This design comes from an exercise in tuning for small area and a short achievable clock period on the open sky130 flow, not from production work.
RTL that was checked went through simulation tests only; none was proved equivalent to the original.
Some runs may be left out. An edit can pass the tests and still lose a function that they never use.
Only the layout flow was run in runs 1 to 4 and 9 to 14; the RTL was not checked for function there.
Power figures rest on the tool's default switching activity, not on a simulated workload.

### run.sh
#!/bin/bash
# synth_recipe.tcl (not shown) runs the flow's synth.tcl, then flattens the netlist and writes it again
# the make line also repeats each setting of config.mk as NAME=value (left out here)
make -C /OpenROAD-flow-scripts/flow DESIGN_CONFIG=/design/flow/config.mk WORK_HOME=/design/flow/orfs CLKGATE_MAP_FILE= SYNTH_SCRIPT=/design/flow/synth_recipe.tcl finish
### config.mk
export PLATFORM = sky130hd
export DESIGN_NAME = QE_M
export DESIGN_NICKNAME = QE_M
export VERILOG_FILES = /design/flow/design.v
export SDC_FILE = /design/flow/constraint.sdc
export NUM_CORES = 4
export LEC_CHECK = 0
export CAP_MARGIN = 20
export CORE_MARGIN = 2
export CORE_UTILIZATION = 40
export SLEW_MARGIN = 20
export SYNTH_HIERARCHICAL = 1
### constraint.sdc
create_clock -name core_clock -period 6.5 [get_ports {clk}]
set_input_delay 1.3000 -clock core_clock [delete_from_list [all_inputs] [get_ports {clk}]]
set_output_delay 1.3000 -clock core_clock [all_outputs]
set_load 0.01 [all_outputs]
### design.v
module QE_M (clk, reset, in_a, in_b, in_c, in_x, mode, valid_in, last_input, valid_out, result);
input wire clk, reset, mode;
input wire [7:0] in_a;
input wire [7:0] in_b;
input wire [7:0] in_c;
input wire [7:0] in_x;
input wire valid_in, last_input;
output reg valid_out;
output wire [15:0] result;
reg T1a14, T1a13, T1b13, T1a12, T1b12, T1c12, T1d12, T1a11, T1b11, T1c11, T1d11, T1a10, T1b10, T1c10, T1d10, T1a9, T1b9, T1c9, T1d9, T1a8, T1b8, T1c8, T1d8, T1a7, T1b7, T1c7, T1d7, T1a6, T1b6, T1c6, T1d6, T1a5, T1b5, T1c5, T1d5, T1a4, T1b4, T1c4, T1d4, T1a3, T1b3, T1c3, T1d3, T1a2, T1b2, T1c2, T1d2, T1a1, T1b1, T1c1, T1a0, T1b0;
reg [7:0]  X1, C1;
reg        m1, f1;
reg [15:0] R;
reg [7:0]  X2, C2;
reg        keep2;
reg S3a15, S3b15, S3a14, S3b14, S3a13, S3b13, S3a12, S3b12, S3a11, S3b11, S3a10, S3b10, S3a9, S3b9, S3a8, S3b8, S3a7, S3b7, S3a6, S3b6, S3a5, S3b5, S3a4, S3b4, S3a3, S3b3, S3a2, S3b2, S3a1, S3b1, S3a0, S3b0;
reg [15:0] Y;
reg        q1, q2, q3;   
reg        lastd;        
wire [15:0] S3a = {S3a15, S3a14, S3a13, S3a12, S3a11, S3a10, S3a9, S3a8, S3a7, S3a6, S3a5, S3a4, S3a3, S3a2, S3a1, S3a0};
wire [15:0] S3b = {S3b15, S3b14, S3b13, S3b12, S3b11, S3b10, S3b9, S3b8, S3b7, S3b6, S3b5, S3b4, S3b3, S3b2, S3b1, S3b0};
wire [7:0] bg = in_b & {8{~mode}};
wire pa_0_0, pa_0_1, pa_0_2, pa_0_3, pa_0_4, pa_0_5, pa_0_6, pa_0_7;
wire pa_1_0, pa_1_1, pa_1_2, pa_1_3, pa_1_4, pa_1_5, pa_1_6, pa_1_7;
wire pa_2_0, pa_2_1, pa_2_2, pa_2_3, pa_2_4, pa_2_5, pa_2_6, pa_2_7;
wire pa_3_0, pa_3_1, pa_3_2, pa_3_3, pa_3_4, pa_3_5, pa_3_6, pa_3_7;
wire pa_4_0, pa_4_1, pa_4_2, pa_4_3, pa_4_4, pa_4_5, pa_4_6, pa_4_7;
wire pa_5_0, pa_5_1, pa_5_2, pa_5_3, pa_5_4, pa_5_5, pa_5_6, pa_5_7;
wire pa_6_0, pa_6_1, pa_6_2, pa_6_3, pa_6_4, pa_6_5, pa_6_6, pa_6_7;
wire pa_7_0, pa_7_1, pa_7_2, pa_7_3, pa_7_4, pa_7_5, pa_7_6, pa_7_7;
wire pc_0_0, pc_1_0, pc_2_0, pc_3_0, pc_4_0, pc_5_0, pc_6_0, pc_7_0;
wire pc_8_0, pc_9_0, pc_10_0, pc_11_0, pc_12_0, pc_13_0, pc_14_0, pc_15_0;
wire pc_0_1, pc_1_1, pc_2_1, pc_3_1, pc_4_1, pc_5_1, pc_6_1, pc_7_1;
wire pc_8_1, pc_9_1, pc_10_1, pc_11_1, pc_12_1, pc_13_1, pc_14_1, pc_0_2;
wire pc_1_2, pc_2_2, pc_3_2, pc_4_2, pc_5_2, pc_6_2, pc_7_2, pc_8_2;
wire pc_9_2, pc_10_2, pc_11_2, pc_12_2, pc_13_2, pc_0_3, pc_1_3, pc_2_3;
wire pc_3_3, pc_4_3, pc_5_3, pc_6_3, pc_7_3, pc_8_3, pc_9_3, pc_10_3;
wire pc_11_3, pc_12_3, pc_0_4, pc_1_4, pc_2_4, pc_3_4, pc_4_4, pc_5_4;
wire pc_6_4, pc_7_4, pc_8_4, pc_9_4, pc_10_4, pc_11_4, pc_0_5, pc_1_5;
wire pc_2_5, pc_3_5, pc_4_5, pc_5_5, pc_6_5, pc_7_5, pc_8_5, pc_9_5;
wire pc_10_5, pc_0_6, pc_1_6, pc_2_6, pc_3_6, pc_4_6, pc_5_6, pc_6_6;
wire pc_7_6, pc_8_6, pc_9_6, pc_0_7, pc_1_7, pc_2_7, pc_3_7, pc_4_7;
wire pc_5_7, pc_6_7, pc_7_7, pc_8_7, pc_acc_1_0, pc_acc_2_0, pc_acc_2_1;
assign pa_0_0 = in_a[0] & in_x[0];
assign pa_0_1 = in_a[0] & in_x[1];
assign pa_0_2 = in_a[0] & in_x[2];
assign pa_0_3 = in_a[0] & in_x[3];
assign pa_0_4 = in_a[0] & in_x[4];
assign pa_0_5 = in_a[0] & in_x[5];
assign pa_0_6 = in_a[0] & in_x[6];
assign pa_0_7 = in_a[0] & in_x[7];
assign pa_1_0 = in_a[1] & in_x[0];
assign pa_1_1 = in_a[1] & in_x[1];
assign pa_1_2 = in_a[1] & in_x[2];
assign pa_1_3 = in_a[1] & in_x[3];
assign pa_1_4 = in_a[1] & in_x[4];
assign pa_1_5 = in_a[1] & in_x[5];
assign pa_1_6 = in_a[1] & in_x[6];
assign pa_1_7 = in_a[1] & in_x[7];
assign pa_2_0 = in_a[2] & in_x[0];
assign pa_2_1 = in_a[2] & in_x[1];
assign pa_2_2 = in_a[2] & in_x[2];
assign pa_2_3 = in_a[2] & in_x[3];
assign pa_2_4 = in_a[2] & in_x[4];
assign pa_2_5 = in_a[2] & in_x[5];
assign pa_2_6 = in_a[2] & in_x[6];
assign pa_2_7 = in_a[2] & in_x[7];
assign pa_3_0 = in_a[3] & in_x[0];
assign pa_3_1 = in_a[3] & in_x[1];
assign pa_3_2 = in_a[3] & in_x[2];
assign pa_3_3 = in_a[3] & in_x[3];
assign pa_3_4 = in_a[3] & in_x[4];
assign pa_3_5 = in_a[3] & in_x[5];
assign pa_3_6 = in_a[3] & in_x[6];
assign pa_3_7 = in_a[3] & in_x[7];
assign pa_4_0 = in_a[4] & in_x[0];
assign pa_4_1 = in_a[4] & in_x[1];
assign pa_4_2 = in_a[4] & in_x[2];
assign pa_4_3 = in_a[4] & in_x[3];
assign pa_4_4 = in_a[4] & in_x[4];
assign pa_4_5 = in_a[4] & in_x[5];
assign pa_4_6 = in_a[4] & in_x[6];
assign pa_4_7 = in_a[4] & in_x[7];
assign pa_5_0 = in_a[5] & in_x[0];
assign pa_5_1 = in_a[5] & in_x[1];
assign pa_5_2 = in_a[5] & in_x[2];
assign pa_5_3 = in_a[5] & in_x[3];
assign pa_5_4 = in_a[5] & in_x[4];
assign pa_5_5 = in_a[5] & in_x[5];
assign pa_5_6 = in_a[5] & in_x[6];
assign pa_5_7 = in_a[5] & in_x[7];
assign pa_6_0 = in_a[6] & in_x[0];
assign pa_6_1 = in_a[6] & in_x[1];
assign pa_6_2 = in_a[6] & in_x[2];
assign pa_6_3 = in_a[6] & in_x[3];
assign pa_6_4 = in_a[6] & in_x[4];
assign pa_6_5 = in_a[6] & in_x[5];
assign pa_6_6 = in_a[6] & in_x[6];
assign pa_6_7 = in_a[6] & in_x[7];
assign pa_7_0 = in_a[7] & in_x[0];
assign pa_7_1 = in_a[7] & in_x[1];
assign pa_7_2 = in_a[7] & in_x[2];
assign pa_7_3 = in_a[7] & in_x[3];
assign pa_7_4 = in_a[7] & in_x[4];
assign pa_7_5 = in_a[7] & in_x[5];
assign pa_7_6 = in_a[7] & in_x[6];
assign pa_7_7 = in_a[7] & in_x[7];
wire ta_1, ta_2, ta_3, ta_4, ta_5, ta_6, ta_7, ta_8;
wire ta_9, ta_10, ta_11, ta_12, ta_13, ta_14, ta_15, ta_16;
wire ta_17, ta_18, ta_19, ta_20, ta_21, ta_22, ta_23, ta_24;
wire ta_25, ta_26, ta_27, ta_28, ta_29, ta_30, ta_31, ta_32;
wire ta_33, ta_34, ta_35, ta_36, ta_37, ta_38, ta_39, ta_40;
wire ta_41, ta_42, ta_43, ta_44, ta_45, ta_46, ta_47, ta_48;
wire ta_49, ta_50;
qe_ha ta_ha0 (.a(pa_0_5), .b(pa_1_4), .s(ta_1), .co(ta_2));
qe_fa ta_fa0 (.a(pa_0_6), .b(pa_1_5), .c(pa_2_4), .s(ta_3), .co(ta_4));
qe_ha ta_ha1 (.a(pa_3_3), .b(pa_4_2), .s(ta_5), .co(ta_6));
qe_fa ta_fa1 (.a(pa_0_7), .b(pa_1_6), .c(pa_2_5), .s(ta_7), .co(ta_8));
qe_fa ta_fa2 (.a(pa_3_4), .b(pa_4_3), .c(pa_5_2), .s(ta_9), .co(ta_10));
qe_ha ta_ha2 (.a(pa_6_1), .b(pa_7_0), .s(ta_11), .co(ta_12));
qe_fa ta_fa3 (.a(pa_1_7), .b(pa_2_6), .c(pa_3_5), .s(ta_13), .co(ta_14));
qe_fa ta_fa4 (.a(pa_4_4), .b(pa_5_3), .c(pa_6_2), .s(ta_15), .co(ta_16));
qe_fa ta_fa5 (.a(pa_2_7), .b(pa_3_6), .c(pa_4_5), .s(ta_17), .co(ta_18));
qe_ha ta_ha3 (.a(pa_0_3), .b(pa_1_2), .s(ta_19), .co(ta_20));
qe_fa ta_fa6 (.a(pa_0_4), .b(pa_1_3), .c(pa_2_2), .s(ta_21), .co(ta_22));
qe_ha ta_ha4 (.a(pa_3_1), .b(pa_4_0), .s(ta_23), .co(ta_24));
qe_fa ta_fa7 (.a(pa_2_3), .b(pa_3_2), .c(pa_4_1), .s(ta_25), .co(ta_26));
qe_fa ta_fa8 (.a(pa_5_0), .b(bg[5]), .c(ta_1), .s(ta_27), .co(ta_28));
qe_fa ta_fa9 (.a(pa_5_1), .b(pa_6_0), .c(bg[6]), .s(ta_29), .co(ta_30));
qe_fa ta_fa10 (.a(ta_2), .b(ta_5), .c(ta_3), .s(ta_31), .co(ta_32));
qe_fa ta_fa11 (.a(bg[7]), .b(ta_6), .c(ta_11), .s(ta_33), .co(ta_34));
qe_fa ta_fa12 (.a(ta_4), .b(ta_7), .c(ta_9), .s(ta_35), .co(ta_36));
qe_fa ta_fa13 (.a(pa_7_1), .b(ta_12), .c(ta_8), .s(ta_37), .co(ta_38));
qe_fa ta_fa14 (.a(ta_10), .b(ta_13), .c(ta_15), .s(ta_39), .co(ta_40));
qe_fa ta_fa15 (.a(pa_5_4), .b(pa_6_3), .c(pa_7_2), .s(ta_41), .co(ta_42));
qe_fa ta_fa16 (.a(ta_14), .b(ta_16), .c(ta_17), .s(ta_43), .co(ta_44));
qe_fa ta_fa17 (.a(pa_3_7), .b(pa_4_6), .c(pa_5_5), .s(ta_45), .co(ta_46));
qe_fa ta_fa18 (.a(pa_6_4), .b(pa_7_3), .c(ta_18), .s(ta_47), .co(ta_48));
qe_fa ta_fa19 (.a(pa_4_7), .b(pa_5_6), .c(pa_6_5), .s(ta_49), .co(ta_50));
wire tb_1, tb_2, tb_3, tb_4, tb_5, tb_6, tb_7, tb_8;
wire tb_9, tb_10, tb_11, tb_12, tb_13, tb_14, tb_15, tb_16;
wire tb_17, tb_18, tb_19, tb_20, tb_21, tb_22, tb_23, tb_24;
wire tb_25, tb_26, tb_27, tb_28, tb_29, tb_30, tb_31, tb_32;
wire tb_33, tb_34, tb_35, tb_36, tb_37, tb_38, tb_39, tb_40;
wire tb_41, tb_42, tb_43, tb_44, tb_45, tb_46, tb_47, tb_48;
qe_ha tb_ha0 (.a(T1a2), .b(T1b2), .s(tb_1), .co(tb_2));
qe_fa tb_fa0 (.a(T1a3), .b(T1b3), .c(T1c3), .s(tb_3), .co(tb_4));
qe_fa tb_fa1 (.a(T1a4), .b(T1b4), .c(T1c4), .s(tb_5), .co(tb_6));
qe_fa tb_fa2 (.a(T1a5), .b(T1b5), .c(T1c5), .s(tb_7), .co(tb_8));
qe_fa tb_fa3 (.a(T1a6), .b(T1b6), .c(T1c6), .s(tb_9), .co(tb_10));
qe_fa tb_fa4 (.a(T1a7), .b(T1b7), .c(T1c7), .s(tb_11), .co(tb_12));
qe_fa tb_fa5 (.a(T1a8), .b(T1b8), .c(T1c8), .s(tb_13), .co(tb_14));
qe_fa tb_fa6 (.a(T1a9), .b(T1b9), .c(T1c9), .s(tb_15), .co(tb_16));
qe_fa tb_fa7 (.a(T1a10), .b(T1b10), .c(T1c10), .s(tb_17), .co(tb_18));
qe_fa tb_fa8 (.a(T1a11), .b(T1b11), .c(T1c11), .s(tb_19), .co(tb_20));
qe_fa tb_fa9 (.a(T1a12), .b(T1b12), .c(T1c12), .s(tb_21), .co(tb_22));
qe_ha tb_ha1 (.a(T1a1), .b(T1b1), .s(tb_23), .co(tb_24));
qe_fa tb_fa10 (.a(T1c2), .b(T1d2), .c(tb_1), .s(tb_25), .co(tb_26));
qe_fa tb_fa11 (.a(T1d3), .b(tb_2), .c(tb_3), .s(tb_27), .co(tb_28));
qe_fa tb_fa12 (.a(T1d4), .b(tb_4), .c(tb_5), .s(tb_29), .co(tb_30));
qe_fa tb_fa13 (.a(T1d5), .b(tb_6), .c(tb_7), .s(tb_31), .co(tb_32));
qe_fa tb_fa14 (.a(T1d6), .b(tb_8), .c(tb_9), .s(tb_33), .co(tb_34));
qe_fa tb_fa15 (.a(T1d7), .b(tb_10), .c(tb_11), .s(tb_35), .co(tb_36));
qe_fa tb_fa16 (.a(T1d8), .b(tb_12), .c(tb_13), .s(tb_37), .co(tb_38));
qe_fa tb_fa17 (.a(T1d9), .b(tb_14), .c(tb_15), .s(tb_39), .co(tb_40));
qe_fa tb_fa18 (.a(T1d10), .b(tb_16), .c(tb_17), .s(tb_41), .co(tb_42));
qe_fa tb_fa19 (.a(T1d11), .b(tb_18), .c(tb_19), .s(tb_43), .co(tb_44));
qe_fa tb_fa20 (.a(T1d12), .b(tb_20), .c(tb_21), .s(tb_45), .co(tb_46));
qe_fa tb_fa21 (.a(T1a13), .b(T1b13), .c(tb_22), .s(tb_47), .co(tb_48));
wire [15:0] SBa = {1'b0, T1a14, tb_46, tb_44, tb_42, tb_40, tb_38, tb_36, tb_34, tb_32, tb_30, tb_28, tb_26, tb_24, T1c1, T1a0};
wire [15:0] SBb = {1'b0, tb_48, tb_47, tb_45, tb_43, tb_41, tb_39, tb_37, tb_35, tb_33, tb_31, tb_29, tb_27, tb_25, tb_23, T1b0};
assign pc_0_0 = R[0] & X2[0];
assign pc_1_0 = R[1] & X2[0];
assign pc_2_0 = R[2] & X2[0];
assign pc_3_0 = R[3] & X2[0];
assign pc_4_0 = R[4] & X2[0];
assign pc_5_0 = R[5] & X2[0];
assign pc_6_0 = R[6] & X2[0];
assign pc_7_0 = R[7] & X2[0];
assign pc_8_0 = R[8] & X2[0];
assign pc_9_0 = R[9] & X2[0];
assign pc_10_0 = R[10] & X2[0];
assign pc_11_0 = R[11] & X2[0];
assign pc_12_0 = R[12] & X2[0];
assign pc_13_0 = R[13] & X2[0];
assign pc_14_0 = R[14] & X2[0];
assign pc_15_0 = R[15] & X2[0];
assign pc_0_1 = (R[0] & X2[1]) | (S3a[1] & keep2);
assign pc_1_1 = (R[1] & X2[1]) | (S3a[2] & keep2);
assign pc_2_1 = (R[2] & X2[1]) | (S3a[3] & keep2);
assign pc_3_1 = (R[3] & X2[1]) | (S3a[4] & keep2);
assign pc_4_1 = (R[4] & X2[1]) | (S3a[5] & keep2);
assign pc_5_1 = (R[5] & X2[1]) | (S3a[6] & keep2);
assign pc_6_1 = (R[6] & X2[1]) | (S3a[7] & keep2);
assign pc_7_1 = (R[7] & X2[1]) | (S3a[8] & keep2);
assign pc_8_1 = (R[8] & X2[1]) | (S3a[9] & keep2);
assign pc_9_1 = (R[9] & X2[1]) | (S3a[10] & keep2);
assign pc_10_1 = (R[10] & X2[1]) | (S3a[11] & keep2);
assign pc_11_1 = (R[11] & X2[1]) | (S3a[12] & keep2);
assign pc_12_1 = (R[12] & X2[1]) | (S3a[13] & keep2);
assign pc_13_1 = (R[13] & X2[1]) | (S3a[14] & keep2);
assign pc_14_1 = (R[14] & X2[1]) | (S3a[15] & keep2);
assign pc_0_2 = (R[0] & X2[2]) | (S3b[2] & keep2);
assign pc_1_2 = (R[1] & X2[2]) | (S3b[3] & keep2);
assign pc_2_2 = (R[2] & X2[2]) | (S3b[4] & keep2);
assign pc_3_2 = (R[3] & X2[2]) | (S3b[5] & keep2);
assign pc_4_2 = (R[4] & X2[2]) | (S3b[6] & keep2);
assign pc_5_2 = (R[5] & X2[2]) | (S3b[7] & keep2);
assign pc_6_2 = (R[6] & X2[2]) | (S3b[8] & keep2);
assign pc_7_2 = (R[7] & X2[2]) | (S3b[9] & keep2);
assign pc_8_2 = (R[8] & X2[2]) | (S3b[10] & keep2);
assign pc_9_2 = (R[9] & X2[2]) | (S3b[11] & keep2);
assign pc_10_2 = (R[10] & X2[2]) | (S3b[12] & keep2);
assign pc_11_2 = (R[11] & X2[2]) | (S3b[13] & keep2);
assign pc_12_2 = (R[12] & X2[2]) | (S3b[14] & keep2);
assign pc_13_2 = (R[13] & X2[2]) | (S3b[15] & keep2);
assign pc_0_3 = R[0] & X2[3];
assign pc_1_3 = R[1] & X2[3];
assign pc_2_3 = R[2] & X2[3];
assign pc_3_3 = R[3] & X2[3];
assign pc_4_3 = R[4] & X2[3];
assign pc_5_3 = R[5] & X2[3];
assign pc_6_3 = R[6] & X2[3];
assign pc_7_3 = R[7] & X2[3];
assign pc_8_3 = R[8] & X2[3];
assign pc_9_3 = R[9] & X2[3];
assign pc_10_3 = R[10] & X2[3];
assign pc_11_3 = R[11] & X2[3];
assign pc_12_3 = R[12] & X2[3];
assign pc_0_4 = R[0] & X2[4];
assign pc_1_4 = R[1] & X2[4];
assign pc_2_4 = R[2] & X2[4];
assign pc_3_4 = R[3] & X2[4];
assign pc_4_4 = R[4] & X2[4];
assign pc_5_4 = R[5] & X2[4];
assign pc_6_4 = R[6] & X2[4];
assign pc_7_4 = R[7] & X2[4];
assign pc_8_4 = R[8] & X2[4];
assign pc_9_4 = R[9] & X2[4];
assign pc_10_4 = R[10] & X2[4];
assign pc_11_4 = R[11] & X2[4];
assign pc_0_5 = R[0] & X2[5];
assign pc_1_5 = R[1] & X2[5];
assign pc_2_5 = R[2] & X2[5];
assign pc_3_5 = R[3] & X2[5];
assign pc_4_5 = R[4] & X2[5];
assign pc_5_5 = R[5] & X2[5];
assign pc_6_5 = R[6] & X2[5];
assign pc_7_5 = R[7] & X2[5];
assign pc_8_5 = R[8] & X2[5];
assign pc_9_5 = R[9] & X2[5];
assign pc_10_5 = R[10] & X2[5];
assign pc_0_6 = R[0] & X2[6];
assign pc_1_6 = R[1] & X2[6];
assign pc_2_6 = R[2] & X2[6];
assign pc_3_6 = R[3] & X2[6];
assign pc_4_6 = R[4] & X2[6];
assign pc_5_6 = R[5] & X2[6];
assign pc_6_6 = R[6] & X2[6];
assign pc_7_6 = R[7] & X2[6];
assign pc_8_6 = R[8] & X2[6];
assign pc_9_6 = R[9] & X2[6];
assign pc_0_7 = R[0] & X2[7];
assign pc_1_7 = R[1] & X2[7];
assign pc_2_7 = R[2] & X2[7];
assign pc_3_7 = R[3] & X2[7];
assign pc_4_7 = R[4] & X2[7];
assign pc_5_7 = R[5] & X2[7];
assign pc_6_7 = R[6] & X2[7];
assign pc_7_7 = R[7] & X2[7];
assign pc_8_7 = R[8] & X2[7];
assign pc_acc_1_0 = S3a[0] & keep2;
assign pc_acc_2_0 = S3b[0] & keep2;
assign pc_acc_2_1 = S3b[1] & keep2;
wire tc_1, tc_2, tc_3, tc_4, tc_5, tc_6, tc_7, tc_8;
wire tc_9, tc_10, tc_11, tc_12, tc_13, tc_14, tc_15, tc_16;
wire tc_17, tc_18, tc_19, tc_20, tc_21, tc_22, tc_23, tc_24;
wire tc_25, tc_26, tc_27, tc_28, tc_29, tc_30, tc_31, tc_32;
wire tc_33, tc_34, tc_35, tc_36, tc_37, tc_38, tc_39, tc_40;
wire tc_41, tc_42, tc_43, tc_44, tc_45, tc_46, tc_47, tc_48;
wire tc_49, tc_50, tc_51, tc_52, tc_53, tc_54, tc_55, tc_56;
wire tc_57, tc_58, tc_59, tc_60, tc_61, tc_62, tc_63, tc_64;
wire tc_65, tc_66, tc_67, tc_68, tc_69, tc_70, tc_71, tc_72;
wire tc_73, tc_74, tc_75, tc_76, tc_77, tc_78, tc_79, tc_80;
wire tc_81, tc_82, tc_83, tc_84, tc_85, tc_86, tc_87, tc_88;
wire tc_89, tc_90, tc_91, tc_92, tc_93, tc_94, tc_95, tc_96;
wire tc_97, tc_98, tc_99, tc_100, tc_101, tc_102, tc_103, tc_104;
wire tc_105, tc_106, tc_107, tc_108, tc_109, tc_110, tc_111, tc_112;
wire tc_113, tc_114, tc_115, tc_116, tc_117, tc_118, tc_119, tc_120;
wire tc_121, tc_122, tc_123, tc_124, tc_125, tc_126, tc_127, tc_128;
wire tc_129, tc_130, tc_131, tc_132, tc_133, tc_134, tc_135, tc_136;
wire tc_137, tc_138, tc_139, tc_140, tc_141, tc_142, tc_143, tc_144;
wire tc_145, tc_146, tc_147, tc_148, tc_149, tc_150, tc_151, tc_152;
wire tc_153, tc_154, tc_155, tc_156, tc_157, tc_158, tc_159, tc_160;
wire tc_161, tc_162, tc_163, tc_164, tc_165, tc_166, tc_167, tc_168;
wire tc_169, tc_170, tc_171, tc_172, tc_173, tc_174;
qe_ha tc_ha0 (.a(C2[5]), .b(pc_5_0), .s(tc_1), .co(tc_2));
qe_fa tc_fa0 (.a(C2[6]), .b(pc_6_0), .c(pc_5_1), .s(tc_3), .co(tc_4));
qe_ha tc_ha1 (.a(pc_4_2), .b(pc_3_3), .s(tc_5), .co(tc_6));
qe_fa tc_fa1 (.a(C2[7]), .b(pc_7_0), .c(pc_6_1), .s(tc_7), .co(tc_8));
qe_fa tc_fa2 (.a(pc_5_2), .b(pc_4_3), .c(pc_3_4), .s(tc_9), .co(tc_10));
qe_ha tc_ha2 (.a(pc_2_5), .b(pc_1_6), .s(tc_11), .co(tc_12));
qe_fa tc_fa3 (.a(pc_8_0), .b(pc_7_1), .c(pc_6_2), .s(tc_13), .co(tc_14));
qe_fa tc_fa4 (.a(pc_5_3), .b(pc_4_4), .c(pc_3_5), .s(tc_15), .co(tc_16));
qe_ha tc_ha3 (.a(pc_2_6), .b(pc_1_7), .s(tc_17), .co(tc_18));
qe_fa tc_fa5 (.a(pc_9_0), .b(pc_8_1), .c(pc_7_2), .s(tc_19), .co(tc_20));
qe_fa tc_fa6 (.a(pc_6_3), .b(pc_5_4), .c(pc_4_5), .s(tc_21), .co(tc_22));
qe_ha tc_ha4 (.a(pc_3_6), .b(pc_2_7), .s(tc_23), .co(tc_24));
qe_fa tc_fa7 (.a(pc_10_0), .b(pc_9_1), .c(pc_8_2), .s(tc_25), .co(tc_26));
qe_fa tc_fa8 (.a(pc_7_3), .b(pc_6_4), .c(pc_5_5), .s(tc_27), .co(tc_28));
qe_ha tc_ha5 (.a(pc_4_6), .b(pc_3_7), .s(tc_29), .co(tc_30));
qe_fa tc_fa9 (.a(pc_11_0), .b(pc_10_1), .c(pc_9_2), .s(tc_31), .co(tc_32));
qe_fa tc_fa10 (.a(pc_8_3), .b(pc_7_4), .c(pc_6_5), .s(tc_33), .co(tc_34));
qe_ha tc_ha6 (.a(pc_5_6), .b(pc_4_7), .s(tc_35), .co(tc_36));
qe_fa tc_fa11 (.a(pc_12_0), .b(pc_11_1), .c(pc_10_2), .s(tc_37), .co(tc_38));
qe_fa tc_fa12 (.a(pc_9_3), .b(pc_8_4), .c(pc_7_5), .s(tc_39), .co(tc_40));
qe_ha tc_ha7 (.a(pc_6_6), .b(pc_5_7), .s(tc_41), .co(tc_42));
qe_fa tc_fa13 (.a(pc_13_0), .b(pc_12_1), .c(pc_11_2), .s(tc_43), .co(tc_44));
qe_fa tc_fa14 (.a(pc_10_3), .b(pc_9_4), .c(pc_8_5), .s(tc_45), .co(tc_46));
qe_ha tc_ha8 (.a(pc_7_6), .b(pc_6_7), .s(tc_47), .co(tc_48));
qe_fa tc_fa15 (.a(pc_14_0), .b(pc_13_1), .c(pc_12_2), .s(tc_49), .co(tc_50));
qe_fa tc_fa16 (.a(pc_11_3), .b(pc_10_4), .c(pc_9_5), .s(tc_51), .co(tc_52));
qe_ha tc_ha9 (.a(pc_8_6), .b(pc_7_7), .s(tc_53), .co(tc_54));
qe_fa tc_fa17 (.a(pc_15_0), .b(pc_14_1), .c(pc_13_2), .s(tc_55), .co(tc_56));
qe_fa tc_fa18 (.a(pc_12_3), .b(pc_11_4), .c(pc_10_5), .s(tc_57), .co(tc_58));
qe_ha tc_ha10 (.a(pc_9_6), .b(pc_8_7), .s(tc_59), .co(tc_60));
qe_ha tc_ha11 (.a(C2[3]), .b(pc_3_0), .s(tc_61), .co(tc_62));
qe_fa tc_fa19 (.a(C2[4]), .b(pc_4_0), .c(pc_3_1), .s(tc_63), .co(tc_64));
qe_ha tc_ha12 (.a(pc_2_2), .b(pc_1_3), .s(tc_65), .co(tc_66));
qe_fa tc_fa20 (.a(pc_4_1), .b(pc_3_2), .c(pc_2_3), .s(tc_67), .co(tc_68));
qe_fa tc_fa21 (.a(pc_1_4), .b(pc_0_5), .c(tc_1), .s(tc_69), .co(tc_70));
qe_fa tc_fa22 (.a(pc_2_4), .b(pc_1_5), .c(pc_0_6), .s(tc_71), .co(tc_72));
qe_fa tc_fa23 (.a(tc_2), .b(tc_5), .c(tc_3), .s(tc_73), .co(tc_74));
qe_fa tc_fa24 (.a(pc_0_7), .b(tc_6), .c(tc_11), .s(tc_75), .co(tc_76));
qe_fa tc_fa25 (.a(tc_4), .b(tc_7), .c(tc_9), .s(tc_77), .co(tc_78));
qe_fa tc_fa26 (.a(tc_12), .b(tc_17), .c(tc_8), .s(tc_79), .co(tc_80));
qe_fa tc_fa27 (.a(tc_10), .b(tc_13), .c(tc_15), .s(tc_81), .co(tc_82));
qe_fa tc_fa28 (.a(tc_18), .b(tc_23), .c(tc_14), .s(tc_83), .co(tc_84));
qe_fa tc_fa29 (.a(tc_16), .b(tc_19), .c(tc_21), .s(tc_85), .co(tc_86));
qe_fa tc_fa30 (.a(tc_24), .b(tc_29), .c(tc_20), .s(tc_87), .co(tc_88));
qe_fa tc_fa31 (.a(tc_22), .b(tc_25), .c(tc_27), .s(tc_89), .co(tc_90));
qe_fa tc_fa32 (.a(tc_30), .b(tc_35), .c(tc_26), .s(tc_91), .co(tc_92));
qe_fa tc_fa33 (.a(tc_28), .b(tc_31), .c(tc_33), .s(tc_93), .co(tc_94));
qe_fa tc_fa34 (.a(tc_36), .b(tc_41), .c(tc_32), .s(tc_95), .co(tc_96));
qe_fa tc_fa35 (.a(tc_34), .b(tc_37), .c(tc_39), .s(tc_97), .co(tc_98));
qe_fa tc_fa36 (.a(tc_42), .b(tc_47), .c(tc_38), .s(tc_99), .co(tc_100));
qe_fa tc_fa37 (.a(tc_40), .b(tc_43), .c(tc_45), .s(tc_101), .co(tc_102));
qe_fa tc_fa38 (.a(tc_48), .b(tc_53), .c(tc_44), .s(tc_103), .co(tc_104));
qe_fa tc_fa39 (.a(tc_46), .b(tc_49), .c(tc_51), .s(tc_105), .co(tc_106));
qe_fa tc_fa40 (.a(tc_54), .b(tc_59), .c(tc_50), .s(tc_107), .co(tc_108));
qe_fa tc_fa41 (.a(tc_52), .b(tc_55), .c(tc_57), .s(tc_109), .co(tc_110));
qe_ha tc_ha13 (.a(C2[0]), .b(pc_0_0), .s(tc_111), .co(tc_112));
qe_fa tc_fa42 (.a(C2[1]), .b(pc_1_0), .c(pc_0_1), .s(tc_113), .co(tc_114));
qe_fa tc_fa43 (.a(C2[2]), .b(pc_2_0), .c(pc_1_1), .s(tc_115), .co(tc_116));
qe_fa tc_fa44 (.a(pc_2_1), .b(pc_1_2), .c(pc_0_3), .s(tc_117), .co(tc_118));
qe_fa tc_fa45 (.a(pc_0_4), .b(tc_62), .c(tc_65), .s(tc_119), .co(tc_120));
qe_fa tc_fa46 (.a(tc_66), .b(tc_64), .c(tc_67), .s(tc_121), .co(tc_122));
qe_fa tc_fa47 (.a(tc_68), .b(tc_71), .c(tc_70), .s(tc_123), .co(tc_124));
qe_fa tc_fa48 (.a(tc_72), .b(tc_75), .c(tc_74), .s(tc_125), .co(tc_126));
qe_fa tc_fa49 (.a(tc_76), .b(tc_78), .c(tc_79), .s(tc_127), .co(tc_128));
qe_fa tc_fa50 (.a(tc_80), .b(tc_82), .c(tc_83), .s(tc_129), .co(tc_130));
qe_fa tc_fa51 (.a(tc_84), .b(tc_86), .c(tc_87), .s(tc_131), .co(tc_132));
qe_fa tc_fa52 (.a(tc_88), .b(tc_90), .c(tc_91), .s(tc_133), .co(tc_134));
qe_fa tc_fa53 (.a(tc_92), .b(tc_94), .c(tc_95), .s(tc_135), .co(tc_136));
qe_fa tc_fa54 (.a(tc_96), .b(tc_98), .c(tc_99), .s(tc_137), .co(tc_138));
qe_fa tc_fa55 (.a(tc_100), .b(tc_102), .c(tc_103), .s(tc_139), .co(tc_140));
qe_fa tc_fa56 (.a(tc_104), .b(tc_106), .c(tc_107), .s(tc_141), .co(tc_142));
qe_ha tc_ha14 (.a(pc_acc_1_0), .b(pc_acc_2_0), .s(tc_143), .co(tc_144));
qe_fa tc_fa57 (.a(pc_acc_2_1), .b(tc_112), .c(tc_113), .s(tc_145), .co(tc_146));
qe_fa tc_fa58 (.a(pc_0_2), .b(tc_114), .c(tc_115), .s(tc_147), .co(tc_148));
qe_fa tc_fa59 (.a(tc_61), .b(tc_116), .c(tc_117), .s(tc_149), .co(tc_150));
qe_fa tc_fa60 (.a(tc_118), .b(tc_63), .c(tc_119), .s(tc_151), .co(tc_152));
qe_fa tc_fa61 (.a(tc_120), .b(tc_69), .c(tc_121), .s(tc_153), .co(tc_154));
qe_fa tc_fa62 (.a(tc_122), .b(tc_73), .c(tc_123), .s(tc_155), .co(tc_156));
qe_fa tc_fa63 (.a(tc_77), .b(tc_124), .c(tc_125), .s(tc_157), .co(tc_158));
qe_fa tc_fa64 (.a(tc_81), .b(tc_126), .c(tc_127), .s(tc_159), .co(tc_160));
qe_fa tc_fa65 (.a(tc_85), .b(tc_128), .c(tc_129), .s(tc_161), .co(tc_162));
qe_fa tc_fa66 (.a(tc_89), .b(tc_130), .c(tc_131), .s(tc_163), .co(tc_164));
qe_fa tc_fa67 (.a(tc_93), .b(tc_132), .c(tc_133), .s(tc_165), .co(tc_166));
qe_fa tc_fa68 (.a(tc_97), .b(tc_134), .c(tc_135), .s(tc_167), .co(tc_168));
qe_fa tc_fa69 (.a(tc_101), .b(tc_136), .c(tc_137), .s(tc_169), .co(tc_170));
qe_fa tc_fa70 (.a(tc_105), .b(tc_138), .c(tc_139), .s(tc_171), .co(tc_172));
qe_fa tc_fa71 (.a(tc_109), .b(tc_140), .c(tc_141), .s(tc_173), .co(tc_174));
always @(posedge clk) begin
	T1a14 <= pa_7_7;
	T1a13 <= pa_6_7;
	T1b13 <= pa_7_6;
	T1a12 <= pa_5_7;
	T1b12 <= pa_6_6;
	T1c12 <= pa_7_5;
	T1d12 <= ta_50;
	T1a11 <= pa_7_4;
	T1b11 <= ta_46;
	T1c11 <= ta_49;
	T1d11 <= ta_48;
	T1a10 <= ta_42;
	T1b10 <= ta_45;
	T1c10 <= ta_44;
	T1d10 <= ta_47;
	T1a9 <= ta_41;
	T1b9 <= ta_38;
	T1c9 <= ta_40;
	T1d9 <= ta_43;
	T1a8 <= ta_34;
	T1b8 <= ta_36;
	T1c8 <= ta_37;
	T1d8 <= ta_39;
	T1a7 <= ta_30;
	T1b7 <= ta_33;
	T1c7 <= ta_32;
	T1d7 <= ta_35;
	T1a6 <= ta_26;
	T1b6 <= ta_29;
	T1c6 <= ta_28;
	T1d6 <= ta_31;
	T1a5 <= ta_24;
	T1b5 <= ta_22;
	T1c5 <= ta_25;
	T1d5 <= ta_27;
	T1a4 <= bg[4];
	T1b4 <= ta_20;
	T1c4 <= ta_23;
	T1d4 <= ta_21;
	T1a3 <= pa_2_1;
	T1b3 <= pa_3_0;
	T1c3 <= bg[3];
	T1d3 <= ta_19;
	T1a2 <= pa_0_2;
	T1b2 <= pa_1_1;
	T1c2 <= pa_2_0;
	T1d2 <= bg[2];
	T1a1 <= pa_0_1;
	T1b1 <= pa_1_0;
	T1c1 <= bg[1];
	T1a0 <= pa_0_0;
	T1b0 <= bg[0];
	X1 <= mode ? {7'd0, valid_in} : in_x;
	C1 <= in_c & {8{~mode}};
	m1 <= mode;
	f1 <= lastd;
	R  <= SBa + SBb;
	X2 <= X1;
	C2 <= C1;
	keep2 <= m1 & ~f1;
	S3a15 <= tc_172;
	S3b15 <= tc_173;
	S3a14 <= tc_170;
	S3b14 <= tc_171;
	S3a13 <= tc_168;
	S3b13 <= tc_169;
	S3a12 <= tc_166;
	S3b12 <= tc_167;
	S3a11 <= tc_164;
	S3b11 <= tc_165;
	S3a10 <= tc_162;
	S3b10 <= tc_163;
	S3a9 <= tc_160;
	S3b9 <= tc_161;
	S3a8 <= tc_158;
	S3b8 <= tc_159;
	S3a7 <= tc_156;
	S3b7 <= tc_157;
	S3a6 <= tc_154;
	S3b6 <= tc_155;
	S3a5 <= tc_152;
	S3b5 <= tc_153;
	S3a4 <= tc_150;
	S3b4 <= tc_151;
	S3a3 <= tc_148;
	S3b3 <= tc_149;
	S3a2 <= tc_146;
	S3b2 <= tc_147;
	S3a1 <= tc_144;
	S3b1 <= tc_145;
	S3a0 <= tc_111;
	S3b0 <= tc_143;
	Y  <= S3a + S3b;
end
always @(posedge clk or posedge reset) begin
	if (reset) begin
		q1 <= 1'b0;
		q2 <= 1'b0;
		q3 <= 1'b0;
		valid_out <= 1'b0;
		lastd <= 1'b1;
	end else begin
		q1 <= mode ? last_input : valid_in;
		q2 <= q1;
		q3 <= q2;
		valid_out <= q3;
		lastd <= last_input;
	end
end
assign result = Y;
endmodule
module qe_fa (a, b, c, s, co);
input wire a, b, c;
output wire s, co;
assign {co, s} = a + b + c;
endmodule
module qe_ha (a, b, s, co);
input wire a, b;
output wire s, co;
assign {co, s} = a + b;
endmodule
Run 1, IR drop over the die:
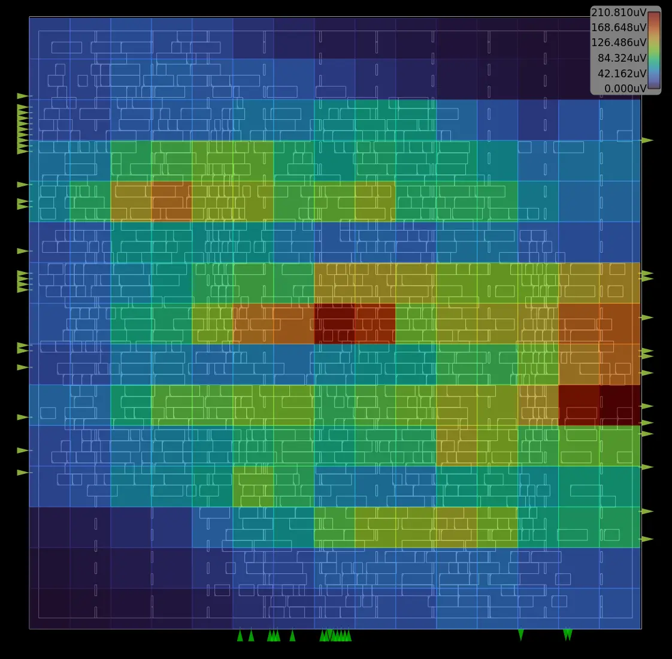
Pwr Density: 424 nW/µm²
total internal power: 2640 µW
total power of the final layout: 4210 µW

Run 1, the metal 3 layer:
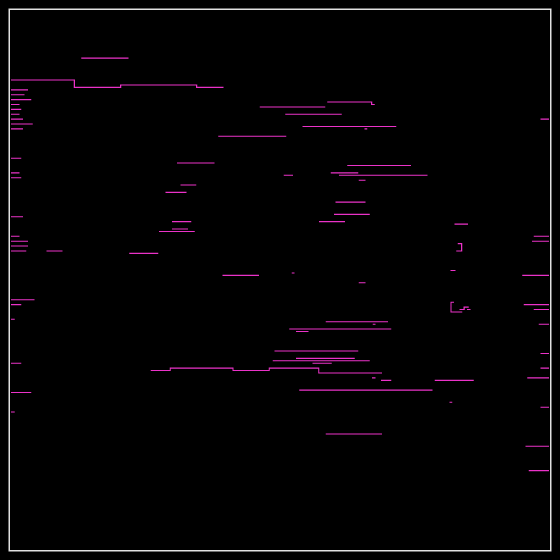
The layer holds 4.1% of the routed length. The longest straight run is 36.8 µm.

==> summary.md, run 1 <==
| Metric | Value |
|---|---|
| Gate power share | about 44% |
| Seq Cell Count | roughly 160 |
| Chip Height | 150 µm |
| Share of the synthesized area in the top cell type | between 30% and 40% |
| Detailed-router iteration count before antenna repair | 4 |
| Worst supply voltage drop on vdd | roughly 0.21 mV |
| Critical path data arrival time | around 3.3 ns |
| Endpoint type of the worst setup path | register |
| GRT met1 Usage | between 20% and 30% |
| Kind of start point of the critical path | register |
| Critical path class | register to register |
| HPWL reported at the end of detailed placement | 13.2 mm |
| Cell types with the largest area share after synthesis | dfxtp_1, fa_1, and2_1 |
| Total routing resource utilization after global routing | between 10% and 20% |
| Final Net Count | between 900 and 1000 |
| Power group with the largest share | combinational logic |
| Critical path's slowest cell | dfxtp_1 |
| TAP cells | ~280 |
| Leakage power summed over all cells | 0.00437 µW |
| Maximum level of the CTS H-tree | 4 |
| Number of sinks on the clock net | between 150 and 200 |
| Clock Power Share | between 20 and 25% |
| Min Clock Period, post-route | 3.02 ns |
| Async set-or-reset flop fraction in the synthesized netlist | between 3 and 4% |
| Top-count cell post-synth | dfxtp_1 |
| Antenna-violating nets left | 0 |
| Maximum clock path buffer count | 2 |
| Final cycle utilization of the critical path | between 40 and 50% |
| Leading cell types by count after synthesis | dfxtp_1, and2_1, fa_1, ha_1, a22o_1 |
| Quantity of gates resized following cts | 0 |
| Initial standard-cell utilization of the core | about two fifths |
| Clock tree from TritonCTS | yes |
| Family of cells with the greatest summed delay on the critical path | adder cells |
| Reg power frac | around a third |
| Fraction of the mapped netlist area in adder cells | about a third |
| F_max | 331 MHz |
| Power Combinational | 1860 µW |
| Layer with the highest usage after global routing | met2 |
| Number of failing setup endpoints in the final timing report | 0 |
| Largest registers in the final layout | R: 16 flops, Y: 16 flops |
| Number of buffer and inverter stages on the critical path | 0 |
| Number of antenna violations at the first check in global routing | 0 |
| Area enclosed by the die boundary | 22600 µm² |
| Sequential share of cell area | 31.7% |
| Compound-cell area share of the yosys netlist | under 10% |
| Routed length on met3 | between 700 and 800 µm |
| Total of clock buffers placed in the layout | 20 |
| Critical path, cell by cell | a22o_1, fa_1, fa_1, fa_1, fa_1 |
| Top cell category | multi-input gates |
| Final hold slack | between 0.3 and 0.4 ns |
| Number of synthesized register bits | roughly 160 |
| Unrepaired setup endpoints after global routing | no |
| Count of cell types in the netlist | 50 |
| Most used cells in the layout excluding fill and tap cells | dfxtp_1, and2_1, fa_1, clkdlybuf4s50_1, ha_1 |
| Synth Area per Inst | about 12 µm² |
| # rows | 53 |
| Final Util | a little under half |
| Summed negative setup slack over all endpoints | 0 ns |
| Cts hold-fix bufs | 0 |
| Number of instances in the synthesized netlist | 709 |
| Global-route wire length before repair | between 20 and 30 mm |
| Antenna cells | 0 |
| Hold WC Path Type | register to register |
| Worst Path Required | 6.79 ns |
| Switching power as a share of total power | 37.4% |
| Area of the placeable core | about 21000 µm² |
| Fraction of standard cell area in multi-input logic | about 54% |
| Buffers outside the clock class | 54 |
| First-iteration detailed-routing DRC count | 370 |
| Proportion of synthesized chip area in sequential cells | a little under two fifths |
| Num ports | 54 |
| Number of hold violations in the final report | 0 |
| Clock transition at the register clock pins on the worst setup and hold paths after CTS | 0.06 ns |
| Wire per inst | ~16 µm |
| Post-Synth XOR/XNOR Area | slightly above 2% |
| Count of buffers from port buffering | 53 |
| Library cell occupying the most area in the post-synthesis netlist | dfxtp_1 |
| Vias in the first global route | between 5000 and 6000 |
| Actual transition at the worst max-transition pin | just over 0.7 ns |
| Fraction of area in non-clock buffers | 5.41% |
| Overall die width | about 150 µm |
| FF+latch area | between 3000 and 4000 µm² |
| Most used cell along the critical path | fa_1 |
| Fill cell instance count of the final layout | approximately 1900 |
| Prevailing post-synth register cell | dfxtp_1 |
| Met2 track demand over resource | between 20% and 30% |
| Number of buffers added for setup after CTS | 0 |
| Status | timing/DRC/antenna clean |
| Biggest cell delay along the critical path | a little under 0.8 ns |
| Critical-path maximum fanout | 15 |
| Vias per cell | 5.02 |
| Area added between synthesis and finish | 16.0% |
| Cell area after synthesis | between 8000 and 9000 µm² |
| Main combinational cell family by area after synthesis | adder cells |
| Total met2 wirelength after detailed routing | 8.51 mm |
| Routed wire length | approximately 17 mm |
| Commonest non-fill, non-tap cell in the layout | dfxtp_1 |
| Fin. max-slew vios | 0 |
| Relative slew slack | between 50% and 60% |
| Number of flops mapped to enable cells by yosys | 0 |
| Clock network power | ~940 µW |
| Clock root buffer | clkbuf_16 |
| GP Congestion | between 0.8 and 0.9 |
| Count of warnings emitted by yosys | 7 |
| Fraction of layout cells with a size suffix above 1 | roughly 5% |
Run 1, clock wiring as the flow saved it:
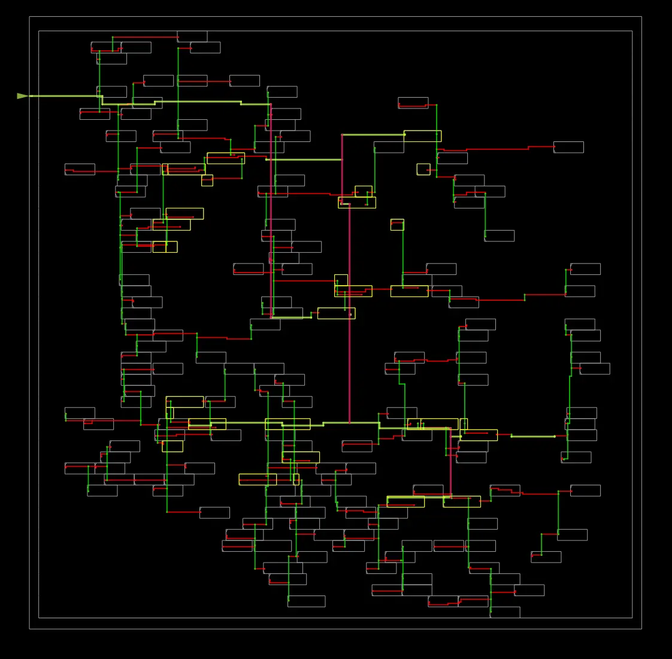
clock insertion delay at the later pin of the skew report: 0.42 ns
worst setup skew after layout: 0.0103 ns
number of buffers inserted during clock tree synthesis: 17

Run 1, signal metal coverage by tile:
30 x 30 tiles, from black (low) to pale yellow (high), scaled to the fullest tile. Values are wire area over tile area, all layers added.
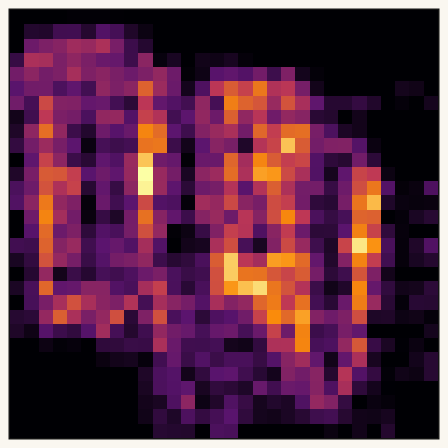
The emptiest ninth of the die: upper right. The densest ninth of the die: center. 27% of the tiles are nearly empty.

## run 1: Yosys stat by module, one instance, submodules excluded
module  copies in the design  cells
QE_M                       1    573
qe_fa                    114      1
qe_ha                     22      1
## run 1: path summary, 6_finish.rpt
path / startpoint / endpoint / slack, ns / cells past startpoint
setup / recovery: X2[1]$_DFF_P_ / S3b15$_DFF_P_ / 3.48 / 5
hold / removal: X1[0]$_DFF_P_ / X2[0]$_DFF_P_ / 0.32 / 0
setup reg to reg: X2[1]$_DFF_P_ / S3b15$_DFF_P_ / 3.48 / 5
hold reg to reg: X1[0]$_DFF_P_ / X2[0]$_DFF_P_ / 0.32 / 0
max in group asynchronous: reset / lastd$_DFF_PP1_ / 5.18 / 2
min in group asynchronous: reset / q3$_DFF_PP0_ / 1.08 / 2
## run 1: stage by stage
| step | instances | area [µm²] | worst slack (ns) |
|---|---|---|---|
| 2_1_floorplan | 709 | 8580 | 3.73 |
| 3_3_place_gp | 1022 | 9390 | 3.25 |
| 3_5_place_dp | 1022 | 9390 | 3.21 |
| 4_1_cts | 1053 | 9940 | 3.20 |
| 5_1_grt | 1053 | 9940 | 3.42 |
| 6_report | 1053 | 9940 | 3.48 |
==> run 2: changes to the inputs <==
==> flow/run.sh (new file) <==
#!/bin/bash
# The standard layout, with buf_2 cells as the port buffers.
bash standard.sh "BUFFER_PORTS_ARGS=-buffer_cell sky130_fd_sc_hd__buf_2" finish > standard.log 2>&1
==> standard.sh (new file) <==
#!/bin/bash
# synth_recipe.tcl (not shown) runs the flow's synth.tcl, then flattens the netlist and writes it again
# the make line also repeats each setting of config.mk as NAME=value (left out here)
make -C /OpenROAD-flow-scripts/flow DESIGN_CONFIG=/design/flow/config.mk WORK_HOME=/design/flow/orfs CLKGATE_MAP_FILE= SYNTH_SCRIPT=/design/flow/synth_recipe.tcl "${@:-finish}"
removed: run.sh
Run 2, clock wiring as the flow saved it:
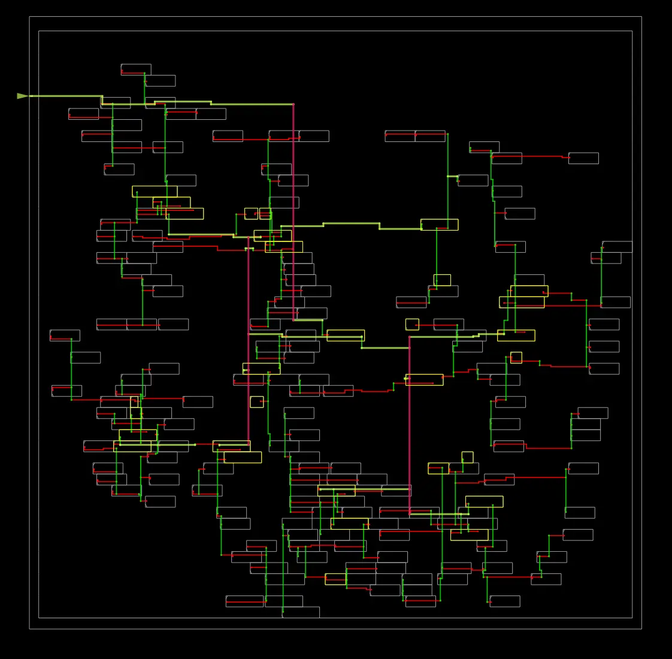
number of sinks on the clock net: 156
Seq Cell Count: 156
worst setup skew after layout: 0.00960 ns
clock network power: 1020 µW
total of clock buffers placed in the layout: 20

Run 2, signal metal coverage by tile:
30 x 30 tiles, from black (low) to pale yellow (high), scaled to the fullest tile. Values are wire area over tile area, all layers added.
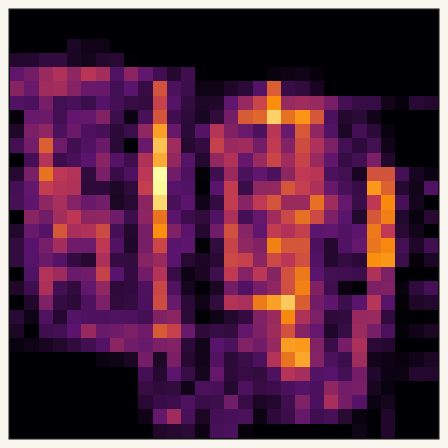
The mean over all tiles is 0.12. The densest ninth of the die: center. The fullest tile reaches 0.59. 9.8% of the tiles are over half the peak. 27% of the tiles are nearly empty.

Run 2, met2 routing:
Scale bar: 50 µm.
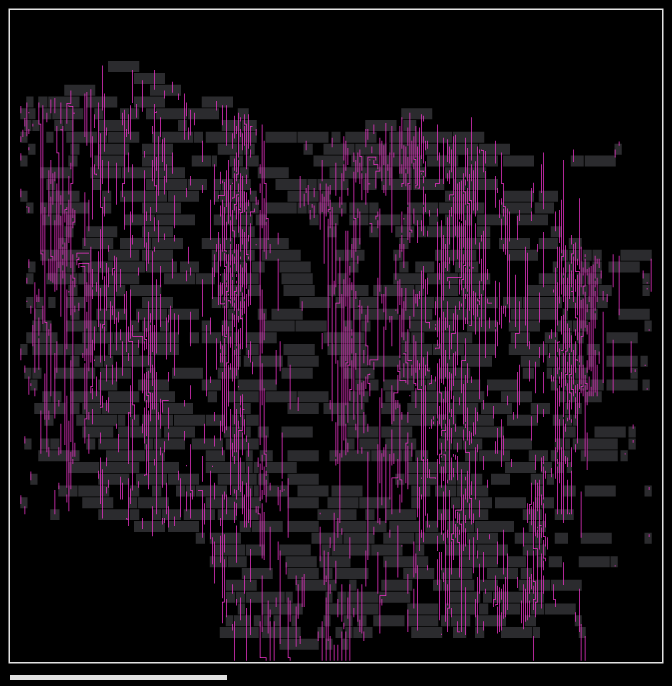
The layer carries 8420 µm of wire. 821 nets have wire on it. The longest straight run is 54.1 µm. The wires run mostly vertical.

==> run 2 against run 1 <==
- worst hold slack worse by 0.0045 ns
- via count is 0.49% higher
- sequential power about the same
- highest routed layer unchanged
- critical path type unchanged
- still clean on timing, DRC and antenna
- largest cell class unchanged
- die area is the same
- maximum frequency down 0.11%
==> summary.md, run 2 <==
| Metric | Value |
|---|---|
| Routed length on met3 | 730 µm (was 707 µm) |
| Synth Area per Inst | 12.1 µm² (unchanged) |
| Proportion of synthesized chip area in sequential cells | 36.7% (unchanged) |
| Relative slew slack | 53.7% (was 52.6%) |
| Number of buffer and inverter stages on the critical path | 0 (unchanged) |
| Cell Count, Final, Fillers Out | 1052 (was 1053) |
| Most used cells in the layout excluding fill and tap cells | dfxtp_1, and2_1, fa_1, buf_2, ha_1 (was dfxtp_1, and2_1, fa_1, clkdlybuf4s50_1, ha_1) |
| Total met2 wirelength after detailed routing | 8.42 mm (was 8.51 mm) |
| Chip Height | 150 µm (unchanged) |
| Critical Path Stages | 5 (unchanged) |
| Largest registers in the final layout | R: 16 flops, Y: 16 flops (unchanged) |
| Wire per inst | 16.4 µm (was 16.3 µm) |
| Number of failing setup endpoints in the final timing report | 0 (unchanged) |
| Worst Path Required | 6.80 ns (was 6.79 ns) |
| Number of instances in the synthesized netlist | 709 (unchanged) |
| F_max | 331 MHz (about the same) |
| Number of cell instances on the worst register-to-register path | 5 (unchanged) |
| Worst supply voltage drop on vdd | 0.216 mV (was 0.214 mV) |
| Critical path, cell by cell | a22o_1, fa_1, fa_1, fa_1, fa_1 (unchanged) |
| Detailed-router iteration count before antenna repair | 6 (was 4) |
| Vias in the first global route | 5805 (was 5928) |
| Cell types with the largest area share after synthesis | dfxtp_1, fa_1, and2_1 (unchanged) |
| Min-delay src | C1[0]$_DFF_P_ (was X1[0]$_DFF_P_) |
| Final hold slack | 0.319 ns (was 0.324 ns) |
| Number of hold violations in the final report | 0 (unchanged) |
| Cell area after synthesis | 8580 µm² (unchanged) |
| Number of antenna violations at the first check in global routing | 0 (unchanged) |
| CP startpoint | X2[1]$_DFF_P_ (unchanged) |
| Maximum clock path buffer count | 2 (unchanged) |
| Number of flops mapped to enable cells by yosys | 0 (unchanged) |
| Hold WC Path Type | register to register (unchanged) |
| Capturing point of the worst reg2reg path | S3b10$_DFF_P_ (was S3b15$_DFF_P_) |
| Leading cell types by count after synthesis | dfxtp_1, and2_1, fa_1, ha_1, a22o_1 (unchanged) |
| Commonest non-fill, non-tap cell in the layout | dfxtp_1 (unchanged) |
| Clock tree from TritonCTS | yes (unchanged) |
| Family of cells with the greatest summed delay on the critical path | adder cells (unchanged) |
| Final Util | 46.3% (was 47.3%) |
| First-iteration detailed-routing DRC count | 182 (was 370) |
| Fraction of layout cells with a size suffix above 1 | 11.8% (was 4.88%) |
| Number of buffers added for setup after CTS | 0 (unchanged) |
| Antenna-violating nets left | 0 (unchanged) |
| RR Startpoint | X2[1]$_DFF_P_ (unchanged) |
| Final Net Count | 970 (was 971) |
| Final cycle utilization of the critical path | 46.5% (about the same) |
| Count of buffers from port buffering | 53 (unchanged) |
| Most used cell along the critical path | fa_1 (unchanged) |
| Placed Cells | 1021 (was 1022) |
| Share of the synthesized area in the top cell type | 35.2% (unchanged) |
| Summed negative setup slack over all endpoints | 0 ns (unchanged) |
| GP Congestion | 0.831 (was 0.830) |
| Pre-CTS worst setup slack | 3.20 ns (was 3.21 ns) |
| Register-to-register path setup slack | 3.48 ns (about the same) |
| Endpoint type of the worst setup path | register (unchanged) |
| Clock root buffer | clkbuf_16 (unchanged) |
| Status | timing/DRC/antenna clean (unchanged) |
| Kind of start point of the critical path | register (unchanged) |
| Initial standard-cell utilization of the core | 40.8% (unchanged) |
| Critical path's slowest cell | dfxtp_1 (unchanged) |
| Terminating pin of the worst hold path | C2[0]$_DFF_P_ (was X2[0]$_DFF_P_) |
| GRT met1 Usage | 20.5% (was 20.4%) |
| Quantity of gates resized following cts | 0 (unchanged) |
| Clock insertion delay at the later pin of the skew report | 0.42 ns (about the same) |
| Leakage power summed over all cells | 0.00439 µW (was 0.00437 µW) |
| Cts hold-fix bufs | 0 (unchanged) |
| Library cell occupying the most area in the post-synthesis netlist | dfxtp_1 (unchanged) |
run 2: final cells by class:
type | count | area (µm²)
sequential | 156 | 3150
inverter | 9 | 33.8
timing repair buffer | 53 | 265
fill | 1914 | 11300
clock inverter | 11 | 133
clock buffer | 20 | 478
tap | 275 | 344
multi-input combinational | 528 | 5320
run 2: worst reg2reg max path, stage by stage (launching register included):
cell and delay (ns):
dfxtp_1 0.76, a22o_1 0.30, fa_1 0.45, fa_1 0.43, fa_1 0.54, fa_1 0.42
run 2: kinds of logic after synthesis:
group / share of synthesized area (%)
compound gates: 9.82
mux: 0.263
flops: 36.7
simple gates: 15.3
buf+inv: 1.23
fa+ha+maj: 34.7
xor+xnor: 2.04
run 2: modules after synthesis, one instance, submodules excluded:
| module | cells | copies in the design | cell area (µm²) |
|---|---|---|---|
| QE_M | 573 | 1 | 6020 |
| qe_fa | 1 | 114 | 20.0 |
| qe_ha | 1 | 22 | 12.5 |
run 2: where the power goes:
group	switching (µW)	leakage, µW	internal, µW	total, µW
registers	191	0.00132	1210	1400
clock network	412	0.000288	612	1020
logic	990	0.00278	826	1820
total	1590	0.00439	2650	4240
==> run 3: changes to the inputs <==
--- a/config.mk
+++ b/config.mk
@@ -5,6 +5,7 @@
 export SDC_FILE = /design/flow/constraint.sdc
 export NUM_CORES = 4
 export LEC_CHECK = 0
+export ABC_CLOCK_PERIOD_IN_PS = 1500
 export CAP_MARGIN = 20
 export CORE_MARGIN = 2
 export CORE_UTILIZATION = 40
Run 3, the metal 3 layer:
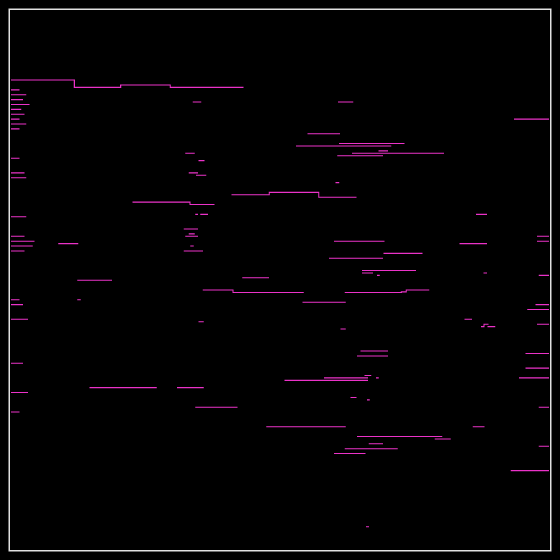
The wires run mostly horizontal. The longest straight run is 26.2 µm.

Run 3, IR drop over the die:
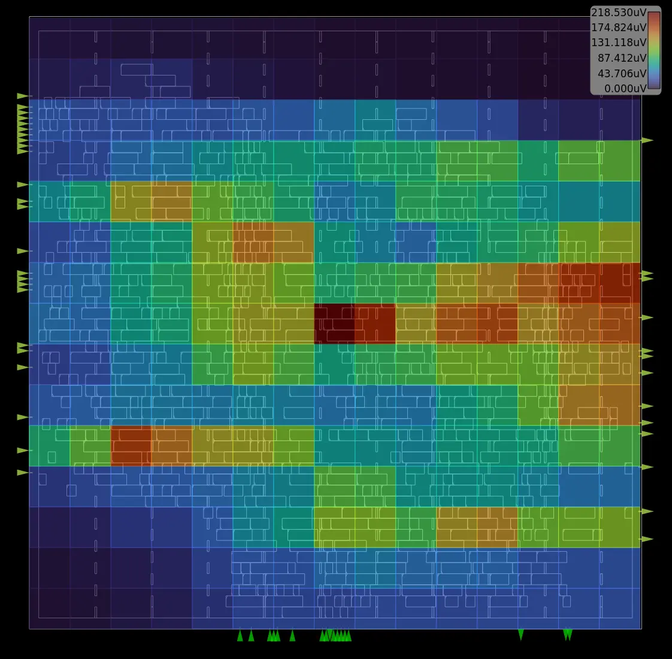
total internal power: 2650 µW
total power of the final layout: 4240 µW

Run 3, pin map:
Pins as bars across the die edge, other pins in gray.
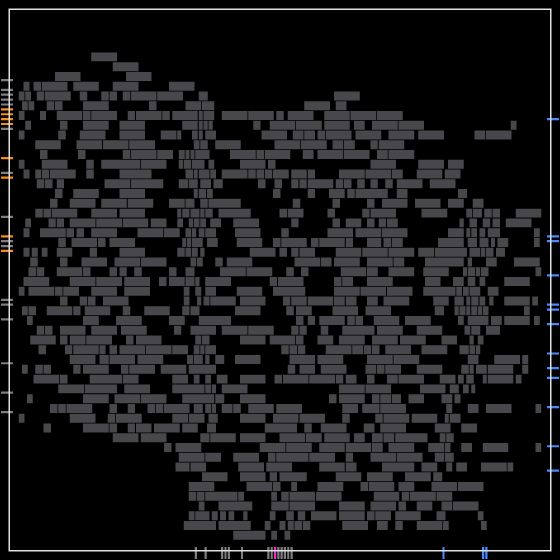
Key: orange = in_x [pins 8, direction input, edge left]; magenta = valid_out [pins 1, direction output, edge bottom]; blue = result [pins 16, direction output, edge 13 right, 3 bottom]

==> run 3 against run 2 <==
- global-route usage unchanged
- critical path depth unchanged
- still clean on timing, DRC and antenna
- core utilization unchanged
- count of clock-buffer cells in the layout unchanged
- wire length unchanged
- highest routed layer unchanged
==> summary.md, run 3 <==
| Metric | Value |
|---|---|
| Status | timing/DRC/antenna clean (unchanged) |
| Kind of start point of the critical path | register (unchanged) |
| Actual transition at the worst max-transition pin | 0.694 ns (unchanged) |
| Endpoint type of the worst setup path | register (unchanged) |
| Vias per cell | 5.05 (unchanged) |
| Cts hold-fix bufs | 0 (unchanged) |
| CP startpoint | X2[1]$_DFF_P_ (unchanged) |
| Number of buffer and inverter stages on the critical path | 0 (unchanged) |
| Num ports | 54 (unchanged) |
| Power group with the largest share | combinational logic (unchanged) |
| Largest registers in the final layout | R: 16 flops, Y: 16 flops (unchanged) |
| Critical path, cell by cell | a22o_1, fa_1, fa_1, fa_1, fa_1 (unchanged) |
| Family of cells with the greatest summed delay on the critical path | adder cells (unchanged) |
| Area occupied by multi-input gates | 5320 µm² (unchanged) |
| Number of synthesized register bits | 156 (unchanged) |
| Unrepaired setup endpoints after global routing | no (unchanged) |
| Number of sinks on the clock net | 156 (unchanged) |
| Fin. max-slew vios | 0 (unchanged) |
| Chip Height | 150 µm (unchanged) |
| Proportion of synthesized chip area in sequential cells | 36.7% (unchanged) |
| Reg power frac | 33.1% (about the same) |
| Cell Count, Final, Fillers Out | 1052 (unchanged) |
| Async set-or-reset flop fraction in the synthesized netlist | 3.21% (unchanged) |
| Worst setup skew after layout | 0.00960 ns (unchanged) |
| Summed negative setup slack over all endpoints | 0 ns (unchanged) |
| Number of flops mapped to enable cells by yosys | 0 (unchanged) |
| Power Combinational | 1820 µW (about the same) |
| Most used cell along the critical path | fa_1 (unchanged) |
| Total routing resource utilization after global routing | 16.5% (unchanged) |
| Capturing point of the worst reg2reg path | S3b10$_DFF_P_ (unchanged) |
| RR Startpoint | X2[1]$_DFF_P_ (unchanged) |
| Switching power as a share of total power | 37.5% (unchanged) |
| Top-count cell post-synth | dfxtp_1 (unchanged) |
| Antenna-violating nets left | 0 (unchanged) |
| F_max | 331 MHz (unchanged) |
| Commonest non-fill, non-tap cell in the layout | dfxtp_1 (unchanged) |
| GP Congestion | 0.831 (unchanged) |
| Fill cell instance count of the final layout | 1914 (unchanged) |
| Clock Power Share | 24.1% (about the same) |
| Count of warnings emitted by yosys | 7 (unchanged) |
| Cell types with the largest area share after synthesis | dfxtp_1, fa_1, and2_1 (unchanged) |
| Critical-path maximum fanout | 15 (unchanged) |
| Synth Area per Inst | 12.1 µm² (unchanged) |
| Critical path class | register to register (unchanged) |
run 3: cell counts after synthesis:
No cell type changed its count.
run 3: layout make-up:
| class | count | area share [%] |
|---|---|---|
| sequential | 156 | 32.4 |
| multi-input combinational | 528 | 54.7 |
| clock buffer | 20 | 4.91 |
| tap | 275 | 3.54 |
| timing repair buffer | 53 | 2.73 |
| clock inverter | 11 | 1.36 |
| inverter | 9 | 0.347 |
run 3: cell families after synthesis:
group / Yosys count / synth area share [%]
AO/OA/AOI/OAI: 113 / 9.82
XOR/XNOR: 20 / 2.04
adder cells (fa/ha/maj): 168 / 34.7
buffers and inverters: 25 / 1.23
flip-flops: 156 / 36.7
multiplexers: 2 / 0.263
AND/OR/NAND/NOR: 225 / 15.3
run 3: worst register-to-register path: cells and delay by family (launching register included):
family,cells,cell delay [ns]
flops,1,0.76
compound gates,1,0.30
fa+ha+maj,4,1.84
run 3: metal layers:
layer,routed length [µm],track usage (%)
met3,730,3.79
met1,7780,20.5
met2,8420,28.4
met5,0,0
met4,365,5.57
run 3: per-module statistics from Yosys, one instance, submodules excluded:
module  times used  flip-flops and latches  cells  cell area [µm²]
QE_M             1                     156    573             6020
qe_ha           22                       0      1             12.5
qe_fa          114                       0      1             20.0
==> run 4: changes to the inputs <==
--- a/config.mk
+++ b/config.mk
@@ -5,9 +5,9 @@
 export SDC_FILE = /design/flow/constraint.sdc
 export NUM_CORES = 4
 export LEC_CHECK = 0
-export ABC_CLOCK_PERIOD_IN_PS = 1500
 export CAP_MARGIN = 20
 export CORE_MARGIN = 2
 export CORE_UTILIZATION = 40
+export SETUP_SLACK_MARGIN = 4
 export SLEW_MARGIN = 20
 export SYNTH_HIERARCHICAL = 1
Run 4, IR drop over the die:
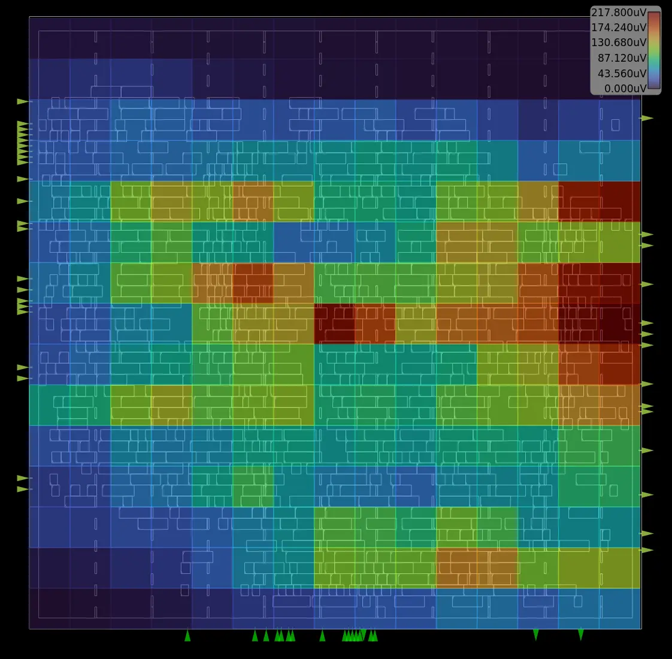
total power of the final layout: 4510 µW
total internal power: 2830 µW
switching power: 1670 µW
Pwr Density: 442 nW/µm²

Run 4, clock wiring as the flow saved it:
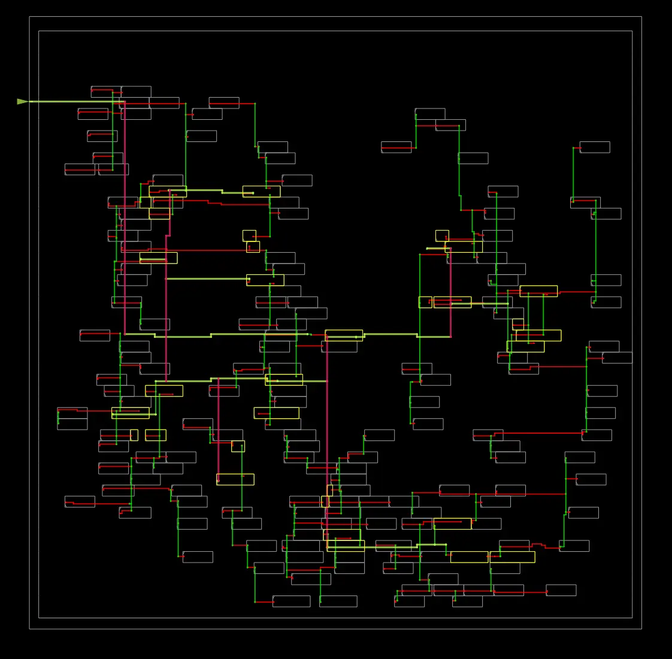
clock network power: 1030 µW
worst setup skew after layout: 0.00763 ns
clock insertion delay at the later pin of the skew report: 0.43 ns

Run 4, the metal 3 layer:
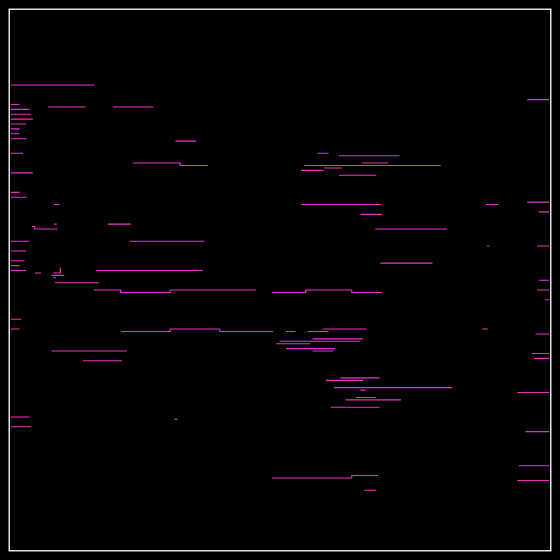
The layer carries 810 µm of wire. 71 nets have wire on it. The layer holds 4.6% of the routed length.

==> run 4 against run 3 <==
- still clean on timing, DRC and antenna
- clock power about the same
- non-clock buffer count is 14 higher
- die area unchanged
- critical path type unchanged
- highest routed layer unchanged
==> summary.md, run 4 <==
| Metric | Value |
|---|---|
| Status | timing/DRC/antenna clean (unchanged) |
| Antenna-violating nets left | 0 (unchanged) |
| Cell area after synthesis | 8580 µm² (unchanged) |
| Actual transition at the worst max-transition pin | 0.511 ns (was 0.694 ns) |
| HPWL reported at the end of detailed placement | 13.1 mm (was 13.2 mm) |
| Routed wire length | 17.6 mm (was 17.3 mm) |
| Relative slew slack | 65.9% (was 53.7%) |
| Most used cell along the critical path | fa_2 (was fa_1) |
| Vias per cell | 5.04 (was 5.05) |
| Cts hold-fix bufs | 0 (unchanged) |
| Biggest cell delay along the critical path | 0.55 ns (was 0.76 ns) |
| GP Congestion | 0.843 (was 0.831) |
| Hold WC Path Type | register to register (unchanged) |
| Pre-CTS worst setup slack | 3.68 ns (was 3.20 ns) |
| Area added between synthesis and finish | 18.9% (was 13.4%) |
| Number of buffer and inverter stages on the critical path | 1 (was 0) |
| Critical Path End | S3b10$_DFF_P_ (unchanged) |
| Final Net Count | 984 (was 970) |
| Layer with the highest usage after global routing | met2 (unchanged) |
| Leakage power summed over all cells | 0.00446 µW (was 0.00439 µW) |
| Area occupied by multi-input gates | 5620 µm² (was 5320 µm²) |
| Capturing point of the worst reg2reg path | S3b10$_DFF_P_ (unchanged) |
| Post-place instance area | 9220 µm² (was 9110 µm²) |
| Critical-path maximum fanout | 16 (was 15) |
| Final cycle utilization of the critical path | 41.1% (was 46.5%) |
| # rows | 53 (unchanged) |
| CP startpoint | keep2$_DFF_P_ (was X2[1]$_DFF_P_) |
| Min Clock Period, post-route | 2.67 ns (was 3.02 ns) |
| Terminating pin of the worst hold path | X2[1]$_DFF_P_ (was C2[0]$_DFF_P_) |
| Number of flops mapped to enable cells by yosys | 0 (unchanged) |
| Min-delay src | X1[1]$_SDFF_PP0_ (was C1[0]$_DFF_P_) |
| Library cell occupying the most area in the post-synthesis netlist | dfxtp_1 (unchanged) |
| Fraction of layout cells with a size suffix above 1 | 23.1% (was 11.8%) |
| Wire per inst | 16.5 µm (was 16.4 µm) |
| Quantity of gates resized following cts | 46 (was 0) |
| Total met2 wirelength after detailed routing | 8.65 mm (was 8.42 mm) |
| Placed Cells | 1021 (unchanged) |
| First-iteration detailed-routing DRC count | 329 (was 182) |
| F_max | 375 MHz (was 331 MHz) |
| Area enclosed by the die boundary | 22600 µm² (unchanged) |
| Top Layer Used | met4 (unchanged) |
| Number of buffers added for setup after CTS | 11 (was 0) |
| Initial standard-cell utilization of the core | 40.8% (unchanged) |
| Overall die width | 150 µm (unchanged) |
| Share of the synthesized area in the top cell type | 35.2% (unchanged) |
| Fin. max-slew vios | 0 (unchanged) |
| Met2 track demand over resource | 29.4% (was 28.4%) |
| Prevailing post-synth register cell | dfxtp_1 (unchanged) |
| Count of warnings emitted by yosys | 7 (unchanged) |
| Number of instances in the synthesized netlist | 709 (unchanged) |
| Num ports | 54 (unchanged) |
| Unrepaired setup endpoints after global routing | yes (was no) |
| RR Startpoint | keep2$_DFF_P_ (was X2[1]$_DFF_P_) |
| Worst Path Required | 6.87 ns (was 6.80 ns) |
| Maximum level of the CTS H-tree | 4 (unchanged) |
| Summed negative setup slack over all endpoints | 0 ns (unchanged) |
| Number of failing setup endpoints in the final timing report | 0 (unchanged) |
| FF+latch area | 3180 µm² (was 3150 µm²) |
| Routed length on met3 | 809 µm (was 730 µm) |
| Critical path, cell by cell | buf_12, a22o_4, fa_2, fa_2, fa_1, fa_2 (was a22o_1, fa_1, fa_1, fa_1, fa_1) |
| Critical path data arrival time | 3.04 ns (was 3.32 ns) |
| Final Util | 48.5% (was 46.3%) |
| Top-count cell post-synth | dfxtp_1 (unchanged) |
| Final hold slack | 0.325 ns (was 0.319 ns) |
| Cell types with the largest area share after synthesis | dfxtp_1, fa_1, and2_1 (unchanged) |
| Global-route wire length before repair | 30.0 mm (was 28.8 mm) |
| Critical path class | register to register (unchanged) |
| Kind of start point of the critical path | register (unchanged) |
| Proportion of synthesized chip area in sequential cells | 36.7% (unchanged) |
| Final worst setup slack | 3.83 ns (was 3.48 ns) |
| Antenna cells | 0 (unchanged) |
| Final cell area excluding filler cells | 10200 µm² (was 9730 µm²) |
==> run 4: cell types whose count changed in the layout (fill, tap and decap cells not counted), moves of 6 or more <==
cell / change
ha_1: -6
buf_4: +10
dfxtp_1: -15
fa_1: -35
o21ai_1: -6
fa_2: +35
dfxtp_4: +6
dfxtp_2: +9
==> run 4: cell families (layout without fill, tap and decap cells) <==
group / after synthesis / in the layout / share of synthesized area, %
AND/OR/NAND/NOR: 225 / 225 / 15.3
adder cells (fa/ha/maj): 168 / 168 / 34.7
flip-flops: 156 / 156 / 36.7
AO/OA/AOI/OAI: 113 / 113 / 9.82
buffers and inverters: 25 / 108 / 1.23
XOR/XNOR: 20 / 20 / 2.04
multiplexers: 2 / 2 / 0.263
==> run 4: area by class of cell <==
class | count | area share (%)
Timing Repair Buffer | 67 | 3.95
Clock buffer | 20 | 4.48
Multi-Input combinational cell | 528 | 55.1
Clock inverter | 12 | 1.56
Inverter | 9 | 0.331
Tap cell | 275 | 3.37
Sequential cell | 156 | 31.2
==> run 4: where the power goes <==
group	internal, µW	switching, µW
sequential	1220	197
combinational	984	1070
clock	628	404
total	2830	1670
## Run 5: files that changed since run 4, shown whole
==> design.v <==
module QE_M (clk, reset, in_a, in_b, in_c, in_x, mode, valid_in, last_input, valid_out, result);
input wire clk, reset, mode;
input wire [7:0] in_a;
input wire [7:0] in_b;
input wire [7:0] in_c;
input wire [7:0] in_x;
input wire valid_in, last_input;
output reg valid_out;
output wire [15:0] result;
reg T1a14, T1a13, T1b13, T1a12, T1b12, T1c12, T1d12, T1a11, T1b11, T1c11, T1d11, T1a10, T1b10, T1c10, T1d10, T1a9, T1b9, T1c9, T1d9, T1a8, T1b8, T1c8, T1d8, T1a7, T1b7, T1c7, T1d7, T1a6, T1b6, T1c6, T1d6, T1a5, T1b5, T1c5, T1d5, T1a4, T1b4, T1c4, T1d4, T1a3, T1b3, T1c3, T1d3, T1a2, T1b2, T1c2, T1d2, T1a1, T1b1, T1c1, T1a0, T1b0;
reg [7:0]  X1, C1;
reg        m1, f1;
reg [15:0] R;
reg [3:0]  bo, bt, bn;   
reg        x7;
reg [7:0]  C2;
reg        keep2;
reg S3a15, S3b15, S3a14, S3b14, S3a13, S3b13, S3a12, S3b12, S3a11, S3b11, S3a10, S3b10, S3a9, S3b9, S3a8, S3b8, S3a7, S3b7, S3a6, S3b6, S3a5, S3b5, S3a4, S3b4, S3a3, S3b3, S3a2, S3b2, S3a1, S3b1, S3a0, S3b0;
reg [15:0] Y;
reg        q1, q2, q3;   
reg        lastd;        
wire [15:0] S3a = {S3a15, S3a14, S3a13, S3a12, S3a11, S3a10, S3a9, S3a8, S3a7, S3a6, S3a5, S3a4, S3a3, S3a2, S3a1, S3a0};
wire [15:0] S3b = {S3b15, S3b14, S3b13, S3b12, S3b11, S3b10, S3b9, S3b8, S3b7, S3b6, S3b5, S3b4, S3b3, S3b2, S3b1, S3b0};
wire [7:0] bg = in_b & {8{~mode}};
wire pa_0_0, pa_0_1, pa_0_2, pa_0_3, pa_0_4, pa_0_5, pa_0_6, pa_0_7;
wire pa_1_0, pa_1_1, pa_1_2, pa_1_3, pa_1_4, pa_1_5, pa_1_6, pa_1_7;
wire pa_2_0, pa_2_1, pa_2_2, pa_2_3, pa_2_4, pa_2_5, pa_2_6, pa_2_7;
wire pa_3_0, pa_3_1, pa_3_2, pa_3_3, pa_3_4, pa_3_5, pa_3_6, pa_3_7;
wire pa_4_0, pa_4_1, pa_4_2, pa_4_3, pa_4_4, pa_4_5, pa_4_6, pa_4_7;
wire pa_5_0, pa_5_1, pa_5_2, pa_5_3, pa_5_4, pa_5_5, pa_5_6, pa_5_7;
wire pa_6_0, pa_6_1, pa_6_2, pa_6_3, pa_6_4, pa_6_5, pa_6_6, pa_6_7;
wire pa_7_0, pa_7_1, pa_7_2, pa_7_3, pa_7_4, pa_7_5, pa_7_6, pa_7_7;
wire pc_0_0, pc_0_1, pc_0_2, pc_0_3, pc_0_4, pc_0_5, pc_0_6, pc_0_7;
wire pc_0_8, pc_0_9, pc_0_10, pc_0_11, pc_0_12, pc_0_13, pc_0_14, pc_0_15;
wire pc_neg_0, pc_1_2, pc_1_3, pc_1_4, pc_1_5, pc_1_6, pc_1_7, pc_1_8;
wire pc_1_9, pc_1_10, pc_1_11, pc_1_12, pc_1_13, pc_1_14, pc_1_15, pc_neg_1;
wire pc_2_4, pc_2_5, pc_2_6, pc_2_7, pc_2_8, pc_2_9, pc_2_10, pc_2_11;
wire pc_2_12, pc_2_13, pc_2_14, pc_2_15, pc_neg_2, pc_3_6, pc_3_7, pc_3_8;
wire pc_3_9, pc_3_10, pc_3_11, pc_3_12, pc_3_13, pc_3_14, pc_3_15, pc_neg_3;
wire pc_4_8, pc_4_9, pc_4_10, pc_4_11, pc_4_12, pc_4_13, pc_4_14, pc_4_15;
wire pc_acc_1_0, pc_acc_1_1, pc_acc_2_0, pc_acc_2_1, pc_acc_2_2, pc_acc_2_3;
assign pa_0_0 = in_a[0] & in_x[0];
assign pa_0_1 = in_a[0] & in_x[1];
assign pa_0_2 = in_a[0] & in_x[2];
assign pa_0_3 = in_a[0] & in_x[3];
assign pa_0_4 = in_a[0] & in_x[4];
assign pa_0_5 = in_a[0] & in_x[5];
assign pa_0_6 = in_a[0] & in_x[6];
assign pa_0_7 = in_a[0] & in_x[7];
assign pa_1_0 = in_a[1] & in_x[0];
assign pa_1_1 = in_a[1] & in_x[1];
assign pa_1_2 = in_a[1] & in_x[2];
assign pa_1_3 = in_a[1] & in_x[3];
assign pa_1_4 = in_a[1] & in_x[4];
assign pa_1_5 = in_a[1] & in_x[5];
assign pa_1_6 = in_a[1] & in_x[6];
assign pa_1_7 = in_a[1] & in_x[7];
assign pa_2_0 = in_a[2] & in_x[0];
assign pa_2_1 = in_a[2] & in_x[1];
assign pa_2_2 = in_a[2] & in_x[2];
assign pa_2_3 = in_a[2] & in_x[3];
assign pa_2_4 = in_a[2] & in_x[4];
assign pa_2_5 = in_a[2] & in_x[5];
assign pa_2_6 = in_a[2] & in_x[6];
assign pa_2_7 = in_a[2] & in_x[7];
assign pa_3_0 = in_a[3] & in_x[0];
assign pa_3_1 = in_a[3] & in_x[1];
assign pa_3_2 = in_a[3] & in_x[2];
assign pa_3_3 = in_a[3] & in_x[3];
assign pa_3_4 = in_a[3] & in_x[4];
assign pa_3_5 = in_a[3] & in_x[5];
assign pa_3_6 = in_a[3] & in_x[6];
assign pa_3_7 = in_a[3] & in_x[7];
assign pa_4_0 = in_a[4] & in_x[0];
assign pa_4_1 = in_a[4] & in_x[1];
assign pa_4_2 = in_a[4] & in_x[2];
assign pa_4_3 = in_a[4] & in_x[3];
assign pa_4_4 = in_a[4] & in_x[4];
assign pa_4_5 = in_a[4] & in_x[5];
assign pa_4_6 = in_a[4] & in_x[6];
assign pa_4_7 = in_a[4] & in_x[7];
assign pa_5_0 = in_a[5] & in_x[0];
assign pa_5_1 = in_a[5] & in_x[1];
assign pa_5_2 = in_a[5] & in_x[2];
assign pa_5_3 = in_a[5] & in_x[3];
assign pa_5_4 = in_a[5] & in_x[4];
assign pa_5_5 = in_a[5] & in_x[5];
assign pa_5_6 = in_a[5] & in_x[6];
assign pa_5_7 = in_a[5] & in_x[7];
assign pa_6_0 = in_a[6] & in_x[0];
assign pa_6_1 = in_a[6] & in_x[1];
assign pa_6_2 = in_a[6] & in_x[2];
assign pa_6_3 = in_a[6] & in_x[3];
assign pa_6_4 = in_a[6] & in_x[4];
assign pa_6_5 = in_a[6] & in_x[5];
assign pa_6_6 = in_a[6] & in_x[6];
assign pa_6_7 = in_a[6] & in_x[7];
assign pa_7_0 = in_a[7] & in_x[0];
assign pa_7_1 = in_a[7] & in_x[1];
assign pa_7_2 = in_a[7] & in_x[2];
assign pa_7_3 = in_a[7] & in_x[3];
assign pa_7_4 = in_a[7] & in_x[4];
assign pa_7_5 = in_a[7] & in_x[5];
assign pa_7_6 = in_a[7] & in_x[6];
assign pa_7_7 = in_a[7] & in_x[7];
wire ta_1, ta_2, ta_3, ta_4, ta_5, ta_6, ta_7, ta_8;
wire ta_9, ta_10, ta_11, ta_12, ta_13, ta_14, ta_15, ta_16;
wire ta_17, ta_18, ta_19, ta_20, ta_21, ta_22, ta_23, ta_24;
wire ta_25, ta_26, ta_27, ta_28, ta_29, ta_30, ta_31, ta_32;
wire ta_33, ta_34, ta_35, ta_36, ta_37, ta_38, ta_39, ta_40;
wire ta_41, ta_42, ta_43, ta_44, ta_45, ta_46, ta_47, ta_48;
wire ta_49, ta_50;
qe_ha ta_ha0 (.a(pa_0_5), .b(pa_1_4), .s(ta_1), .co(ta_2));
qe_fa ta_fa0 (.a(pa_0_6), .b(pa_1_5), .c(pa_2_4), .s(ta_3), .co(ta_4));
qe_ha ta_ha1 (.a(pa_3_3), .b(pa_4_2), .s(ta_5), .co(ta_6));
qe_fa ta_fa1 (.a(pa_0_7), .b(pa_1_6), .c(pa_2_5), .s(ta_7), .co(ta_8));
qe_fa ta_fa2 (.a(pa_3_4), .b(pa_4_3), .c(pa_5_2), .s(ta_9), .co(ta_10));
qe_ha ta_ha2 (.a(pa_6_1), .b(pa_7_0), .s(ta_11), .co(ta_12));
qe_fa ta_fa3 (.a(pa_1_7), .b(pa_2_6), .c(pa_3_5), .s(ta_13), .co(ta_14));
qe_fa ta_fa4 (.a(pa_4_4), .b(pa_5_3), .c(pa_6_2), .s(ta_15), .co(ta_16));
qe_fa ta_fa5 (.a(pa_2_7), .b(pa_3_6), .c(pa_4_5), .s(ta_17), .co(ta_18));
qe_ha ta_ha3 (.a(pa_0_3), .b(pa_1_2), .s(ta_19), .co(ta_20));
qe_fa ta_fa6 (.a(pa_0_4), .b(pa_1_3), .c(pa_2_2), .s(ta_21), .co(ta_22));
qe_ha ta_ha4 (.a(pa_3_1), .b(pa_4_0), .s(ta_23), .co(ta_24));
qe_fa ta_fa7 (.a(pa_2_3), .b(pa_3_2), .c(pa_4_1), .s(ta_25), .co(ta_26));
qe_fa ta_fa8 (.a(pa_5_0), .b(bg[5]), .c(ta_1), .s(ta_27), .co(ta_28));
qe_fa ta_fa9 (.a(pa_5_1), .b(pa_6_0), .c(bg[6]), .s(ta_29), .co(ta_30));
qe_fa ta_fa10 (.a(ta_2), .b(ta_5), .c(ta_3), .s(ta_31), .co(ta_32));
qe_fa ta_fa11 (.a(bg[7]), .b(ta_6), .c(ta_11), .s(ta_33), .co(ta_34));
qe_fa ta_fa12 (.a(ta_4), .b(ta_7), .c(ta_9), .s(ta_35), .co(ta_36));
qe_fa ta_fa13 (.a(pa_7_1), .b(ta_12), .c(ta_8), .s(ta_37), .co(ta_38));
qe_fa ta_fa14 (.a(ta_10), .b(ta_13), .c(ta_15), .s(ta_39), .co(ta_40));
qe_fa ta_fa15 (.a(pa_5_4), .b(pa_6_3), .c(pa_7_2), .s(ta_41), .co(ta_42));
qe_fa ta_fa16 (.a(ta_14), .b(ta_16), .c(ta_17), .s(ta_43), .co(ta_44));
qe_fa ta_fa17 (.a(pa_3_7), .b(pa_4_6), .c(pa_5_5), .s(ta_45), .co(ta_46));
qe_fa ta_fa18 (.a(pa_6_4), .b(pa_7_3), .c(ta_18), .s(ta_47), .co(ta_48));
qe_fa ta_fa19 (.a(pa_4_7), .b(pa_5_6), .c(pa_6_5), .s(ta_49), .co(ta_50));
wire [7:0] xm = {X1[6:0], 1'b0};   
integer i;
wire tb_1, tb_2, tb_3, tb_4, tb_5, tb_6, tb_7, tb_8;
wire tb_9, tb_10, tb_11, tb_12, tb_13, tb_14, tb_15, tb_16;
wire tb_17, tb_18, tb_19, tb_20, tb_21, tb_22, tb_23, tb_24;
wire tb_25, tb_26, tb_27, tb_28, tb_29, tb_30, tb_31, tb_32;
wire tb_33, tb_34, tb_35, tb_36, tb_37, tb_38, tb_39, tb_40;
wire tb_41, tb_42, tb_43, tb_44, tb_45, tb_46, tb_47, tb_48;
qe_ha tb_ha0 (.a(T1a2), .b(T1b2), .s(tb_1), .co(tb_2));
qe_fa tb_fa0 (.a(T1a3), .b(T1b3), .c(T1c3), .s(tb_3), .co(tb_4));
qe_fa tb_fa1 (.a(T1a4), .b(T1b4), .c(T1c4), .s(tb_5), .co(tb_6));
qe_fa tb_fa2 (.a(T1a5), .b(T1b5), .c(T1c5), .s(tb_7), .co(tb_8));
qe_fa tb_fa3 (.a(T1a6), .b(T1b6), .c(T1c6), .s(tb_9), .co(tb_10));
qe_fa tb_fa4 (.a(T1a7), .b(T1b7), .c(T1c7), .s(tb_11), .co(tb_12));
qe_fa tb_fa5 (.a(T1a8), .b(T1b8), .c(T1c8), .s(tb_13), .co(tb_14));
qe_fa tb_fa6 (.a(T1a9), .b(T1b9), .c(T1c9), .s(tb_15), .co(tb_16));
qe_fa tb_fa7 (.a(T1a10), .b(T1b10), .c(T1c10), .s(tb_17), .co(tb_18));
qe_fa tb_fa8 (.a(T1a11), .b(T1b11), .c(T1c11), .s(tb_19), .co(tb_20));
qe_fa tb_fa9 (.a(T1a12), .b(T1b12), .c(T1c12), .s(tb_21), .co(tb_22));
qe_ha tb_ha1 (.a(T1a1), .b(T1b1), .s(tb_23), .co(tb_24));
qe_fa tb_fa10 (.a(T1c2), .b(T1d2), .c(tb_1), .s(tb_25), .co(tb_26));
qe_fa tb_fa11 (.a(T1d3), .b(tb_2), .c(tb_3), .s(tb_27), .co(tb_28));
qe_fa tb_fa12 (.a(T1d4), .b(tb_4), .c(tb_5), .s(tb_29), .co(tb_30));
qe_fa tb_fa13 (.a(T1d5), .b(tb_6), .c(tb_7), .s(tb_31), .co(tb_32));
qe_fa tb_fa14 (.a(T1d6), .b(tb_8), .c(tb_9), .s(tb_33), .co(tb_34));
qe_fa tb_fa15 (.a(T1d7), .b(tb_10), .c(tb_11), .s(tb_35), .co(tb_36));
qe_fa tb_fa16 (.a(T1d8), .b(tb_12), .c(tb_13), .s(tb_37), .co(tb_38));
qe_fa tb_fa17 (.a(T1d9), .b(tb_14), .c(tb_15), .s(tb_39), .co(tb_40));
qe_fa tb_fa18 (.a(T1d10), .b(tb_16), .c(tb_17), .s(tb_41), .co(tb_42));
qe_fa tb_fa19 (.a(T1d11), .b(tb_18), .c(tb_19), .s(tb_43), .co(tb_44));
qe_fa tb_fa20 (.a(T1d12), .b(tb_20), .c(tb_21), .s(tb_45), .co(tb_46));
qe_fa tb_fa21 (.a(T1a13), .b(T1b13), .c(tb_22), .s(tb_47), .co(tb_48));
wire [15:0] SBa = {1'b0, T1a14, tb_46, tb_44, tb_42, tb_40, tb_38, tb_36, tb_34, tb_32, tb_30, tb_28, tb_26, tb_24, T1c1, T1a0};
wire [15:0] SBb = {1'b0, tb_48, tb_47, tb_45, tb_43, tb_41, tb_39, tb_37, tb_35, tb_33, tb_31, tb_29, tb_27, tb_25, tb_23, T1b0};
assign pc_0_0 = ((bo[0] & R[0])) ^ bn[0];
assign pc_0_1 = ((bo[0] & R[1]) | (bt[0] & R[0])) ^ bn[0];
assign pc_0_2 = ((bo[0] & R[2]) | (bt[0] & R[1])) ^ bn[0];
assign pc_0_3 = ((bo[0] & R[3]) | (bt[0] & R[2])) ^ bn[0];
assign pc_0_4 = ((bo[0] & R[4]) | (bt[0] & R[3])) ^ bn[0];
assign pc_0_5 = ((bo[0] & R[5]) | (bt[0] & R[4])) ^ bn[0];
assign pc_0_6 = ((bo[0] & R[6]) | (bt[0] & R[5])) ^ bn[0];
assign pc_0_7 = ((bo[0] & R[7]) | (bt[0] & R[6])) ^ bn[0];
assign pc_0_8 = ((bo[0] & R[8]) | (bt[0] & R[7])) ^ bn[0];
assign pc_0_9 = ((bo[0] & R[9]) | (bt[0] & R[8])) ^ bn[0];
assign pc_0_10 = ((bo[0] & R[10]) | (bt[0] & R[9])) ^ bn[0];
assign pc_0_11 = ((bo[0] & R[11]) | (bt[0] & R[10])) ^ bn[0];
assign pc_0_12 = ((bo[0] & R[12]) | (bt[0] & R[11])) ^ bn[0];
assign pc_0_13 = ((bo[0] & R[13]) | (bt[0] & R[12])) ^ bn[0];
assign pc_0_14 = ((bo[0] & R[14]) | (bt[0] & R[13])) ^ bn[0];
assign pc_0_15 = ((bo[0] & R[15]) | (bt[0] & R[14])) ^ bn[0];
assign pc_neg_0 = bn[0];
assign pc_1_2 = ((bo[1] & R[0]) | (keep2 & S3a[2])) ^ bn[1];
assign pc_1_3 = ((bo[1] & R[1]) | (bt[1] & R[0]) | (keep2 & S3a[3])) ^ bn[1];
assign pc_1_4 = ((bo[1] & R[2]) | (bt[1] & R[1]) | (keep2 & S3a[4])) ^ bn[1];
assign pc_1_5 = ((bo[1] & R[3]) | (bt[1] & R[2]) | (keep2 & S3a[5])) ^ bn[1];
assign pc_1_6 = ((bo[1] & R[4]) | (bt[1] & R[3]) | (keep2 & S3a[6])) ^ bn[1];
assign pc_1_7 = ((bo[1] & R[5]) | (bt[1] & R[4]) | (keep2 & S3a[7])) ^ bn[1];
assign pc_1_8 = ((bo[1] & R[6]) | (bt[1] & R[5]) | (keep2 & S3a[8])) ^ bn[1];
assign pc_1_9 = ((bo[1] & R[7]) | (bt[1] & R[6]) | (keep2 & S3a[9])) ^ bn[1];
assign pc_1_10 = ((bo[1] & R[8]) | (bt[1] & R[7]) | (keep2 & S3a[10])) ^ bn[1];
assign pc_1_11 = ((bo[1] & R[9]) | (bt[1] & R[8]) | (keep2 & S3a[11])) ^ bn[1];
assign pc_1_12 = ((bo[1] & R[10]) | (bt[1] & R[9]) | (keep2 & S3a[12])) ^ bn[1];
assign pc_1_13 = ((bo[1] & R[11]) | (bt[1] & R[10]) | (keep2 & S3a[13])) ^ bn[1];
assign pc_1_14 = ((bo[1] & R[12]) | (bt[1] & R[11]) | (keep2 & S3a[14])) ^ bn[1];
assign pc_1_15 = ((bo[1] & R[13]) | (bt[1] & R[12]) | (keep2 & S3a[15])) ^ bn[1];
assign pc_neg_1 = bn[1];
assign pc_2_4 = ((bo[2] & R[0]) | (keep2 & S3b[4])) ^ bn[2];
assign pc_2_5 = ((bo[2] & R[1]) | (bt[2] & R[0]) | (keep2 & S3b[5])) ^ bn[2];
assign pc_2_6 = ((bo[2] & R[2]) | (bt[2] & R[1]) | (keep2 & S3b[6])) ^ bn[2];
assign pc_2_7 = ((bo[2] & R[3]) | (bt[2] & R[2]) | (keep2 & S3b[7])) ^ bn[2];
assign pc_2_8 = ((bo[2] & R[4]) | (bt[2] & R[3]) | (keep2 & S3b[8])) ^ bn[2];
assign pc_2_9 = ((bo[2] & R[5]) | (bt[2] & R[4]) | (keep2 & S3b[9])) ^ bn[2];
assign pc_2_10 = ((bo[2] & R[6]) | (bt[2] & R[5]) | (keep2 & S3b[10])) ^ bn[2];
assign pc_2_11 = ((bo[2] & R[7]) | (bt[2] & R[6]) | (keep2 & S3b[11])) ^ bn[2];
assign pc_2_12 = ((bo[2] & R[8]) | (bt[2] & R[7]) | (keep2 & S3b[12])) ^ bn[2];
assign pc_2_13 = ((bo[2] & R[9]) | (bt[2] & R[8]) | (keep2 & S3b[13])) ^ bn[2];
assign pc_2_14 = ((bo[2] & R[10]) | (bt[2] & R[9]) | (keep2 & S3b[14])) ^ bn[2];
assign pc_2_15 = ((bo[2] & R[11]) | (bt[2] & R[10]) | (keep2 & S3b[15])) ^ bn[2];
assign pc_neg_2 = bn[2];
assign pc_3_6 = ((bo[3] & R[0])) ^ bn[3];
assign pc_3_7 = ((bo[3] & R[1]) | (bt[3] & R[0])) ^ bn[3];
assign pc_3_8 = ((bo[3] & R[2]) | (bt[3] & R[1])) ^ bn[3];
assign pc_3_9 = ((bo[3] & R[3]) | (bt[3] & R[2])) ^ bn[3];
assign pc_3_10 = ((bo[3] & R[4]) | (bt[3] & R[3])) ^ bn[3];
assign pc_3_11 = ((bo[3] & R[5]) | (bt[3] & R[4])) ^ bn[3];
assign pc_3_12 = ((bo[3] & R[6]) | (bt[3] & R[5])) ^ bn[3];
assign pc_3_13 = ((bo[3] & R[7]) | (bt[3] & R[6])) ^ bn[3];
assign pc_3_14 = ((bo[3] & R[8]) | (bt[3] & R[7])) ^ bn[3];
assign pc_3_15 = ((bo[3] & R[9]) | (bt[3] & R[8])) ^ bn[3];
assign pc_neg_3 = bn[3];
assign pc_4_8 = x7 & R[0];
assign pc_4_9 = x7 & R[1];
assign pc_4_10 = x7 & R[2];
assign pc_4_11 = x7 & R[3];
assign pc_4_12 = x7 & R[4];
assign pc_4_13 = x7 & R[5];
assign pc_4_14 = x7 & R[6];
assign pc_4_15 = x7 & R[7];
assign pc_acc_1_0 = keep2 & S3a[0];
assign pc_acc_1_1 = keep2 & S3a[1];
assign pc_acc_2_0 = keep2 & S3b[0];
assign pc_acc_2_1 = keep2 & S3b[1];
assign pc_acc_2_2 = keep2 & S3b[2];
assign pc_acc_2_3 = keep2 & S3b[3];
wire tc_1, tc_2, tc_3, tc_4, tc_5, tc_6, tc_7, tc_8;
wire tc_9, tc_10, tc_11, tc_12, tc_13, tc_14, tc_15, tc_16;
wire tc_17, tc_18, tc_19, tc_20, tc_21, tc_22, tc_23, tc_24;
wire tc_25, tc_26, tc_27, tc_28, tc_29, tc_30, tc_31, tc_32;
wire tc_33, tc_34, tc_35, tc_36, tc_37, tc_38, tc_39, tc_40;
wire tc_41, tc_42, tc_43, tc_44, tc_45, tc_46, tc_47, tc_48;
wire tc_49, tc_50, tc_51, tc_52, tc_53, tc_54, tc_55, tc_56;
wire tc_57, tc_58, tc_59, tc_60, tc_61, tc_62, tc_63, tc_64;
wire tc_65, tc_66, tc_67, tc_68, tc_69, tc_70, tc_71, tc_72;
wire tc_73, tc_74, tc_75, tc_76, tc_77, tc_78, tc_79, tc_80;
wire tc_81, tc_82, tc_83, tc_84, tc_85, tc_86, tc_87, tc_88;
wire tc_89, tc_90, tc_91, tc_92, tc_93, tc_94, tc_95, tc_96;
wire tc_97, tc_98, tc_99, tc_100, tc_101, tc_102, tc_103, tc_104;
wire tc_105, tc_106, tc_107, tc_108, tc_109, tc_110, tc_111, tc_112;
wire tc_113, tc_114, tc_115, tc_116;
qe_ha tc_ha0 (.a(pc_neg_0), .b(C2[0]), .s(tc_1), .co(tc_2));
qe_ha tc_ha1 (.a(C2[1]), .b(pc_acc_1_1), .s(tc_3), .co(tc_4));
qe_fa tc_fa0 (.a(pc_neg_1), .b(C2[2]), .c(pc_acc_2_2), .s(tc_5), .co(tc_6));
qe_ha tc_ha2 (.a(C2[3]), .b(pc_acc_2_3), .s(tc_7), .co(tc_8));
qe_fa tc_fa1 (.a(pc_neg_2), .b(C2[4]), .c(pc_0_4), .s(tc_9), .co(tc_10));
qe_ha tc_ha3 (.a(C2[5]), .b(pc_0_5), .s(tc_11), .co(tc_12));
qe_fa tc_fa2 (.a(pc_neg_3), .b(C2[6]), .c(pc_0_6), .s(tc_13), .co(tc_14));
qe_ha tc_ha4 (.a(pc_1_6), .b(pc_2_6), .s(tc_15), .co(tc_16));
qe_fa tc_fa3 (.a(C2[7]), .b(pc_0_7), .c(pc_1_7), .s(tc_17), .co(tc_18));
qe_ha tc_ha5 (.a(pc_2_7), .b(pc_3_7), .s(tc_19), .co(tc_20));
qe_fa tc_fa4 (.a(pc_4_8), .b(pc_0_8), .c(pc_1_8), .s(tc_21), .co(tc_22));
qe_ha tc_ha6 (.a(pc_2_8), .b(pc_3_8), .s(tc_23), .co(tc_24));
qe_fa tc_fa5 (.a(pc_4_9), .b(pc_0_9), .c(pc_1_9), .s(tc_25), .co(tc_26));
qe_ha tc_ha7 (.a(pc_2_9), .b(pc_3_9), .s(tc_27), .co(tc_28));
qe_fa tc_fa6 (.a(pc_4_10), .b(pc_0_10), .c(pc_1_10), .s(tc_29), .co(tc_30));
qe_ha tc_ha8 (.a(pc_2_10), .b(pc_3_10), .s(tc_31), .co(tc_32));
qe_fa tc_fa7 (.a(pc_4_11), .b(pc_0_11), .c(pc_1_11), .s(tc_33), .co(tc_34));
qe_ha tc_ha9 (.a(pc_2_11), .b(pc_3_11), .s(tc_35), .co(tc_36));
qe_fa tc_fa8 (.a(pc_4_12), .b(pc_0_12), .c(pc_1_12), .s(tc_37), .co(tc_38));
qe_ha tc_ha10 (.a(pc_2_12), .b(pc_3_12), .s(tc_39), .co(tc_40));
qe_fa tc_fa9 (.a(pc_4_13), .b(pc_0_13), .c(pc_1_13), .s(tc_41), .co(tc_42));
qe_ha tc_ha11 (.a(pc_2_13), .b(pc_3_13), .s(tc_43), .co(tc_44));
qe_fa tc_fa10 (.a(pc_4_14), .b(pc_0_14), .c(pc_1_14), .s(tc_45), .co(tc_46));
qe_ha tc_ha12 (.a(pc_2_14), .b(pc_3_14), .s(tc_47), .co(tc_48));
qe_fa tc_fa11 (.a(pc_4_15), .b(pc_0_15), .c(pc_1_15), .s(tc_49), .co(tc_50));
qe_ha tc_ha13 (.a(pc_2_15), .b(pc_3_15), .s(tc_51), .co(tc_52));
qe_ha tc_ha14 (.a(pc_acc_1_0), .b(pc_acc_2_0), .s(tc_53), .co(tc_54));
qe_fa tc_fa12 (.a(pc_acc_2_1), .b(tc_2), .c(pc_0_1), .s(tc_55), .co(tc_56));
qe_fa tc_fa13 (.a(pc_0_2), .b(pc_1_2), .c(tc_4), .s(tc_57), .co(tc_58));
qe_fa tc_fa14 (.a(pc_0_3), .b(pc_1_3), .c(tc_7), .s(tc_59), .co(tc_60));
qe_fa tc_fa15 (.a(pc_1_4), .b(pc_2_4), .c(tc_8), .s(tc_61), .co(tc_62));
qe_fa tc_fa16 (.a(pc_1_5), .b(pc_2_5), .c(tc_11), .s(tc_63), .co(tc_64));
qe_fa tc_fa17 (.a(pc_3_6), .b(tc_12), .c(tc_15), .s(tc_65), .co(tc_66));
qe_fa tc_fa18 (.a(tc_16), .b(tc_19), .c(tc_14), .s(tc_67), .co(tc_68));
qe_fa tc_fa19 (.a(tc_20), .b(tc_23), .c(tc_18), .s(tc_69), .co(tc_70));
qe_fa tc_fa20 (.a(tc_24), .b(tc_27), .c(tc_22), .s(tc_71), .co(tc_72));
qe_fa tc_fa21 (.a(tc_28), .b(tc_31), .c(tc_26), .s(tc_73), .co(tc_74));
qe_fa tc_fa22 (.a(tc_32), .b(tc_35), .c(tc_30), .s(tc_75), .co(tc_76));
qe_fa tc_fa23 (.a(tc_36), .b(tc_39), .c(tc_34), .s(tc_77), .co(tc_78));
qe_fa tc_fa24 (.a(tc_40), .b(tc_43), .c(tc_38), .s(tc_79), .co(tc_80));
qe_fa tc_fa25 (.a(tc_44), .b(tc_47), .c(tc_42), .s(tc_81), .co(tc_82));
qe_fa tc_fa26 (.a(tc_48), .b(tc_51), .c(tc_46), .s(tc_83), .co(tc_84));
qe_ha tc_ha15 (.a(pc_0_0), .b(tc_1), .s(tc_85), .co(tc_86));
qe_fa tc_fa27 (.a(tc_54), .b(tc_3), .c(tc_55), .s(tc_87), .co(tc_88));
qe_fa tc_fa28 (.a(tc_5), .b(tc_56), .c(tc_57), .s(tc_89), .co(tc_90));
qe_fa tc_fa29 (.a(tc_6), .b(tc_58), .c(tc_59), .s(tc_91), .co(tc_92));
qe_fa tc_fa30 (.a(tc_9), .b(tc_61), .c(tc_60), .s(tc_93), .co(tc_94));
qe_fa tc_fa31 (.a(tc_10), .b(tc_62), .c(tc_63), .s(tc_95), .co(tc_96));
qe_fa tc_fa32 (.a(tc_13), .b(tc_64), .c(tc_65), .s(tc_97), .co(tc_98));
qe_fa tc_fa33 (.a(tc_17), .b(tc_66), .c(tc_67), .s(tc_99), .co(tc_100));
qe_fa tc_fa34 (.a(tc_21), .b(tc_68), .c(tc_69), .s(tc_101), .co(tc_102));
qe_fa tc_fa35 (.a(tc_25), .b(tc_70), .c(tc_71), .s(tc_103), .co(tc_104));
qe_fa tc_fa36 (.a(tc_29), .b(tc_72), .c(tc_73), .s(tc_105), .co(tc_106));
qe_fa tc_fa37 (.a(tc_33), .b(tc_74), .c(tc_75), .s(tc_107), .co(tc_108));
qe_fa tc_fa38 (.a(tc_37), .b(tc_76), .c(tc_77), .s(tc_109), .co(tc_110));
qe_fa tc_fa39 (.a(tc_41), .b(tc_78), .c(tc_79), .s(tc_111), .co(tc_112));
qe_fa tc_fa40 (.a(tc_45), .b(tc_80), .c(tc_81), .s(tc_113), .co(tc_114));
qe_fa tc_fa41 (.a(tc_49), .b(tc_82), .c(tc_83), .s(tc_115), .co(tc_116));
always @(posedge clk) begin
	T1a14 <= pa_7_7;
	T1a13 <= pa_6_7;
	T1b13 <= pa_7_6;
	T1a12 <= pa_5_7;
	T1b12 <= pa_6_6;
	T1c12 <= pa_7_5;
	T1d12 <= ta_50;
	T1a11 <= pa_7_4;
	T1b11 <= ta_46;
	T1c11 <= ta_49;
	T1d11 <= ta_48;
	T1a10 <= ta_42;
	T1b10 <= ta_45;
	T1c10 <= ta_44;
	T1d10 <= ta_47;
	T1a9 <= ta_41;
	T1b9 <= ta_38;
	T1c9 <= ta_40;
	T1d9 <= ta_43;
	T1a8 <= ta_34;
	T1b8 <= ta_36;
	T1c8 <= ta_37;
	T1d8 <= ta_39;
	T1a7 <= ta_30;
	T1b7 <= ta_33;
	T1c7 <= ta_32;
	T1d7 <= ta_35;
	T1a6 <= ta_26;
	T1b6 <= ta_29;
	T1c6 <= ta_28;
	T1d6 <= ta_31;
	T1a5 <= ta_24;
	T1b5 <= ta_22;
	T1c5 <= ta_25;
	T1d5 <= ta_27;
	T1a4 <= bg[4];
	T1b4 <= ta_20;
	T1c4 <= ta_23;
	T1d4 <= ta_21;
	T1a3 <= pa_2_1;
	T1b3 <= pa_3_0;
	T1c3 <= bg[3];
	T1d3 <= ta_19;
	T1a2 <= pa_0_2;
	T1b2 <= pa_1_1;
	T1c2 <= pa_2_0;
	T1d2 <= bg[2];
	T1a1 <= pa_0_1;
	T1b1 <= pa_1_0;
	T1c1 <= bg[1];
	T1a0 <= pa_0_0;
	T1b0 <= bg[0];
	X1 <= mode ? {7'd0, valid_in} : in_x;
	C1 <= in_c & {8{~mode}};
	m1 <= mode;
	f1 <= lastd;
	R  <= SBa + SBb;
	for (i = 0; i < 4; i = i + 1) begin
		bo[i] <= X1[2*i] ^ xm[2*i];
		bt[i] <= (X1[2*i+1] & ~X1[2*i] & ~xm[2*i]) | (~X1[2*i+1] & X1[2*i] & xm[2*i]);
		bn[i] <= X1[2*i+1];
	end
	x7 <= X1[7];
	C2 <= C1;
	keep2 <= m1 & ~f1;
	S3a15 <= tc_114;
	S3b15 <= tc_115;
	S3a14 <= tc_112;
	S3b14 <= tc_113;
	S3a13 <= tc_110;
	S3b13 <= tc_111;
	S3a12 <= tc_108;
	S3b12 <= tc_109;
	S3a11 <= tc_106;
	S3b11 <= tc_107;
	S3a10 <= tc_104;
	S3b10 <= tc_105;
	S3a9 <= tc_102;
	S3b9 <= tc_103;
	S3a8 <= tc_100;
	S3b8 <= tc_101;
	S3a7 <= tc_98;
	S3b7 <= tc_99;
	S3a6 <= tc_96;
	S3b6 <= tc_97;
	S3a5 <= tc_94;
	S3b5 <= tc_95;
	S3a4 <= tc_92;
	S3b4 <= tc_93;
	S3a3 <= tc_90;
	S3b3 <= tc_91;
	S3a2 <= tc_88;
	S3b2 <= tc_89;
	S3a1 <= tc_86;
	S3b1 <= tc_87;
	S3a0 <= tc_53;
	S3b0 <= tc_85;
	Y  <= S3a + S3b;
end
always @(posedge clk or posedge reset) begin
	if (reset) begin
		q1 <= 1'b0;
		q2 <= 1'b0;
		q3 <= 1'b0;
		valid_out <= 1'b0;
		lastd <= 1'b1;
	end else begin
		q1 <= mode ? last_input : valid_in;
		q2 <= q1;
		q3 <= q2;
		valid_out <= q3;
		lastd <= last_input;
	end
end
assign result = Y;
endmodule
module qe_fa (a, b, c, s, co);
input wire a, b, c;
output wire s, co;
assign {co, s} = a + b + c;
endmodule
module qe_ha (a, b, s, co);
input wire a, b;
output wire s, co;
assign {co, s} = a + b;
endmodule
==> config.mk <==
export PLATFORM = sky130hd
export DESIGN_NAME = QE_M
export DESIGN_NICKNAME = QE_M
export VERILOG_FILES = /design/flow/design.v
export SDC_FILE = /design/flow/constraint.sdc
export NUM_CORES = 4
export LEC_CHECK = 0
export CAP_MARGIN = 20
export CORE_MARGIN = 2
export CORE_UTILIZATION = 40
export SLEW_MARGIN = 20
export SYNTH_HIERARCHICAL = 1
Run 5, signal metal coverage by tile:
30 x 30 tiles, from black (low) to pale yellow (high), scaled to the fullest tile. Values are wire area over tile area, all layers added.
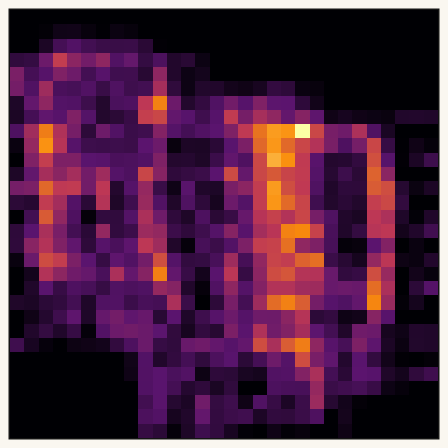
The mean over all tiles is 0.12. The fullest tile reaches 0.64. The densest ninth of the die: center.

Run 5, clock wiring as the flow saved it:
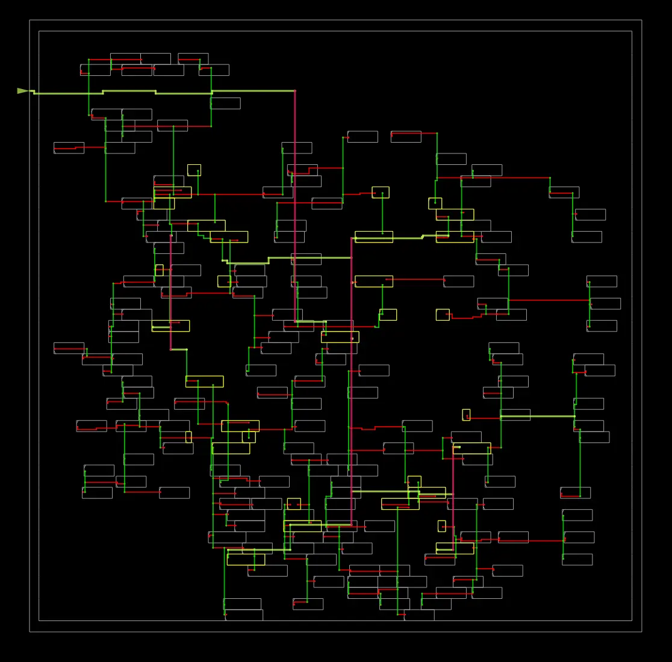
clock insertion delay at the later pin of the skew report: 0.42 ns
clock network power: 955 µW

Run 5, met2 routing:
Scale bar: 50 µm.
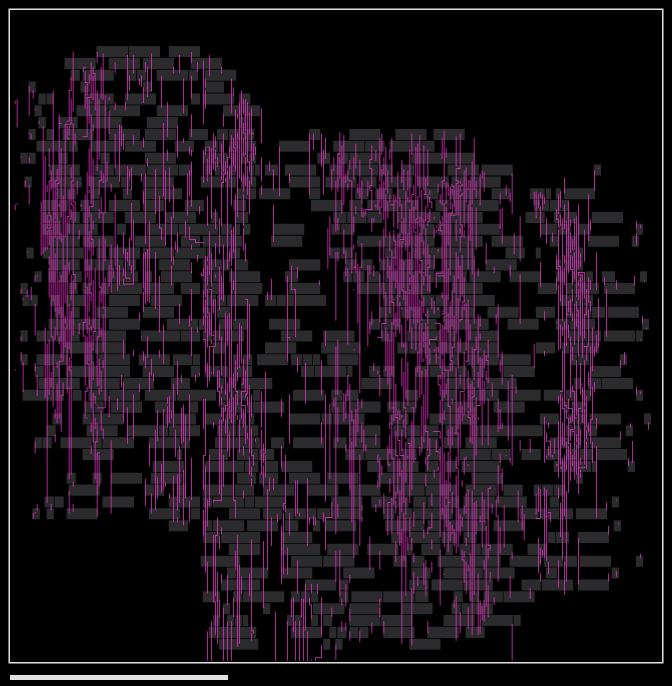
The layer holds 49% of the routed length. The longest straight run is 48.3 µm. The wires run mostly vertical.

==> run 5 against run 4 <==
- sequential power rose by 5%
- power down 2.2%
- clock skew is 0.0021 ns higher
- register-to-register slack got worse by 0.27 ns
- first-iteration DRC count is 68% higher
==> summary.md, run 5 <==
| Metric | Value |
|---|---|
| Num ports | 54 (unchanged) |
| # rows | 53 (unchanged) |
| Worst supply voltage drop on vdd | 0.221 mV (was 0.200 mV) |
| Routed length on met3 | 789 µm (was 809 µm) |
| Cts hold-fix bufs | 0 (unchanged) |
| Number of sinks on the clock net | 160 (was 156) |
| Leading cell types by count after synthesis | dfxtp_1, fa_1, and2_1, xnor2_1, ha_1 (was dfxtp_1, and2_1, fa_1, ha_1, a22o_1) |
| Clock Power Share | 21.7% (was 22.9%) |
| F_max | 340 MHz (was 375 MHz) |
| Critical Path Stages | 5 (was 6) |
| Switching power as a share of total power | 38.4% (was 37.2%) |
| Number of cell instances on the worst register-to-register path | 5 (was 6) |
| Switching power | 1690 µW (was 1670 µW) |
| CP startpoint | keep2$_DFF_P_ (unchanged) |
| Number of buffers added for setup after CTS | 0 (was 11) |
| Clock tree from TritonCTS | yes (unchanged) |
| Area added between synthesis and finish | 12.3% (was 18.9%) |
| Gate power share | 44.4% (was 45.7%) |
| Critical-path maximum fanout | 32 (was 16) |
| Total routing resource utilization after global routing | 16.7% (was 17.2%) |
| Number of antenna violations at the first check in global routing | 0 (unchanged) |
| Summed negative setup slack over all endpoints | 0 ns (unchanged) |
| Number of flops mapped to enable cells by yosys | 0 (unchanged) |
| HPWL reported at the end of detailed placement | 12.9 mm (was 13.1 mm) |
| Chip Height | 150 µm (about the same) |
| Fraction of layout cells with a size suffix above 1 | 13.4% (was 23.1%) |
| Global-route wire length before repair | 29.4 mm (was 30.0 mm) |
| Reg power frac | 33.9% (was 31.4%) |
| Layer with the highest usage after global routing | met2 (unchanged) |
| Critical path class | register to register (unchanged) |
| Cell types with the largest area share after synthesis | dfxtp_1, fa_1, ha_1 (was dfxtp_1, fa_1, and2_1) |
| Number of buffer and inverter stages on the critical path | 0 (was 1) |
| GRT met1 Usage | 21.1% (was 21.6%) |
| Area enclosed by the die boundary | 22400 µm² (was 22600 µm²) |
| Maximum level of the CTS H-tree | 4 (unchanged) |
| Worst setup skew after layout | 0.00973 ns (was 0.00763 ns) |
| Count of cell types in the netlist | 57 (was 50) |
| Vias per cell | 5.16 (was 5.04) |
| Clock root buffer | clkbuf_16 (unchanged) |
| Antenna cells | 0 (unchanged) |
| Routed wire length | 17.2 mm (was 17.6 mm) |
| Critical Path End | S3b11$_DFF_P_ (was S3b10$_DFF_P_) |
| Fill cell instance count of the final layout | 1946 (was 1851) |
| Synth Area per Inst | 11.8 µm² (was 12.1 µm²) |
| Largest registers in the final layout | R: 16 flops, Y: 16 flops (unchanged) |
| Final Net Count | 931 (was 984) |
| Total met2 wirelength after detailed routing | 8.39 mm (was 8.65 mm) |
| RR Startpoint | keep2$_DFF_P_ (unchanged) |
| Total internal power | 2710 µW (was 2830 µW) |
| GP Congestion | 0.858 (was 0.843) |
| Critical path data arrival time | 3.24 ns (was 3.04 ns) |
| Power Combinational | 1950 µW (was 2060 µW) |
| DRT met1 WL | 7.76 mm (was 7.88 mm) |
| Number of hold violations in the final report | 0 (unchanged) |
| Initial standard-cell utilization of the core | 40.6% (was 40.8%) |
| Most used cell along the critical path | fa_1 (was fa_2) |
| Overall die width | 150 µm (about the same) |
| Hold WC Path Type | register to register (unchanged) |
| Status | timing/DRC/antenna clean (unchanged) |
| Fin. max-slew vios | 0 (unchanged) |
| Leakage power summed over all cells | 0.00402 µW (was 0.00446 µW) |
## run 5: layout make-up
class	instances	area [µm²]	share of cell area [%]
flip-flops and latches	160	3230	33.9
clock buffers	20	468	4.91
clock inverters	12	98.8	1.04
repair buffers	53	265	2.79
well taps	275	344	3.61
inverters	7	26.3	0.276
multi-input cells	516	5090	53.5
## run 5: metrics by stage
stage          util [%]  area, µm²  total power, µW  setup slack, ns  cells
3_5_place_dp       42.9       8960             3460             3.63   1011
3_3_place_gp       42.9       8960             3380             3.65   1011
2_1_floorplan         -       8480             2980             3.84    716
5_1_grt            45.6       9520             4780             3.43   1043
4_1_cts            45.6       9520             4440             3.62   1043
6_report           45.6       9520             4400             3.56   1043
## run 5: cell families (layout without fill, tap and decap cells)
| logic type | after synthesis | after routing | synth area share, % |
|---|---|---|---|
| adder cells (fa/ha/maj) | 139 | 139 | 28.1 |
| AO/OA/AOI/OAI | 137 | 137 | 12.3 |
| buffers and inverters | 40 | 92 | 1.89 |
| AND/OR/NAND/NOR | 159 | 159 | 11.2 |
| flip-flops | 160 | 160 | 38.1 |
| multiplexers | 4 | 4 | 0.531 |
| XOR/XNOR | 77 | 77 | 7.95 |
==> run 6: changes to the inputs <==
--- a/config.mk
+++ b/config.mk
@@ -8,5 +8,6 @@
 export CAP_MARGIN = 20
 export CORE_MARGIN = 2
 export CORE_UTILIZATION = 40
+export SETUP_SLACK_MARGIN = 3
 export SLEW_MARGIN = 20
 export SYNTH_HIERARCHICAL = 1
Run 6, pin map:
Pins as bars across the die edge, other pins in gray.
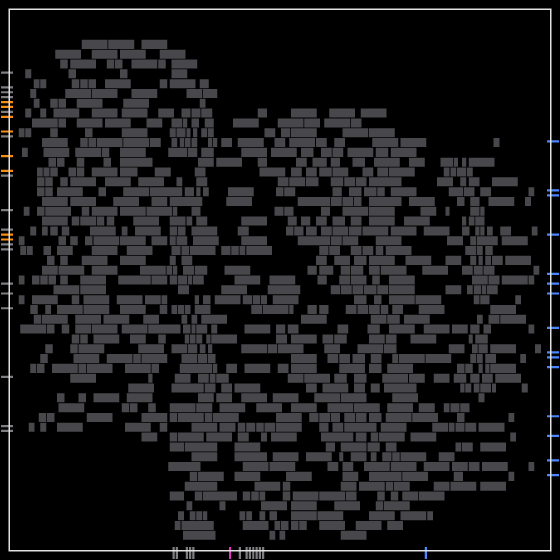
Key: blue = result [pins 16, direction output, edge 15 right, 1 bottom]; orange = in_x [pins 8, direction input, edge left]; magenta = valid_out [pins 1, direction output, edge bottom]
All pins by edge: 25 left, 15 right, 14 bottom.

Run 6, the metal 3 layer:
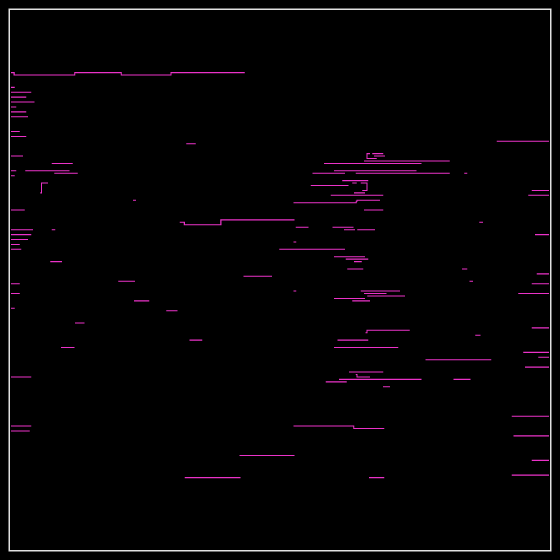
The longest straight run is 26.7 µm. The wires run mostly horizontal.

Run 6, IR drop over the die:
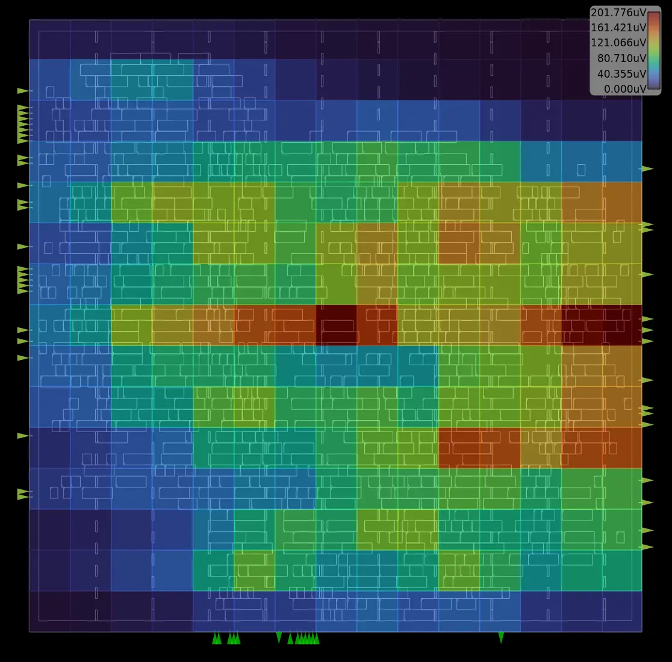
switching power: 1690 µW
total internal power: 2710 µW
Pwr Density: 462 nW/µm²
total power of the final layout: 4400 µW

==> run 6 against run 5 <==
- critical path depth is the same
- sequential share of layout area is the same
- count of clock-buffer cells in the layout is the same
- synthesized cell count is the same
- power is the same
==> summary.md, run 6 <==
| Metric | Value |
|---|---|
| Routed wire length | 17.2 mm (unchanged) |
| GP Congestion | 0.858 (unchanged) |
| Cell Count, Final, Fillers Out | 1043 (unchanged) |
| Number of cell instances on the worst register-to-register path | 5 (unchanged) |
| Total met2 wirelength after detailed routing | 8.39 mm (unchanged) |
| Fin. max-slew vios | 0 (unchanged) |
| Summed negative setup slack over all endpoints | 0 ns (unchanged) |
| Register-to-register path setup slack | 3.56 ns (about the same) |
| Final Util | 45.6% (unchanged) |
| Final cell area excluding filler cells | 9520 µm² (unchanged) |
| Critical-path maximum fanout | 32 (unchanged) |
| Final hold slack | 0.322 ns (unchanged) |
| Hold WC Path Type | register to register (unchanged) |
| Overall die width | 150 µm (unchanged) |
| Global-route track usage on met3 | 2.93% (unchanged) |
| Final Net Count | 931 (unchanged) |
| # rows | 53 (unchanged) |
| Quantity of gates resized following cts | 0 (unchanged) |
| Clock tree from TritonCTS | yes (unchanged) |
| Synth Area per Inst | 11.8 µm² (unchanged) |
| Clock Power Share | 21.7% (about the same) |
| Total routing resource utilization after global routing | 16.7% (unchanged) |
| Status | timing/DRC/antenna clean (unchanged) |
| Number of instances in the synthesized netlist | 716 (unchanged) |
| Cts hold-fix bufs | 0 (unchanged) |
| Vias per cell | 5.16 (unchanged) |
| Gate power share | 44.4% (about the same) |
| Final worst setup slack | 3.56 ns (unchanged) |
| Library cell occupying the most area in the post-synthesis netlist | dfxtp_1 (unchanged) |
| Clock transition at the register clock pins on the worst setup and hold paths after CTS | 0.06 ns (about the same) |
| Prevailing post-synth register cell | dfxtp_1 (unchanged) |
| Num ports | 54 (unchanged) |
| DRT met1 WL | 7.76 mm (unchanged) |
| Clock network power | 955 µW (about the same) |
| Number of antenna violations at the first check in global routing | 0 (unchanged) |
| Power Combinational | 1950 µW (about the same) |
| Antenna cells | 0 (unchanged) |
| Worst Path Required | 6.80 ns (about the same) |
| Critical path's slowest cell | dfxtp_1 (unchanged) |
| Critical path class | register to register (unchanged) |
| Biggest cell delay along the critical path | 1.02 ns (about the same) |
| Async set-or-reset flop fraction in the synthesized netlist | 3.13% (unchanged) |
| Post-place instance area | 8960 µm² (unchanged) |
| Commonest non-fill, non-tap cell in the layout | dfxtp_1 (unchanged) |
| Cell area after synthesis | 8480 µm² (unchanged) |
| Kind of start point of the critical path | register (unchanged) |
| Layer with the highest usage after global routing | met2 (unchanged) |
| RR Startpoint | keep2$_DFF_P_ (unchanged) |
[run 6: cell counts in the layout (fill, tap and decap cells not counted)]
No cell type changed its count.
[run 6: worst max-delay path by stage]
stage                         end  slack (ns)  depth (start not counted)
floorplan           R[15]$_DFF_P_        3.84                          8
global placement     S3b8$_DFF_P_        3.65                          5
detailed placement   S3b8$_DFF_P_        3.63                          5
CTS                 S3b11$_DFF_P_        3.62                          5
global route        S3b15$_DFF_P_        3.43                          5
finish              S3b11$_DFF_P_        3.56                          5
[run 6: cells by family after synthesis]
| family | Yosys count | share of synthesized area (%) |
|---|---|---|
| adder cells (fa/ha/maj) | 139 | 28.1 |
| multiplexers | 4 | 0.531 |
| buffers and inverters | 40 | 1.89 |
| AO/OA/AOI/OAI | 137 | 12.3 |
| flip-flops | 160 | 38.1 |
| AND/OR/NAND/NOR | 159 | 11.2 |
| XOR/XNOR | 77 | 7.95 |
[run 6: layout make-up]
cell class | instances | area, µm²
fill | 1946 | 11400
multi-input combinational | 516 | 5090
sequential | 160 | 3230
clock buffer | 20 | 468
tap | 275 | 344
timing repair buffer | 53 | 265
clock inverter | 12 | 98.8
inverter | 7 | 26.3
==> run 7: changes to the inputs <==
--- a/config.mk
+++ b/config.mk
@@ -8,6 +8,6 @@
 export CAP_MARGIN = 20
 export CORE_MARGIN = 2
 export CORE_UTILIZATION = 40
-export SETUP_SLACK_MARGIN = 3
+export SETUP_SLACK_MARGIN = 4.5
 export SLEW_MARGIN = 20
 export SYNTH_HIERARCHICAL = 1
Run 7, IR drop over the die:
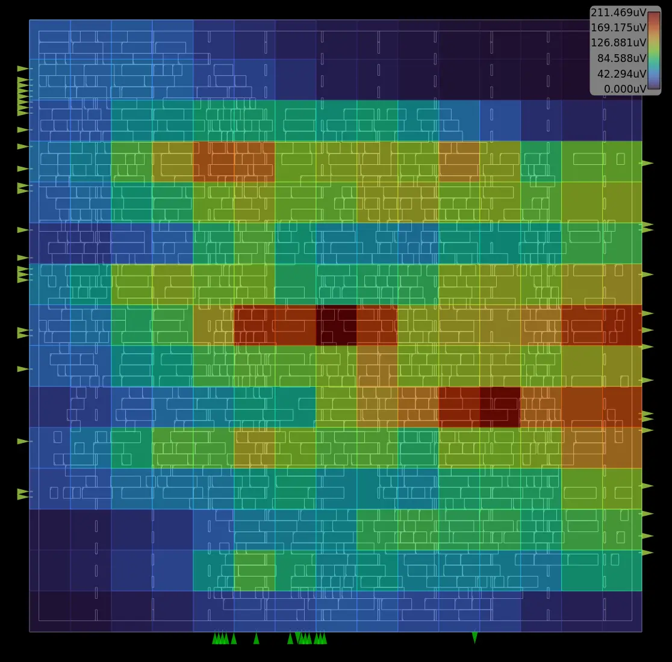
Pwr Density: 459 nW/µm²
total power of the final layout: 4870 µW
switching power: 1840 µW
total internal power: 3030 µW

Run 7, met2 routing:
Scale bar: 50 µm.
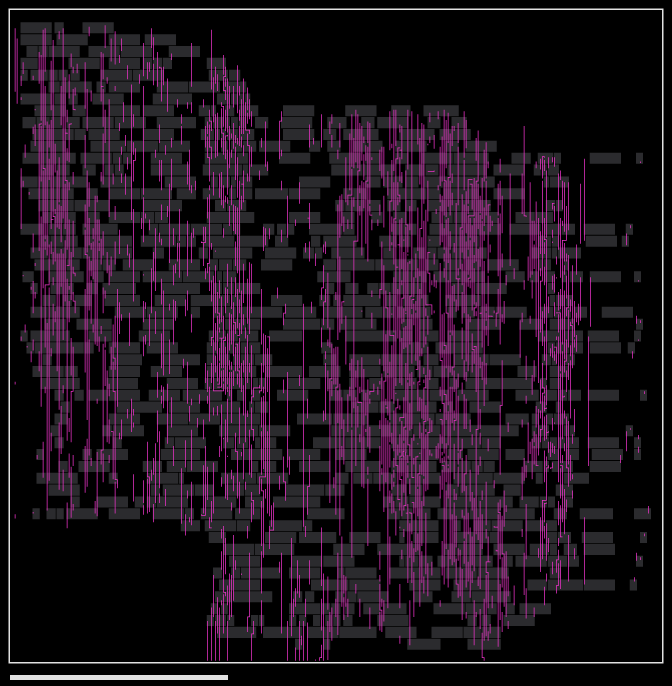
838 nets have wire on it. The layer holds 51% of the routed length. The longest straight run is 51.0 µm. The wires run mostly vertical. The layer carries 9570 µm of wire.

Run 7, clock wiring as the flow saved it:
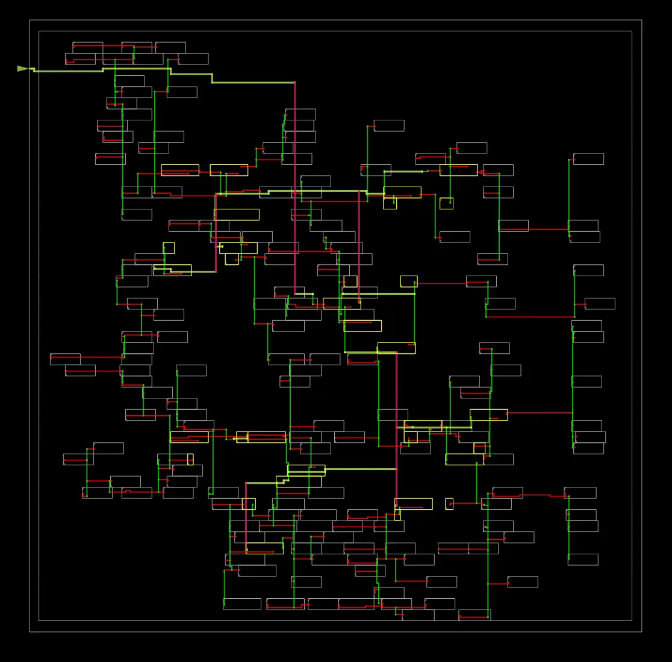
worst setup skew after layout: 0.00981 ns
Seq Cell Count: 160

==> run 7 against run 6 <==
- design area increased by 11%
- count of clock-buffer cells in the layout decreased by 1
- area after synthesis stayed put
- clock power rose by 5%
- maximum frequency up 7.9%
- final cell count increased by 3.9%
- non-clock buffer count up 41
- die area unchanged
- setup slack better by 0.21 ns
- critical path depth up 3
- still clean
==> summary.md, run 7 <==
| Metric | Value |
|---|---|
| Top-count cell post-synth | dfxtp_1 (unchanged) |
| Library cell occupying the most area in the post-synthesis netlist | dfxtp_1 (unchanged) |
| Min-delay src | C1[6]$_DFF_P_ (unchanged) |
| Unrepaired setup endpoints after global routing | yes (was no) |
| Clock insertion delay at the later pin of the skew report | 0.42 ns (about the same) |
| Leakage power summed over all cells | 0.00433 µW (was 0.00402 µW) |
| Final Net Count | 972 (was 931) |
| Area of the placeable core | 20900 µm² (unchanged) |
| # rows | 53 (unchanged) |
| Final hold slack | 0.323 ns (was 0.322 ns) |
| Critical path's slowest cell | fa_1 (was dfxtp_1) |
| Critical path, cell by cell | fa_1, fa_1, ha_4, a211oi_4, o21a_1, o211ai_2, a2111oi_2, nand3b_1 (was a222oi_1, xnor2_1, fa_1, fa_1, fa_1) |
| Detailed-router iteration count before antenna repair | 8 (was 9) |
| Status | timing/DRC/antenna clean (unchanged) |
| Relative slew slack | 61.5% (was 29.3%) |
| Post-place instance area | 9230 µm² (was 8960 µm²) |
| Critical path class | register to register (unchanged) |
| Vias per cell | 5.15 (was 5.16) |
| Clock root buffer | clkbuf_16 (unchanged) |
| Largest registers in the final layout | R: 16 flops, Y: 16 flops (unchanged) |
| Number of hold violations in the final report | 0 (unchanged) |
| Biggest cell delay along the critical path | 0.58 ns (was 1.02 ns) |
| Most used cells in the layout excluding fill and tap cells | dfxtp_1, xnor2_1, and2_1, fa_1, fa_2 (was dfxtp_1, fa_1, and2_1, xnor2_1) |
| Area added between synthesis and finish | 25.1% (was 12.3%) |
| Wire per inst | 17.4 µm (was 16.5 µm) |
| Gate power share | 48.4% (was 44.4%) |
| Worst Path Required | 6.86 ns (was 6.80 ns) |
| Count of buffers from port buffering | 53 (unchanged) |
| Prevailing post-synth register cell | dfxtp_1 (unchanged) |
| Leading cell types by count after synthesis | dfxtp_1, fa_1, and2_1, xnor2_1, ha_1 (unchanged) |
| Simple-Gate Fraction of Synth Area | 11.2% (unchanged) |
| Num ports | 54 (unchanged) |
| Multiplexer share of the synthesized area | 0.531% (unchanged) |
| Final Util | 50.8% (was 45.6%) |
| Summed negative setup slack over all endpoints | 0 ns (unchanged) |
| Endpoint type of the worst setup path | register (unchanged) |
| Vias in the first global route | 6091 (was 5971) |
| Reg power frac | 31.1% (was 33.9%) |
| Routed wire length | 18.9 mm (was 17.2 mm) |
| Worst supply voltage drop on vdd | 0.202 mV (was 0.221 mV) |
| Max Cap Violations | 0 (unchanged) |
| GP Congestion | 0.825 (was 0.858) |
| Number of buffers inserted during clock tree synthesis | 17 (unchanged) |
| Final worst setup slack | 3.78 ns (was 3.56 ns) |
| Number of flops mapped to enable cells by yosys | 0 (unchanged) |
| Post-Synth XOR/XNOR Area | 7.95% (unchanged) |
| Cell area after synthesis | 8480 µm² (unchanged) |
| Clock transition at the register clock pins on the worst setup and hold paths after CTS | 0.07 ns (was 0.06 ns) |
| Most used cell along the critical path | fa_1 (unchanged) |
| Maximum level of the CTS H-tree | 4 (unchanged) |
| Pre-CTS worst setup slack | 3.71 ns (was 3.63 ns) |
| Final cycle utilization of the critical path | 41.9% (was 45.2%) |
| Cts hold-fix bufs | 0 (unchanged) |
| Fraction of layout cells with a size suffix above 1 | 34.0% (was 13.4%) |
| Cell Count, Final, Fillers Out | 1084 (was 1043) |
| Antenna-violating nets left | 0 (unchanged) |
| Switching power as a share of total power | 37.8% (was 38.4%) |
| Total routing resource utilization after global routing | 17.7% (was 16.7%) |
| Number of antenna violations at the first check in global routing | 0 (unchanged) |
| Placed Cells | 1011 (unchanged) |
| Proportion of synthesized chip area in sequential cells | 38.1% (unchanged) |
| Main combinational cell family by area after synthesis | adder cells (unchanged) |
| Family of cells with the greatest summed delay on the critical path | adder cells (unchanged) |
| Number of failing setup endpoints in the final timing report | 0 (unchanged) |
| Async set-or-reset flop fraction in the synthesized netlist | 3.13% (unchanged) |
| Chip Height | 150 µm (unchanged) |
| Critical path data arrival time | 3.08 ns (was 3.24 ns) |
| Capturing point of the worst reg2reg path | R[12]$_DFF_P_ (was S3b11$_DFF_P_) |
| Critical Path Stages | 8 (was 5) |
| Maximum clock path buffer count | 2 (unchanged) |
| Register-to-register path setup slack | 3.78 ns (was 3.56 ns) |
| CP startpoint | T1b3$_DFF_P_ (was keep2$_DFF_P_) |
| Clock tree from TritonCTS | yes (unchanged) |
| Initial standard-cell utilization of the core | 40.6% (unchanged) |
| Fin. max-slew vios | 0 (unchanged) |
| Number of synthesized register bits | 160 (unchanged) |
| F_max | 367 MHz (was 340 MHz) |
| Number of cell instances on the worst register-to-register path | 8 (was 5) |
| Number of buffer and inverter stages on the critical path | 0 (unchanged) |
| Clock Power Share | 20.6% (was 21.7%) |
| Overall die width | 150 µm (unchanged) |
| Global-route wire length before repair | 30.9 mm (was 29.4 mm) |
| Fill cell instance count of the final layout | 1799 (was 1946) |
| Count of warnings emitted by yosys | 7 (unchanged) |
| Area enclosed by the die boundary | 22400 µm² (unchanged) |
run 7: cell counts after synthesis:
Identical to the previous run, type by type.
run 7: modules after synthesis (local to each module, per instance):
module / area (µm²) / cells inside / flip-flops and latches
QE_M: 6510 / 609 / 160
qe_fa: 20.0 / 1 / 0
qe_ha: 12.5 / 1 / 0
run 7: cell type report:
type	count	area, µm²	share of cell area (%)
Tap cell	275	344	3.24
Sequential cell	160	3280	30.9
Timing Repair Buffer	94	822	7.75
Clock inverter	13	151	1.43
Multi-Input combinational cell	516	5560	52.3
Clock buffer	19	433	4.08
Inverter	7	26.3	0.248
run 7: metal layers:
metal	global-route usage, %	share of wire, %	wire (µm)	vias to the layer above
met5	0	0	0	-
li1	-	-	-	2651
met1	21.7	44	8240	2757
met4	6.38	1.7	330	0
met3	3.32	3.9	735	25
met2	31.1	51	9570	149
run 7: what timing repair did:
action / 4_1_cts / 5_1_grt
endpoints found under the setup margin: 77 / 74
setup buffers: 35 / 6
resized for setup: 105 / 42
pin swaps: 69 / 48
run 7: power groups by stage:
stage	logic, µW	registers (µW)	clock network, µW
CTS	2240	1500	1020
global route	2610	1540	1070
global placement	2020	1520	0
floorplan	1720	1410	0
finish	2360	1510	1000
detailed placement	2090	1520	0
==> run 8: changes to the inputs <==
--- a/config.mk
+++ b/config.mk
@@ -8,6 +8,6 @@
 export CAP_MARGIN = 20
 export CORE_MARGIN = 2
 export CORE_UTILIZATION = 40
-export SETUP_SLACK_MARGIN = 4.5
+export SETUP_SLACK_MARGIN = 4
 export SLEW_MARGIN = 20
 export SYNTH_HIERARCHICAL = 1
Run 8, signal metal coverage by tile:
30 x 30 tiles, from black (low) to pale yellow (high), scaled to the fullest tile. Values are wire area over tile area, all layers added.
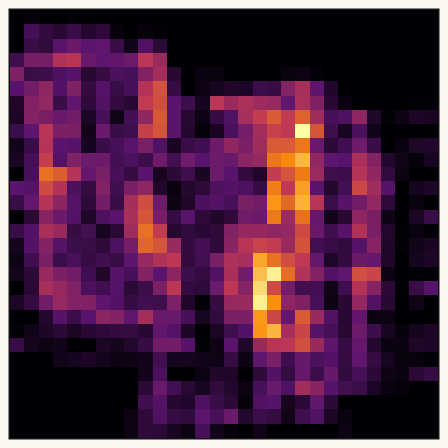
The densest ninth of the die: center. The fullest tile reaches 0.71. The mean over all tiles is 0.13. 26% of the tiles are nearly empty. 7.6% of the tiles are over half the peak.

Run 8, pin map:
Pins as bars across the die edge, other pins in gray.
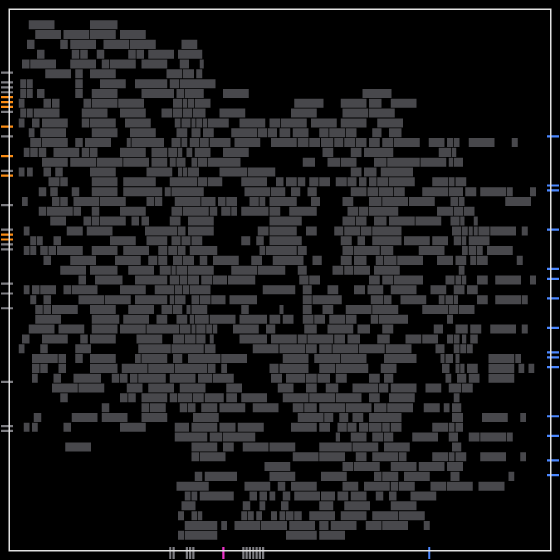
Key: blue = result [pins 16, direction output, edge 15 right, 1 bottom]; magenta = valid_out [pins 1, direction output, edge bottom]; orange = in_x [pins 8, direction input, edge left]

Run 8, met2 routing:
Scale bar: 50 µm.
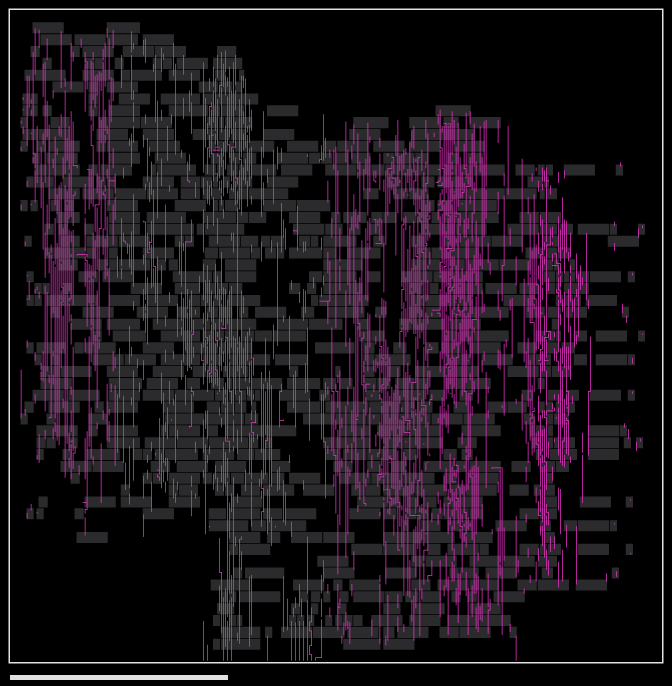
The wires run mostly vertical. The longest straight run is 67.0 µm. The layer holds 50% of the routed length. The layer carries 9360 µm of wire. 812 nets have wire on it.

==> run 8 against run 7 <==
- highest routed layer unchanged
- sequential power hardly changed
- first-iteration DRC count fell by 3.6%
- combinational power is essentially flat
- maximum frequency rose by 2.2%
- die area unchanged
- power is 0.92% lower
- final cell count fell by 1.4%
- count of clock-buffer cells in the layout down 1
- largest cell class unchanged
- global-route usage down 0.74 points
- wire length decreased by 1.7%
- flip-flop and latch count is the same
- design area is 5.1% lower
==> summary.md, run 8 <==
| Metric | Value |
|---|---|
| Fin. max-slew vios | 0 (unchanged) |
| Fraction of layout cells with a size suffix above 1 | 24.4% (was 34.0%) |
| Async set-or-reset flop fraction in the synthesized netlist | 3.13% (unchanged) |
| Critical path's slowest cell | fa_1 (unchanged) |
| Critical Path Stages | 8 (unchanged) |
| F_max | 375 MHz (was 367 MHz) |
| Clock transition at the register clock pins on the worst setup and hold paths after CTS | 0.07 ns (about the same) |
| Cts hold-fix bufs | 0 (unchanged) |
| Worst setup skew after layout | 0.00824 ns (was 0.00981 ns) |
| Maximum level of the CTS H-tree | 4 (unchanged) |
| Actual transition at the worst max-transition pin | 0.522 ns (was 0.578 ns) |
| Maximum clock path buffer count | 2 (unchanged) |
| Number of hold violations in the final report | 0 (unchanged) |
| Library cell occupying the most area in the post-synthesis netlist | dfxtp_1 (unchanged) |
| Final Net Count | 957 (was 972) |
| RR Startpoint | T1c4$_DFF_P_ (was T1b3$_DFF_P_) |
| Status | timing/DRC/antenna clean (unchanged) |
| Worst hold stages | 0 (unchanged) |
| Cell area after synthesis | 8480 µm² (unchanged) |
| Relative slew slack | 64.3% (was 61.5%) |
| Number of multi-input logic gates | 516 (unchanged) |
| Critical Path End | R[15]$_DFF_P_ (was R[12]$_DFF_P_) |
| Count of buffers from port buffering | 53 (unchanged) |
| Final cell area excluding filler cells | 10100 µm² (was 10600 µm²) |
| Critical path class | register to register (unchanged) |
| Number of synthesized register bits | 160 (unchanged) |
| TAP cells | 275 (unchanged) |
| Pre-CTS worst setup slack | 3.52 ns (was 3.71 ns) |
| Register-to-register path setup slack | 3.84 ns (was 3.78 ns) |
| Number of cell instances on the worst register-to-register path | 8 (unchanged) |
| Clock insertion delay at the later pin of the skew report | 0.42 ns (about the same) |
| Leading cell types by count after synthesis | dfxtp_1, fa_1, and2_1, xnor2_1, ha_1 (unchanged) |
| Routed wire length | 18.6 mm (was 18.9 mm) |
| Kind of start point of the critical path | register (unchanged) |
| # rows | 53 (unchanged) |
| Critical path data arrival time | 2.98 ns (was 3.08 ns) |
| Number of sinks on the clock net | 160 (unchanged) |
| Vias per cell | 5.21 (was 5.15) |
| Count of cell types in the netlist | 57 (unchanged) |
| Chip Height | 150 µm (unchanged) |
| Hold WC Path Type | register to register (unchanged) |
| Top-count cell post-synth | dfxtp_1 (unchanged) |
| Proportion of synthesized chip area in sequential cells | 38.1% (unchanged) |
| Area added between synthesis and finish | 18.7% (was 25.1%) |
| FF+latch area | 3260 µm² (was 3280 µm²) |
| Number of buffer and inverter stages on the critical path | 0 (unchanged) |
| Num ports | 54 (unchanged) |
| Top cell category | multi-input gates (unchanged) |
| HPWL reported at the end of detailed placement | 13.3 mm (about the same) |
| Fraction of standard cell area in multi-input logic | 53.4% (was 52.3%) |
| Global-route wire length before repair | 29.7 mm (was 30.9 mm) |
| Area enclosed by the die boundary | 22400 µm² (unchanged) |
| Prevailing post-synth register cell | dfxtp_1 (unchanged) |
| Antenna cells | 0 (unchanged) |
| CP startpoint | T1c4$_DFF_P_ (was T1b3$_DFF_P_) |
| Min-delay src | C1[5]$_DFF_P_ (was C1[6]$_DFF_P_) |
| Overall die width | 150 µm (unchanged) |
| Sequential share of cell area | 32.4% (was 30.9%) |
| Clock root buffer | clkbuf_16 (unchanged) |
| Critical path, cell by cell | fa_1, fa_1, ha_4, a21oi_2, nor2_1, nor3_4, o21ai_2, a221o_1 (was fa_1, fa_1, ha_4, a211oi_4, o21a_1, o211ai_2, a2111oi_2, nand3b_1) |
| Leakage power summed over all cells | 0.00417 µW (was 0.00433 µW) |
| Cell types with the largest area share after synthesis | dfxtp_1, fa_1, ha_1 (unchanged) |
| Critical-path maximum fanout | 5 (unchanged) |
| Summed negative setup slack over all endpoints | 0 ns (unchanged) |
| Cell Count, Final, Fillers Out | 1069 (was 1084) |
| Terminating pin of the worst hold path | C2[5]$_DFF_P_ (was C2[6]$_DFF_P_) |
| Number of failing setup endpoints in the final timing report | 0 (unchanged) |
| Pwr Density | 479 nW/µm² (was 459 nW/µm²) |
| First-iteration detailed-routing DRC count | 480 (was 498) |
| Fill cell instance count of the final layout | 1854 (was 1799) |
| Total of clock buffers placed in the layout | 18 (was 19) |
| Final Util | 48.2% (was 50.8%) |
| Seq Cell Count | 160 (unchanged) |
| Unrepaired setup endpoints after global routing | yes (unchanged) |
| Final hold slack | 0.321 ns (was 0.323 ns) |
| Number of antenna violations at the first check in global routing | 0 (unchanged) |
| Capturing point of the worst reg2reg path | R[15]$_DFF_P_ (was R[12]$_DFF_P_) |
| Count of warnings emitted by yosys | 7 (unchanged) |
| Area of the placeable core | 20900 µm² (unchanged) |
| Largest registers in the final layout | R: 16 flops, Y: 16 flops (unchanged) |
| Most used cells in the layout excluding fill and tap cells | dfxtp_1, and2_1, fa_1, xnor2_1, buf_2 (was dfxtp_1, xnor2_1, and2_1, fa_1, fa_2) |
| Total routing resource utilization after global routing | 17.0% (was 17.7%) |
| Max Cap Violations | 0 (unchanged) |
| Antenna-violating nets left | 0 (unchanged) |
| Area occupied by multi-input gates | 5380 µm² (was 5560 µm²) |
| Placed Cells | 1011 (unchanged) |
| Total power of the final layout | 4830 µW (was 4870 µW) |
| Commonest non-fill, non-tap cell in the layout | dfxtp_1 (unchanged) |
| Number of flops mapped to enable cells by yosys | 0 (unchanged) |
| Final cycle utilization of the critical path | 41.0% (was 41.9%) |
| Biggest cell delay along the critical path | 0.55 ns (was 0.58 ns) |
| Proportion of cell area spent on the clock network | 5.69% (was 5.51%) |
| Non-CTS inverters | 7 (unchanged) |
| Detailed-router iteration count before antenna repair | 8 (unchanged) |
| Share of the synthesized area in the top cell type | 36.6% (unchanged) |
| Number of instances in the synthesized netlist | 716 (unchanged) |
| Endpoint type of the worst setup path | register (unchanged) |
| Initial standard-cell utilization of the core | 40.6% (unchanged) |
| Fraction of area in non-clock buffers | 4.80% (was 7.75%) |
| Wire per inst | 17.4 µm (about the same) |
| Worst Path Required | 6.81 ns (was 6.86 ns) |
| GP Congestion | 0.847 (was 0.825) |
| Clock tree from TritonCTS | yes (unchanged) |
| Min Clock Period, post-route | 2.66 ns (was 2.72 ns) |
-- run 8: kinds of logic after synthesis --
logic type,after synthesis,share of synthesized area [%]
buffers and inverters,40,1.89
and+or+nand+nor,159,11.2
xor gates and xnor gates,77,7.95
DFF,160,38.1
AOI/OAI and AO/OA,137,12.3
adders and majority gates,139,28.1
muxes,4,0.531
-- run 8: what timing repair did --
item	CTS	global route
setup endpoints to repair	33	23
pin swaps	12	52
setup buffers	6	20
resized for setup	28	53
-- run 8: where the power goes --
group	total, µW	switching, µW	internal (µW)	leakage (µW)
Sequential	1500	237	1270	0.00136
Clock	969	429	540	0.000274
Combinational	2350	1180	1170	0.00254
-- run 8: layer usage --
layer | share of wire [%] | global-route usage [%] | up-vias
met2 | 50 | 29.7 | 193
met5 | 0 | 0 | -
li1 | - | - | 2612
met3 | 5.7 | 3.78 | 35
met1 | 42 | 20.8 | 2731
met4 | 2.2 | 5.62 | 0
-- run 8: worst reg2reg max path, cell delays in order, from the launching register on --
cell     delay (ns)
dfxtp_2        0.33
fa_1           0.55
fa_1           0.46
ha_4           0.27
a21oi_2        0.17
nor2_1         0.10
nor3_4         0.25
o21ai_2        0.11
a221o_1        0.32
--- run 9 (changed files replaced; the others as in run 8) ---
==> design.v <==
module QE_M (clk, reset, in_a, in_b, in_c, in_x, mode, valid_in, last_input, valid_out, result);
input wire clk, reset, mode;
input wire [7:0] in_a;
input wire [7:0] in_b;
input wire [7:0] in_c;
input wire [7:0] in_x;
input wire valid_in, last_input;
output reg valid_out;
output wire [15:0] result;
reg T1a14, T1a13, T1b13, T1a12, T1b12, T1c12, T1d12, T1a11, T1b11, T1c11, T1d11, T1a10, T1b10, T1c10, T1d10, T1a9, T1b9, T1c9, T1d9, T1a8, T1b8, T1c8, T1d8, T1a7, T1b7, T1c7, T1d7, T1a6, T1b6, T1c6, T1d6, T1a5, T1b5, T1c5, T1d5, T1a4, T1b4, T1c4, T1d4, T1a3, T1b3, T1c3, T1d3, T1a2, T1b2, T1c2, T1d2, T1a1, T1b1, T1c1, T1a0, T1b0;
reg [7:0]  X1, C1;
reg        m1, f1;
reg [15:0] R;
reg [3:0]  bo, bt, bn;   
reg        x7;
reg [7:0]  C2;
reg        keep2;
reg S3a15, S3b15, S3a14, S3b14, S3a13, S3b13, S3a12, S3b12, S3a11, S3b11, S3a10, S3b10, S3a9, S3b9, S3a8, S3b8, S3a7, S3b7, S3a6, S3b6, S3a5, S3b5, S3a4, S3b4, S3a3, S3b3, S3a2, S3b2, S3a1, S3b1, S3a0, S3b0;
reg [15:0] Y;
reg        q1, q2, q3;   
reg        lastd;        
wire [15:0] S3a = {S3a15, S3a14, S3a13, S3a12, S3a11, S3a10, S3a9, S3a8, S3a7, S3a6, S3a5, S3a4, S3a3, S3a2, S3a1, S3a0};
wire [15:0] S3b = {S3b15, S3b14, S3b13, S3b12, S3b11, S3b10, S3b9, S3b8, S3b7, S3b6, S3b5, S3b4, S3b3, S3b2, S3b1, S3b0};
wire [7:0] bg = in_b & {8{~mode}};
wire pa_0_0, pa_0_1, pa_0_2, pa_0_3, pa_0_4, pa_0_5, pa_0_6, pa_0_7;
wire pa_1_0, pa_1_1, pa_1_2, pa_1_3, pa_1_4, pa_1_5, pa_1_6, pa_1_7;
wire pa_2_0, pa_2_1, pa_2_2, pa_2_3, pa_2_4, pa_2_5, pa_2_6, pa_2_7;
wire pa_3_0, pa_3_1, pa_3_2, pa_3_3, pa_3_4, pa_3_5, pa_3_6, pa_3_7;
wire pa_4_0, pa_4_1, pa_4_2, pa_4_3, pa_4_4, pa_4_5, pa_4_6, pa_4_7;
wire pa_5_0, pa_5_1, pa_5_2, pa_5_3, pa_5_4, pa_5_5, pa_5_6, pa_5_7;
wire pa_6_0, pa_6_1, pa_6_2, pa_6_3, pa_6_4, pa_6_5, pa_6_6, pa_6_7;
wire pa_7_0, pa_7_1, pa_7_2, pa_7_3, pa_7_4, pa_7_5, pa_7_6, pa_7_7;
wire pc_0_0, pc_0_1, pc_0_2, pc_0_3, pc_0_4, pc_0_5, pc_0_6, pc_0_7;
wire pc_0_8, pc_0_9, pc_0_10, pc_0_11, pc_0_12, pc_0_13, pc_0_14, pc_0_15;
wire pc_neg_0, pc_1_2, pc_1_3, pc_1_4, pc_1_5, pc_1_6, pc_1_7, pc_1_8;
wire pc_1_9, pc_1_10, pc_1_11, pc_1_12, pc_1_13, pc_1_14, pc_1_15, pc_neg_1;
wire pc_2_4, pc_2_5, pc_2_6, pc_2_7, pc_2_8, pc_2_9, pc_2_10, pc_2_11;
wire pc_2_12, pc_2_13, pc_2_14, pc_2_15, pc_neg_2, pc_3_6, pc_3_7, pc_3_8;
wire pc_3_9, pc_3_10, pc_3_11, pc_3_12, pc_3_13, pc_3_14, pc_3_15, pc_neg_3;
wire pc_4_8, pc_4_9, pc_4_10, pc_4_11, pc_4_12, pc_4_13, pc_4_14, pc_4_15;
wire pc_acc_1_0, pc_acc_1_1, pc_acc_2_0, pc_acc_2_1, pc_acc_2_2, pc_acc_2_3;
assign pa_0_0 = in_a[0] & in_x[0];
assign pa_0_1 = in_a[0] & in_x[1];
assign pa_0_2 = in_a[0] & in_x[2];
assign pa_0_3 = in_a[0] & in_x[3];
assign pa_0_4 = in_a[0] & in_x[4];
assign pa_0_5 = in_a[0] & in_x[5];
assign pa_0_6 = in_a[0] & in_x[6];
assign pa_0_7 = in_a[0] & in_x[7];
assign pa_1_0 = in_a[1] & in_x[0];
assign pa_1_1 = in_a[1] & in_x[1];
assign pa_1_2 = in_a[1] & in_x[2];
assign pa_1_3 = in_a[1] & in_x[3];
assign pa_1_4 = in_a[1] & in_x[4];
assign pa_1_5 = in_a[1] & in_x[5];
assign pa_1_6 = in_a[1] & in_x[6];
assign pa_1_7 = in_a[1] & in_x[7];
assign pa_2_0 = in_a[2] & in_x[0];
assign pa_2_1 = in_a[2] & in_x[1];
assign pa_2_2 = in_a[2] & in_x[2];
assign pa_2_3 = in_a[2] & in_x[3];
assign pa_2_4 = in_a[2] & in_x[4];
assign pa_2_5 = in_a[2] & in_x[5];
assign pa_2_6 = in_a[2] & in_x[6];
assign pa_2_7 = in_a[2] & in_x[7];
assign pa_3_0 = in_a[3] & in_x[0];
assign pa_3_1 = in_a[3] & in_x[1];
assign pa_3_2 = in_a[3] & in_x[2];
assign pa_3_3 = in_a[3] & in_x[3];
assign pa_3_4 = in_a[3] & in_x[4];
assign pa_3_5 = in_a[3] & in_x[5];
assign pa_3_6 = in_a[3] & in_x[6];
assign pa_3_7 = in_a[3] & in_x[7];
assign pa_4_0 = in_a[4] & in_x[0];
assign pa_4_1 = in_a[4] & in_x[1];
assign pa_4_2 = in_a[4] & in_x[2];
assign pa_4_3 = in_a[4] & in_x[3];
assign pa_4_4 = in_a[4] & in_x[4];
assign pa_4_5 = in_a[4] & in_x[5];
assign pa_4_6 = in_a[4] & in_x[6];
assign pa_4_7 = in_a[4] & in_x[7];
assign pa_5_0 = in_a[5] & in_x[0];
assign pa_5_1 = in_a[5] & in_x[1];
assign pa_5_2 = in_a[5] & in_x[2];
assign pa_5_3 = in_a[5] & in_x[3];
assign pa_5_4 = in_a[5] & in_x[4];
assign pa_5_5 = in_a[5] & in_x[5];
assign pa_5_6 = in_a[5] & in_x[6];
assign pa_5_7 = in_a[5] & in_x[7];
assign pa_6_0 = in_a[6] & in_x[0];
assign pa_6_1 = in_a[6] & in_x[1];
assign pa_6_2 = in_a[6] & in_x[2];
assign pa_6_3 = in_a[6] & in_x[3];
assign pa_6_4 = in_a[6] & in_x[4];
assign pa_6_5 = in_a[6] & in_x[5];
assign pa_6_6 = in_a[6] & in_x[6];
assign pa_6_7 = in_a[6] & in_x[7];
assign pa_7_0 = in_a[7] & in_x[0];
assign pa_7_1 = in_a[7] & in_x[1];
assign pa_7_2 = in_a[7] & in_x[2];
assign pa_7_3 = in_a[7] & in_x[3];
assign pa_7_4 = in_a[7] & in_x[4];
assign pa_7_5 = in_a[7] & in_x[5];
assign pa_7_6 = in_a[7] & in_x[6];
assign pa_7_7 = in_a[7] & in_x[7];
wire ta_1, ta_2, ta_3, ta_4, ta_5, ta_6, ta_7, ta_8;
wire ta_9, ta_10, ta_11, ta_12, ta_13, ta_14, ta_15, ta_16;
wire ta_17, ta_18, ta_19, ta_20, ta_21, ta_22, ta_23, ta_24;
wire ta_25, ta_26, ta_27, ta_28, ta_29, ta_30, ta_31, ta_32;
wire ta_33, ta_34, ta_35, ta_36, ta_37, ta_38, ta_39, ta_40;
wire ta_41, ta_42, ta_43, ta_44, ta_45, ta_46, ta_47, ta_48;
wire ta_49, ta_50;
qe_ha ta_ha0 (.a(pa_0_5), .b(pa_1_4), .s(ta_1), .co(ta_2));
qe_fa ta_fa0 (.a(pa_0_6), .b(pa_1_5), .c(pa_2_4), .s(ta_3), .co(ta_4));
qe_ha ta_ha1 (.a(pa_3_3), .b(pa_4_2), .s(ta_5), .co(ta_6));
qe_fa ta_fa1 (.a(pa_0_7), .b(pa_1_6), .c(pa_2_5), .s(ta_7), .co(ta_8));
qe_fa ta_fa2 (.a(pa_3_4), .b(pa_4_3), .c(pa_5_2), .s(ta_9), .co(ta_10));
qe_ha ta_ha2 (.a(pa_6_1), .b(pa_7_0), .s(ta_11), .co(ta_12));
qe_fa ta_fa3 (.a(pa_1_7), .b(pa_2_6), .c(pa_3_5), .s(ta_13), .co(ta_14));
qe_fa ta_fa4 (.a(pa_4_4), .b(pa_5_3), .c(pa_6_2), .s(ta_15), .co(ta_16));
qe_fa ta_fa5 (.a(pa_2_7), .b(pa_3_6), .c(pa_4_5), .s(ta_17), .co(ta_18));
qe_ha ta_ha3 (.a(pa_0_3), .b(pa_1_2), .s(ta_19), .co(ta_20));
qe_fa ta_fa6 (.a(pa_0_4), .b(pa_1_3), .c(pa_2_2), .s(ta_21), .co(ta_22));
qe_ha ta_ha4 (.a(pa_3_1), .b(pa_4_0), .s(ta_23), .co(ta_24));
qe_fa ta_fa7 (.a(pa_2_3), .b(pa_3_2), .c(pa_4_1), .s(ta_25), .co(ta_26));
qe_fa ta_fa8 (.a(pa_5_0), .b(bg[5]), .c(ta_1), .s(ta_27), .co(ta_28));
qe_fa ta_fa9 (.a(pa_5_1), .b(pa_6_0), .c(bg[6]), .s(ta_29), .co(ta_30));
qe_fa ta_fa10 (.a(ta_2), .b(ta_5), .c(ta_3), .s(ta_31), .co(ta_32));
qe_fa ta_fa11 (.a(bg[7]), .b(ta_6), .c(ta_11), .s(ta_33), .co(ta_34));
qe_fa ta_fa12 (.a(ta_4), .b(ta_7), .c(ta_9), .s(ta_35), .co(ta_36));
qe_fa ta_fa13 (.a(pa_7_1), .b(ta_12), .c(ta_8), .s(ta_37), .co(ta_38));
qe_fa ta_fa14 (.a(ta_10), .b(ta_13), .c(ta_15), .s(ta_39), .co(ta_40));
qe_fa ta_fa15 (.a(pa_5_4), .b(pa_6_3), .c(pa_7_2), .s(ta_41), .co(ta_42));
qe_fa ta_fa16 (.a(ta_14), .b(ta_16), .c(ta_17), .s(ta_43), .co(ta_44));
qe_fa ta_fa17 (.a(pa_3_7), .b(pa_4_6), .c(pa_5_5), .s(ta_45), .co(ta_46));
qe_fa ta_fa18 (.a(pa_6_4), .b(pa_7_3), .c(ta_18), .s(ta_47), .co(ta_48));
qe_fa ta_fa19 (.a(pa_4_7), .b(pa_5_6), .c(pa_6_5), .s(ta_49), .co(ta_50));
wire [7:0] xm = {X1[6:0], 1'b0};   
integer i;
wire tb_1, tb_2, tb_3, tb_4, tb_5, tb_6, tb_7, tb_8;
wire tb_9, tb_10, tb_11, tb_12, tb_13, tb_14, tb_15, tb_16;
wire tb_17, tb_18, tb_19, tb_20, tb_21, tb_22, tb_23, tb_24;
wire tb_25, tb_26, tb_27, tb_28, tb_29, tb_30, tb_31, tb_32;
wire tb_33, tb_34, tb_35, tb_36, tb_37, tb_38, tb_39, tb_40;
wire tb_41, tb_42, tb_43, tb_44, tb_45, tb_46, tb_47, tb_48;
assign tb_1 = T1a2 ^ T1b2;
assign tb_2 = T1a2 & T1b2;
qe_fs tb_fs0 (.a(T1a3), .b(T1b3), .c(T1c3), .s(tb_3));
qe_fc tb_fc0 (.a(T1a3), .b(T1b3), .c(T1c3), .co(tb_4));
qe_fs tb_fs1 (.a(T1a4), .b(T1b4), .c(T1c4), .s(tb_5));
qe_fc tb_fc1 (.a(T1a4), .b(T1b4), .c(T1c4), .co(tb_6));
qe_fs tb_fs2 (.a(T1a5), .b(T1b5), .c(T1c5), .s(tb_7));
qe_fc tb_fc2 (.a(T1a5), .b(T1b5), .c(T1c5), .co(tb_8));
qe_fs tb_fs3 (.a(T1a6), .b(T1b6), .c(T1c6), .s(tb_9));
qe_fc tb_fc3 (.a(T1a6), .b(T1b6), .c(T1c6), .co(tb_10));
qe_fs tb_fs4 (.a(T1a7), .b(T1b7), .c(T1c7), .s(tb_11));
qe_fc tb_fc4 (.a(T1a7), .b(T1b7), .c(T1c7), .co(tb_12));
qe_fs tb_fs5 (.a(T1a8), .b(T1b8), .c(T1c8), .s(tb_13));
qe_fc tb_fc5 (.a(T1a8), .b(T1b8), .c(T1c8), .co(tb_14));
qe_fs tb_fs6 (.a(T1a9), .b(T1b9), .c(T1c9), .s(tb_15));
qe_fc tb_fc6 (.a(T1a9), .b(T1b9), .c(T1c9), .co(tb_16));
qe_fs tb_fs7 (.a(T1a10), .b(T1b10), .c(T1c10), .s(tb_17));
qe_fc tb_fc7 (.a(T1a10), .b(T1b10), .c(T1c10), .co(tb_18));
qe_fs tb_fs8 (.a(T1a11), .b(T1b11), .c(T1c11), .s(tb_19));
qe_fc tb_fc8 (.a(T1a11), .b(T1b11), .c(T1c11), .co(tb_20));
qe_fs tb_fs9 (.a(T1a12), .b(T1b12), .c(T1c12), .s(tb_21));
qe_fc tb_fc9 (.a(T1a12), .b(T1b12), .c(T1c12), .co(tb_22));
assign tb_23 = T1a1 ^ T1b1;
assign tb_24 = T1a1 & T1b1;
qe_fs tb_fs10 (.a(T1c2), .b(T1d2), .c(tb_1), .s(tb_25));
qe_fc tb_fc10 (.a(T1c2), .b(T1d2), .c(tb_1), .co(tb_26));
qe_fs tb_fs11 (.a(T1d3), .b(tb_2), .c(tb_3), .s(tb_27));
qe_fc tb_fc11 (.a(T1d3), .b(tb_2), .c(tb_3), .co(tb_28));
qe_fs tb_fs12 (.a(T1d4), .b(tb_4), .c(tb_5), .s(tb_29));
qe_fc tb_fc12 (.a(T1d4), .b(tb_4), .c(tb_5), .co(tb_30));
qe_fs tb_fs13 (.a(T1d5), .b(tb_6), .c(tb_7), .s(tb_31));
qe_fc tb_fc13 (.a(T1d5), .b(tb_6), .c(tb_7), .co(tb_32));
qe_fs tb_fs14 (.a(T1d6), .b(tb_8), .c(tb_9), .s(tb_33));
qe_fc tb_fc14 (.a(T1d6), .b(tb_8), .c(tb_9), .co(tb_34));
qe_fs tb_fs15 (.a(T1d7), .b(tb_10), .c(tb_11), .s(tb_35));
qe_fc tb_fc15 (.a(T1d7), .b(tb_10), .c(tb_11), .co(tb_36));
qe_fs tb_fs16 (.a(T1d8), .b(tb_12), .c(tb_13), .s(tb_37));
qe_fc tb_fc16 (.a(T1d8), .b(tb_12), .c(tb_13), .co(tb_38));
qe_fs tb_fs17 (.a(T1d9), .b(tb_14), .c(tb_15), .s(tb_39));
qe_fc tb_fc17 (.a(T1d9), .b(tb_14), .c(tb_15), .co(tb_40));
qe_fs tb_fs18 (.a(T1d10), .b(tb_16), .c(tb_17), .s(tb_41));
qe_fc tb_fc18 (.a(T1d10), .b(tb_16), .c(tb_17), .co(tb_42));
qe_fs tb_fs19 (.a(T1d11), .b(tb_18), .c(tb_19), .s(tb_43));
qe_fc tb_fc19 (.a(T1d11), .b(tb_18), .c(tb_19), .co(tb_44));
qe_fs tb_fs20 (.a(T1d12), .b(tb_20), .c(tb_21), .s(tb_45));
qe_fc tb_fc20 (.a(T1d12), .b(tb_20), .c(tb_21), .co(tb_46));
qe_fs tb_fs21 (.a(T1a13), .b(T1b13), .c(tb_22), .s(tb_47));
qe_fc tb_fc21 (.a(T1a13), .b(T1b13), .c(tb_22), .co(tb_48));
wire [15:0] SBa = {1'b0, T1a14, tb_46, tb_44, tb_42, tb_40, tb_38, tb_36, tb_34, tb_32, tb_30, tb_28, tb_26, tb_24, T1c1, T1a0};
wire [15:0] SBb = {1'b0, tb_48, tb_47, tb_45, tb_43, tb_41, tb_39, tb_37, tb_35, tb_33, tb_31, tb_29, tb_27, tb_25, tb_23, T1b0};
assign pc_0_0 = ((bo[0] & R[0])) ^ bn[0];
assign pc_0_1 = ((bo[0] & R[1]) | (bt[0] & R[0])) ^ bn[0];
assign pc_0_2 = ((bo[0] & R[2]) | (bt[0] & R[1])) ^ bn[0];
assign pc_0_3 = ((bo[0] & R[3]) | (bt[0] & R[2])) ^ bn[0];
assign pc_0_4 = ((bo[0] & R[4]) | (bt[0] & R[3])) ^ bn[0];
assign pc_0_5 = ((bo[0] & R[5]) | (bt[0] & R[4])) ^ bn[0];
assign pc_0_6 = ((bo[0] & R[6]) | (bt[0] & R[5])) ^ bn[0];
assign pc_0_7 = ((bo[0] & R[7]) | (bt[0] & R[6])) ^ bn[0];
assign pc_0_8 = ((bo[0] & R[8]) | (bt[0] & R[7])) ^ bn[0];
assign pc_0_9 = ((bo[0] & R[9]) | (bt[0] & R[8])) ^ bn[0];
assign pc_0_10 = ((bo[0] & R[10]) | (bt[0] & R[9])) ^ bn[0];
assign pc_0_11 = ((bo[0] & R[11]) | (bt[0] & R[10])) ^ bn[0];
assign pc_0_12 = ((bo[0] & R[12]) | (bt[0] & R[11])) ^ bn[0];
assign pc_0_13 = ((bo[0] & R[13]) | (bt[0] & R[12])) ^ bn[0];
assign pc_0_14 = ((bo[0] & R[14]) | (bt[0] & R[13])) ^ bn[0];
assign pc_0_15 = ((bo[0] & R[15]) | (bt[0] & R[14])) ^ bn[0];
assign pc_neg_0 = bn[0];
assign pc_1_2 = ((bo[1] & R[0]) | (keep2 & S3a[2])) ^ bn[1];
assign pc_1_3 = ((bo[1] & R[1]) | (bt[1] & R[0]) | (keep2 & S3a[3])) ^ bn[1];
assign pc_1_4 = ((bo[1] & R[2]) | (bt[1] & R[1]) | (keep2 & S3a[4])) ^ bn[1];
assign pc_1_5 = ((bo[1] & R[3]) | (bt[1] & R[2]) | (keep2 & S3a[5])) ^ bn[1];
assign pc_1_6 = ((bo[1] & R[4]) | (bt[1] & R[3]) | (keep2 & S3a[6])) ^ bn[1];
assign pc_1_7 = ((bo[1] & R[5]) | (bt[1] & R[4]) | (keep2 & S3a[7])) ^ bn[1];
assign pc_1_8 = ((bo[1] & R[6]) | (bt[1] & R[5]) | (keep2 & S3a[8])) ^ bn[1];
assign pc_1_9 = ((bo[1] & R[7]) | (bt[1] & R[6]) | (keep2 & S3a[9])) ^ bn[1];
assign pc_1_10 = ((bo[1] & R[8]) | (bt[1] & R[7]) | (keep2 & S3a[10])) ^ bn[1];
assign pc_1_11 = ((bo[1] & R[9]) | (bt[1] & R[8]) | (keep2 & S3a[11])) ^ bn[1];
assign pc_1_12 = ((bo[1] & R[10]) | (bt[1] & R[9]) | (keep2 & S3a[12])) ^ bn[1];
assign pc_1_13 = ((bo[1] & R[11]) | (bt[1] & R[10]) | (keep2 & S3a[13])) ^ bn[1];
assign pc_1_14 = ((bo[1] & R[12]) | (bt[1] & R[11]) | (keep2 & S3a[14])) ^ bn[1];
assign pc_1_15 = ((bo[1] & R[13]) | (bt[1] & R[12]) | (keep2 & S3a[15])) ^ bn[1];
assign pc_neg_1 = bn[1];
assign pc_2_4 = ((bo[2] & R[0]) | (keep2 & S3b[4])) ^ bn[2];
assign pc_2_5 = ((bo[2] & R[1]) | (bt[2] & R[0]) | (keep2 & S3b[5])) ^ bn[2];
assign pc_2_6 = ((bo[2] & R[2]) | (bt[2] & R[1]) | (keep2 & S3b[6])) ^ bn[2];
assign pc_2_7 = ((bo[2] & R[3]) | (bt[2] & R[2]) | (keep2 & S3b[7])) ^ bn[2];
assign pc_2_8 = ((bo[2] & R[4]) | (bt[2] & R[3]) | (keep2 & S3b[8])) ^ bn[2];
assign pc_2_9 = ((bo[2] & R[5]) | (bt[2] & R[4]) | (keep2 & S3b[9])) ^ bn[2];
assign pc_2_10 = ((bo[2] & R[6]) | (bt[2] & R[5]) | (keep2 & S3b[10])) ^ bn[2];
assign pc_2_11 = ((bo[2] & R[7]) | (bt[2] & R[6]) | (keep2 & S3b[11])) ^ bn[2];
assign pc_2_12 = ((bo[2] & R[8]) | (bt[2] & R[7]) | (keep2 & S3b[12])) ^ bn[2];
assign pc_2_13 = ((bo[2] & R[9]) | (bt[2] & R[8]) | (keep2 & S3b[13])) ^ bn[2];
assign pc_2_14 = ((bo[2] & R[10]) | (bt[2] & R[9]) | (keep2 & S3b[14])) ^ bn[2];
assign pc_2_15 = ((bo[2] & R[11]) | (bt[2] & R[10]) | (keep2 & S3b[15])) ^ bn[2];
assign pc_neg_2 = bn[2];
assign pc_3_6 = ((bo[3] & R[0])) ^ bn[3];
assign pc_3_7 = ((bo[3] & R[1]) | (bt[3] & R[0])) ^ bn[3];
assign pc_3_8 = ((bo[3] & R[2]) | (bt[3] & R[1])) ^ bn[3];
assign pc_3_9 = ((bo[3] & R[3]) | (bt[3] & R[2])) ^ bn[3];
assign pc_3_10 = ((bo[3] & R[4]) | (bt[3] & R[3])) ^ bn[3];
assign pc_3_11 = ((bo[3] & R[5]) | (bt[3] & R[4])) ^ bn[3];
assign pc_3_12 = ((bo[3] & R[6]) | (bt[3] & R[5])) ^ bn[3];
assign pc_3_13 = ((bo[3] & R[7]) | (bt[3] & R[6])) ^ bn[3];
assign pc_3_14 = ((bo[3] & R[8]) | (bt[3] & R[7])) ^ bn[3];
assign pc_3_15 = ((bo[3] & R[9]) | (bt[3] & R[8])) ^ bn[3];
assign pc_neg_3 = bn[3];
assign pc_4_8 = x7 & R[0];
assign pc_4_9 = x7 & R[1];
assign pc_4_10 = x7 & R[2];
assign pc_4_11 = x7 & R[3];
assign pc_4_12 = x7 & R[4];
assign pc_4_13 = x7 & R[5];
assign pc_4_14 = x7 & R[6];
assign pc_4_15 = x7 & R[7];
assign pc_acc_1_0 = keep2 & S3a[0];
assign pc_acc_1_1 = keep2 & S3a[1];
assign pc_acc_2_0 = keep2 & S3b[0];
assign pc_acc_2_1 = keep2 & S3b[1];
assign pc_acc_2_2 = keep2 & S3b[2];
assign pc_acc_2_3 = keep2 & S3b[3];
wire tc_1, tc_2, tc_3, tc_4, tc_5, tc_6, tc_7, tc_8;
wire tc_9, tc_10, tc_11, tc_12, tc_13, tc_14, tc_15, tc_16;
wire tc_17, tc_18, tc_19, tc_20, tc_21, tc_22, tc_23, tc_24;
wire tc_25, tc_26, tc_27, tc_28, tc_29, tc_30, tc_31, tc_32;
wire tc_33, tc_34, tc_35, tc_36, tc_37, tc_38, tc_39, tc_40;
wire tc_41, tc_42, tc_43, tc_44, tc_45, tc_46, tc_47, tc_48;
wire tc_49, tc_50, tc_51, tc_52, tc_53, tc_54, tc_55, tc_56;
wire tc_57, tc_58, tc_59, tc_60, tc_61, tc_62, tc_63, tc_64;
wire tc_65, tc_66, tc_67, tc_68, tc_69, tc_70, tc_71, tc_72;
wire tc_73, tc_74, tc_75, tc_76, tc_77, tc_78, tc_79, tc_80;
wire tc_81, tc_82, tc_83, tc_84, tc_85, tc_86, tc_87, tc_88;
wire tc_89, tc_90, tc_91, tc_92, tc_93, tc_94, tc_95, tc_96;
wire tc_97, tc_98, tc_99, tc_100, tc_101, tc_102, tc_103, tc_104;
wire tc_105, tc_106, tc_107, tc_108, tc_109, tc_110, tc_111, tc_112;
wire tc_113, tc_114, tc_115, tc_116;
assign tc_1 = pc_neg_0 ^ C2[0];
assign tc_2 = pc_neg_0 & C2[0];
assign tc_3 = C2[1] ^ pc_acc_1_1;
assign tc_4 = C2[1] & pc_acc_1_1;
qe_fs tc_fs0 (.a(pc_neg_1), .b(C2[2]), .c(pc_acc_2_2), .s(tc_5));
qe_fc tc_fc0 (.a(pc_neg_1), .b(C2[2]), .c(pc_acc_2_2), .co(tc_6));
assign tc_7 = C2[3] ^ pc_acc_2_3;
assign tc_8 = C2[3] & pc_acc_2_3;
qe_fs tc_fs1 (.a(pc_neg_2), .b(C2[4]), .c(pc_0_4), .s(tc_9));
qe_fc tc_fc1 (.a(pc_neg_2), .b(C2[4]), .c(pc_0_4), .co(tc_10));
assign tc_11 = C2[5] ^ pc_0_5;
assign tc_12 = C2[5] & pc_0_5;
qe_fs tc_fs2 (.a(pc_neg_3), .b(C2[6]), .c(pc_0_6), .s(tc_13));
qe_fc tc_fc2 (.a(pc_neg_3), .b(C2[6]), .c(pc_0_6), .co(tc_14));
assign tc_15 = pc_1_6 ^ pc_2_6;
assign tc_16 = pc_1_6 & pc_2_6;
qe_fs tc_fs3 (.a(C2[7]), .b(pc_0_7), .c(pc_1_7), .s(tc_17));
qe_fc tc_fc3 (.a(C2[7]), .b(pc_0_7), .c(pc_1_7), .co(tc_18));
assign tc_19 = pc_2_7 ^ pc_3_7;
assign tc_20 = pc_2_7 & pc_3_7;
qe_fs tc_fs4 (.a(pc_4_8), .b(pc_0_8), .c(pc_1_8), .s(tc_21));
qe_fc tc_fc4 (.a(pc_4_8), .b(pc_0_8), .c(pc_1_8), .co(tc_22));
assign tc_23 = pc_2_8 ^ pc_3_8;
assign tc_24 = pc_2_8 & pc_3_8;
qe_fs tc_fs5 (.a(pc_4_9), .b(pc_0_9), .c(pc_1_9), .s(tc_25));
qe_fc tc_fc5 (.a(pc_4_9), .b(pc_0_9), .c(pc_1_9), .co(tc_26));
assign tc_27 = pc_2_9 ^ pc_3_9;
assign tc_28 = pc_2_9 & pc_3_9;
qe_fs tc_fs6 (.a(pc_4_10), .b(pc_0_10), .c(pc_1_10), .s(tc_29));
qe_fc tc_fc6 (.a(pc_4_10), .b(pc_0_10), .c(pc_1_10), .co(tc_30));
assign tc_31 = pc_2_10 ^ pc_3_10;
assign tc_32 = pc_2_10 & pc_3_10;
qe_fs tc_fs7 (.a(pc_4_11), .b(pc_0_11), .c(pc_1_11), .s(tc_33));
qe_fc tc_fc7 (.a(pc_4_11), .b(pc_0_11), .c(pc_1_11), .co(tc_34));
assign tc_35 = pc_2_11 ^ pc_3_11;
assign tc_36 = pc_2_11 & pc_3_11;
qe_fs tc_fs8 (.a(pc_4_12), .b(pc_0_12), .c(pc_1_12), .s(tc_37));
qe_fc tc_fc8 (.a(pc_4_12), .b(pc_0_12), .c(pc_1_12), .co(tc_38));
assign tc_39 = pc_2_12 ^ pc_3_12;
assign tc_40 = pc_2_12 & pc_3_12;
qe_fs tc_fs9 (.a(pc_4_13), .b(pc_0_13), .c(pc_1_13), .s(tc_41));
qe_fc tc_fc9 (.a(pc_4_13), .b(pc_0_13), .c(pc_1_13), .co(tc_42));
assign tc_43 = pc_2_13 ^ pc_3_13;
assign tc_44 = pc_2_13 & pc_3_13;
qe_fs tc_fs10 (.a(pc_4_14), .b(pc_0_14), .c(pc_1_14), .s(tc_45));
qe_fc tc_fc10 (.a(pc_4_14), .b(pc_0_14), .c(pc_1_14), .co(tc_46));
assign tc_47 = pc_2_14 ^ pc_3_14;
assign tc_48 = pc_2_14 & pc_3_14;
qe_fs tc_fs11 (.a(pc_4_15), .b(pc_0_15), .c(pc_1_15), .s(tc_49));
qe_fc tc_fc11 (.a(pc_4_15), .b(pc_0_15), .c(pc_1_15), .co(tc_50));
assign tc_51 = pc_2_15 ^ pc_3_15;
assign tc_52 = pc_2_15 & pc_3_15;
assign tc_53 = pc_acc_1_0 ^ pc_acc_2_0;
assign tc_54 = pc_acc_1_0 & pc_acc_2_0;
qe_fs tc_fs12 (.a(pc_acc_2_1), .b(tc_2), .c(pc_0_1), .s(tc_55));
qe_fc tc_fc12 (.a(pc_acc_2_1), .b(tc_2), .c(pc_0_1), .co(tc_56));
qe_fs tc_fs13 (.a(pc_0_2), .b(pc_1_2), .c(tc_4), .s(tc_57));
qe_fc tc_fc13 (.a(pc_0_2), .b(pc_1_2), .c(tc_4), .co(tc_58));
qe_fs tc_fs14 (.a(pc_0_3), .b(pc_1_3), .c(tc_7), .s(tc_59));
qe_fc tc_fc14 (.a(pc_0_3), .b(pc_1_3), .c(tc_7), .co(tc_60));
qe_fs tc_fs15 (.a(pc_1_4), .b(pc_2_4), .c(tc_8), .s(tc_61));
qe_fc tc_fc15 (.a(pc_1_4), .b(pc_2_4), .c(tc_8), .co(tc_62));
qe_fs tc_fs16 (.a(pc_1_5), .b(pc_2_5), .c(tc_11), .s(tc_63));
qe_fc tc_fc16 (.a(pc_1_5), .b(pc_2_5), .c(tc_11), .co(tc_64));
qe_fs tc_fs17 (.a(pc_3_6), .b(tc_12), .c(tc_15), .s(tc_65));
qe_fc tc_fc17 (.a(pc_3_6), .b(tc_12), .c(tc_15), .co(tc_66));
qe_fs tc_fs18 (.a(tc_16), .b(tc_19), .c(tc_14), .s(tc_67));
qe_fc tc_fc18 (.a(tc_16), .b(tc_19), .c(tc_14), .co(tc_68));
qe_fs tc_fs19 (.a(tc_20), .b(tc_23), .c(tc_18), .s(tc_69));
qe_fc tc_fc19 (.a(tc_20), .b(tc_23), .c(tc_18), .co(tc_70));
qe_fs tc_fs20 (.a(tc_24), .b(tc_27), .c(tc_22), .s(tc_71));
qe_fc tc_fc20 (.a(tc_24), .b(tc_27), .c(tc_22), .co(tc_72));
qe_fs tc_fs21 (.a(tc_28), .b(tc_31), .c(tc_26), .s(tc_73));
qe_fc tc_fc21 (.a(tc_28), .b(tc_31), .c(tc_26), .co(tc_74));
qe_fs tc_fs22 (.a(tc_32), .b(tc_35), .c(tc_30), .s(tc_75));
qe_fc tc_fc22 (.a(tc_32), .b(tc_35), .c(tc_30), .co(tc_76));
qe_fs tc_fs23 (.a(tc_36), .b(tc_39), .c(tc_34), .s(tc_77));
qe_fc tc_fc23 (.a(tc_36), .b(tc_39), .c(tc_34), .co(tc_78));
qe_fs tc_fs24 (.a(tc_40), .b(tc_43), .c(tc_38), .s(tc_79));
qe_fc tc_fc24 (.a(tc_40), .b(tc_43), .c(tc_38), .co(tc_80));
qe_fs tc_fs25 (.a(tc_44), .b(tc_47), .c(tc_42), .s(tc_81));
qe_fc tc_fc25 (.a(tc_44), .b(tc_47), .c(tc_42), .co(tc_82));
qe_fs tc_fs26 (.a(tc_48), .b(tc_51), .c(tc_46), .s(tc_83));
qe_fc tc_fc26 (.a(tc_48), .b(tc_51), .c(tc_46), .co(tc_84));
assign tc_85 = pc_0_0 ^ tc_1;
assign tc_86 = pc_0_0 & tc_1;
qe_fs tc_fs27 (.a(tc_54), .b(tc_3), .c(tc_55), .s(tc_87));
qe_fc tc_fc27 (.a(tc_54), .b(tc_3), .c(tc_55), .co(tc_88));
qe_fs tc_fs28 (.a(tc_5), .b(tc_56), .c(tc_57), .s(tc_89));
qe_fc tc_fc28 (.a(tc_5), .b(tc_56), .c(tc_57), .co(tc_90));
qe_fs tc_fs29 (.a(tc_6), .b(tc_58), .c(tc_59), .s(tc_91));
qe_fc tc_fc29 (.a(tc_6), .b(tc_58), .c(tc_59), .co(tc_92));
qe_fs tc_fs30 (.a(tc_9), .b(tc_61), .c(tc_60), .s(tc_93));
qe_fc tc_fc30 (.a(tc_9), .b(tc_61), .c(tc_60), .co(tc_94));
qe_fs tc_fs31 (.a(tc_10), .b(tc_62), .c(tc_63), .s(tc_95));
qe_fc tc_fc31 (.a(tc_10), .b(tc_62), .c(tc_63), .co(tc_96));
qe_fs tc_fs32 (.a(tc_13), .b(tc_64), .c(tc_65), .s(tc_97));
qe_fc tc_fc32 (.a(tc_13), .b(tc_64), .c(tc_65), .co(tc_98));
qe_fs tc_fs33 (.a(tc_17), .b(tc_66), .c(tc_67), .s(tc_99));
qe_fc tc_fc33 (.a(tc_17), .b(tc_66), .c(tc_67), .co(tc_100));
qe_fs tc_fs34 (.a(tc_21), .b(tc_68), .c(tc_69), .s(tc_101));
qe_fc tc_fc34 (.a(tc_21), .b(tc_68), .c(tc_69), .co(tc_102));
qe_fs tc_fs35 (.a(tc_25), .b(tc_70), .c(tc_71), .s(tc_103));
qe_fc tc_fc35 (.a(tc_25), .b(tc_70), .c(tc_71), .co(tc_104));
qe_fs tc_fs36 (.a(tc_29), .b(tc_72), .c(tc_73), .s(tc_105));
qe_fc tc_fc36 (.a(tc_29), .b(tc_72), .c(tc_73), .co(tc_106));
qe_fs tc_fs37 (.a(tc_33), .b(tc_74), .c(tc_75), .s(tc_107));
qe_fc tc_fc37 (.a(tc_33), .b(tc_74), .c(tc_75), .co(tc_108));
qe_fs tc_fs38 (.a(tc_37), .b(tc_76), .c(tc_77), .s(tc_109));
qe_fc tc_fc38 (.a(tc_37), .b(tc_76), .c(tc_77), .co(tc_110));
qe_fs tc_fs39 (.a(tc_41), .b(tc_78), .c(tc_79), .s(tc_111));
qe_fc tc_fc39 (.a(tc_41), .b(tc_78), .c(tc_79), .co(tc_112));
qe_fs tc_fs40 (.a(tc_45), .b(tc_80), .c(tc_81), .s(tc_113));
qe_fc tc_fc40 (.a(tc_45), .b(tc_80), .c(tc_81), .co(tc_114));
qe_fs tc_fs41 (.a(tc_49), .b(tc_82), .c(tc_83), .s(tc_115));
qe_fc tc_fc41 (.a(tc_49), .b(tc_82), .c(tc_83), .co(tc_116));
always @(posedge clk) begin
	T1a14 <= pa_7_7;
	T1a13 <= pa_6_7;
	T1b13 <= pa_7_6;
	T1a12 <= pa_5_7;
	T1b12 <= pa_6_6;
	T1c12 <= pa_7_5;
	T1d12 <= ta_50;
	T1a11 <= pa_7_4;
	T1b11 <= ta_46;
	T1c11 <= ta_49;
	T1d11 <= ta_48;
	T1a10 <= ta_42;
	T1b10 <= ta_45;
	T1c10 <= ta_44;
	T1d10 <= ta_47;
	T1a9 <= ta_41;
	T1b9 <= ta_38;
	T1c9 <= ta_40;
	T1d9 <= ta_43;
	T1a8 <= ta_34;
	T1b8 <= ta_36;
	T1c8 <= ta_37;
	T1d8 <= ta_39;
	T1a7 <= ta_30;
	T1b7 <= ta_33;
	T1c7 <= ta_32;
	T1d7 <= ta_35;
	T1a6 <= ta_26;
	T1b6 <= ta_29;
	T1c6 <= ta_28;
	T1d6 <= ta_31;
	T1a5 <= ta_24;
	T1b5 <= ta_22;
	T1c5 <= ta_25;
	T1d5 <= ta_27;
	T1a4 <= bg[4];
	T1b4 <= ta_20;
	T1c4 <= ta_23;
	T1d4 <= ta_21;
	T1a3 <= pa_2_1;
	T1b3 <= pa_3_0;
	T1c3 <= bg[3];
	T1d3 <= ta_19;
	T1a2 <= pa_0_2;
	T1b2 <= pa_1_1;
	T1c2 <= pa_2_0;
	T1d2 <= bg[2];
	T1a1 <= pa_0_1;
	T1b1 <= pa_1_0;
	T1c1 <= bg[1];
	T1a0 <= pa_0_0;
	T1b0 <= bg[0];
	X1 <= mode ? {7'd0, valid_in} : in_x;
	C1 <= in_c & {8{~mode}};
	m1 <= mode;
	f1 <= lastd;
	R  <= SBa + SBb;
	for (i = 0; i < 4; i = i + 1) begin
		bo[i] <= X1[2*i] ^ xm[2*i];
		bt[i] <= (X1[2*i+1] & ~X1[2*i] & ~xm[2*i]) | (~X1[2*i+1] & X1[2*i] & xm[2*i]);
		bn[i] <= X1[2*i+1];
	end
	x7 <= X1[7];
	C2 <= C1;
	keep2 <= m1 & ~f1;
	S3a15 <= tc_114;
	S3b15 <= tc_115;
	S3a14 <= tc_112;
	S3b14 <= tc_113;
	S3a13 <= tc_110;
	S3b13 <= tc_111;
	S3a12 <= tc_108;
	S3b12 <= tc_109;
	S3a11 <= tc_106;
	S3b11 <= tc_107;
	S3a10 <= tc_104;
	S3b10 <= tc_105;
	S3a9 <= tc_102;
	S3b9 <= tc_103;
	S3a8 <= tc_100;
	S3b8 <= tc_101;
	S3a7 <= tc_98;
	S3b7 <= tc_99;
	S3a6 <= tc_96;
	S3b6 <= tc_97;
	S3a5 <= tc_94;
	S3b5 <= tc_95;
	S3a4 <= tc_92;
	S3b4 <= tc_93;
	S3a3 <= tc_90;
	S3b3 <= tc_91;
	S3a2 <= tc_88;
	S3b2 <= tc_89;
	S3a1 <= tc_86;
	S3b1 <= tc_87;
	S3a0 <= tc_53;
	S3b0 <= tc_85;
	Y  <= S3a + S3b;
end
always @(posedge clk or posedge reset) begin
	if (reset) begin
		q1 <= 1'b0;
		q2 <= 1'b0;
		q3 <= 1'b0;
		valid_out <= 1'b0;
		lastd <= 1'b1;
	end else begin
		q1 <= mode ? last_input : valid_in;
		q2 <= q1;
		q3 <= q2;
		valid_out <= q3;
		lastd <= last_input;
	end
end
assign result = Y;
endmodule
module qe_fa (a, b, c, s, co);
input wire a, b, c;
output wire s, co;
assign {co, s} = a + b + c;
endmodule
module qe_fs (a, b, c, s);
input wire a, b, c;
output wire s;
assign s = a ^ b ^ c;
endmodule
module qe_fc (a, b, c, co);
input wire a, b, c;
output wire co;
assign co = (a & b) | (c & (a | b));
endmodule
module qe_ha (a, b, s, co);
input wire a, b;
output wire s, co;
assign {co, s} = a + b;
endmodule
Run 9, signal metal coverage by tile:
31 x 31 tiles, from black (low) to pale yellow (high), scaled to the fullest tile. Values are wire area over tile area, all layers added.
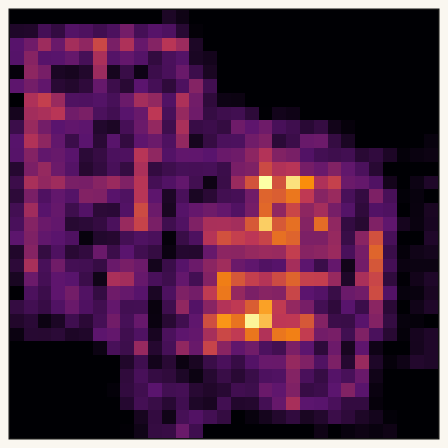
The emptiest ninth of the die: upper right. The mean over all tiles is 0.12. 6.5% of the tiles are over half the peak. 27% of the tiles are nearly empty. The fullest tile reaches 0.65. The densest ninth of the die: center.

Run 9, pin map:
Pins as bars across the die edge, other pins in gray.
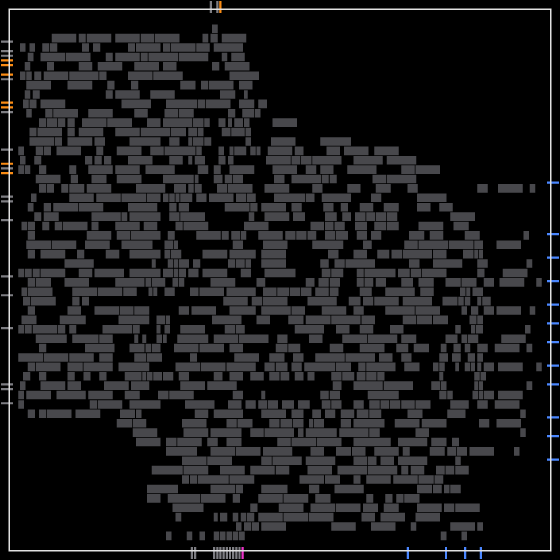
Key: orange = in_x [pins 8, direction input, edge 7 left, 1 top]; magenta = valid_out [pins 1, direction output, edge bottom]; blue = result [pins 16, direction output, edge 12 right, 4 bottom]
All pins by edge: 23 left, 16 bottom, 12 right, 3 top.

Run 9, clock wiring as the flow saved it:
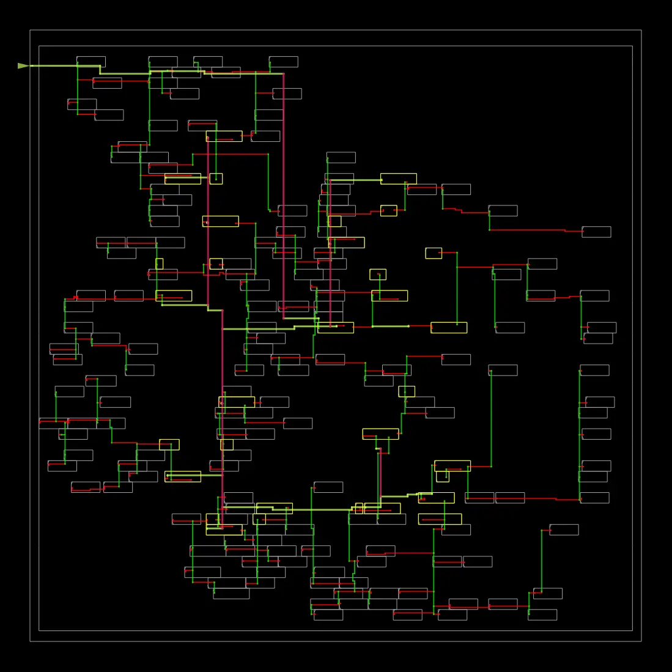
worst setup skew after layout: 0.0102 ns
number of sinks on the clock net: 160
clock network power: 1000 µW
total of clock buffers placed in the layout: 18

==> run 9 against run 8 <==
- still clean on timing, DRC and antenna
- clock power barely moved
- global-route usage fell by 0.77 points
- area after synthesis rose by 9.5%
- critical path depth did not move
- via count rose by 4.4%
- combinational power rose by 11%
- setup slack improved by 0.16 ns
- wire length rose by 2.0%
- design area rose by 4.3%
- die area rose by 9.3%
- critical endpoint is now R[12]$_DFF_P_
- highest routed layer unchanged
==> summary.md, run 9 <==
| Metric | Value |
|---|---|
| Total routing resource utilization after global routing | 16.2% (was 17.0%) |
| Met2 track demand over resource | 26.4% (was 29.7%) |
| Number of buffers inserted during clock tree synthesis | 17 (unchanged) |
| Number of flops mapped to enable cells by yosys | 0 (unchanged) |
| Share of the synthesized area in the top cell type | 33.4% (was 36.6%) |
| Number of hold violations in the final report | 0 (unchanged) |
| Power group with the largest share | combinational logic (unchanged) |
| Maximum level of the CTS H-tree | 4 (unchanged) |
| Detailed-router iteration count before antenna repair | 6 (was 8) |
| Post-Synth XOR/XNOR Area | 24.0% (was 7.95%) |
| Kind of start point of the critical path | register (unchanged) |
| Min Clock Period, post-route | 2.51 ns (was 2.66 ns) |
| Area enclosed by the die boundary | 24500 µm² (was 22400 µm²) |
| Hold WC Path Type | register to register (unchanged) |
| Endpoint type of the worst setup path | register (unchanged) |
| Gate power share | 50.8% (was 48.7%) |
| Area added between synthesis and finish | 13.1% (was 18.7%) |
| Unrepaired setup endpoints after global routing | yes (unchanged) |
| Final cycle utilization of the critical path | 38.5% (was 41.0%) |
| Cts hold-fix bufs | 0 (unchanged) |
| Switching power | 1790 µW (was 1850 µW) |
| Reg power frac | 29.7% (was 31.2%) |
| Count of warnings emitted by yosys | 7 (unchanged) |
| Top-count cell post-synth | dfxtp_1 (unchanged) |
| Num ports | 54 (unchanged) |
| Worst supply voltage drop on vdd | 0.187 mV (was 0.220 mV) |
| Final Net Count | 920 (was 957) |
| Quantity of gates resized following cts | 10 (was 28) |
| Maximum clock path buffer count | 2 (unchanged) |
| Number of buffers added for setup after CTS | 0 (was 6) |
| First-iteration detailed-routing DRC count | 439 (was 480) |
| Leading cell types by count after synthesis | dfxtp_1, and2_1, xnor2_1, xor3_1, maj3_2 (was dfxtp_1, fa_1, and2_1, xnor2_1, ha_1) |
| Flip-flop and latch power | 1530 µW (was 1500 µW) |
| Main combinational cell family by area after synthesis | XOR/XNOR gates (was adder cells) |
| Relative slew slack | 37.8% (was 64.3%) |
| Total power of the final layout | 5130 µW (was 4830 µW) |
| DRT met1 WL | 8.92 mm (was 7.72 mm) |
| Fraction of the mapped netlist area in adder cells | 19.1% (was 28.1%) |
| F_max | 399 MHz (was 375 MHz) |
| Top Layer Used | met4 (unchanged) |
| Initial standard-cell utilization of the core | 40.9% (was 40.6%) |
| Power Combinational | 2610 µW (was 2350 µW) |
| Final Util | 46.2% (was 48.2%) |
| Pre-CTS worst setup slack | 3.72 ns (was 3.52 ns) |
| Critical path data arrival time | 2.82 ns (was 2.98 ns) |
| Clock insertion delay at the later pin of the skew report | 0.43 ns (was 0.42 ns) |
| Critical path's slowest cell | xor3_1 (was fa_1) |
| Antenna cells | 0 (unchanged) |
| Critical-path maximum fanout | 5 (unchanged) |
| Count of buffers from port buffering | 53 (unchanged) |
| Summed negative setup slack over all endpoints | 0 ns (unchanged) |
| Clock tree from TritonCTS | yes (unchanged) |
| Total internal power | 3340 µW (was 2980 µW) |
| Number of failing setup endpoints in the final timing report | 0 (unchanged) |
| Final worst setup slack | 3.99 ns (was 3.84 ns) |
| Number of synthesized register bits | 160 (unchanged) |
| Biggest cell delay along the critical path | 0.43 ns (was 0.55 ns) |
| Actual transition at the worst max-transition pin | 0.932 ns (was 0.522 ns) |
| Clock root buffer | clkbuf_16 (unchanged) |
| Antenna-violating nets left | 0 (unchanged) |
| Vias in the first global route | 5871 (was 5922) |
| Wire per inst | 17.1 µm (was 17.4 µm) |
| Multiplexer share of the synthesized area | 0.579% (was 0.531%) |
| Status | timing/DRC/antenna clean (unchanged) |
| Family of cells with the greatest summed delay on the critical path | adder cells (unchanged) |
| Vias per cell | 5.25 (was 5.21) |
| Chip Height | 156 µm (was 150 µm) |
| Compound-cell area share of the yosys netlist | 9.71% (was 12.3%) |
| Number of instances in the synthesized netlist | 766 (was 716) |
| Routed wire length | 18.9 mm (was 18.6 mm) |
| Global-route wire length before repair | 30.8 mm (was 29.7 mm) |
| Pwr Density | 489 nW/µm² (was 479 nW/µm²) |
| Global-route track usage on met3 | 3.66% (was 3.78%) |
| Simple-Gate Fraction of Synth Area | 10.4% (was 11.2%) |
| Cell types with the largest area share after synthesis | dfxtp_1, xor3_1, maj3_2 (was dfxtp_1, fa_1, ha_1) |
| Proportion of synthesized chip area in sequential cells | 34.8% (was 38.1%) |
| Synth Area per Inst | 12.1 µm² (was 11.8 µm²) |
| Worst Path Required | 6.81 ns (about the same) |
| GRT met1 Usage | 21.7% (was 20.8%) |
| Overall die width | 156 µm (was 150 µm) |
| Max Cap Violations | 0 (unchanged) |
| Total met2 wirelength after detailed routing | 8.83 mm (was 9.36 mm) |
| Library cell occupying the most area in the post-synthesis netlist | dfxtp_1 (unchanged) |
| Critical path, cell by cell | xor3_1, maj3_2, ha_4, o21ai_0, o21ai_1, a2111oi_1, or3_1, xnor2_1 (was fa_1, fa_1, ha_4, a21oi_2, nor2_1, nor3_4, o21ai_2, a221o_1) |
| Leakage power summed over all cells | 0.00451 µW (was 0.00417 µW) |
| HPWL reported at the end of detailed placement | 13.8 mm (was 13.3 mm) |
| Count of cell types in the netlist | 52 (was 57) |
| Largest registers in the final layout | R: 16 flops, Y: 16 flops (unchanged) |
| Critical path class | register to register (unchanged) |
| Commonest non-fill, non-tap cell in the layout | dfxtp_1 (unchanged) |
| Number of antenna violations at the first check in global routing | 0 (unchanged) |
| GP Congestion | 0.776 (was 0.847) |
| Routed length on met3 | 932 µm (was 1.07 mm) |
| Async set-or-reset flop fraction in the synthesized netlist | 3.13% (unchanged) |
| Clock Power Share | 19.5% (was 20.1%) |
| # rows | 55 (was 53) |
| Fraction of layout cells with a size suffix above 1 | 21.9% (was 24.4%) |
run 9: final cells by class:
type | count | area, µm²
fill | 2086 | 12200
clock inverter | 14 | 146
clock buffer | 18 | 439
timing repair buffer | 55 | 280
sequential | 160 | 3240
multi-input combinational | 572 | 6030
inverter | 3 | 11.3
tap | 285 | 357
run 9: worst paths after layout:
check                                   start               to  slack (ns)  cells past startpoint
worst max register to register   T1b3$_DFF_P_    R[12]$_DFF_P_        3.99                      8
worst min register to register  C1[4]$_DFF_P_    C2[4]$_DFF_P_        0.32                      0
worst max-delay path             T1b3$_DFF_P_    R[12]$_DFF_P_        3.99                      8
max in group asynchronous               reset  lastd$_DFF_PP1_        5.50                      2
min in group asynchronous               reset     q3$_DFF_PP0_        0.76                      2
worst min-delay path            C1[4]$_DFF_P_    C2[4]$_DFF_P_        0.32                      0
run 9: stage by stage:
| step | hold WS [ns] | instances | cell area (µm²) |
|---|---|---|---|
| finish | 0.321 | 1107 | 10500 |
| global route | 0.326 | 1107 | 10500 |
| floorplan | 0.310 | 766 | 9290 |
| global placement | 0.312 | 1073 | 9800 |
| CTS | 0.324 | 1105 | 10400 |
| detailed placement | 0.312 | 1073 | 9800 |
==> run 10: changes to the inputs <==
--- a/design.v
+++ b/design.v
@@ -110,31 +110,56 @@
 wire ta_33, ta_34, ta_35, ta_36, ta_37, ta_38, ta_39, ta_40;
 wire ta_41, ta_42, ta_43, ta_44, ta_45, ta_46, ta_47, ta_48;
 wire ta_49, ta_50;
-qe_ha ta_ha0 (.a(pa_0_5), .b(pa_1_4), .s(ta_1), .co(ta_2));
-qe_fa ta_fa0 (.a(pa_0_6), .b(pa_1_5), .c(pa_2_4), .s(ta_3), .co(ta_4));
-qe_ha ta_ha1 (.a(pa_3_3), .b(pa_4_2), .s(ta_5), .co(ta_6));
-qe_fa ta_fa1 (.a(pa_0_7), .b(pa_1_6), .c(pa_2_5), .s(ta_7), .co(ta_8));
-qe_fa ta_fa2 (.a(pa_3_4), .b(pa_4_3), .c(pa_5_2), .s(ta_9), .co(ta_10));
-qe_ha ta_ha2 (.a(pa_6_1), .b(pa_7_0), .s(ta_11), .co(ta_12));
-qe_fa ta_fa3 (.a(pa_1_7), .b(pa_2_6), .c(pa_3_5), .s(ta_13), .co(ta_14));
-qe_fa ta_fa4 (.a(pa_4_4), .b(pa_5_3), .c(pa_6_2), .s(ta_15), .co(ta_16));
-qe_fa ta_fa5 (.a(pa_2_7), .b(pa_3_6), .c(pa_4_5), .s(ta_17), .co(ta_18));
-qe_ha ta_ha3 (.a(pa_0_3), .b(pa_1_2), .s(ta_19), .co(ta_20));
-qe_fa ta_fa6 (.a(pa_0_4), .b(pa_1_3), .c(pa_2_2), .s(ta_21), .co(ta_22));
-qe_ha ta_ha4 (.a(pa_3_1), .b(pa_4_0), .s(ta_23), .co(ta_24));
-qe_fa ta_fa7 (.a(pa_2_3), .b(pa_3_2), .c(pa_4_1), .s(ta_25), .co(ta_26));
-qe_fa ta_fa8 (.a(pa_5_0), .b(bg[5]), .c(ta_1), .s(ta_27), .co(ta_28));
-qe_fa ta_fa9 (.a(pa_5_1), .b(pa_6_0), .c(bg[6]), .s(ta_29), .co(ta_30));
-qe_fa ta_fa10 (.a(ta_2), .b(ta_5), .c(ta_3), .s(ta_31), .co(ta_32));
-qe_fa ta_fa11 (.a(bg[7]), .b(ta_6), .c(ta_11), .s(ta_33), .co(ta_34));
-qe_fa ta_fa12 (.a(ta_4), .b(ta_7), .c(ta_9), .s(ta_35), .co(ta_36));
-qe_fa ta_fa13 (.a(pa_7_1), .b(ta_12), .c(ta_8), .s(ta_37), .co(ta_38));
-qe_fa ta_fa14 (.a(ta_10), .b(ta_13), .c(ta_15), .s(ta_39), .co(ta_40));
-qe_fa ta_fa15 (.a(pa_5_4), .b(pa_6_3), .c(pa_7_2), .s(ta_41), .co(ta_42));
-qe_fa ta_fa16 (.a(ta_14), .b(ta_16), .c(ta_17), .s(ta_43), .co(ta_44));
-qe_fa ta_fa17 (.a(pa_3_7), .b(pa_4_6), .c(pa_5_5), .s(ta_45), .co(ta_46));
-qe_fa ta_fa18 (.a(pa_6_4), .b(pa_7_3), .c(ta_18), .s(ta_47), .co(ta_48));
-qe_fa ta_fa19 (.a(pa_4_7), .b(pa_5_6), .c(pa_6_5), .s(ta_49), .co(ta_50));
+assign ta_1 = pa_0_5 ^ pa_1_4;
+assign ta_2 = pa_0_5 & pa_1_4;
+qe_fs ta_fs0 (.a(pa_0_6), .b(pa_1_5), .c(pa_2_4), .s(ta_3));
+qe_fc ta_fc0 (.a(pa_0_6), .b(pa_1_5), .c(pa_2_4), .co(ta_4));
+assign ta_5 = pa_3_3 ^ pa_4_2;
+assign ta_6 = pa_3_3 & pa_4_2;
+qe_fs ta_fs1 (.a(pa_0_7), .b(pa_1_6), .c(pa_2_5), .s(ta_7));
+qe_fc ta_fc1 (.a(pa_0_7), .b(pa_1_6), .c(pa_2_5), .co(ta_8));
+qe_fs ta_fs2 (.a(pa_3_4), .b(pa_4_3), .c(pa_5_2), .s(ta_9));
+qe_fc ta_fc2 (.a(pa_3_4), .b(pa_4_3), .c(pa_5_2), .co(ta_10));
+assign ta_11 = pa_6_1 ^ pa_7_0;
+assign ta_12 = pa_6_1 & pa_7_0;
+qe_fs ta_fs3 (.a(pa_1_7), .b(pa_2_6), .c(pa_3_5), .s(ta_13));
+qe_fc ta_fc3 (.a(pa_1_7), .b(pa_2_6), .c(pa_3_5), .co(ta_14));
+qe_fs ta_fs4 (.a(pa_4_4), .b(pa_5_3), .c(pa_6_2), .s(ta_15));
+qe_fc ta_fc4 (.a(pa_4_4), .b(pa_5_3), .c(pa_6_2), .co(ta_16));
+qe_fs ta_fs5 (.a(pa_2_7), .b(pa_3_6), .c(pa_4_5), .s(ta_17));
+qe_fc ta_fc5 (.a(pa_2_7), .b(pa_3_6), .c(pa_4_5), .co(ta_18));
+assign ta_19 = pa_0_3 ^ pa_1_2;
+assign ta_20 = pa_0_3 & pa_1_2;
+qe_fs ta_fs6 (.a(pa_0_4), .b(pa_1_3), .c(pa_2_2), .s(ta_21));
+qe_fc ta_fc6 (.a(pa_0_4), .b(pa_1_3), .c(pa_2_2), .co(ta_22));
+assign ta_23 = pa_3_1 ^ pa_4_0;
+assign ta_24 = pa_3_1 & pa_4_0;
+qe_fs ta_fs7 (.a(pa_2_3), .b(pa_3_2), .c(pa_4_1), .s(ta_25));
+qe_fc ta_fc7 (.a(pa_2_3), .b(pa_3_2), .c(pa_4_1), .co(ta_26));
+qe_fs ta_fs8 (.a(pa_5_0), .b(bg[5]), .c(ta_1), .s(ta_27));
+qe_fc ta_fc8 (.a(pa_5_0), .b(bg[5]), .c(ta_1), .co(ta_28));
+qe_fs ta_fs9 (.a(pa_5_1), .b(pa_6_0), .c(bg[6]), .s(ta_29));
+qe_fc ta_fc9 (.a(pa_5_1), .b(pa_6_0), .c(bg[6]), .co(ta_30));
+qe_fs ta_fs10 (.a(ta_2), .b(ta_5), .c(ta_3), .s(ta_31));
+qe_fc ta_fc10 (.a(ta_2), .b(ta_5), .c(ta_3), .co(ta_32));
+qe_fs ta_fs11 (.a(bg[7]), .b(ta_6), .c(ta_11), .s(ta_33));
+qe_fc ta_fc11 (.a(bg[7]), .b(ta_6), .c(ta_11), .co(ta_34));
+qe_fs ta_fs12 (.a(ta_4), .b(ta_7), .c(ta_9), .s(ta_35));
+qe_fc ta_fc12 (.a(ta_4), .b(ta_7), .c(ta_9), .co(ta_36));
+qe_fs ta_fs13 (.a(pa_7_1), .b(ta_12), .c(ta_8), .s(ta_37));
+qe_fc ta_fc13 (.a(pa_7_1), .b(ta_12), .c(ta_8), .co(ta_38));
+qe_fs ta_fs14 (.a(ta_10), .b(ta_13), .c(ta_15), .s(ta_39));
+qe_fc ta_fc14 (.a(ta_10), .b(ta_13), .c(ta_15), .co(ta_40));
+qe_fs ta_fs15 (.a(pa_5_4), .b(pa_6_3), .c(pa_7_2), .s(ta_41));
+qe_fc ta_fc15 (.a(pa_5_4), .b(pa_6_3), .c(pa_7_2), .co(ta_42));
+qe_fs ta_fs16 (.a(ta_14), .b(ta_16), .c(ta_17), .s(ta_43));
+qe_fc ta_fc16 (.a(ta_14), .b(ta_16), .c(ta_17), .co(ta_44));
+qe_fs ta_fs17 (.a(pa_3_7), .b(pa_4_6), .c(pa_5_5), .s(ta_45));
+qe_fc ta_fc17 (.a(pa_3_7), .b(pa_4_6), .c(pa_5_5), .co(ta_46));
+qe_fs ta_fs18 (.a(pa_6_4), .b(pa_7_3), .c(ta_18), .s(ta_47));
+qe_fc ta_fc18 (.a(pa_6_4), .b(pa_7_3), .c(ta_18), .co(ta_48));
+qe_fs ta_fs19 (.a(pa_4_7), .b(pa_5_6), .c(pa_6_5), .s(ta_49));
+qe_fc ta_fc19 (.a(pa_4_7), .b(pa_5_6), .c(pa_6_5), .co(ta_50));
 wire [7:0] xm = {X1[6:0], 1'b0};   
 integer i;
 wire tb_1, tb_2, tb_3, tb_4, tb_5, tb_6, tb_7, tb_8;
Run 10, met2 routing:
Scale bar: 50 µm.
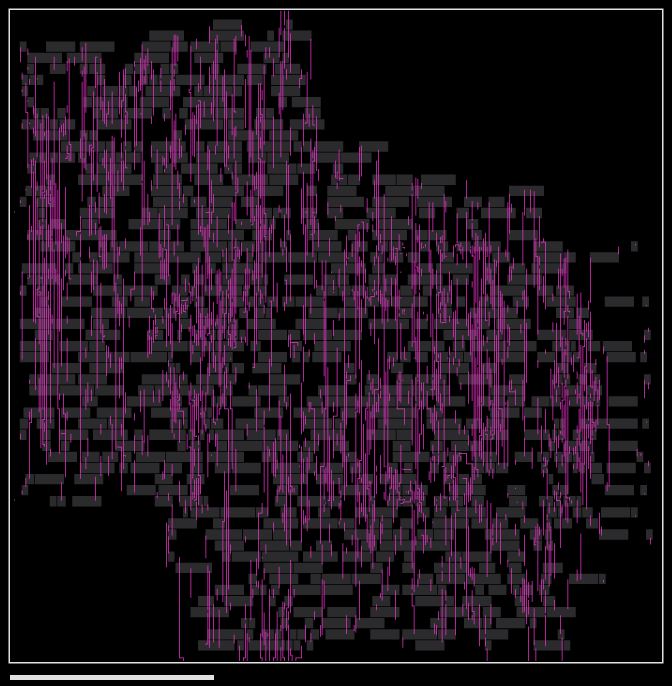
The wires run mostly vertical. The layer carries 9700 µm of wire. The longest straight run is 67.3 µm. 832 nets have wire on it. The layer holds 48% of the routed length.

Run 10, signal metal coverage by tile:
32 x 32 tiles, from black (low) to pale yellow (high), scaled to the fullest tile. Values are wire area over tile area, all layers added.
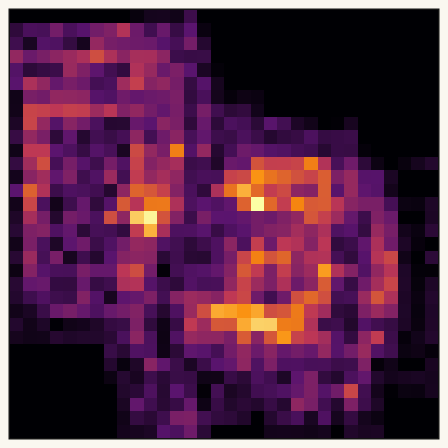
25% of the tiles are nearly empty. The densest ninth of the die: center. 9.8% of the tiles are over half the peak. The fullest tile reaches 0.59.

Run 10, IR drop over the die:
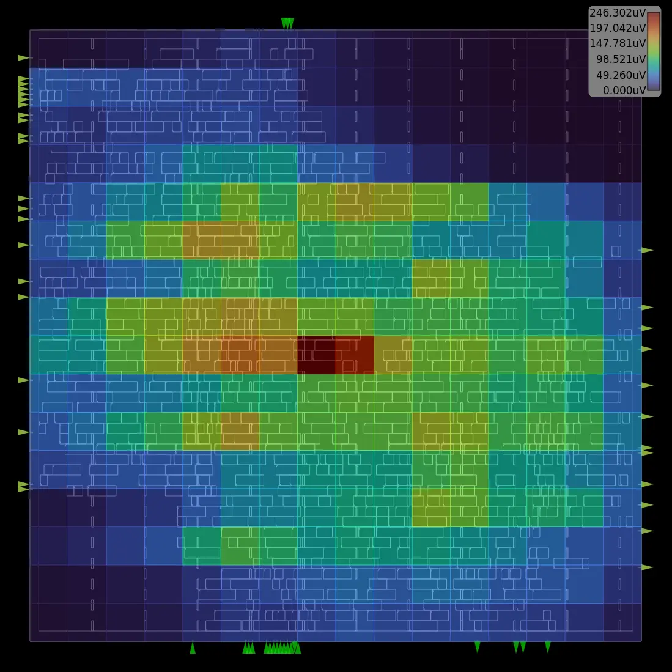
total internal power: 3540 µW
total power of the final layout: 5500 µW
Pwr Density: 494 nW/µm²
switching power: 1960 µW

==> run 10 against run 9 <==
- register-to-register slack gained 0.02 ns
- largest power group unchanged
- power grew 7.2%
- highest routed layer unchanged
- wire length grew 7.2%
- core utilization is essentially flat
- critical endpoint is now R[15]$_DFF_P_
- clock skew grew 0.0059 ns
- largest cell class unchanged
- combinational power grew 14%
- still clean
- worst hold slack gained 0.0028 ns
- setup slack gained 0.017 ns
==> summary.md, run 10 <==
| Metric | Value |
|---|---|
| Number of flops mapped to enable cells by yosys | 0 (unchanged) |
| Total routing resource utilization after global routing | 16.2% (about the same) |
| Critical-path maximum fanout | 5 (unchanged) |
| Overall die width | 160 µm (was 156 µm) |
| Number of antenna violations at the first check in global routing | 0 (unchanged) |
| Kind of start point of the critical path | register (unchanged) |
| Cts hold-fix bufs | 0 (unchanged) |
| Most used cells in the layout excluding fill and tap cells | dfxtp_1, xor3_1, and2_1, maj3_2, xnor2_1 (was dfxtp_1, and2_1, xnor2_1, xor3_1, maj3_2) |
| Number of instances in the synthesized netlist | 814 (was 766) |
| Sequential share of cell area | 29.1% (was 30.8%) |
| Cell types with the largest area share after synthesis | dfxtp_1, xor3_1, maj3_2 (unchanged) |
| Quantity of gates resized following cts | 8 (was 10) |
| Largest registers in the final layout | R: 16 flops, Y: 16 flops (unchanged) |
| Reg power frac | 27.6% (was 29.7%) |
| Worst hold stages | 0 (unchanged) |
| Clock transition at the register clock pins on the worst setup and hold paths after CTS | 0.07 ns (about the same) |
| Worst setup skew after layout | 0.0162 ns (was 0.0102 ns) |
| TAP cells | 324 (was 285) |
| DRT met1 WL | 9.42 mm (was 8.92 mm) |
| Proportion of cell area spent on the clock network | 5.44% (was 5.58%) |
| Number of buffers added for setup after CTS | 0 (unchanged) |
| Top-count cell post-synth | dfxtp_1 (unchanged) |
| Unrepaired setup endpoints after global routing | yes (unchanged) |
| Chip Height | 160 µm (was 156 µm) |
| Count of buffers from port buffering | 53 (unchanged) |
| Final Net Count | 956 (was 920) |
| Seq Cell Count | 160 (unchanged) |
| Maximum clock path buffer count | 2 (unchanged) |
| Fraction of layout cells with a size suffix above 1 | 24.4% (was 21.9%) |
| Summed negative setup slack over all endpoints | 0 ns (unchanged) |
| Number of multi-input logic gates | 614 (was 572) |
| HPWL reported at the end of detailed placement | 14.8 mm (was 13.8 mm) |
| GP Congestion | 0.771 (was 0.776) |
| Multiplexer share of the synthesized area | 0.450% (was 0.579%) |
| Detailed-router iteration count before antenna repair | 9 (was 6) |
| Actual transition at the worst max-transition pin | 0.909 ns (was 0.932 ns) |
| Clock Power Share | 18.5% (was 19.5%) |
| Number of cell instances on the worst register-to-register path | 8 (unchanged) |
| Max Cap Violations | 0 (unchanged) |
| FF+latch area | 3240 µm² (about the same) |
| Async set-or-reset flop fraction in the synthesized netlist | 3.13% (unchanged) |
| Clock root buffer | clkbuf_16 (unchanged) |
| Initial standard-cell utilization of the core | 40.4% (was 40.9%) |
| Family of cells with the greatest summed delay on the critical path | adder cells (unchanged) |
| Main combinational cell family by area after synthesis | XOR/XNOR gates (unchanged) |
| Status | timing/DRC/antenna clean (unchanged) |
| Min Clock Period, post-route | 2.49 ns (was 2.51 ns) |
| Number of hold violations in the final report | 0 (unchanged) |
| Number of synthesized register bits | 160 (unchanged) |
| Simple-Gate Fraction of Synth Area | 10.8% (was 10.4%) |
| Relative slew slack | 39.3% (was 37.8%) |
| Vias in the first global route | 6157 (was 5871) |
| Antenna-violating nets left | 0 (unchanged) |
| Buffers outside the clock class | 65 (was 55) |
| Proportion of synthesized chip area in sequential cells | 33.2% (was 34.8%) |
| Final cycle utilization of the critical path | 38.3% (was 38.5%) |
| Antenna cells | 0 (unchanged) |
| First-iteration detailed-routing DRC count | 481 (was 439) |
| Power group with the largest share | combinational logic (unchanged) |
| Met2 track demand over resource | 27.2% (was 26.4%) |
| GRT met1 Usage | 21.4% (was 21.7%) |
| Prevailing post-synth register cell | dfxtp_1 (unchanged) |
| Leakage power summed over all cells | 0.00479 µW (was 0.00451 µW) |
| Final hold slack | 0.324 ns (was 0.321 ns) |
| Clock tree from TritonCTS | yes (unchanged) |
| Switching power as a share of total power | 35.7% (was 34.9%) |
| Num ports | 54 (unchanged) |
| Library cell occupying the most area in the post-synthesis netlist | dfxtp_1 (unchanged) |
| Critical path's slowest cell | xor3_1 (unchanged) |
| Power Combinational | 2970 µW (was 2610 µW) |
| Fraction of area in non-clock buffers | 3.30% (was 2.67%) |
| Total of clock buffers placed in the layout | 18 (unchanged) |
| Number of failing setup endpoints in the final timing report | 0 (unchanged) |
| Synth Area per Inst | 12.0 µm² (was 12.1 µm²) |
| Register-to-register path setup slack | 4.01 ns (was 3.99 ns) |
| # rows | 57 (was 55) |
| Count of cell types in the netlist | 61 (was 52) |
| Critical path data arrival time | 2.84 ns (was 2.82 ns) |
| Maximum level of the CTS H-tree | 4 (unchanged) |
| Flip-flop and latch power | 1520 µW (was 1530 µW) |
| Number of buffer and inverter stages on the critical path | 0 (unchanged) |
| Biggest cell delay along the critical path | 0.43 ns (about the same) |
| Top cell category | multi-input gates (unchanged) |
| Worst supply voltage drop on vdd | 0.192 mV (was 0.187 mV) |
| Area added between synthesis and finish | 14.5% (was 13.1%) |
| Number of buffers inserted during clock tree synthesis | 17 (unchanged) |
| Layer with the highest usage after global routing | met2 (unchanged) |
| Fin. max-slew vios | 0 (unchanged) |
| Count of warnings emitted by yosys | 7 (unchanged) |
| Top Layer Used | met4 (unchanged) |
| Final Util | 46.2% (about the same) |
| Routed length on met3 | 937 µm (was 932 µm) |
| Critical Path Stages | 8 (unchanged) |
| Worst Path Required | 6.85 ns (was 6.81 ns) |
| Critical path class | register to register (unchanged) |
| Area occupied by multi-input gates | 6490 µm² (was 6030 µm²) |
| Total met2 wirelength after detailed routing | 9.70 mm (was 8.83 mm) |
| Non-CTS inverters | 7 (was 3) |
| Global-route wire length before repair | 32.7 mm (was 30.8 mm) |
| Commonest non-fill, non-tap cell in the layout | dfxtp_1 (unchanged) |
| Cell area after synthesis | 9730 µm² (was 9290 µm²) |
| Area of the placeable core | 24100 µm² (was 22700 µm²) |
| Post-place instance area | 10300 µm² (was 9800 µm²) |
| Compound-cell area share of the yosys netlist | 10.1% (was 9.71%) |
| Endpoint type of the worst setup path | register (unchanged) |
| Gate power share | 54.0% (was 50.8%) |
| Final cell area excluding filler cells | 11100 µm² (was 10500 µm²) |
| Routed wire length | 20.3 mm (was 18.9 mm) |
## run 10: changes by cell type after synthesis, sizes merged, moves of 5 or more
| cell | change |
|---|---|
| fa | -20 |
| maj3 | +20 |
| nand2 | +6 |
| nand3 | -5 |
| xor3 | +20 |
## run 10: stage by stage
step                worst slack, ns  instances
global placement               3.90       1159
floorplan                      4.09        814
detailed placement             3.87       1159
CTS                            3.93       1191
global route                   3.90       1202
finish                         4.01       1202
## run 10: kinds of logic after synthesis
group                    count (synthesis)
AO/OA/AOI/OAI                          132
XOR/XNOR                               160
adder cells (fa/ha/maj)                135
buffers and inverters                   40
flip-flops                             160
multiplexers                             4
AND/OR/NAND/NOR                        183
## run 10: worst paths after layout
check / from / end
worst max-delay path: T1c7$_DFF_P_ / R[15]$_DFF_P_
worst min-delay path: C1[7]$_DFF_P_ / C2[7]$_DFF_P_
worst max register to register: T1c7$_DFF_P_ / R[15]$_DFF_P_
worst min register to register: C1[7]$_DFF_P_ / C2[7]$_DFF_P_
max in group asynchronous: reset / lastd$_DFF_PP1_
min in group asynchronous: reset / valid_out$_DFF_PP0_
--- run 11: outline of the changes from run 10 ---
design.v: 558 -> 615 lines; modules unchanged: 4
  QE_M: edited, 538 -> 585 lines
  qe_x2: new, 5 lines
  qe_cy: new, 5 lines
==> module qe_x2 as of run 11 <==
module qe_x2 (a, b, y);
input wire a, b;
output wire y;
assign y = a ^ b;
endmodule
==> module qe_cy as of run 11 <==
module qe_cy (a, b, c, p, co);
input wire a, b, c, p;
output wire co;
assign co = (a & b) | (c & p);
endmodule
Run 11, IR drop over the die:
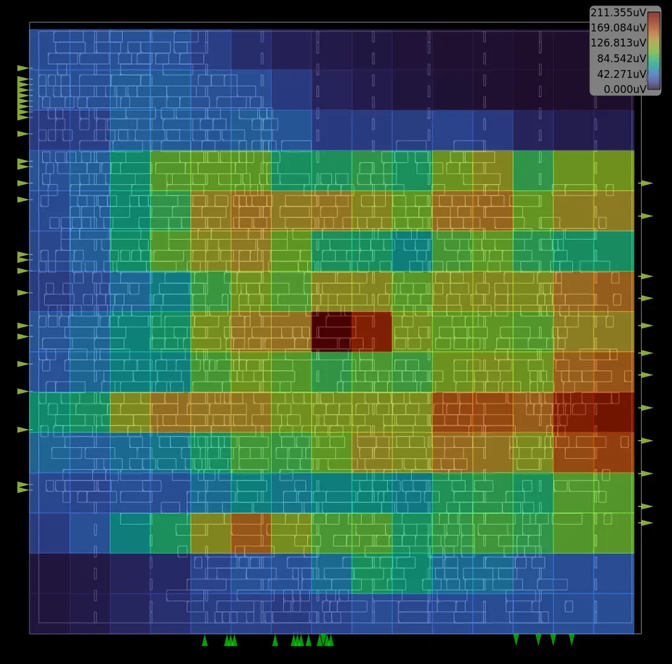
switching power: 1920 µW
total internal power: 3010 µW

Run 11, pin map:
Pins as bars across the die edge, other pins in gray.
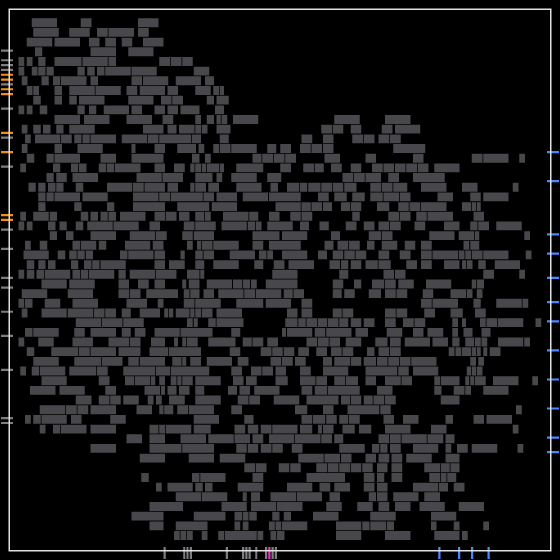
Key: magenta = valid_out [pins 1, direction output, edge bottom]; blue = result [pins 16, direction output, edge 12 right, 4 bottom]; orange = in_x [pins 8, direction input, edge left]

Run 11, the metal 3 layer:
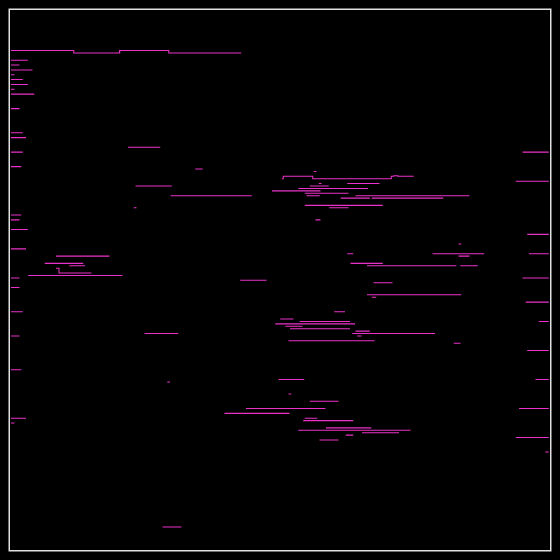
The layer holds 4.7% of the routed length. The layer carries 866 µm of wire. 79 nets have wire on it.

==> run 11 against run 10 <==
- global-route usage shrank 0.14 points
- combinational power is 19% lower
- worst hold slack better by 0.0024 ns
- first-iteration DRC count fell by 5.8%
- critical endpoint is now R[12]$_DFF_P_
- largest power group unchanged
- sequential power hardly changed
- register-to-register slack got worse by 0.07 ns
- final cell count is 2.5% lower
- core utilization is 0.60 points higher
==> summary.md, run 11 <==
| Metric | Value |
|---|---|
| Status | timing/DRC/antenna clean (unchanged) |
| Clock insertion delay at the later pin of the skew report | 0.42 ns (was 0.43 ns) |
| Vias per cell | 5.24 (was 5.17) |
| Final cycle utilization of the critical path | 39.3% (was 38.3%) |
| Commonest non-fill, non-tap cell in the layout | dfxtp_1 (unchanged) |
| Fraction of standard cell area in multi-input logic | 55.3% (was 58.3%) |
| Cell types with the largest area share after synthesis | dfxtp_1, xor2_1, ha_1 (was dfxtp_1, xor3_1, maj3_2) |
| Number of failing setup endpoints in the final timing report | 0 (unchanged) |
| Min-delay src | C1[0]$_DFF_P_ (was C1[7]$_DFF_P_) |
| Number of buffers added for setup after CTS | 2 (was 0) |
| Number of sinks on the clock net | 160 (unchanged) |
| Clock root buffer | clkbuf_16 (unchanged) |
| Cts hold-fix bufs | 0 (unchanged) |
| Maximum clock path buffer count | 2 (unchanged) |
| Detailed-router iteration count before antenna repair | 7 (was 9) |
| Number of synthesized register bits | 160 (unchanged) |
| Maximum level of the CTS H-tree | 4 (unchanged) |
| Post-Synth XOR/XNOR Area | 20.9% (was 27.4%) |
| Num ports | 54 (unchanged) |
| Total of clock buffers placed in the layout | 19 (was 18) |
| Worst Path Required | 6.81 ns (was 6.85 ns) |
| Most used cells in the layout excluding fill and tap cells | dfxtp_1, xor2_1, and2_1, xnor2_1, a22o_1 (was dfxtp_1, xor3_1, and2_1, maj3_2, xnor2_1) |
| Fraction of layout cells with a size suffix above 1 | 16.0% (was 24.4%) |
| Pre-CTS worst setup slack | 3.77 ns (was 3.87 ns) |
| Count of buffers from port buffering | 53 (unchanged) |
| Final hold slack | 0.327 ns (was 0.324 ns) |
| Number of buffers inserted during clock tree synthesis | 17 (unchanged) |
| Total met2 wirelength after detailed routing | 8.89 mm (was 9.70 mm) |
| Count of cell types in the netlist | 50 (was 61) |
| Clock transition at the register clock pins on the worst setup and hold paths after CTS | 0.07 ns (about the same) |
| Initial standard-cell utilization of the core | 40.4% (about the same) |
| Simple-Gate Fraction of Synth Area | 11.0% (was 10.8%) |
| Switching power as a share of total power | 38.9% (was 35.7%) |
| Min Clock Period, post-route | 2.55 ns (was 2.49 ns) |
| Fraction of area in non-clock buffers | 3.25% (was 3.30%) |
| Final Net Count | 991 (was 956) |
| Area enclosed by the die boundary | 23100 µm² (was 25600 µm²) |
| Fin. max-slew vios | 0 (unchanged) |
| F_max | 391 MHz (was 402 MHz) |
| Total power of the final layout | 4930 µW (was 5500 µW) |
| Proportion of synthesized chip area in sequential cells | 36.9% (was 33.2%) |
| # rows | 54 (was 57) |
| Compound-cell area share of the yosys netlist | 16.5% (was 10.1%) |
| Capturing point of the worst reg2reg path | R[12]$_DFF_P_ (was R[15]$_DFF_P_) |
| Number of cell instances on the worst register-to-register path | 10 (was 8) |
| Routed length on met3 | 865 µm (was 937 µm) |
| Total routing resource utilization after global routing | 16.0% (was 16.2%) |
| Final Util | 46.8% (was 46.2%) |
| Critical path class | register to register (unchanged) |
| Antenna cells | 0 (unchanged) |
| Library cell occupying the most area in the post-synthesis netlist | dfxtp_1 (unchanged) |
| Summed negative setup slack over all endpoints | 0 ns (unchanged) |
| Multiplexer share of the synthesized area | 0.616% (was 0.450%) |
| Pwr Density | 487 nW/µm² (was 494 nW/µm²) |
| Max Cap Violations | 0 (unchanged) |
| RR Startpoint | T1b5$_DFF_P_ (was T1c7$_DFF_P_) |
| Critical-path maximum fanout | 6 (was 5) |
| Leakage power summed over all cells | 0.00445 µW (was 0.00479 µW) |
| Endpoint type of the worst setup path | register (unchanged) |
| Routed wire length | 18.4 mm (was 20.3 mm) |
| Number of flops mapped to enable cells by yosys | 0 (unchanged) |
| Share of the synthesized area in the top cell type | 35.5% (was 31.9%) |
| Layer with the highest usage after global routing | met2 (unchanged) |
| Top cell category | multi-input gates (unchanged) |
| Reg power frac | 30.7% (was 27.6%) |
| Seq Cell Count | 160 (unchanged) |
| Async set-or-reset flop fraction in the synthesized netlist | 3.13% (unchanged) |
| Leading cell types by count after synthesis | dfxtp_1, xor2_1, and2_1, xnor2_1, a22o_1 (was dfxtp_1, xor3_1, and2_1, maj3_2, xnor2_1) |
| Proportion of cell area spent on the clock network | 5.86% (was 5.44%) |
| CP startpoint | T1b5$_DFF_P_ (was T1c7$_DFF_P_) |
| Number of instances in the synthesized netlist | 831 (was 814) |
| Top Layer Used | met4 (unchanged) |
| Relative slew slack | 34.4% (was 39.3%) |
| Met2 track demand over resource | 26.5% (was 27.2%) |
| Gate power share | 49.1% (was 54.0%) |
| Synth Area per Inst | 10.5 µm² (was 12.0 µm²) |
| Area added between synthesis and finish | 15.8% (was 14.5%) |
| Fraction of the mapped netlist area in adder cells | 12.5% (was 16.5%) |
| Number of antenna violations at the first check in global routing | 0 (unchanged) |
| Register-to-register path setup slack | 3.95 ns (was 4.01 ns) |
==> run 11: worst max-delay path, stage by stage (launching register included) <==
cell and delay, ns:
dfxtp_1 0.33, xor2_2 0.18, a22o_1 0.25, xor2_2 0.20, a22o_1 0.21, ha_2 0.39
a21oi_1 0.11, o21ai_2 0.21, a2111oi_0 0.09, or3_1 0.34, xnor2_1 0.13
==> run 11: power groups by stage <==
| stage | Sequential, µW | Clock (µW) | Combinational, µW |
|---|---|---|---|
| 2_1_floorplan | 1410 | 0 | 1910 |
| 3_3_place_gp | 1530 | 0 | 2240 |
| 3_5_place_dp | 1520 | 0 | 2270 |
| 4_1_cts | 1500 | 1030 | 2290 |
| 5_1_grt | 1540 | 1080 | 2690 |
| 6_report | 1510 | 999 | 2420 |
==> run 11: worst min-delay path by stage <==
stage	end	slack, ns	depth (start not counted)
after global routing	C2[4]$_DFF_P_	0.34	0
after global placement	C2[6]$_DFF_P_	0.31	0
final	C2[0]$_DFF_P_	0.33	0
after CTS	C2[0]$_DFF_P_	0.33	0
after floorplan	C2[0]$_DFF_P_	0.31	0
after detailed placement	C2[0]$_DFF_P_	0.31	0
==> run 12: changes to the inputs <==
--- a/config.mk
+++ b/config.mk
@@ -8,6 +8,7 @@
 export CAP_MARGIN = 20
 export CORE_MARGIN = 2
 export CORE_UTILIZATION = 40
+export CTS_BUF_LIST = sky130_fd_sc_hd__clkbuf_8
 export SETUP_SLACK_MARGIN = 4
 export SLEW_MARGIN = 20
 export SYNTH_HIERARCHICAL = 1
Run 12, met2 routing:
Scale bar: 50 µm.
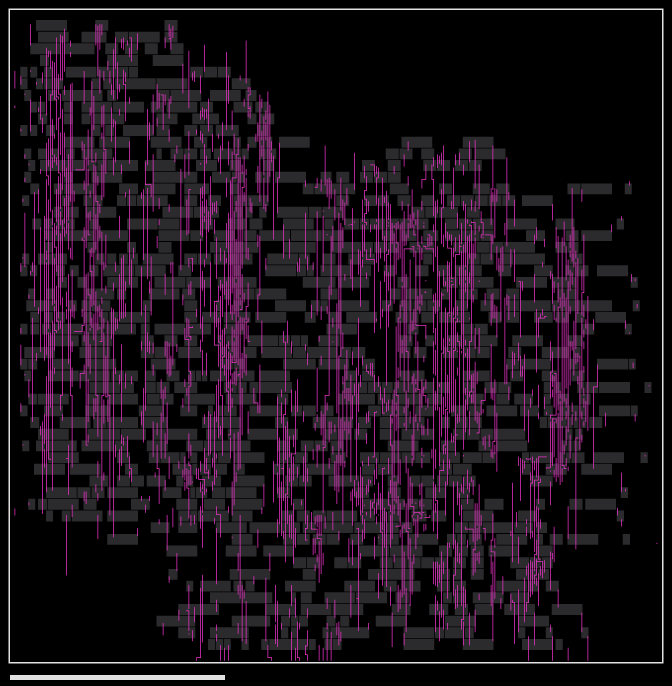
839 nets have wire on it. The layer holds 48% of the routed length. The wires run mostly vertical. The layer carries 8730 µm of wire.

Run 12, signal metal coverage by tile:
30 x 30 tiles, from black (low) to pale yellow (high), scaled to the fullest tile. Values are wire area over tile area, all layers added.
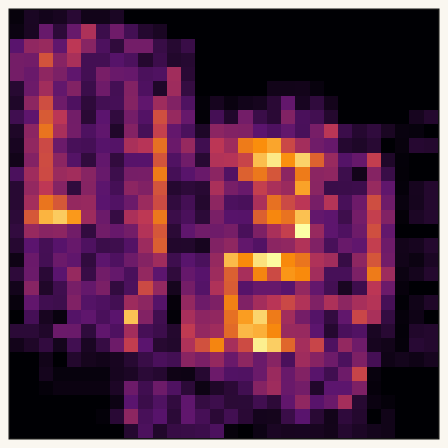
The densest ninth of the die: center. The emptiest ninth of the die: upper right. 22% of the tiles are nearly empty.

Run 12, IR drop over the die:
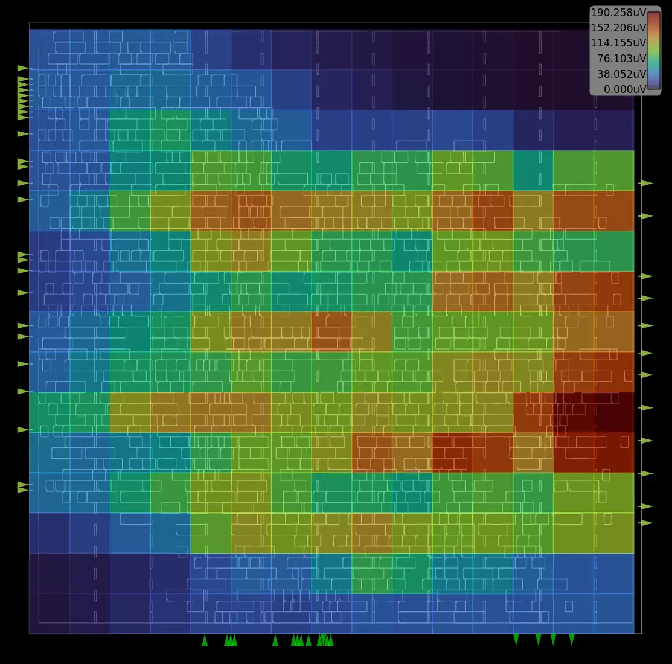
Pwr Density: 469 nW/µm²
switching power: 1870 µW

==> run 12 against run 11 <==
- non-clock buffer count did not move
- sequential share of layout area rose by 0.85 points
- clock power fell by 25%
- still clean
- maximum frequency rose by 1.5%
- setup slack improved by 0.038 ns
- critical path depth did not move
- first-iteration DRC count rose by 8.2%
- clock skew rose by 0.0049 ns
- register-to-register slack improved by 0.04 ns
- highest routed layer unchanged
==> summary.md, run 12 <==
| Metric | Value |
|---|---|
| Status | timing/DRC/antenna clean (unchanged) |
| HPWL reported at the end of detailed placement | 13.7 mm (unchanged) |
| Total met2 wirelength after detailed routing | 8.73 mm (was 8.89 mm) |
| Global-route track usage on met3 | 3.17% (was 3.51%) |
| Critical path, cell by cell | xor2_2, a22o_1, xor2_1, a22o_1, ha_2, nand2_1, nor3_2, a2111oi_0, or3_1, xnor2_1 (was xor2_2, a22o_1, xor2_2, a22o_1, ha_2, a21oi_1, o21ai_2, a2111oi_0, or3_1, xnor2_1) |
| GRT met1 Usage | 21.3% (about the same) |
| Count of warnings emitted by yosys | 7 (unchanged) |
| Critical path class | register to register (unchanged) |
| Cell area after synthesis | 8740 µm² (unchanged) |
| Number of failing setup endpoints in the final timing report | 0 (unchanged) |
| Met2 track demand over resource | 26.5% (about the same) |
| Final Util | 45.6% (was 46.8%) |
| Cell types with the largest area share after synthesis | dfxtp_1, xor2_1, ha_1 (unchanged) |
| Main combinational cell family by area after synthesis | XOR/XNOR gates (unchanged) |
| Final worst setup slack | 3.98 ns (was 3.95 ns) |
| Antenna cells | 0 (unchanged) |
| Hold WC Path Type | register to register (unchanged) |
| Fraction of layout cells with a size suffix above 1 | 15.0% (was 16.0%) |
| Largest registers in the final layout | R: 16 flops, Y: 16 flops (unchanged) |
| Final Net Count | 991 (unchanged) |
| Clock tree from TritonCTS | yes (unchanged) |
| Final cycle utilization of the critical path | 38.7% (was 39.3%) |
| Clock network power | 745 µW (was 999 µW) |
| Biggest cell delay along the critical path | 0.40 ns (was 0.39 ns) |
| Count of buffers from port buffering | 53 (unchanged) |
| Wire per inst | 15.6 µm (was 15.7 µm) |
| Maximum level of the CTS H-tree | 4 (unchanged) |
| Min-delay src | C1[0]$_DFF_P_ (unchanged) |
| Number of cell instances on the worst register-to-register path | 10 (unchanged) |
| Fin. max-slew vios | 0 (unchanged) |
| Number of sinks on the clock net | 160 (unchanged) |
| Worst supply voltage drop on vdd | 0.158 mV (was 0.205 mV) |
| Chip Height | 152 µm (unchanged) |
| RR Startpoint | T1b7$_DFF_P_ (was T1b5$_DFF_P_) |
| Register-to-register path setup slack | 3.98 ns (was 3.95 ns) |
| First-iteration detailed-routing DRC count | 490 (was 453) |
| Worst setup skew after layout | 0.0165 ns (was 0.0116 ns) |
| Detailed-router iteration count before antenna repair | 7 (unchanged) |
| Critical path's slowest cell | ha_2 (unchanged) |
| Terminating pin of the worst hold path | C2[0]$_DFF_P_ (unchanged) |
| Number of buffers inserted during clock tree synthesis | 17 (unchanged) |
| Library cell occupying the most area in the post-synthesis netlist | dfxtp_1 (unchanged) |
| Routed wire length | 18.3 mm (was 18.4 mm) |
| Async set-or-reset flop fraction in the synthesized netlist | 3.13% (unchanged) |
| Unrepaired setup endpoints after global routing | yes (unchanged) |
| Area of the placeable core | 21600 µm² (unchanged) |
| Number of instances in the synthesized netlist | 831 (unchanged) |
| Num ports | 54 (unchanged) |
| Area enclosed by the die boundary | 23100 µm² (unchanged) |
| Clock Power Share | 16.1% (was 20.3%) |
| Simple-Gate Fraction of Synth Area | 11.0% (unchanged) |
| Multiplexer share of the synthesized area | 0.616% (unchanged) |
| Worst Path Required | 6.84 ns (was 6.81 ns) |
| Critical path data arrival time | 2.86 ns (about the same) |
| Total routing resource utilization after global routing | 16.1% (was 16.0%) |
| F_max | 397 MHz (was 391 MHz) |
| Leading cell types by count after synthesis | dfxtp_1, xor2_1, and2_1, xnor2_1, a22o_1 (unchanged) |
| Number of synthesized register bits | 160 (unchanged) |
| Synth Area per Inst | 10.5 µm² (unchanged) |
| Critical-path maximum fanout | 6 (unchanged) |
| Maximum clock path buffer count | 2 (unchanged) |
| Vias per cell | 5.22 (was 5.24) |
| Number of antenna violations at the first check in global routing | 0 (unchanged) |
| Fraction of the mapped netlist area in adder cells | 12.5% (unchanged) |
| Prevailing post-synth register cell | dfxtp_1 (unchanged) |
| Vias in the first global route | 5912 (was 5922) |
| Worst hold stages | 0 (unchanged) |
| Total internal power | 2750 µW (was 3010 µW) |
| Layer with the highest usage after global routing | met2 (unchanged) |
| DRT met1 WL | 8.46 mm (was 8.50 mm) |
| GP Congestion | 0.798 (unchanged) |
| Final cell area excluding filler cells | 9850 µm² (was 10100 µm²) |
| Reg power frac | 32.7% (was 30.7%) |
| Top Layer Used | met4 (unchanged) |
| Placed Cells | 1134 (unchanged) |
| # rows | 54 (unchanged) |
| Clock transition at the register clock pins on the worst setup and hold paths after CTS | 0.08 ns (was 0.07 ns) |
| Clock insertion delay at the later pin of the skew report | 0.46 ns (was 0.42 ns) |
-- run 12: cell types whose count changed in the layout (fill, tap and decap cells not counted), sizes merged --
cell | previous run | this run
clkbuf | 19 | 18
inv | 8 | 9
-- run 12: worst max-delay path by stage --
stage	start	end	slack, ns
2_1_floorplan	in_a[5]	T1d7$_DFF_P_	3.98
3_3_place_gp	in_a[5]	T1d7$_DFF_P_	3.80
3_5_place_dp	in_x[6]	T1d6$_DFF_P_	3.77
4_1_cts	T1a6$_DFF_P_	R[14]$_DFF_P_	3.93
5_1_grt	T1b3$_DFF_P_	R[12]$_DFF_P_	3.87
6_report	T1b7$_DFF_P_	R[12]$_DFF_P_	3.98
-- run 12: timing repair --
item / CTS / global route
setup endpoints to repair: 5 / 22
hold buffers: 0 / 0
resized for setup: 3 / 32
setup buffers: 2 / 5
hold endpoints to repair: 0 / 0
pin swaps: 3 / 11
-- run 12: final cells by class --
cell class,instances,area [µm²]
Clock buffer,18,248
Clock inverter,13,154
Fill cell,2075,11800
Inverter,3,11.3
Multi-Input combinational cell,637,5520
Sequential cell,160,3240
Tap cell,280,350
Timing Repair Buffer,61,329
==> run 13: changes to the inputs <==
--- a/design.v
+++ b/design.v
@@ -109,32 +109,79 @@
 wire ta_25, ta_26, ta_27, ta_28, ta_29, ta_30, ta_31, ta_32;
 wire ta_33, ta_34, ta_35, ta_36, ta_37, ta_38, ta_39, ta_40;
 wire ta_41, ta_42, ta_43, ta_44, ta_45, ta_46, ta_47, ta_48;
-wire ta_49, ta_50;
-qe_ha ta_ha0 (.a(pa_0_5), .b(pa_1_4), .s(ta_1), .co(ta_2));
-qe_fa ta_fa0 (.a(pa_0_6), .b(pa_1_5), .c(pa_2_4), .s(ta_3), .co(ta_4));
-qe_ha ta_ha1 (.a(pa_3_3), .b(pa_4_2), .s(ta_5), .co(ta_6));
-qe_fa ta_fa1 (.a(pa_0_7), .b(pa_1_6), .c(pa_2_5), .s(ta_7), .co(ta_8));
-qe_fa ta_fa2 (.a(pa_3_4), .b(pa_4_3), .c(pa_5_2), .s(ta_9), .co(ta_10));
-qe_ha ta_ha2 (.a(pa_6_1), .b(pa_7_0), .s(ta_11), .co(ta_12));
-qe_fa ta_fa3 (.a(pa_1_7), .b(pa_2_6), .c(pa_3_5), .s(ta_13), .co(ta_14));
-qe_fa ta_fa4 (.a(pa_4_4), .b(pa_5_3), .c(pa_6_2), .s(ta_15), .co(ta_16));
-qe_fa ta_fa5 (.a(pa_2_7), .b(pa_3_6), .c(pa_4_5), .s(ta_17), .co(ta_18));
-qe_ha ta_ha3 (.a(pa_0_3), .b(pa_1_2), .s(ta_19), .co(ta_20));
-qe_fa ta_fa6 (.a(pa_0_4), .b(pa_1_3), .c(pa_2_2), .s(ta_21), .co(ta_22));
-qe_ha ta_ha4 (.a(pa_3_1), .b(pa_4_0), .s(ta_23), .co(ta_24));
-qe_fa ta_fa7 (.a(pa_2_3), .b(pa_3_2), .c(pa_4_1), .s(ta_25), .co(ta_26));
-qe_fa ta_fa8 (.a(pa_5_0), .b(bg[5]), .c(ta_1), .s(ta_27), .co(ta_28));
-qe_fa ta_fa9 (.a(pa_5_1), .b(pa_6_0), .c(bg[6]), .s(ta_29), .co(ta_30));
-qe_fa ta_fa10 (.a(ta_2), .b(ta_5), .c(ta_3), .s(ta_31), .co(ta_32));
-qe_fa ta_fa11 (.a(bg[7]), .b(ta_6), .c(ta_11), .s(ta_33), .co(ta_34));
-qe_fa ta_fa12 (.a(ta_4), .b(ta_7), .c(ta_9), .s(ta_35), .co(ta_36));
-qe_fa ta_fa13 (.a(pa_7_1), .b(ta_12), .c(ta_8), .s(ta_37), .co(ta_38));
-qe_fa ta_fa14 (.a(ta_10), .b(ta_13), .c(ta_15), .s(ta_39), .co(ta_40));
-qe_fa ta_fa15 (.a(pa_5_4), .b(pa_6_3), .c(pa_7_2), .s(ta_41), .co(ta_42));
-qe_fa ta_fa16 (.a(ta_14), .b(ta_16), .c(ta_17), .s(ta_43), .co(ta_44));
-qe_fa ta_fa17 (.a(pa_3_7), .b(pa_4_6), .c(pa_5_5), .s(ta_45), .co(ta_46));
-qe_fa ta_fa18 (.a(pa_6_4), .b(pa_7_3), .c(ta_18), .s(ta_47), .co(ta_48));
-qe_fa ta_fa19 (.a(pa_4_7), .b(pa_5_6), .c(pa_6_5), .s(ta_49), .co(ta_50));
+wire ta_49, ta_50, ta_51, ta_52, ta_53, ta_54, ta_55, ta_56;
+wire ta_57, ta_58, ta_59, ta_60, ta_61, ta_62, ta_63, ta_64;
+wire ta_65, ta_66, ta_67, ta_68, ta_69, ta_70;
+assign ta_1 = pa_0_5 ^ pa_1_4;
+assign ta_2 = pa_0_5 & pa_1_4;
+qe_x2 ta_xp0 (.a(pa_0_6), .b(pa_1_5), .y(ta_5));
+qe_x2 ta_xs0 (.a(ta_5), .b(pa_2_4), .y(ta_3));
+qe_cy ta_cy0 (.a(pa_0_6), .b(pa_1_5), .c(pa_2_4), .p(ta_5), .co(ta_4));
+assign ta_6 = pa_3_3 ^ pa_4_2;
+assign ta_7 = pa_3_3 & pa_4_2;
+qe_x2 ta_xp1 (.a(pa_0_7), .b(pa_1_6), .y(ta_10));
+qe_x2 ta_xs1 (.a(ta_10), .b(pa_2_5), .y(ta_8));
+qe_cy ta_cy1 (.a(pa_0_7), .b(pa_1_6), .c(pa_2_5), .p(ta_10), .co(ta_9));
+qe_x2 ta_xp2 (.a(pa_3_4), .b(pa_4_3), .y(ta_13));
+qe_x2 ta_xs2 (.a(ta_13), .b(pa_5_2), .y(ta_11));
+qe_cy ta_cy2 (.a(pa_3_4), .b(pa_4_3), .c(pa_5_2), .p(ta_13), .co(ta_12));
+assign ta_14 = pa_6_1 ^ pa_7_0;
+assign ta_15 = pa_6_1 & pa_7_0;
+qe_x2 ta_xp3 (.a(pa_1_7), .b(pa_2_6), .y(ta_18));
+qe_x2 ta_xs3 (.a(ta_18), .b(pa_3_5), .y(ta_16));
+qe_cy ta_cy3 (.a(pa_1_7), .b(pa_2_6), .c(pa_3_5), .p(ta_18), .co(ta_17));
+qe_x2 ta_xp4 (.a(pa_4_4), .b(pa_5_3), .y(ta_21));
+qe_x2 ta_xs4 (.a(ta_21), .b(pa_6_2), .y(ta_19));
+qe_cy ta_cy4 (.a(pa_4_4), .b(pa_5_3), .c(pa_6_2), .p(ta_21), .co(ta_20));
+qe_x2 ta_xp5 (.a(pa_2_7), .b(pa_3_6), .y(ta_24));
+qe_x2 ta_xs5 (.a(ta_24), .b(pa_4_5), .y(ta_22));
+qe_cy ta_cy5 (.a(pa_2_7), .b(pa_3_6), .c(pa_4_5), .p(ta_24), .co(ta_23));
+assign ta_25 = pa_0_3 ^ pa_1_2;
+assign ta_26 = pa_0_3 & pa_1_2;
+qe_x2 ta_xp6 (.a(pa_0_4), .b(pa_1_3), .y(ta_29));
+qe_x2 ta_xs6 (.a(ta_29), .b(pa_2_2), .y(ta_27));
+qe_cy ta_cy6 (.a(pa_0_4), .b(pa_1_3), .c(pa_2_2), .p(ta_29), .co(ta_28));
+assign ta_30 = pa_3_1 ^ pa_4_0;
+assign ta_31 = pa_3_1 & pa_4_0;
+qe_x2 ta_xp7 (.a(pa_2_3), .b(pa_3_2), .y(ta_34));
+qe_x2 ta_xs7 (.a(ta_34), .b(pa_4_1), .y(ta_32));
+qe_cy ta_cy7 (.a(pa_2_3), .b(pa_3_2), .c(pa_4_1), .p(ta_34), .co(ta_33));
+qe_x2 ta_xp8 (.a(pa_5_0), .b(bg[5]), .y(ta_37));
+qe_x2 ta_xs8 (.a(ta_37), .b(ta_1), .y(ta_35));
+qe_cy ta_cy8 (.a(pa_5_0), .b(bg[5]), .c(ta_1), .p(ta_37), .co(ta_36));
+qe_x2 ta_xp9 (.a(pa_5_1), .b(pa_6_0), .y(ta_40));
+qe_x2 ta_xs9 (.a(ta_40), .b(bg[6]), .y(ta_38));
+qe_cy ta_cy9 (.a(pa_5_1), .b(pa_6_0), .c(bg[6]), .p(ta_40), .co(ta_39));
+qe_x2 ta_xp10 (.a(ta_2), .b(ta_6), .y(ta_43));
+qe_x2 ta_xs10 (.a(ta_43), .b(ta_3), .y(ta_41));
+qe_cy ta_cy10 (.a(ta_2), .b(ta_6), .c(ta_3), .p(ta_43), .co(ta_42));
+qe_x2 ta_xp11 (.a(bg[7]), .b(ta_7), .y(ta_46));
+qe_x2 ta_xs11 (.a(ta_46), .b(ta_14), .y(ta_44));
+qe_cy ta_cy11 (.a(bg[7]), .b(ta_7), .c(ta_14), .p(ta_46), .co(ta_45));
+qe_x2 ta_xp12 (.a(ta_4), .b(ta_8), .y(ta_49));
+qe_x2 ta_xs12 (.a(ta_49), .b(ta_11), .y(ta_47));
+qe_cy ta_cy12 (.a(ta_4), .b(ta_8), .c(ta_11), .p(ta_49), .co(ta_48));
+qe_x2 ta_xp13 (.a(pa_7_1), .b(ta_15), .y(ta_52));
+qe_x2 ta_xs13 (.a(ta_52), .b(ta_9), .y(ta_50));
+qe_cy ta_cy13 (.a(pa_7_1), .b(ta_15), .c(ta_9), .p(ta_52), .co(ta_51));
+qe_x2 ta_xp14 (.a(ta_12), .b(ta_16), .y(ta_55));
+qe_x2 ta_xs14 (.a(ta_55), .b(ta_19), .y(ta_53));
+qe_cy ta_cy14 (.a(ta_12), .b(ta_16), .c(ta_19), .p(ta_55), .co(ta_54));
+qe_x2 ta_xp15 (.a(pa_5_4), .b(pa_6_3), .y(ta_58));
+qe_x2 ta_xs15 (.a(ta_58), .b(pa_7_2), .y(ta_56));
+qe_cy ta_cy15 (.a(pa_5_4), .b(pa_6_3), .c(pa_7_2), .p(ta_58), .co(ta_57));
+qe_x2 ta_xp16 (.a(ta_17), .b(ta_20), .y(ta_61));
+qe_x2 ta_xs16 (.a(ta_61), .b(ta_22), .y(ta_59));
+qe_cy ta_cy16 (.a(ta_17), .b(ta_20), .c(ta_22), .p(ta_61), .co(ta_60));
+qe_x2 ta_xp17 (.a(pa_3_7), .b(pa_4_6), .y(ta_64));
+qe_x2 ta_xs17 (.a(ta_64), .b(pa_5_5), .y(ta_62));
+qe_cy ta_cy17 (.a(pa_3_7), .b(pa_4_6), .c(pa_5_5), .p(ta_64), .co(ta_63));
+qe_x2 ta_xp18 (.a(pa_6_4), .b(pa_7_3), .y(ta_67));
+qe_x2 ta_xs18 (.a(ta_67), .b(ta_23), .y(ta_65));
+qe_cy ta_cy18 (.a(pa_6_4), .b(pa_7_3), .c(ta_23), .p(ta_67), .co(ta_66));
+qe_x2 ta_xp19 (.a(pa_4_7), .b(pa_5_6), .y(ta_70));
+qe_x2 ta_xs19 (.a(ta_70), .b(pa_6_5), .y(ta_68));
+qe_cy ta_cy19 (.a(pa_4_7), .b(pa_5_6), .c(pa_6_5), .p(ta_70), .co(ta_69));
 wire [7:0] xm = {X1[6:0], 1'b0};   
 integer i;
 wire tb_1, tb_2, tb_3, tb_4, tb_5, tb_6, tb_7, tb_8;
@@ -473,43 +520,43 @@
 	T1a12 <= pa_5_7;
 	T1b12 <= pa_6_6;
 	T1c12 <= pa_7_5;
-	T1d12 <= ta_50;
+	T1d12 <= ta_69;
 	T1a11 <= pa_7_4;
-	T1b11 <= ta_46;
-	T1c11 <= ta_49;
-	T1d11 <= ta_48;
-	T1a10 <= ta_42;
-	T1b10 <= ta_45;
-	T1c10 <= ta_44;
-	T1d10 <= ta_47;
-	T1a9 <= ta_41;
-	T1b9 <= ta_38;
-	T1c9 <= ta_40;
-	T1d9 <= ta_43;
-	T1a8 <= ta_34;
-	T1b8 <= ta_36;
-	T1c8 <= ta_37;
-	T1d8 <= ta_39;
-	T1a7 <= ta_30;
-	T1b7 <= ta_33;
-	T1c7 <= ta_32;
-	T1d7 <= ta_35;
-	T1a6 <= ta_26;
-	T1b6 <= ta_29;
-	T1c6 <= ta_28;
-	T1d6 <= ta_31;
-	T1a5 <= ta_24;
-	T1b5 <= ta_22;
-	T1c5 <= ta_25;
-	T1d5 <= ta_27;
+	T1b11 <= ta_63;
+	T1c11 <= ta_68;
+	T1d11 <= ta_66;
+	T1a10 <= ta_57;
+	T1b10 <= ta_62;
+	T1c10 <= ta_60;
+	T1d10 <= ta_65;
+	T1a9 <= ta_56;
+	T1b9 <= ta_51;
+	T1c9 <= ta_54;
+	T1d9 <= ta_59;
+	T1a8 <= ta_45;
+	T1b8 <= ta_48;
+	T1c8 <= ta_50;
+	T1d8 <= ta_53;
+	T1a7 <= ta_39;
+	T1b7 <= ta_44;
+	T1c7 <= ta_42;
+	T1d7 <= ta_47;
+	T1a6 <= ta_33;
+	T1b6 <= ta_38;
+	T1c6 <= ta_36;
+	T1d6 <= ta_41;
+	T1a5 <= ta_31;
+	T1b5 <= ta_28;
+	T1c5 <= ta_32;
+	T1d5 <= ta_35;
 	T1a4 <= bg[4];
-	T1b4 <= ta_20;
-	T1c4 <= ta_23;
-	T1d4 <= ta_21;
+	T1b4 <= ta_26;
+	T1c4 <= ta_30;
+	T1d4 <= ta_27;
 	T1a3 <= pa_2_1;
 	T1b3 <= pa_3_0;
 	T1c3 <= bg[3];
-	T1d3 <= ta_19;
+	T1d3 <= ta_25;
 	T1a2 <= pa_0_2;
 	T1b2 <= pa_1_1;
 	T1c2 <= pa_2_0;
--- a/config.mk
+++ b/config.mk
@@ -8,7 +8,6 @@
 export CAP_MARGIN = 20
 export CORE_MARGIN = 2
 export CORE_UTILIZATION = 40
-export CTS_BUF_LIST = sky130_fd_sc_hd__clkbuf_8
 export SETUP_SLACK_MARGIN = 4
 export SLEW_MARGIN = 20
 export SYNTH_HIERARCHICAL = 1
Run 13, clock wiring as the flow saved it:
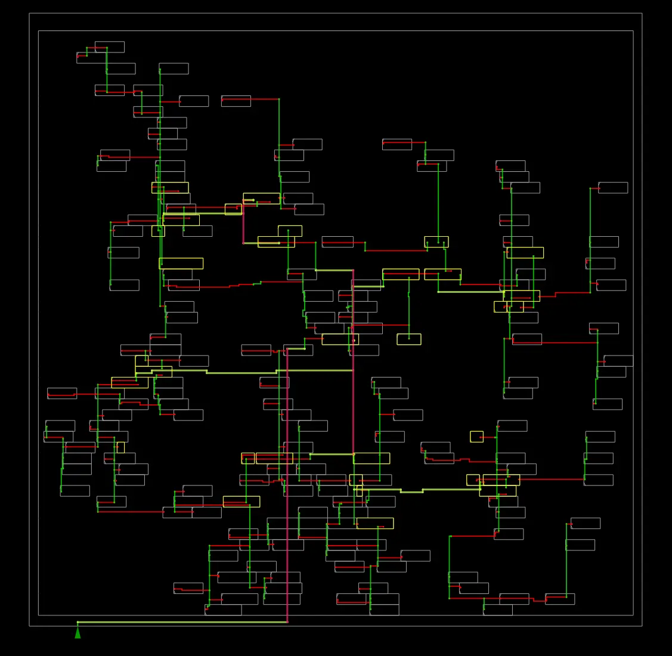
worst setup skew after layout: 0.00765 ns
clock network power: 996 µW

Run 13, signal metal coverage by tile:
31 x 31 tiles, from black (low) to pale yellow (high), scaled to the fullest tile. Values are wire area over tile area, all layers added.
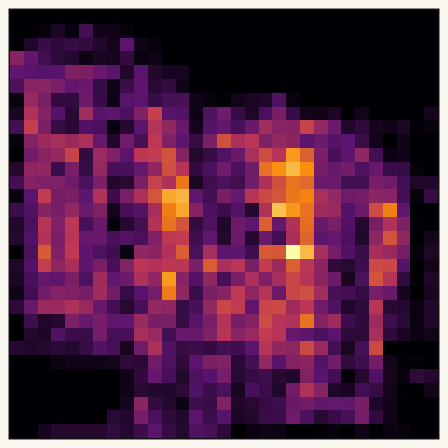
The fullest tile reaches 0.61. 25% of the tiles are nearly empty. 7.6% of the tiles are over half the peak. The emptiest ninth of the die: upper right. The densest ninth of the die: center. The mean over all tiles is 0.13.

Run 13, pin map:
Pins as bars across the die edge, other pins in gray.
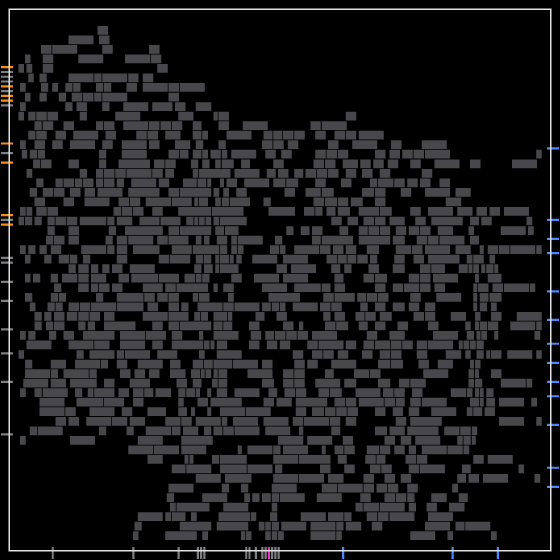
Key: blue = result [pins 16, direction output, edge 13 right, 3 bottom]; magenta = valid_out [pins 1, direction output, edge bottom]; orange = in_x [pins 8, direction input, edge left]
All pins by edge: 23 left, 18 bottom, 13 right.

==> run 13 against run 12 <==
- power increased by 12%
- clock power increased by 34%
- die area increased by 2.9%
- synthesized cell count increased by 8.1%
- maximum frequency decreased by 1.3%
- combinational power increased by 13%
- critical path depth unchanged
- first-iteration DRC count decreased by 4.1%
- clock skew decreased by 0.0089 ns
- critical path type unchanged
- largest power group unchanged
==> summary.md, run 13 <==
| Metric | Value |
|---|---|
| Routed wire length | 19.2 mm (was 18.3 mm) |
| Async set-or-reset flop fraction in the synthesized netlist | 3.13% (unchanged) |
| RR Startpoint | T1a7$_DFF_P_ (was T1b7$_DFF_P_) |
| Reg power frac | 29.1% (was 32.7%) |
| Critical path, cell by cell | xor2_2, a22o_1, xor2_2, a22o_1, ha_4, a41o_4, a221oi_4, o31ai_4, buf_4, xor2_1 (was xor2_2, a22o_1, xor2_1, a22o_1, ha_2, nand2_1, nor3_2, a2111oi_0, or3_1, xnor2_1) |
| Cell Count, Final, Fillers Out | 1239 (was 1172) |
| Min Clock Period, post-route | 2.55 ns (was 2.52 ns) |
| Cell types with the largest area share after synthesis | dfxtp_1, xor2_1, a22o_1 (was dfxtp_1, xor2_1, ha_1) |
| Terminating pin of the worst hold path | C2[1]$_DFF_P_ (was C2[0]$_DFF_P_) |
| Worst Path Required | 6.81 ns (was 6.84 ns) |
| Sequential share of cell area | 31.2% (was 32.9%) |
| Area added between synthesis and finish | 15.6% (was 12.7%) |
| Count of cell types in the netlist | 60 (was 50) |
| Status | timing/DRC/antenna clean (unchanged) |
| Number of buffers inserted during clock tree synthesis | 17 (unchanged) |
| Area occupied by multi-input gates | 5860 µm² (was 5520 µm²) |
| Chip Height | 154 µm (was 152 µm) |
| Top Layer Used | met4 (unchanged) |
| Critical path class | register to register (unchanged) |
| Seq Cell Count | 160 (unchanged) |
| Number of synthesized register bits | 160 (unchanged) |
| HPWL reported at the end of detailed placement | 14.1 mm (was 13.7 mm) |
| Pwr Density | 497 nW/µm² (was 469 nW/µm²) |
| Hold WC Path Type | register to register (unchanged) |
| Total routing resource utilization after global routing | 16.5% (was 16.1%) |
| Placed Cells | 1199 (was 1134) |
| Area enclosed by the die boundary | 23700 µm² (was 23100 µm²) |
| Fill cell instance count of the final layout | 2065 (was 2075) |
| Top cell category | multi-input gates (unchanged) |
| Global-route wire length before repair | 31.2 mm (was 30.0 mm) |
| Area of the placeable core | 22000 µm² (was 21600 µm²) |
| Summed negative setup slack over all endpoints | 0 ns (unchanged) |
| Min-delay src | C1[1]$_DFF_P_ (was C1[0]$_DFF_P_) |
| Initial standard-cell utilization of the core | 41.0% (was 40.4%) |
| Met2 track demand over resource | 28.6% (was 26.5%) |
| Fraction of area in non-clock buffers | 3.20% (was 3.34%) |
| Critical-path maximum fanout | 7 (was 6) |
| Top-count cell post-synth | xor2_1 (was dfxtp_1) |
| Detailed-router iteration count before antenna repair | 8 (was 7) |
| Count of warnings emitted by yosys | 7 (unchanged) |
| Clock tree from TritonCTS | yes (unchanged) |
run 13: cell types whose count changed after synthesis, moves of 4 or more:
cell	previous run	this run
nor2b_1	26	30
nor3_1	2	7
nand3_1	10	5
xor2_1	142	180
a22o_1	61	81
nand2_1	16	20
o21bai_1	4	0
fa_1	22	2
nand4_1	1	5
inv_1	3	7
run 13: timing repair:
action	4_1_cts	5_1_grt
setup endpoints to repair	3	21
resized for setup	21	29
hold buffers	0	0
pin swaps	7	8
setup buffers	4	4
run 13: worst max-delay path by stage:
stage | startpoint | end | slack (ns) | cells past startpoint
2_1_floorplan | T1b6$_DFF_P_ | R[11]$_DFF_P_ | 4.12 | 9
3_3_place_gp | T1a3$_DFF_P_ | R[9]$_DFF_P_ | 3.90 | 10
3_5_place_dp | T1a3$_DFF_P_ | R[9]$_DFF_P_ | 3.85 | 10
4_1_cts | T1a6$_DFF_P_ | R[15]$_DFF_P_ | 4.00 | 10
5_1_grt | T1a8$_DFF_P_ | R[11]$_DFF_P_ | 3.86 | 10
6_report | T1a7$_DFF_P_ | R[11]$_DFF_P_ | 3.95 | 10
--- run 14: outline of the changes from run 13 ---
design.v: 662 -> 845 lines; modules unchanged: 6
  QE_M: edited, 632 -> 815 lines
Run 14, pin map:
Pins as bars across the die edge, other pins in gray.
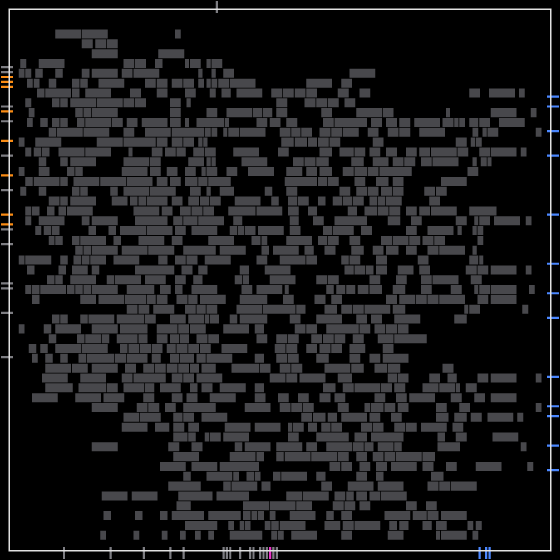
Key: magenta = valid_out [pins 1, direction output, edge bottom]; orange = in_x [pins 8, direction input, edge left]; blue = result [pins 16, direction output, edge 13 right, 3 bottom]
All pins by edge: 20 bottom, 20 left, 13 right, 1 top.

Run 14, clock wiring as the flow saved it:
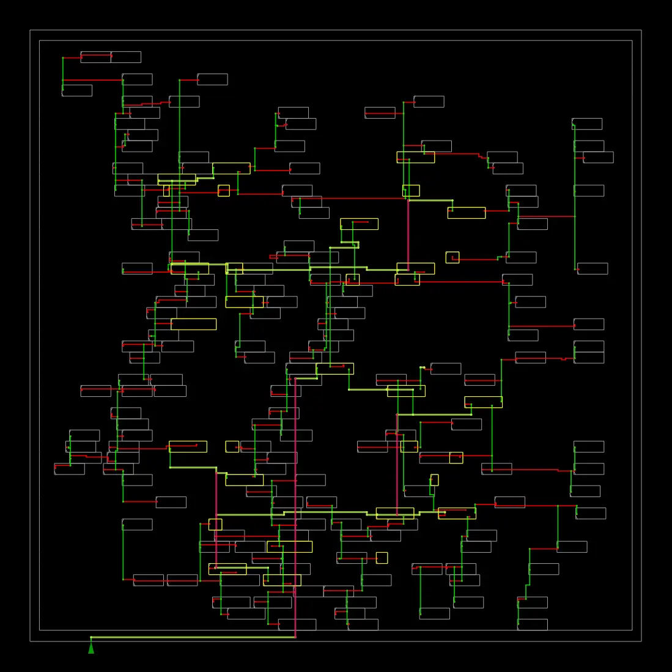
clock insertion delay at the later pin of the skew report: 0.43 ns
clock network power: 1020 µW
worst setup skew after layout: 0.00820 ns

Run 14, met2 routing:
Scale bar: 50 µm.
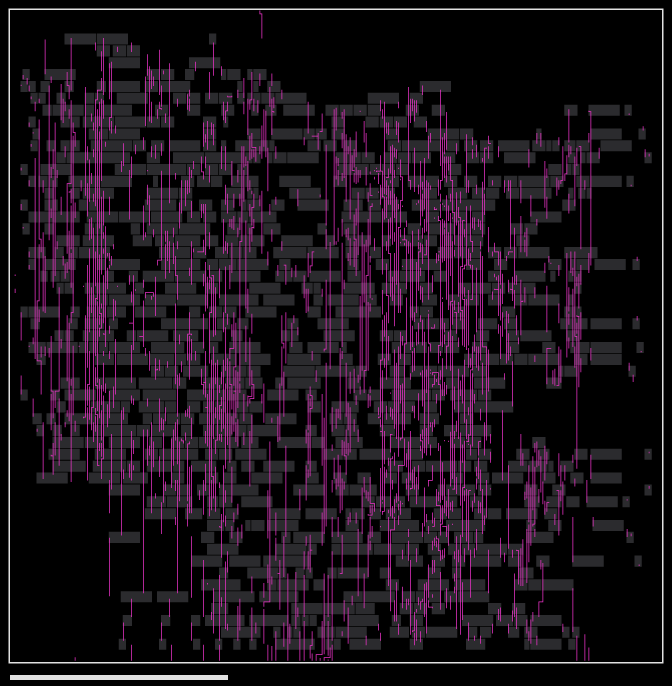
776 nets have wire on it. The longest straight run is 45.9 µm. The layer holds 46% of the routed length. The wires run mostly vertical. The layer carries 7800 µm of wire.

==> run 14 against run 13 <==
- die area decreased by 5.9%
- worst hold slack got worse by 0.00077 ns
- first-iteration DRC count decreased by 25%
- core utilization decreased by 0.18 points
- global-route usage decreased by 0.75 points
- flip-flop and latch count unchanged
- critical path type unchanged
- register-to-register slack got worse by 0.05 ns
- area after synthesis decreased by 6.0%
==> summary.md, run 14 <==
| Metric | Value |
|---|---|
| Status | timing/DRC/antenna clean (unchanged) |
| Unrepaired setup endpoints after global routing | yes (unchanged) |
| FF+latch area | 3240 µm² (about the same) |
| Largest registers in the final layout | R: 16 flops, Y: 16 flops (unchanged) |
| Post-place instance area | 8980 µm² (was 9490 µm²) |
| Area enclosed by the die boundary | 22300 µm² (was 23700 µm²) |
| Area added between synthesis and finish | 16.6% (was 15.6%) |
| Final cycle utilization of the critical path | 40.0% (was 39.2%) |
| Total power of the final layout | 4700 µW (was 5170 µW) |
| Num ports | 54 (unchanged) |
| Proportion of synthesized chip area in sequential cells | 38.2% (was 35.9%) |
| Cts hold-fix bufs | 0 (unchanged) |
| Total of clock buffers placed in the layout | 18 (unchanged) |
| Global-route wire length before repair | 27.8 mm (was 31.2 mm) |
| Critical path class | register to register (unchanged) |
| Leakage power summed over all cells | 0.00445 µW (was 0.00465 µW) |
| Most used cells in the layout excluding fill and tap cells | xor2_1, dfxtp_1, and2_1, a22o_1, buf_2 (was xor2_1, dfxtp_1, and2_1, a22o_1, xnor2_1) |
| Pwr Density | 476 nW/µm² (was 497 nW/µm²) |
| Final worst setup slack | 3.90 ns (was 3.95 ns) |
| Hold WC Path Type | register to register (unchanged) |
| RR Startpoint | T1a3$_DFF_P_ (was T1a7$_DFF_P_) |
| Maximum clock path buffer count | 2 (unchanged) |
| Layer with the highest usage after global routing | met2 (unchanged) |
| Clock Power Share | 21.6% (was 19.3%) |
| Summed negative setup slack over all endpoints | 0 ns (unchanged) |
| Number of buffers inserted during clock tree synthesis | 17 (unchanged) |
| Reg power frac | 32.9% (was 29.1%) |
| Final Util | 47.2% (was 47.4%) |
| Critical-path maximum fanout | 3 (was 7) |
| TAP cells | 275 (was 280) |
| Worst hold stages | 0 (unchanged) |
| Clock tree from TritonCTS | yes (unchanged) |
| Async set-or-reset flop fraction in the synthesized netlist | 3.13% (unchanged) |
| Top-count cell post-synth | xor2_1 (unchanged) |
| Fraction of area in non-clock buffers | 4.40% (was 3.20%) |
| Total internal power | 2880 µW (was 3080 µW) |
| Cell area after synthesis | 8460 µm² (was 9000 µm²) |
| Simple-Gate Fraction of Synth Area | 9.64% (was 11.7%) |
| Leading cell types by count after synthesis | xor2_1, dfxtp_1, and2_1, a22o_1, xnor2_1 (was xor2_1, dfxtp_1, a22o_1, and2_1, xnor2_1) |
| Endpoint type of the worst setup path | register (unchanged) |
| Number of buffers added for setup after CTS | 16 (was 4) |
| Fill cell instance count of the final layout | 1919 (was 2065) |
| Initial standard-cell utilization of the core | 40.5% (was 41.0%) |
| Clock transition at the register clock pins on the worst setup and hold paths after CTS | 0.07 ns (about the same) |
| Buffers outside the clock class | 75 (was 62) |
| Number of buffer and inverter stages on the critical path | 1 (unchanged) |
| Total routing resource utilization after global routing | 15.8% (was 16.5%) |
| Seq Cell Count | 160 (unchanged) |
| First-iteration detailed-routing DRC count | 352 (was 470) |
| Number of antenna violations at the first check in global routing | 0 (unchanged) |
| Actual transition at the worst max-transition pin | 0.998 ns (was 0.981 ns) |
| Compound-cell area share of the yosys netlist | 16.4% (was 18.8%) |
| Vias in the first global route | 5651 (was 6368) |
| Capturing point of the worst reg2reg path | R[10]$_DFF_P_ (was R[11]$_DFF_P_) |
| Fraction of the mapped netlist area in adder cells | 7.98% (was 7.67%) |
| Final hold slack | 0.326 ns (was 0.327 ns) |
| Top Layer Used | met4 (unchanged) |
| Fin. max-slew vios | 0 (unchanged) |
| Maximum level of the CTS H-tree | 4 (unchanged) |
| Critical path's slowest cell | dfxtp_2 (unchanged) |
| Final Net Count | 935 (was 1037) |
| Relative slew slack | 33.3% (was 34.5%) |
| Count of buffers from port buffering | 53 (unchanged) |
| Number of flops mapped to enable cells by yosys | 0 (unchanged) |
| Switching power as a share of total power | 38.6% (was 40.5%) |
| Final cell area excluding filler cells | 9870 µm² (was 10400 µm²) |
| Pre-CTS worst setup slack | 3.70 ns (was 3.85 ns) |
| Detailed-router iteration count before antenna repair | 6 (was 8) |
| Total met2 wirelength after detailed routing | 7.80 mm (was 9.31 mm) |
| Critical path, cell by cell | xor2_2, a22o_1, xor2_2, a22o_1, xor2_1, a32o_2, a22oi_2, o211ai_2, buf_4, a31o_4, xor2_1 (was xor2_2, a22o_1, xor2_2, a22o_1, ha_4, a41o_4, a221oi_4, o31ai_4, buf_4, xor2_1) |
| Overall die width | 149 µm (was 154 µm) |
| Critical path data arrival time | 2.91 ns (was 2.86 ns) |
| GP Congestion | 0.793 (was 0.814) |
| Prevailing post-synth register cell | dfxtp_1 (unchanged) |
| Worst Path Required | 6.81 ns (about the same) |
| Number of sinks on the clock net | 160 (unchanged) |
| Non-CTS inverters | 11 (was 7) |
| Count of cell types in the netlist | 39 (was 60) |
| Kind of start point of the critical path | register (unchanged) |
| Wire per inst | 14.8 µm (was 15.5 µm) |
| Fraction of layout cells with a size suffix above 1 | 17.5% (was 15.2%) |
| Min Clock Period, post-route | 2.60 ns (was 2.55 ns) |
| Sequential share of cell area | 32.9% (was 31.2%) |
| Top cell category | multi-input gates (unchanged) |
| Quantity of gates resized following cts | 12 (was 21) |
| Clock root buffer | clkbuf_16 (unchanged) |
| Biggest cell delay along the critical path | 0.34 ns (about the same) |
| Multiplexer share of the synthesized area | 0.266% (was 0.486%) |
| Min-delay src | C1[0]$_DFF_P_ (was C1[1]$_DFF_P_) |
| Number of failing setup endpoints in the final timing report | 0 (unchanged) |
| Family of cells with the greatest summed delay on the critical path | compound AO/OA/AOI/OAI gates (unchanged) |
| Met2 track demand over resource | 25.2% (was 28.6%) |
| Routed wire length | 16.9 mm (was 19.2 mm) |
| Number of synthesized register bits | 160 (unchanged) |
| F_max | 384 MHz (was 392 MHz) |
| Area of the placeable core | 20900 µm² (was 22000 µm²) |
| Antenna-violating nets left | 0 (unchanged) |
| Routed length on met3 | 782 µm (was 695 µm) |
| Worst supply voltage drop on vdd | 0.241 mV (was 0.209 mV) |
| Switching power | 1820 µW (was 2090 µW) |
| Number of cell instances on the worst register-to-register path | 11 (was 10) |
[run 14: changes by cell type after synthesis, sizes merged, moves of 9 or more]
cell / previous run / this run
nor2: 17 / 2
a22o: 81 / 67
xnor2: 64 / 52
a21oi: 23 / 0
a21o: 9 / 0
ha: 52 / 22
xor2: 180 / 196
fa: 2 / 20
[run 14: how the worst max path moves through the flow]
stage | from | end | depth (start not counted)
6_report | T1a3$_DFF_P_ | R[10]$_DFF_P_ | 11
5_1_grt | T1a6$_DFF_P_ | R[15]$_DFF_P_ | 11
4_1_cts | T1a3$_DFF_P_ | R[10]$_DFF_P_ | 11
3_5_place_dp | T1a3$_DFF_P_ | R[14]$_DFF_P_ | 11
3_3_place_gp | T1a3$_DFF_P_ | R[14]$_DFF_P_ | 11
2_1_floorplan | in_a[5] | T1d7$_DFF_P_ | 3
[run 14: power by group through the flow]
| stage | sequential, µW | clock [µW] | combinational (µW) |
|---|---|---|---|
| final | 1540 | 1020 | 2140 |
| after global routing | 1580 | 1090 | 2390 |
| after CTS | 1540 | 1050 | 2090 |
| after detailed placement | 1560 | 0 | 1980 |
| after global placement | 1560 | 0 | 1960 |
| after floorplan | 1440 | 0 | 1710 |

re-timing with driven ports:
The results above use ideal ports. As a check the final layouts listed here were re-extracted and re-timed, cells and wires unchanged.
Step 1, drivers: a clkbuf_16 drives clk and a buf_2 each remaining input, both assumed.
Step 2 also shifts input and output timing later by t, the mid clock arrival at the registers, as if the neighbouring blocks saw the same clock.
Slacks: ideal / step 1 / step 2; pairs: ideal / step 1.
| run | t, ns | setup WS [ns] | pins driven straight from the clock port |
|---|---|---|---|
| run 1 | 0.456 | 3.480 / 3.480 / 3.227 | 1 |
| run 2 | 0.462 | 3.477 / 3.477 / 3.477 | 1 |
| run 3 | 0.462 | 3.477 / 3.477 / 3.477 | 1 |
| run 4 | 0.470 | 3.831 / 3.831 / 3.722 | 1 |
| run 5 | 0.462 | 3.562 / 3.562 / 3.562 | 1 |
| run 6 | 0.462 | 3.562 / 3.562 / 3.562 | 1 |
| run 7 | 0.463 | 3.777 / 3.777 / 3.777 | 1 |
| run 8 | 0.465 | 3.836 / 3.836 / 3.735 | 1 |
| run 9 | 0.473 | 3.995 / 3.995 / 3.725 | 1 |
| run 10 | 0.471 | 4.011 / 4.011 / 3.877 | 1 |
| run 11 | 0.461 | 3.945 / 3.945 / 3.770 | 1 |
| run 12 | 0.490 | 3.984 / 3.984 / 3.776 | 1 |
| run 13 | 0.461 | 3.950 / 3.950 / 3.874 | 1 |
| run 14 | 0.464 | 3.898 / 3.898 / 3.760 | 1 |
After both steps every run listed still meets setup and hold. For run 9, which loses most, drivers alone change the setup slack by 0.000 ns; drivers and shift together by -0.270 ns.
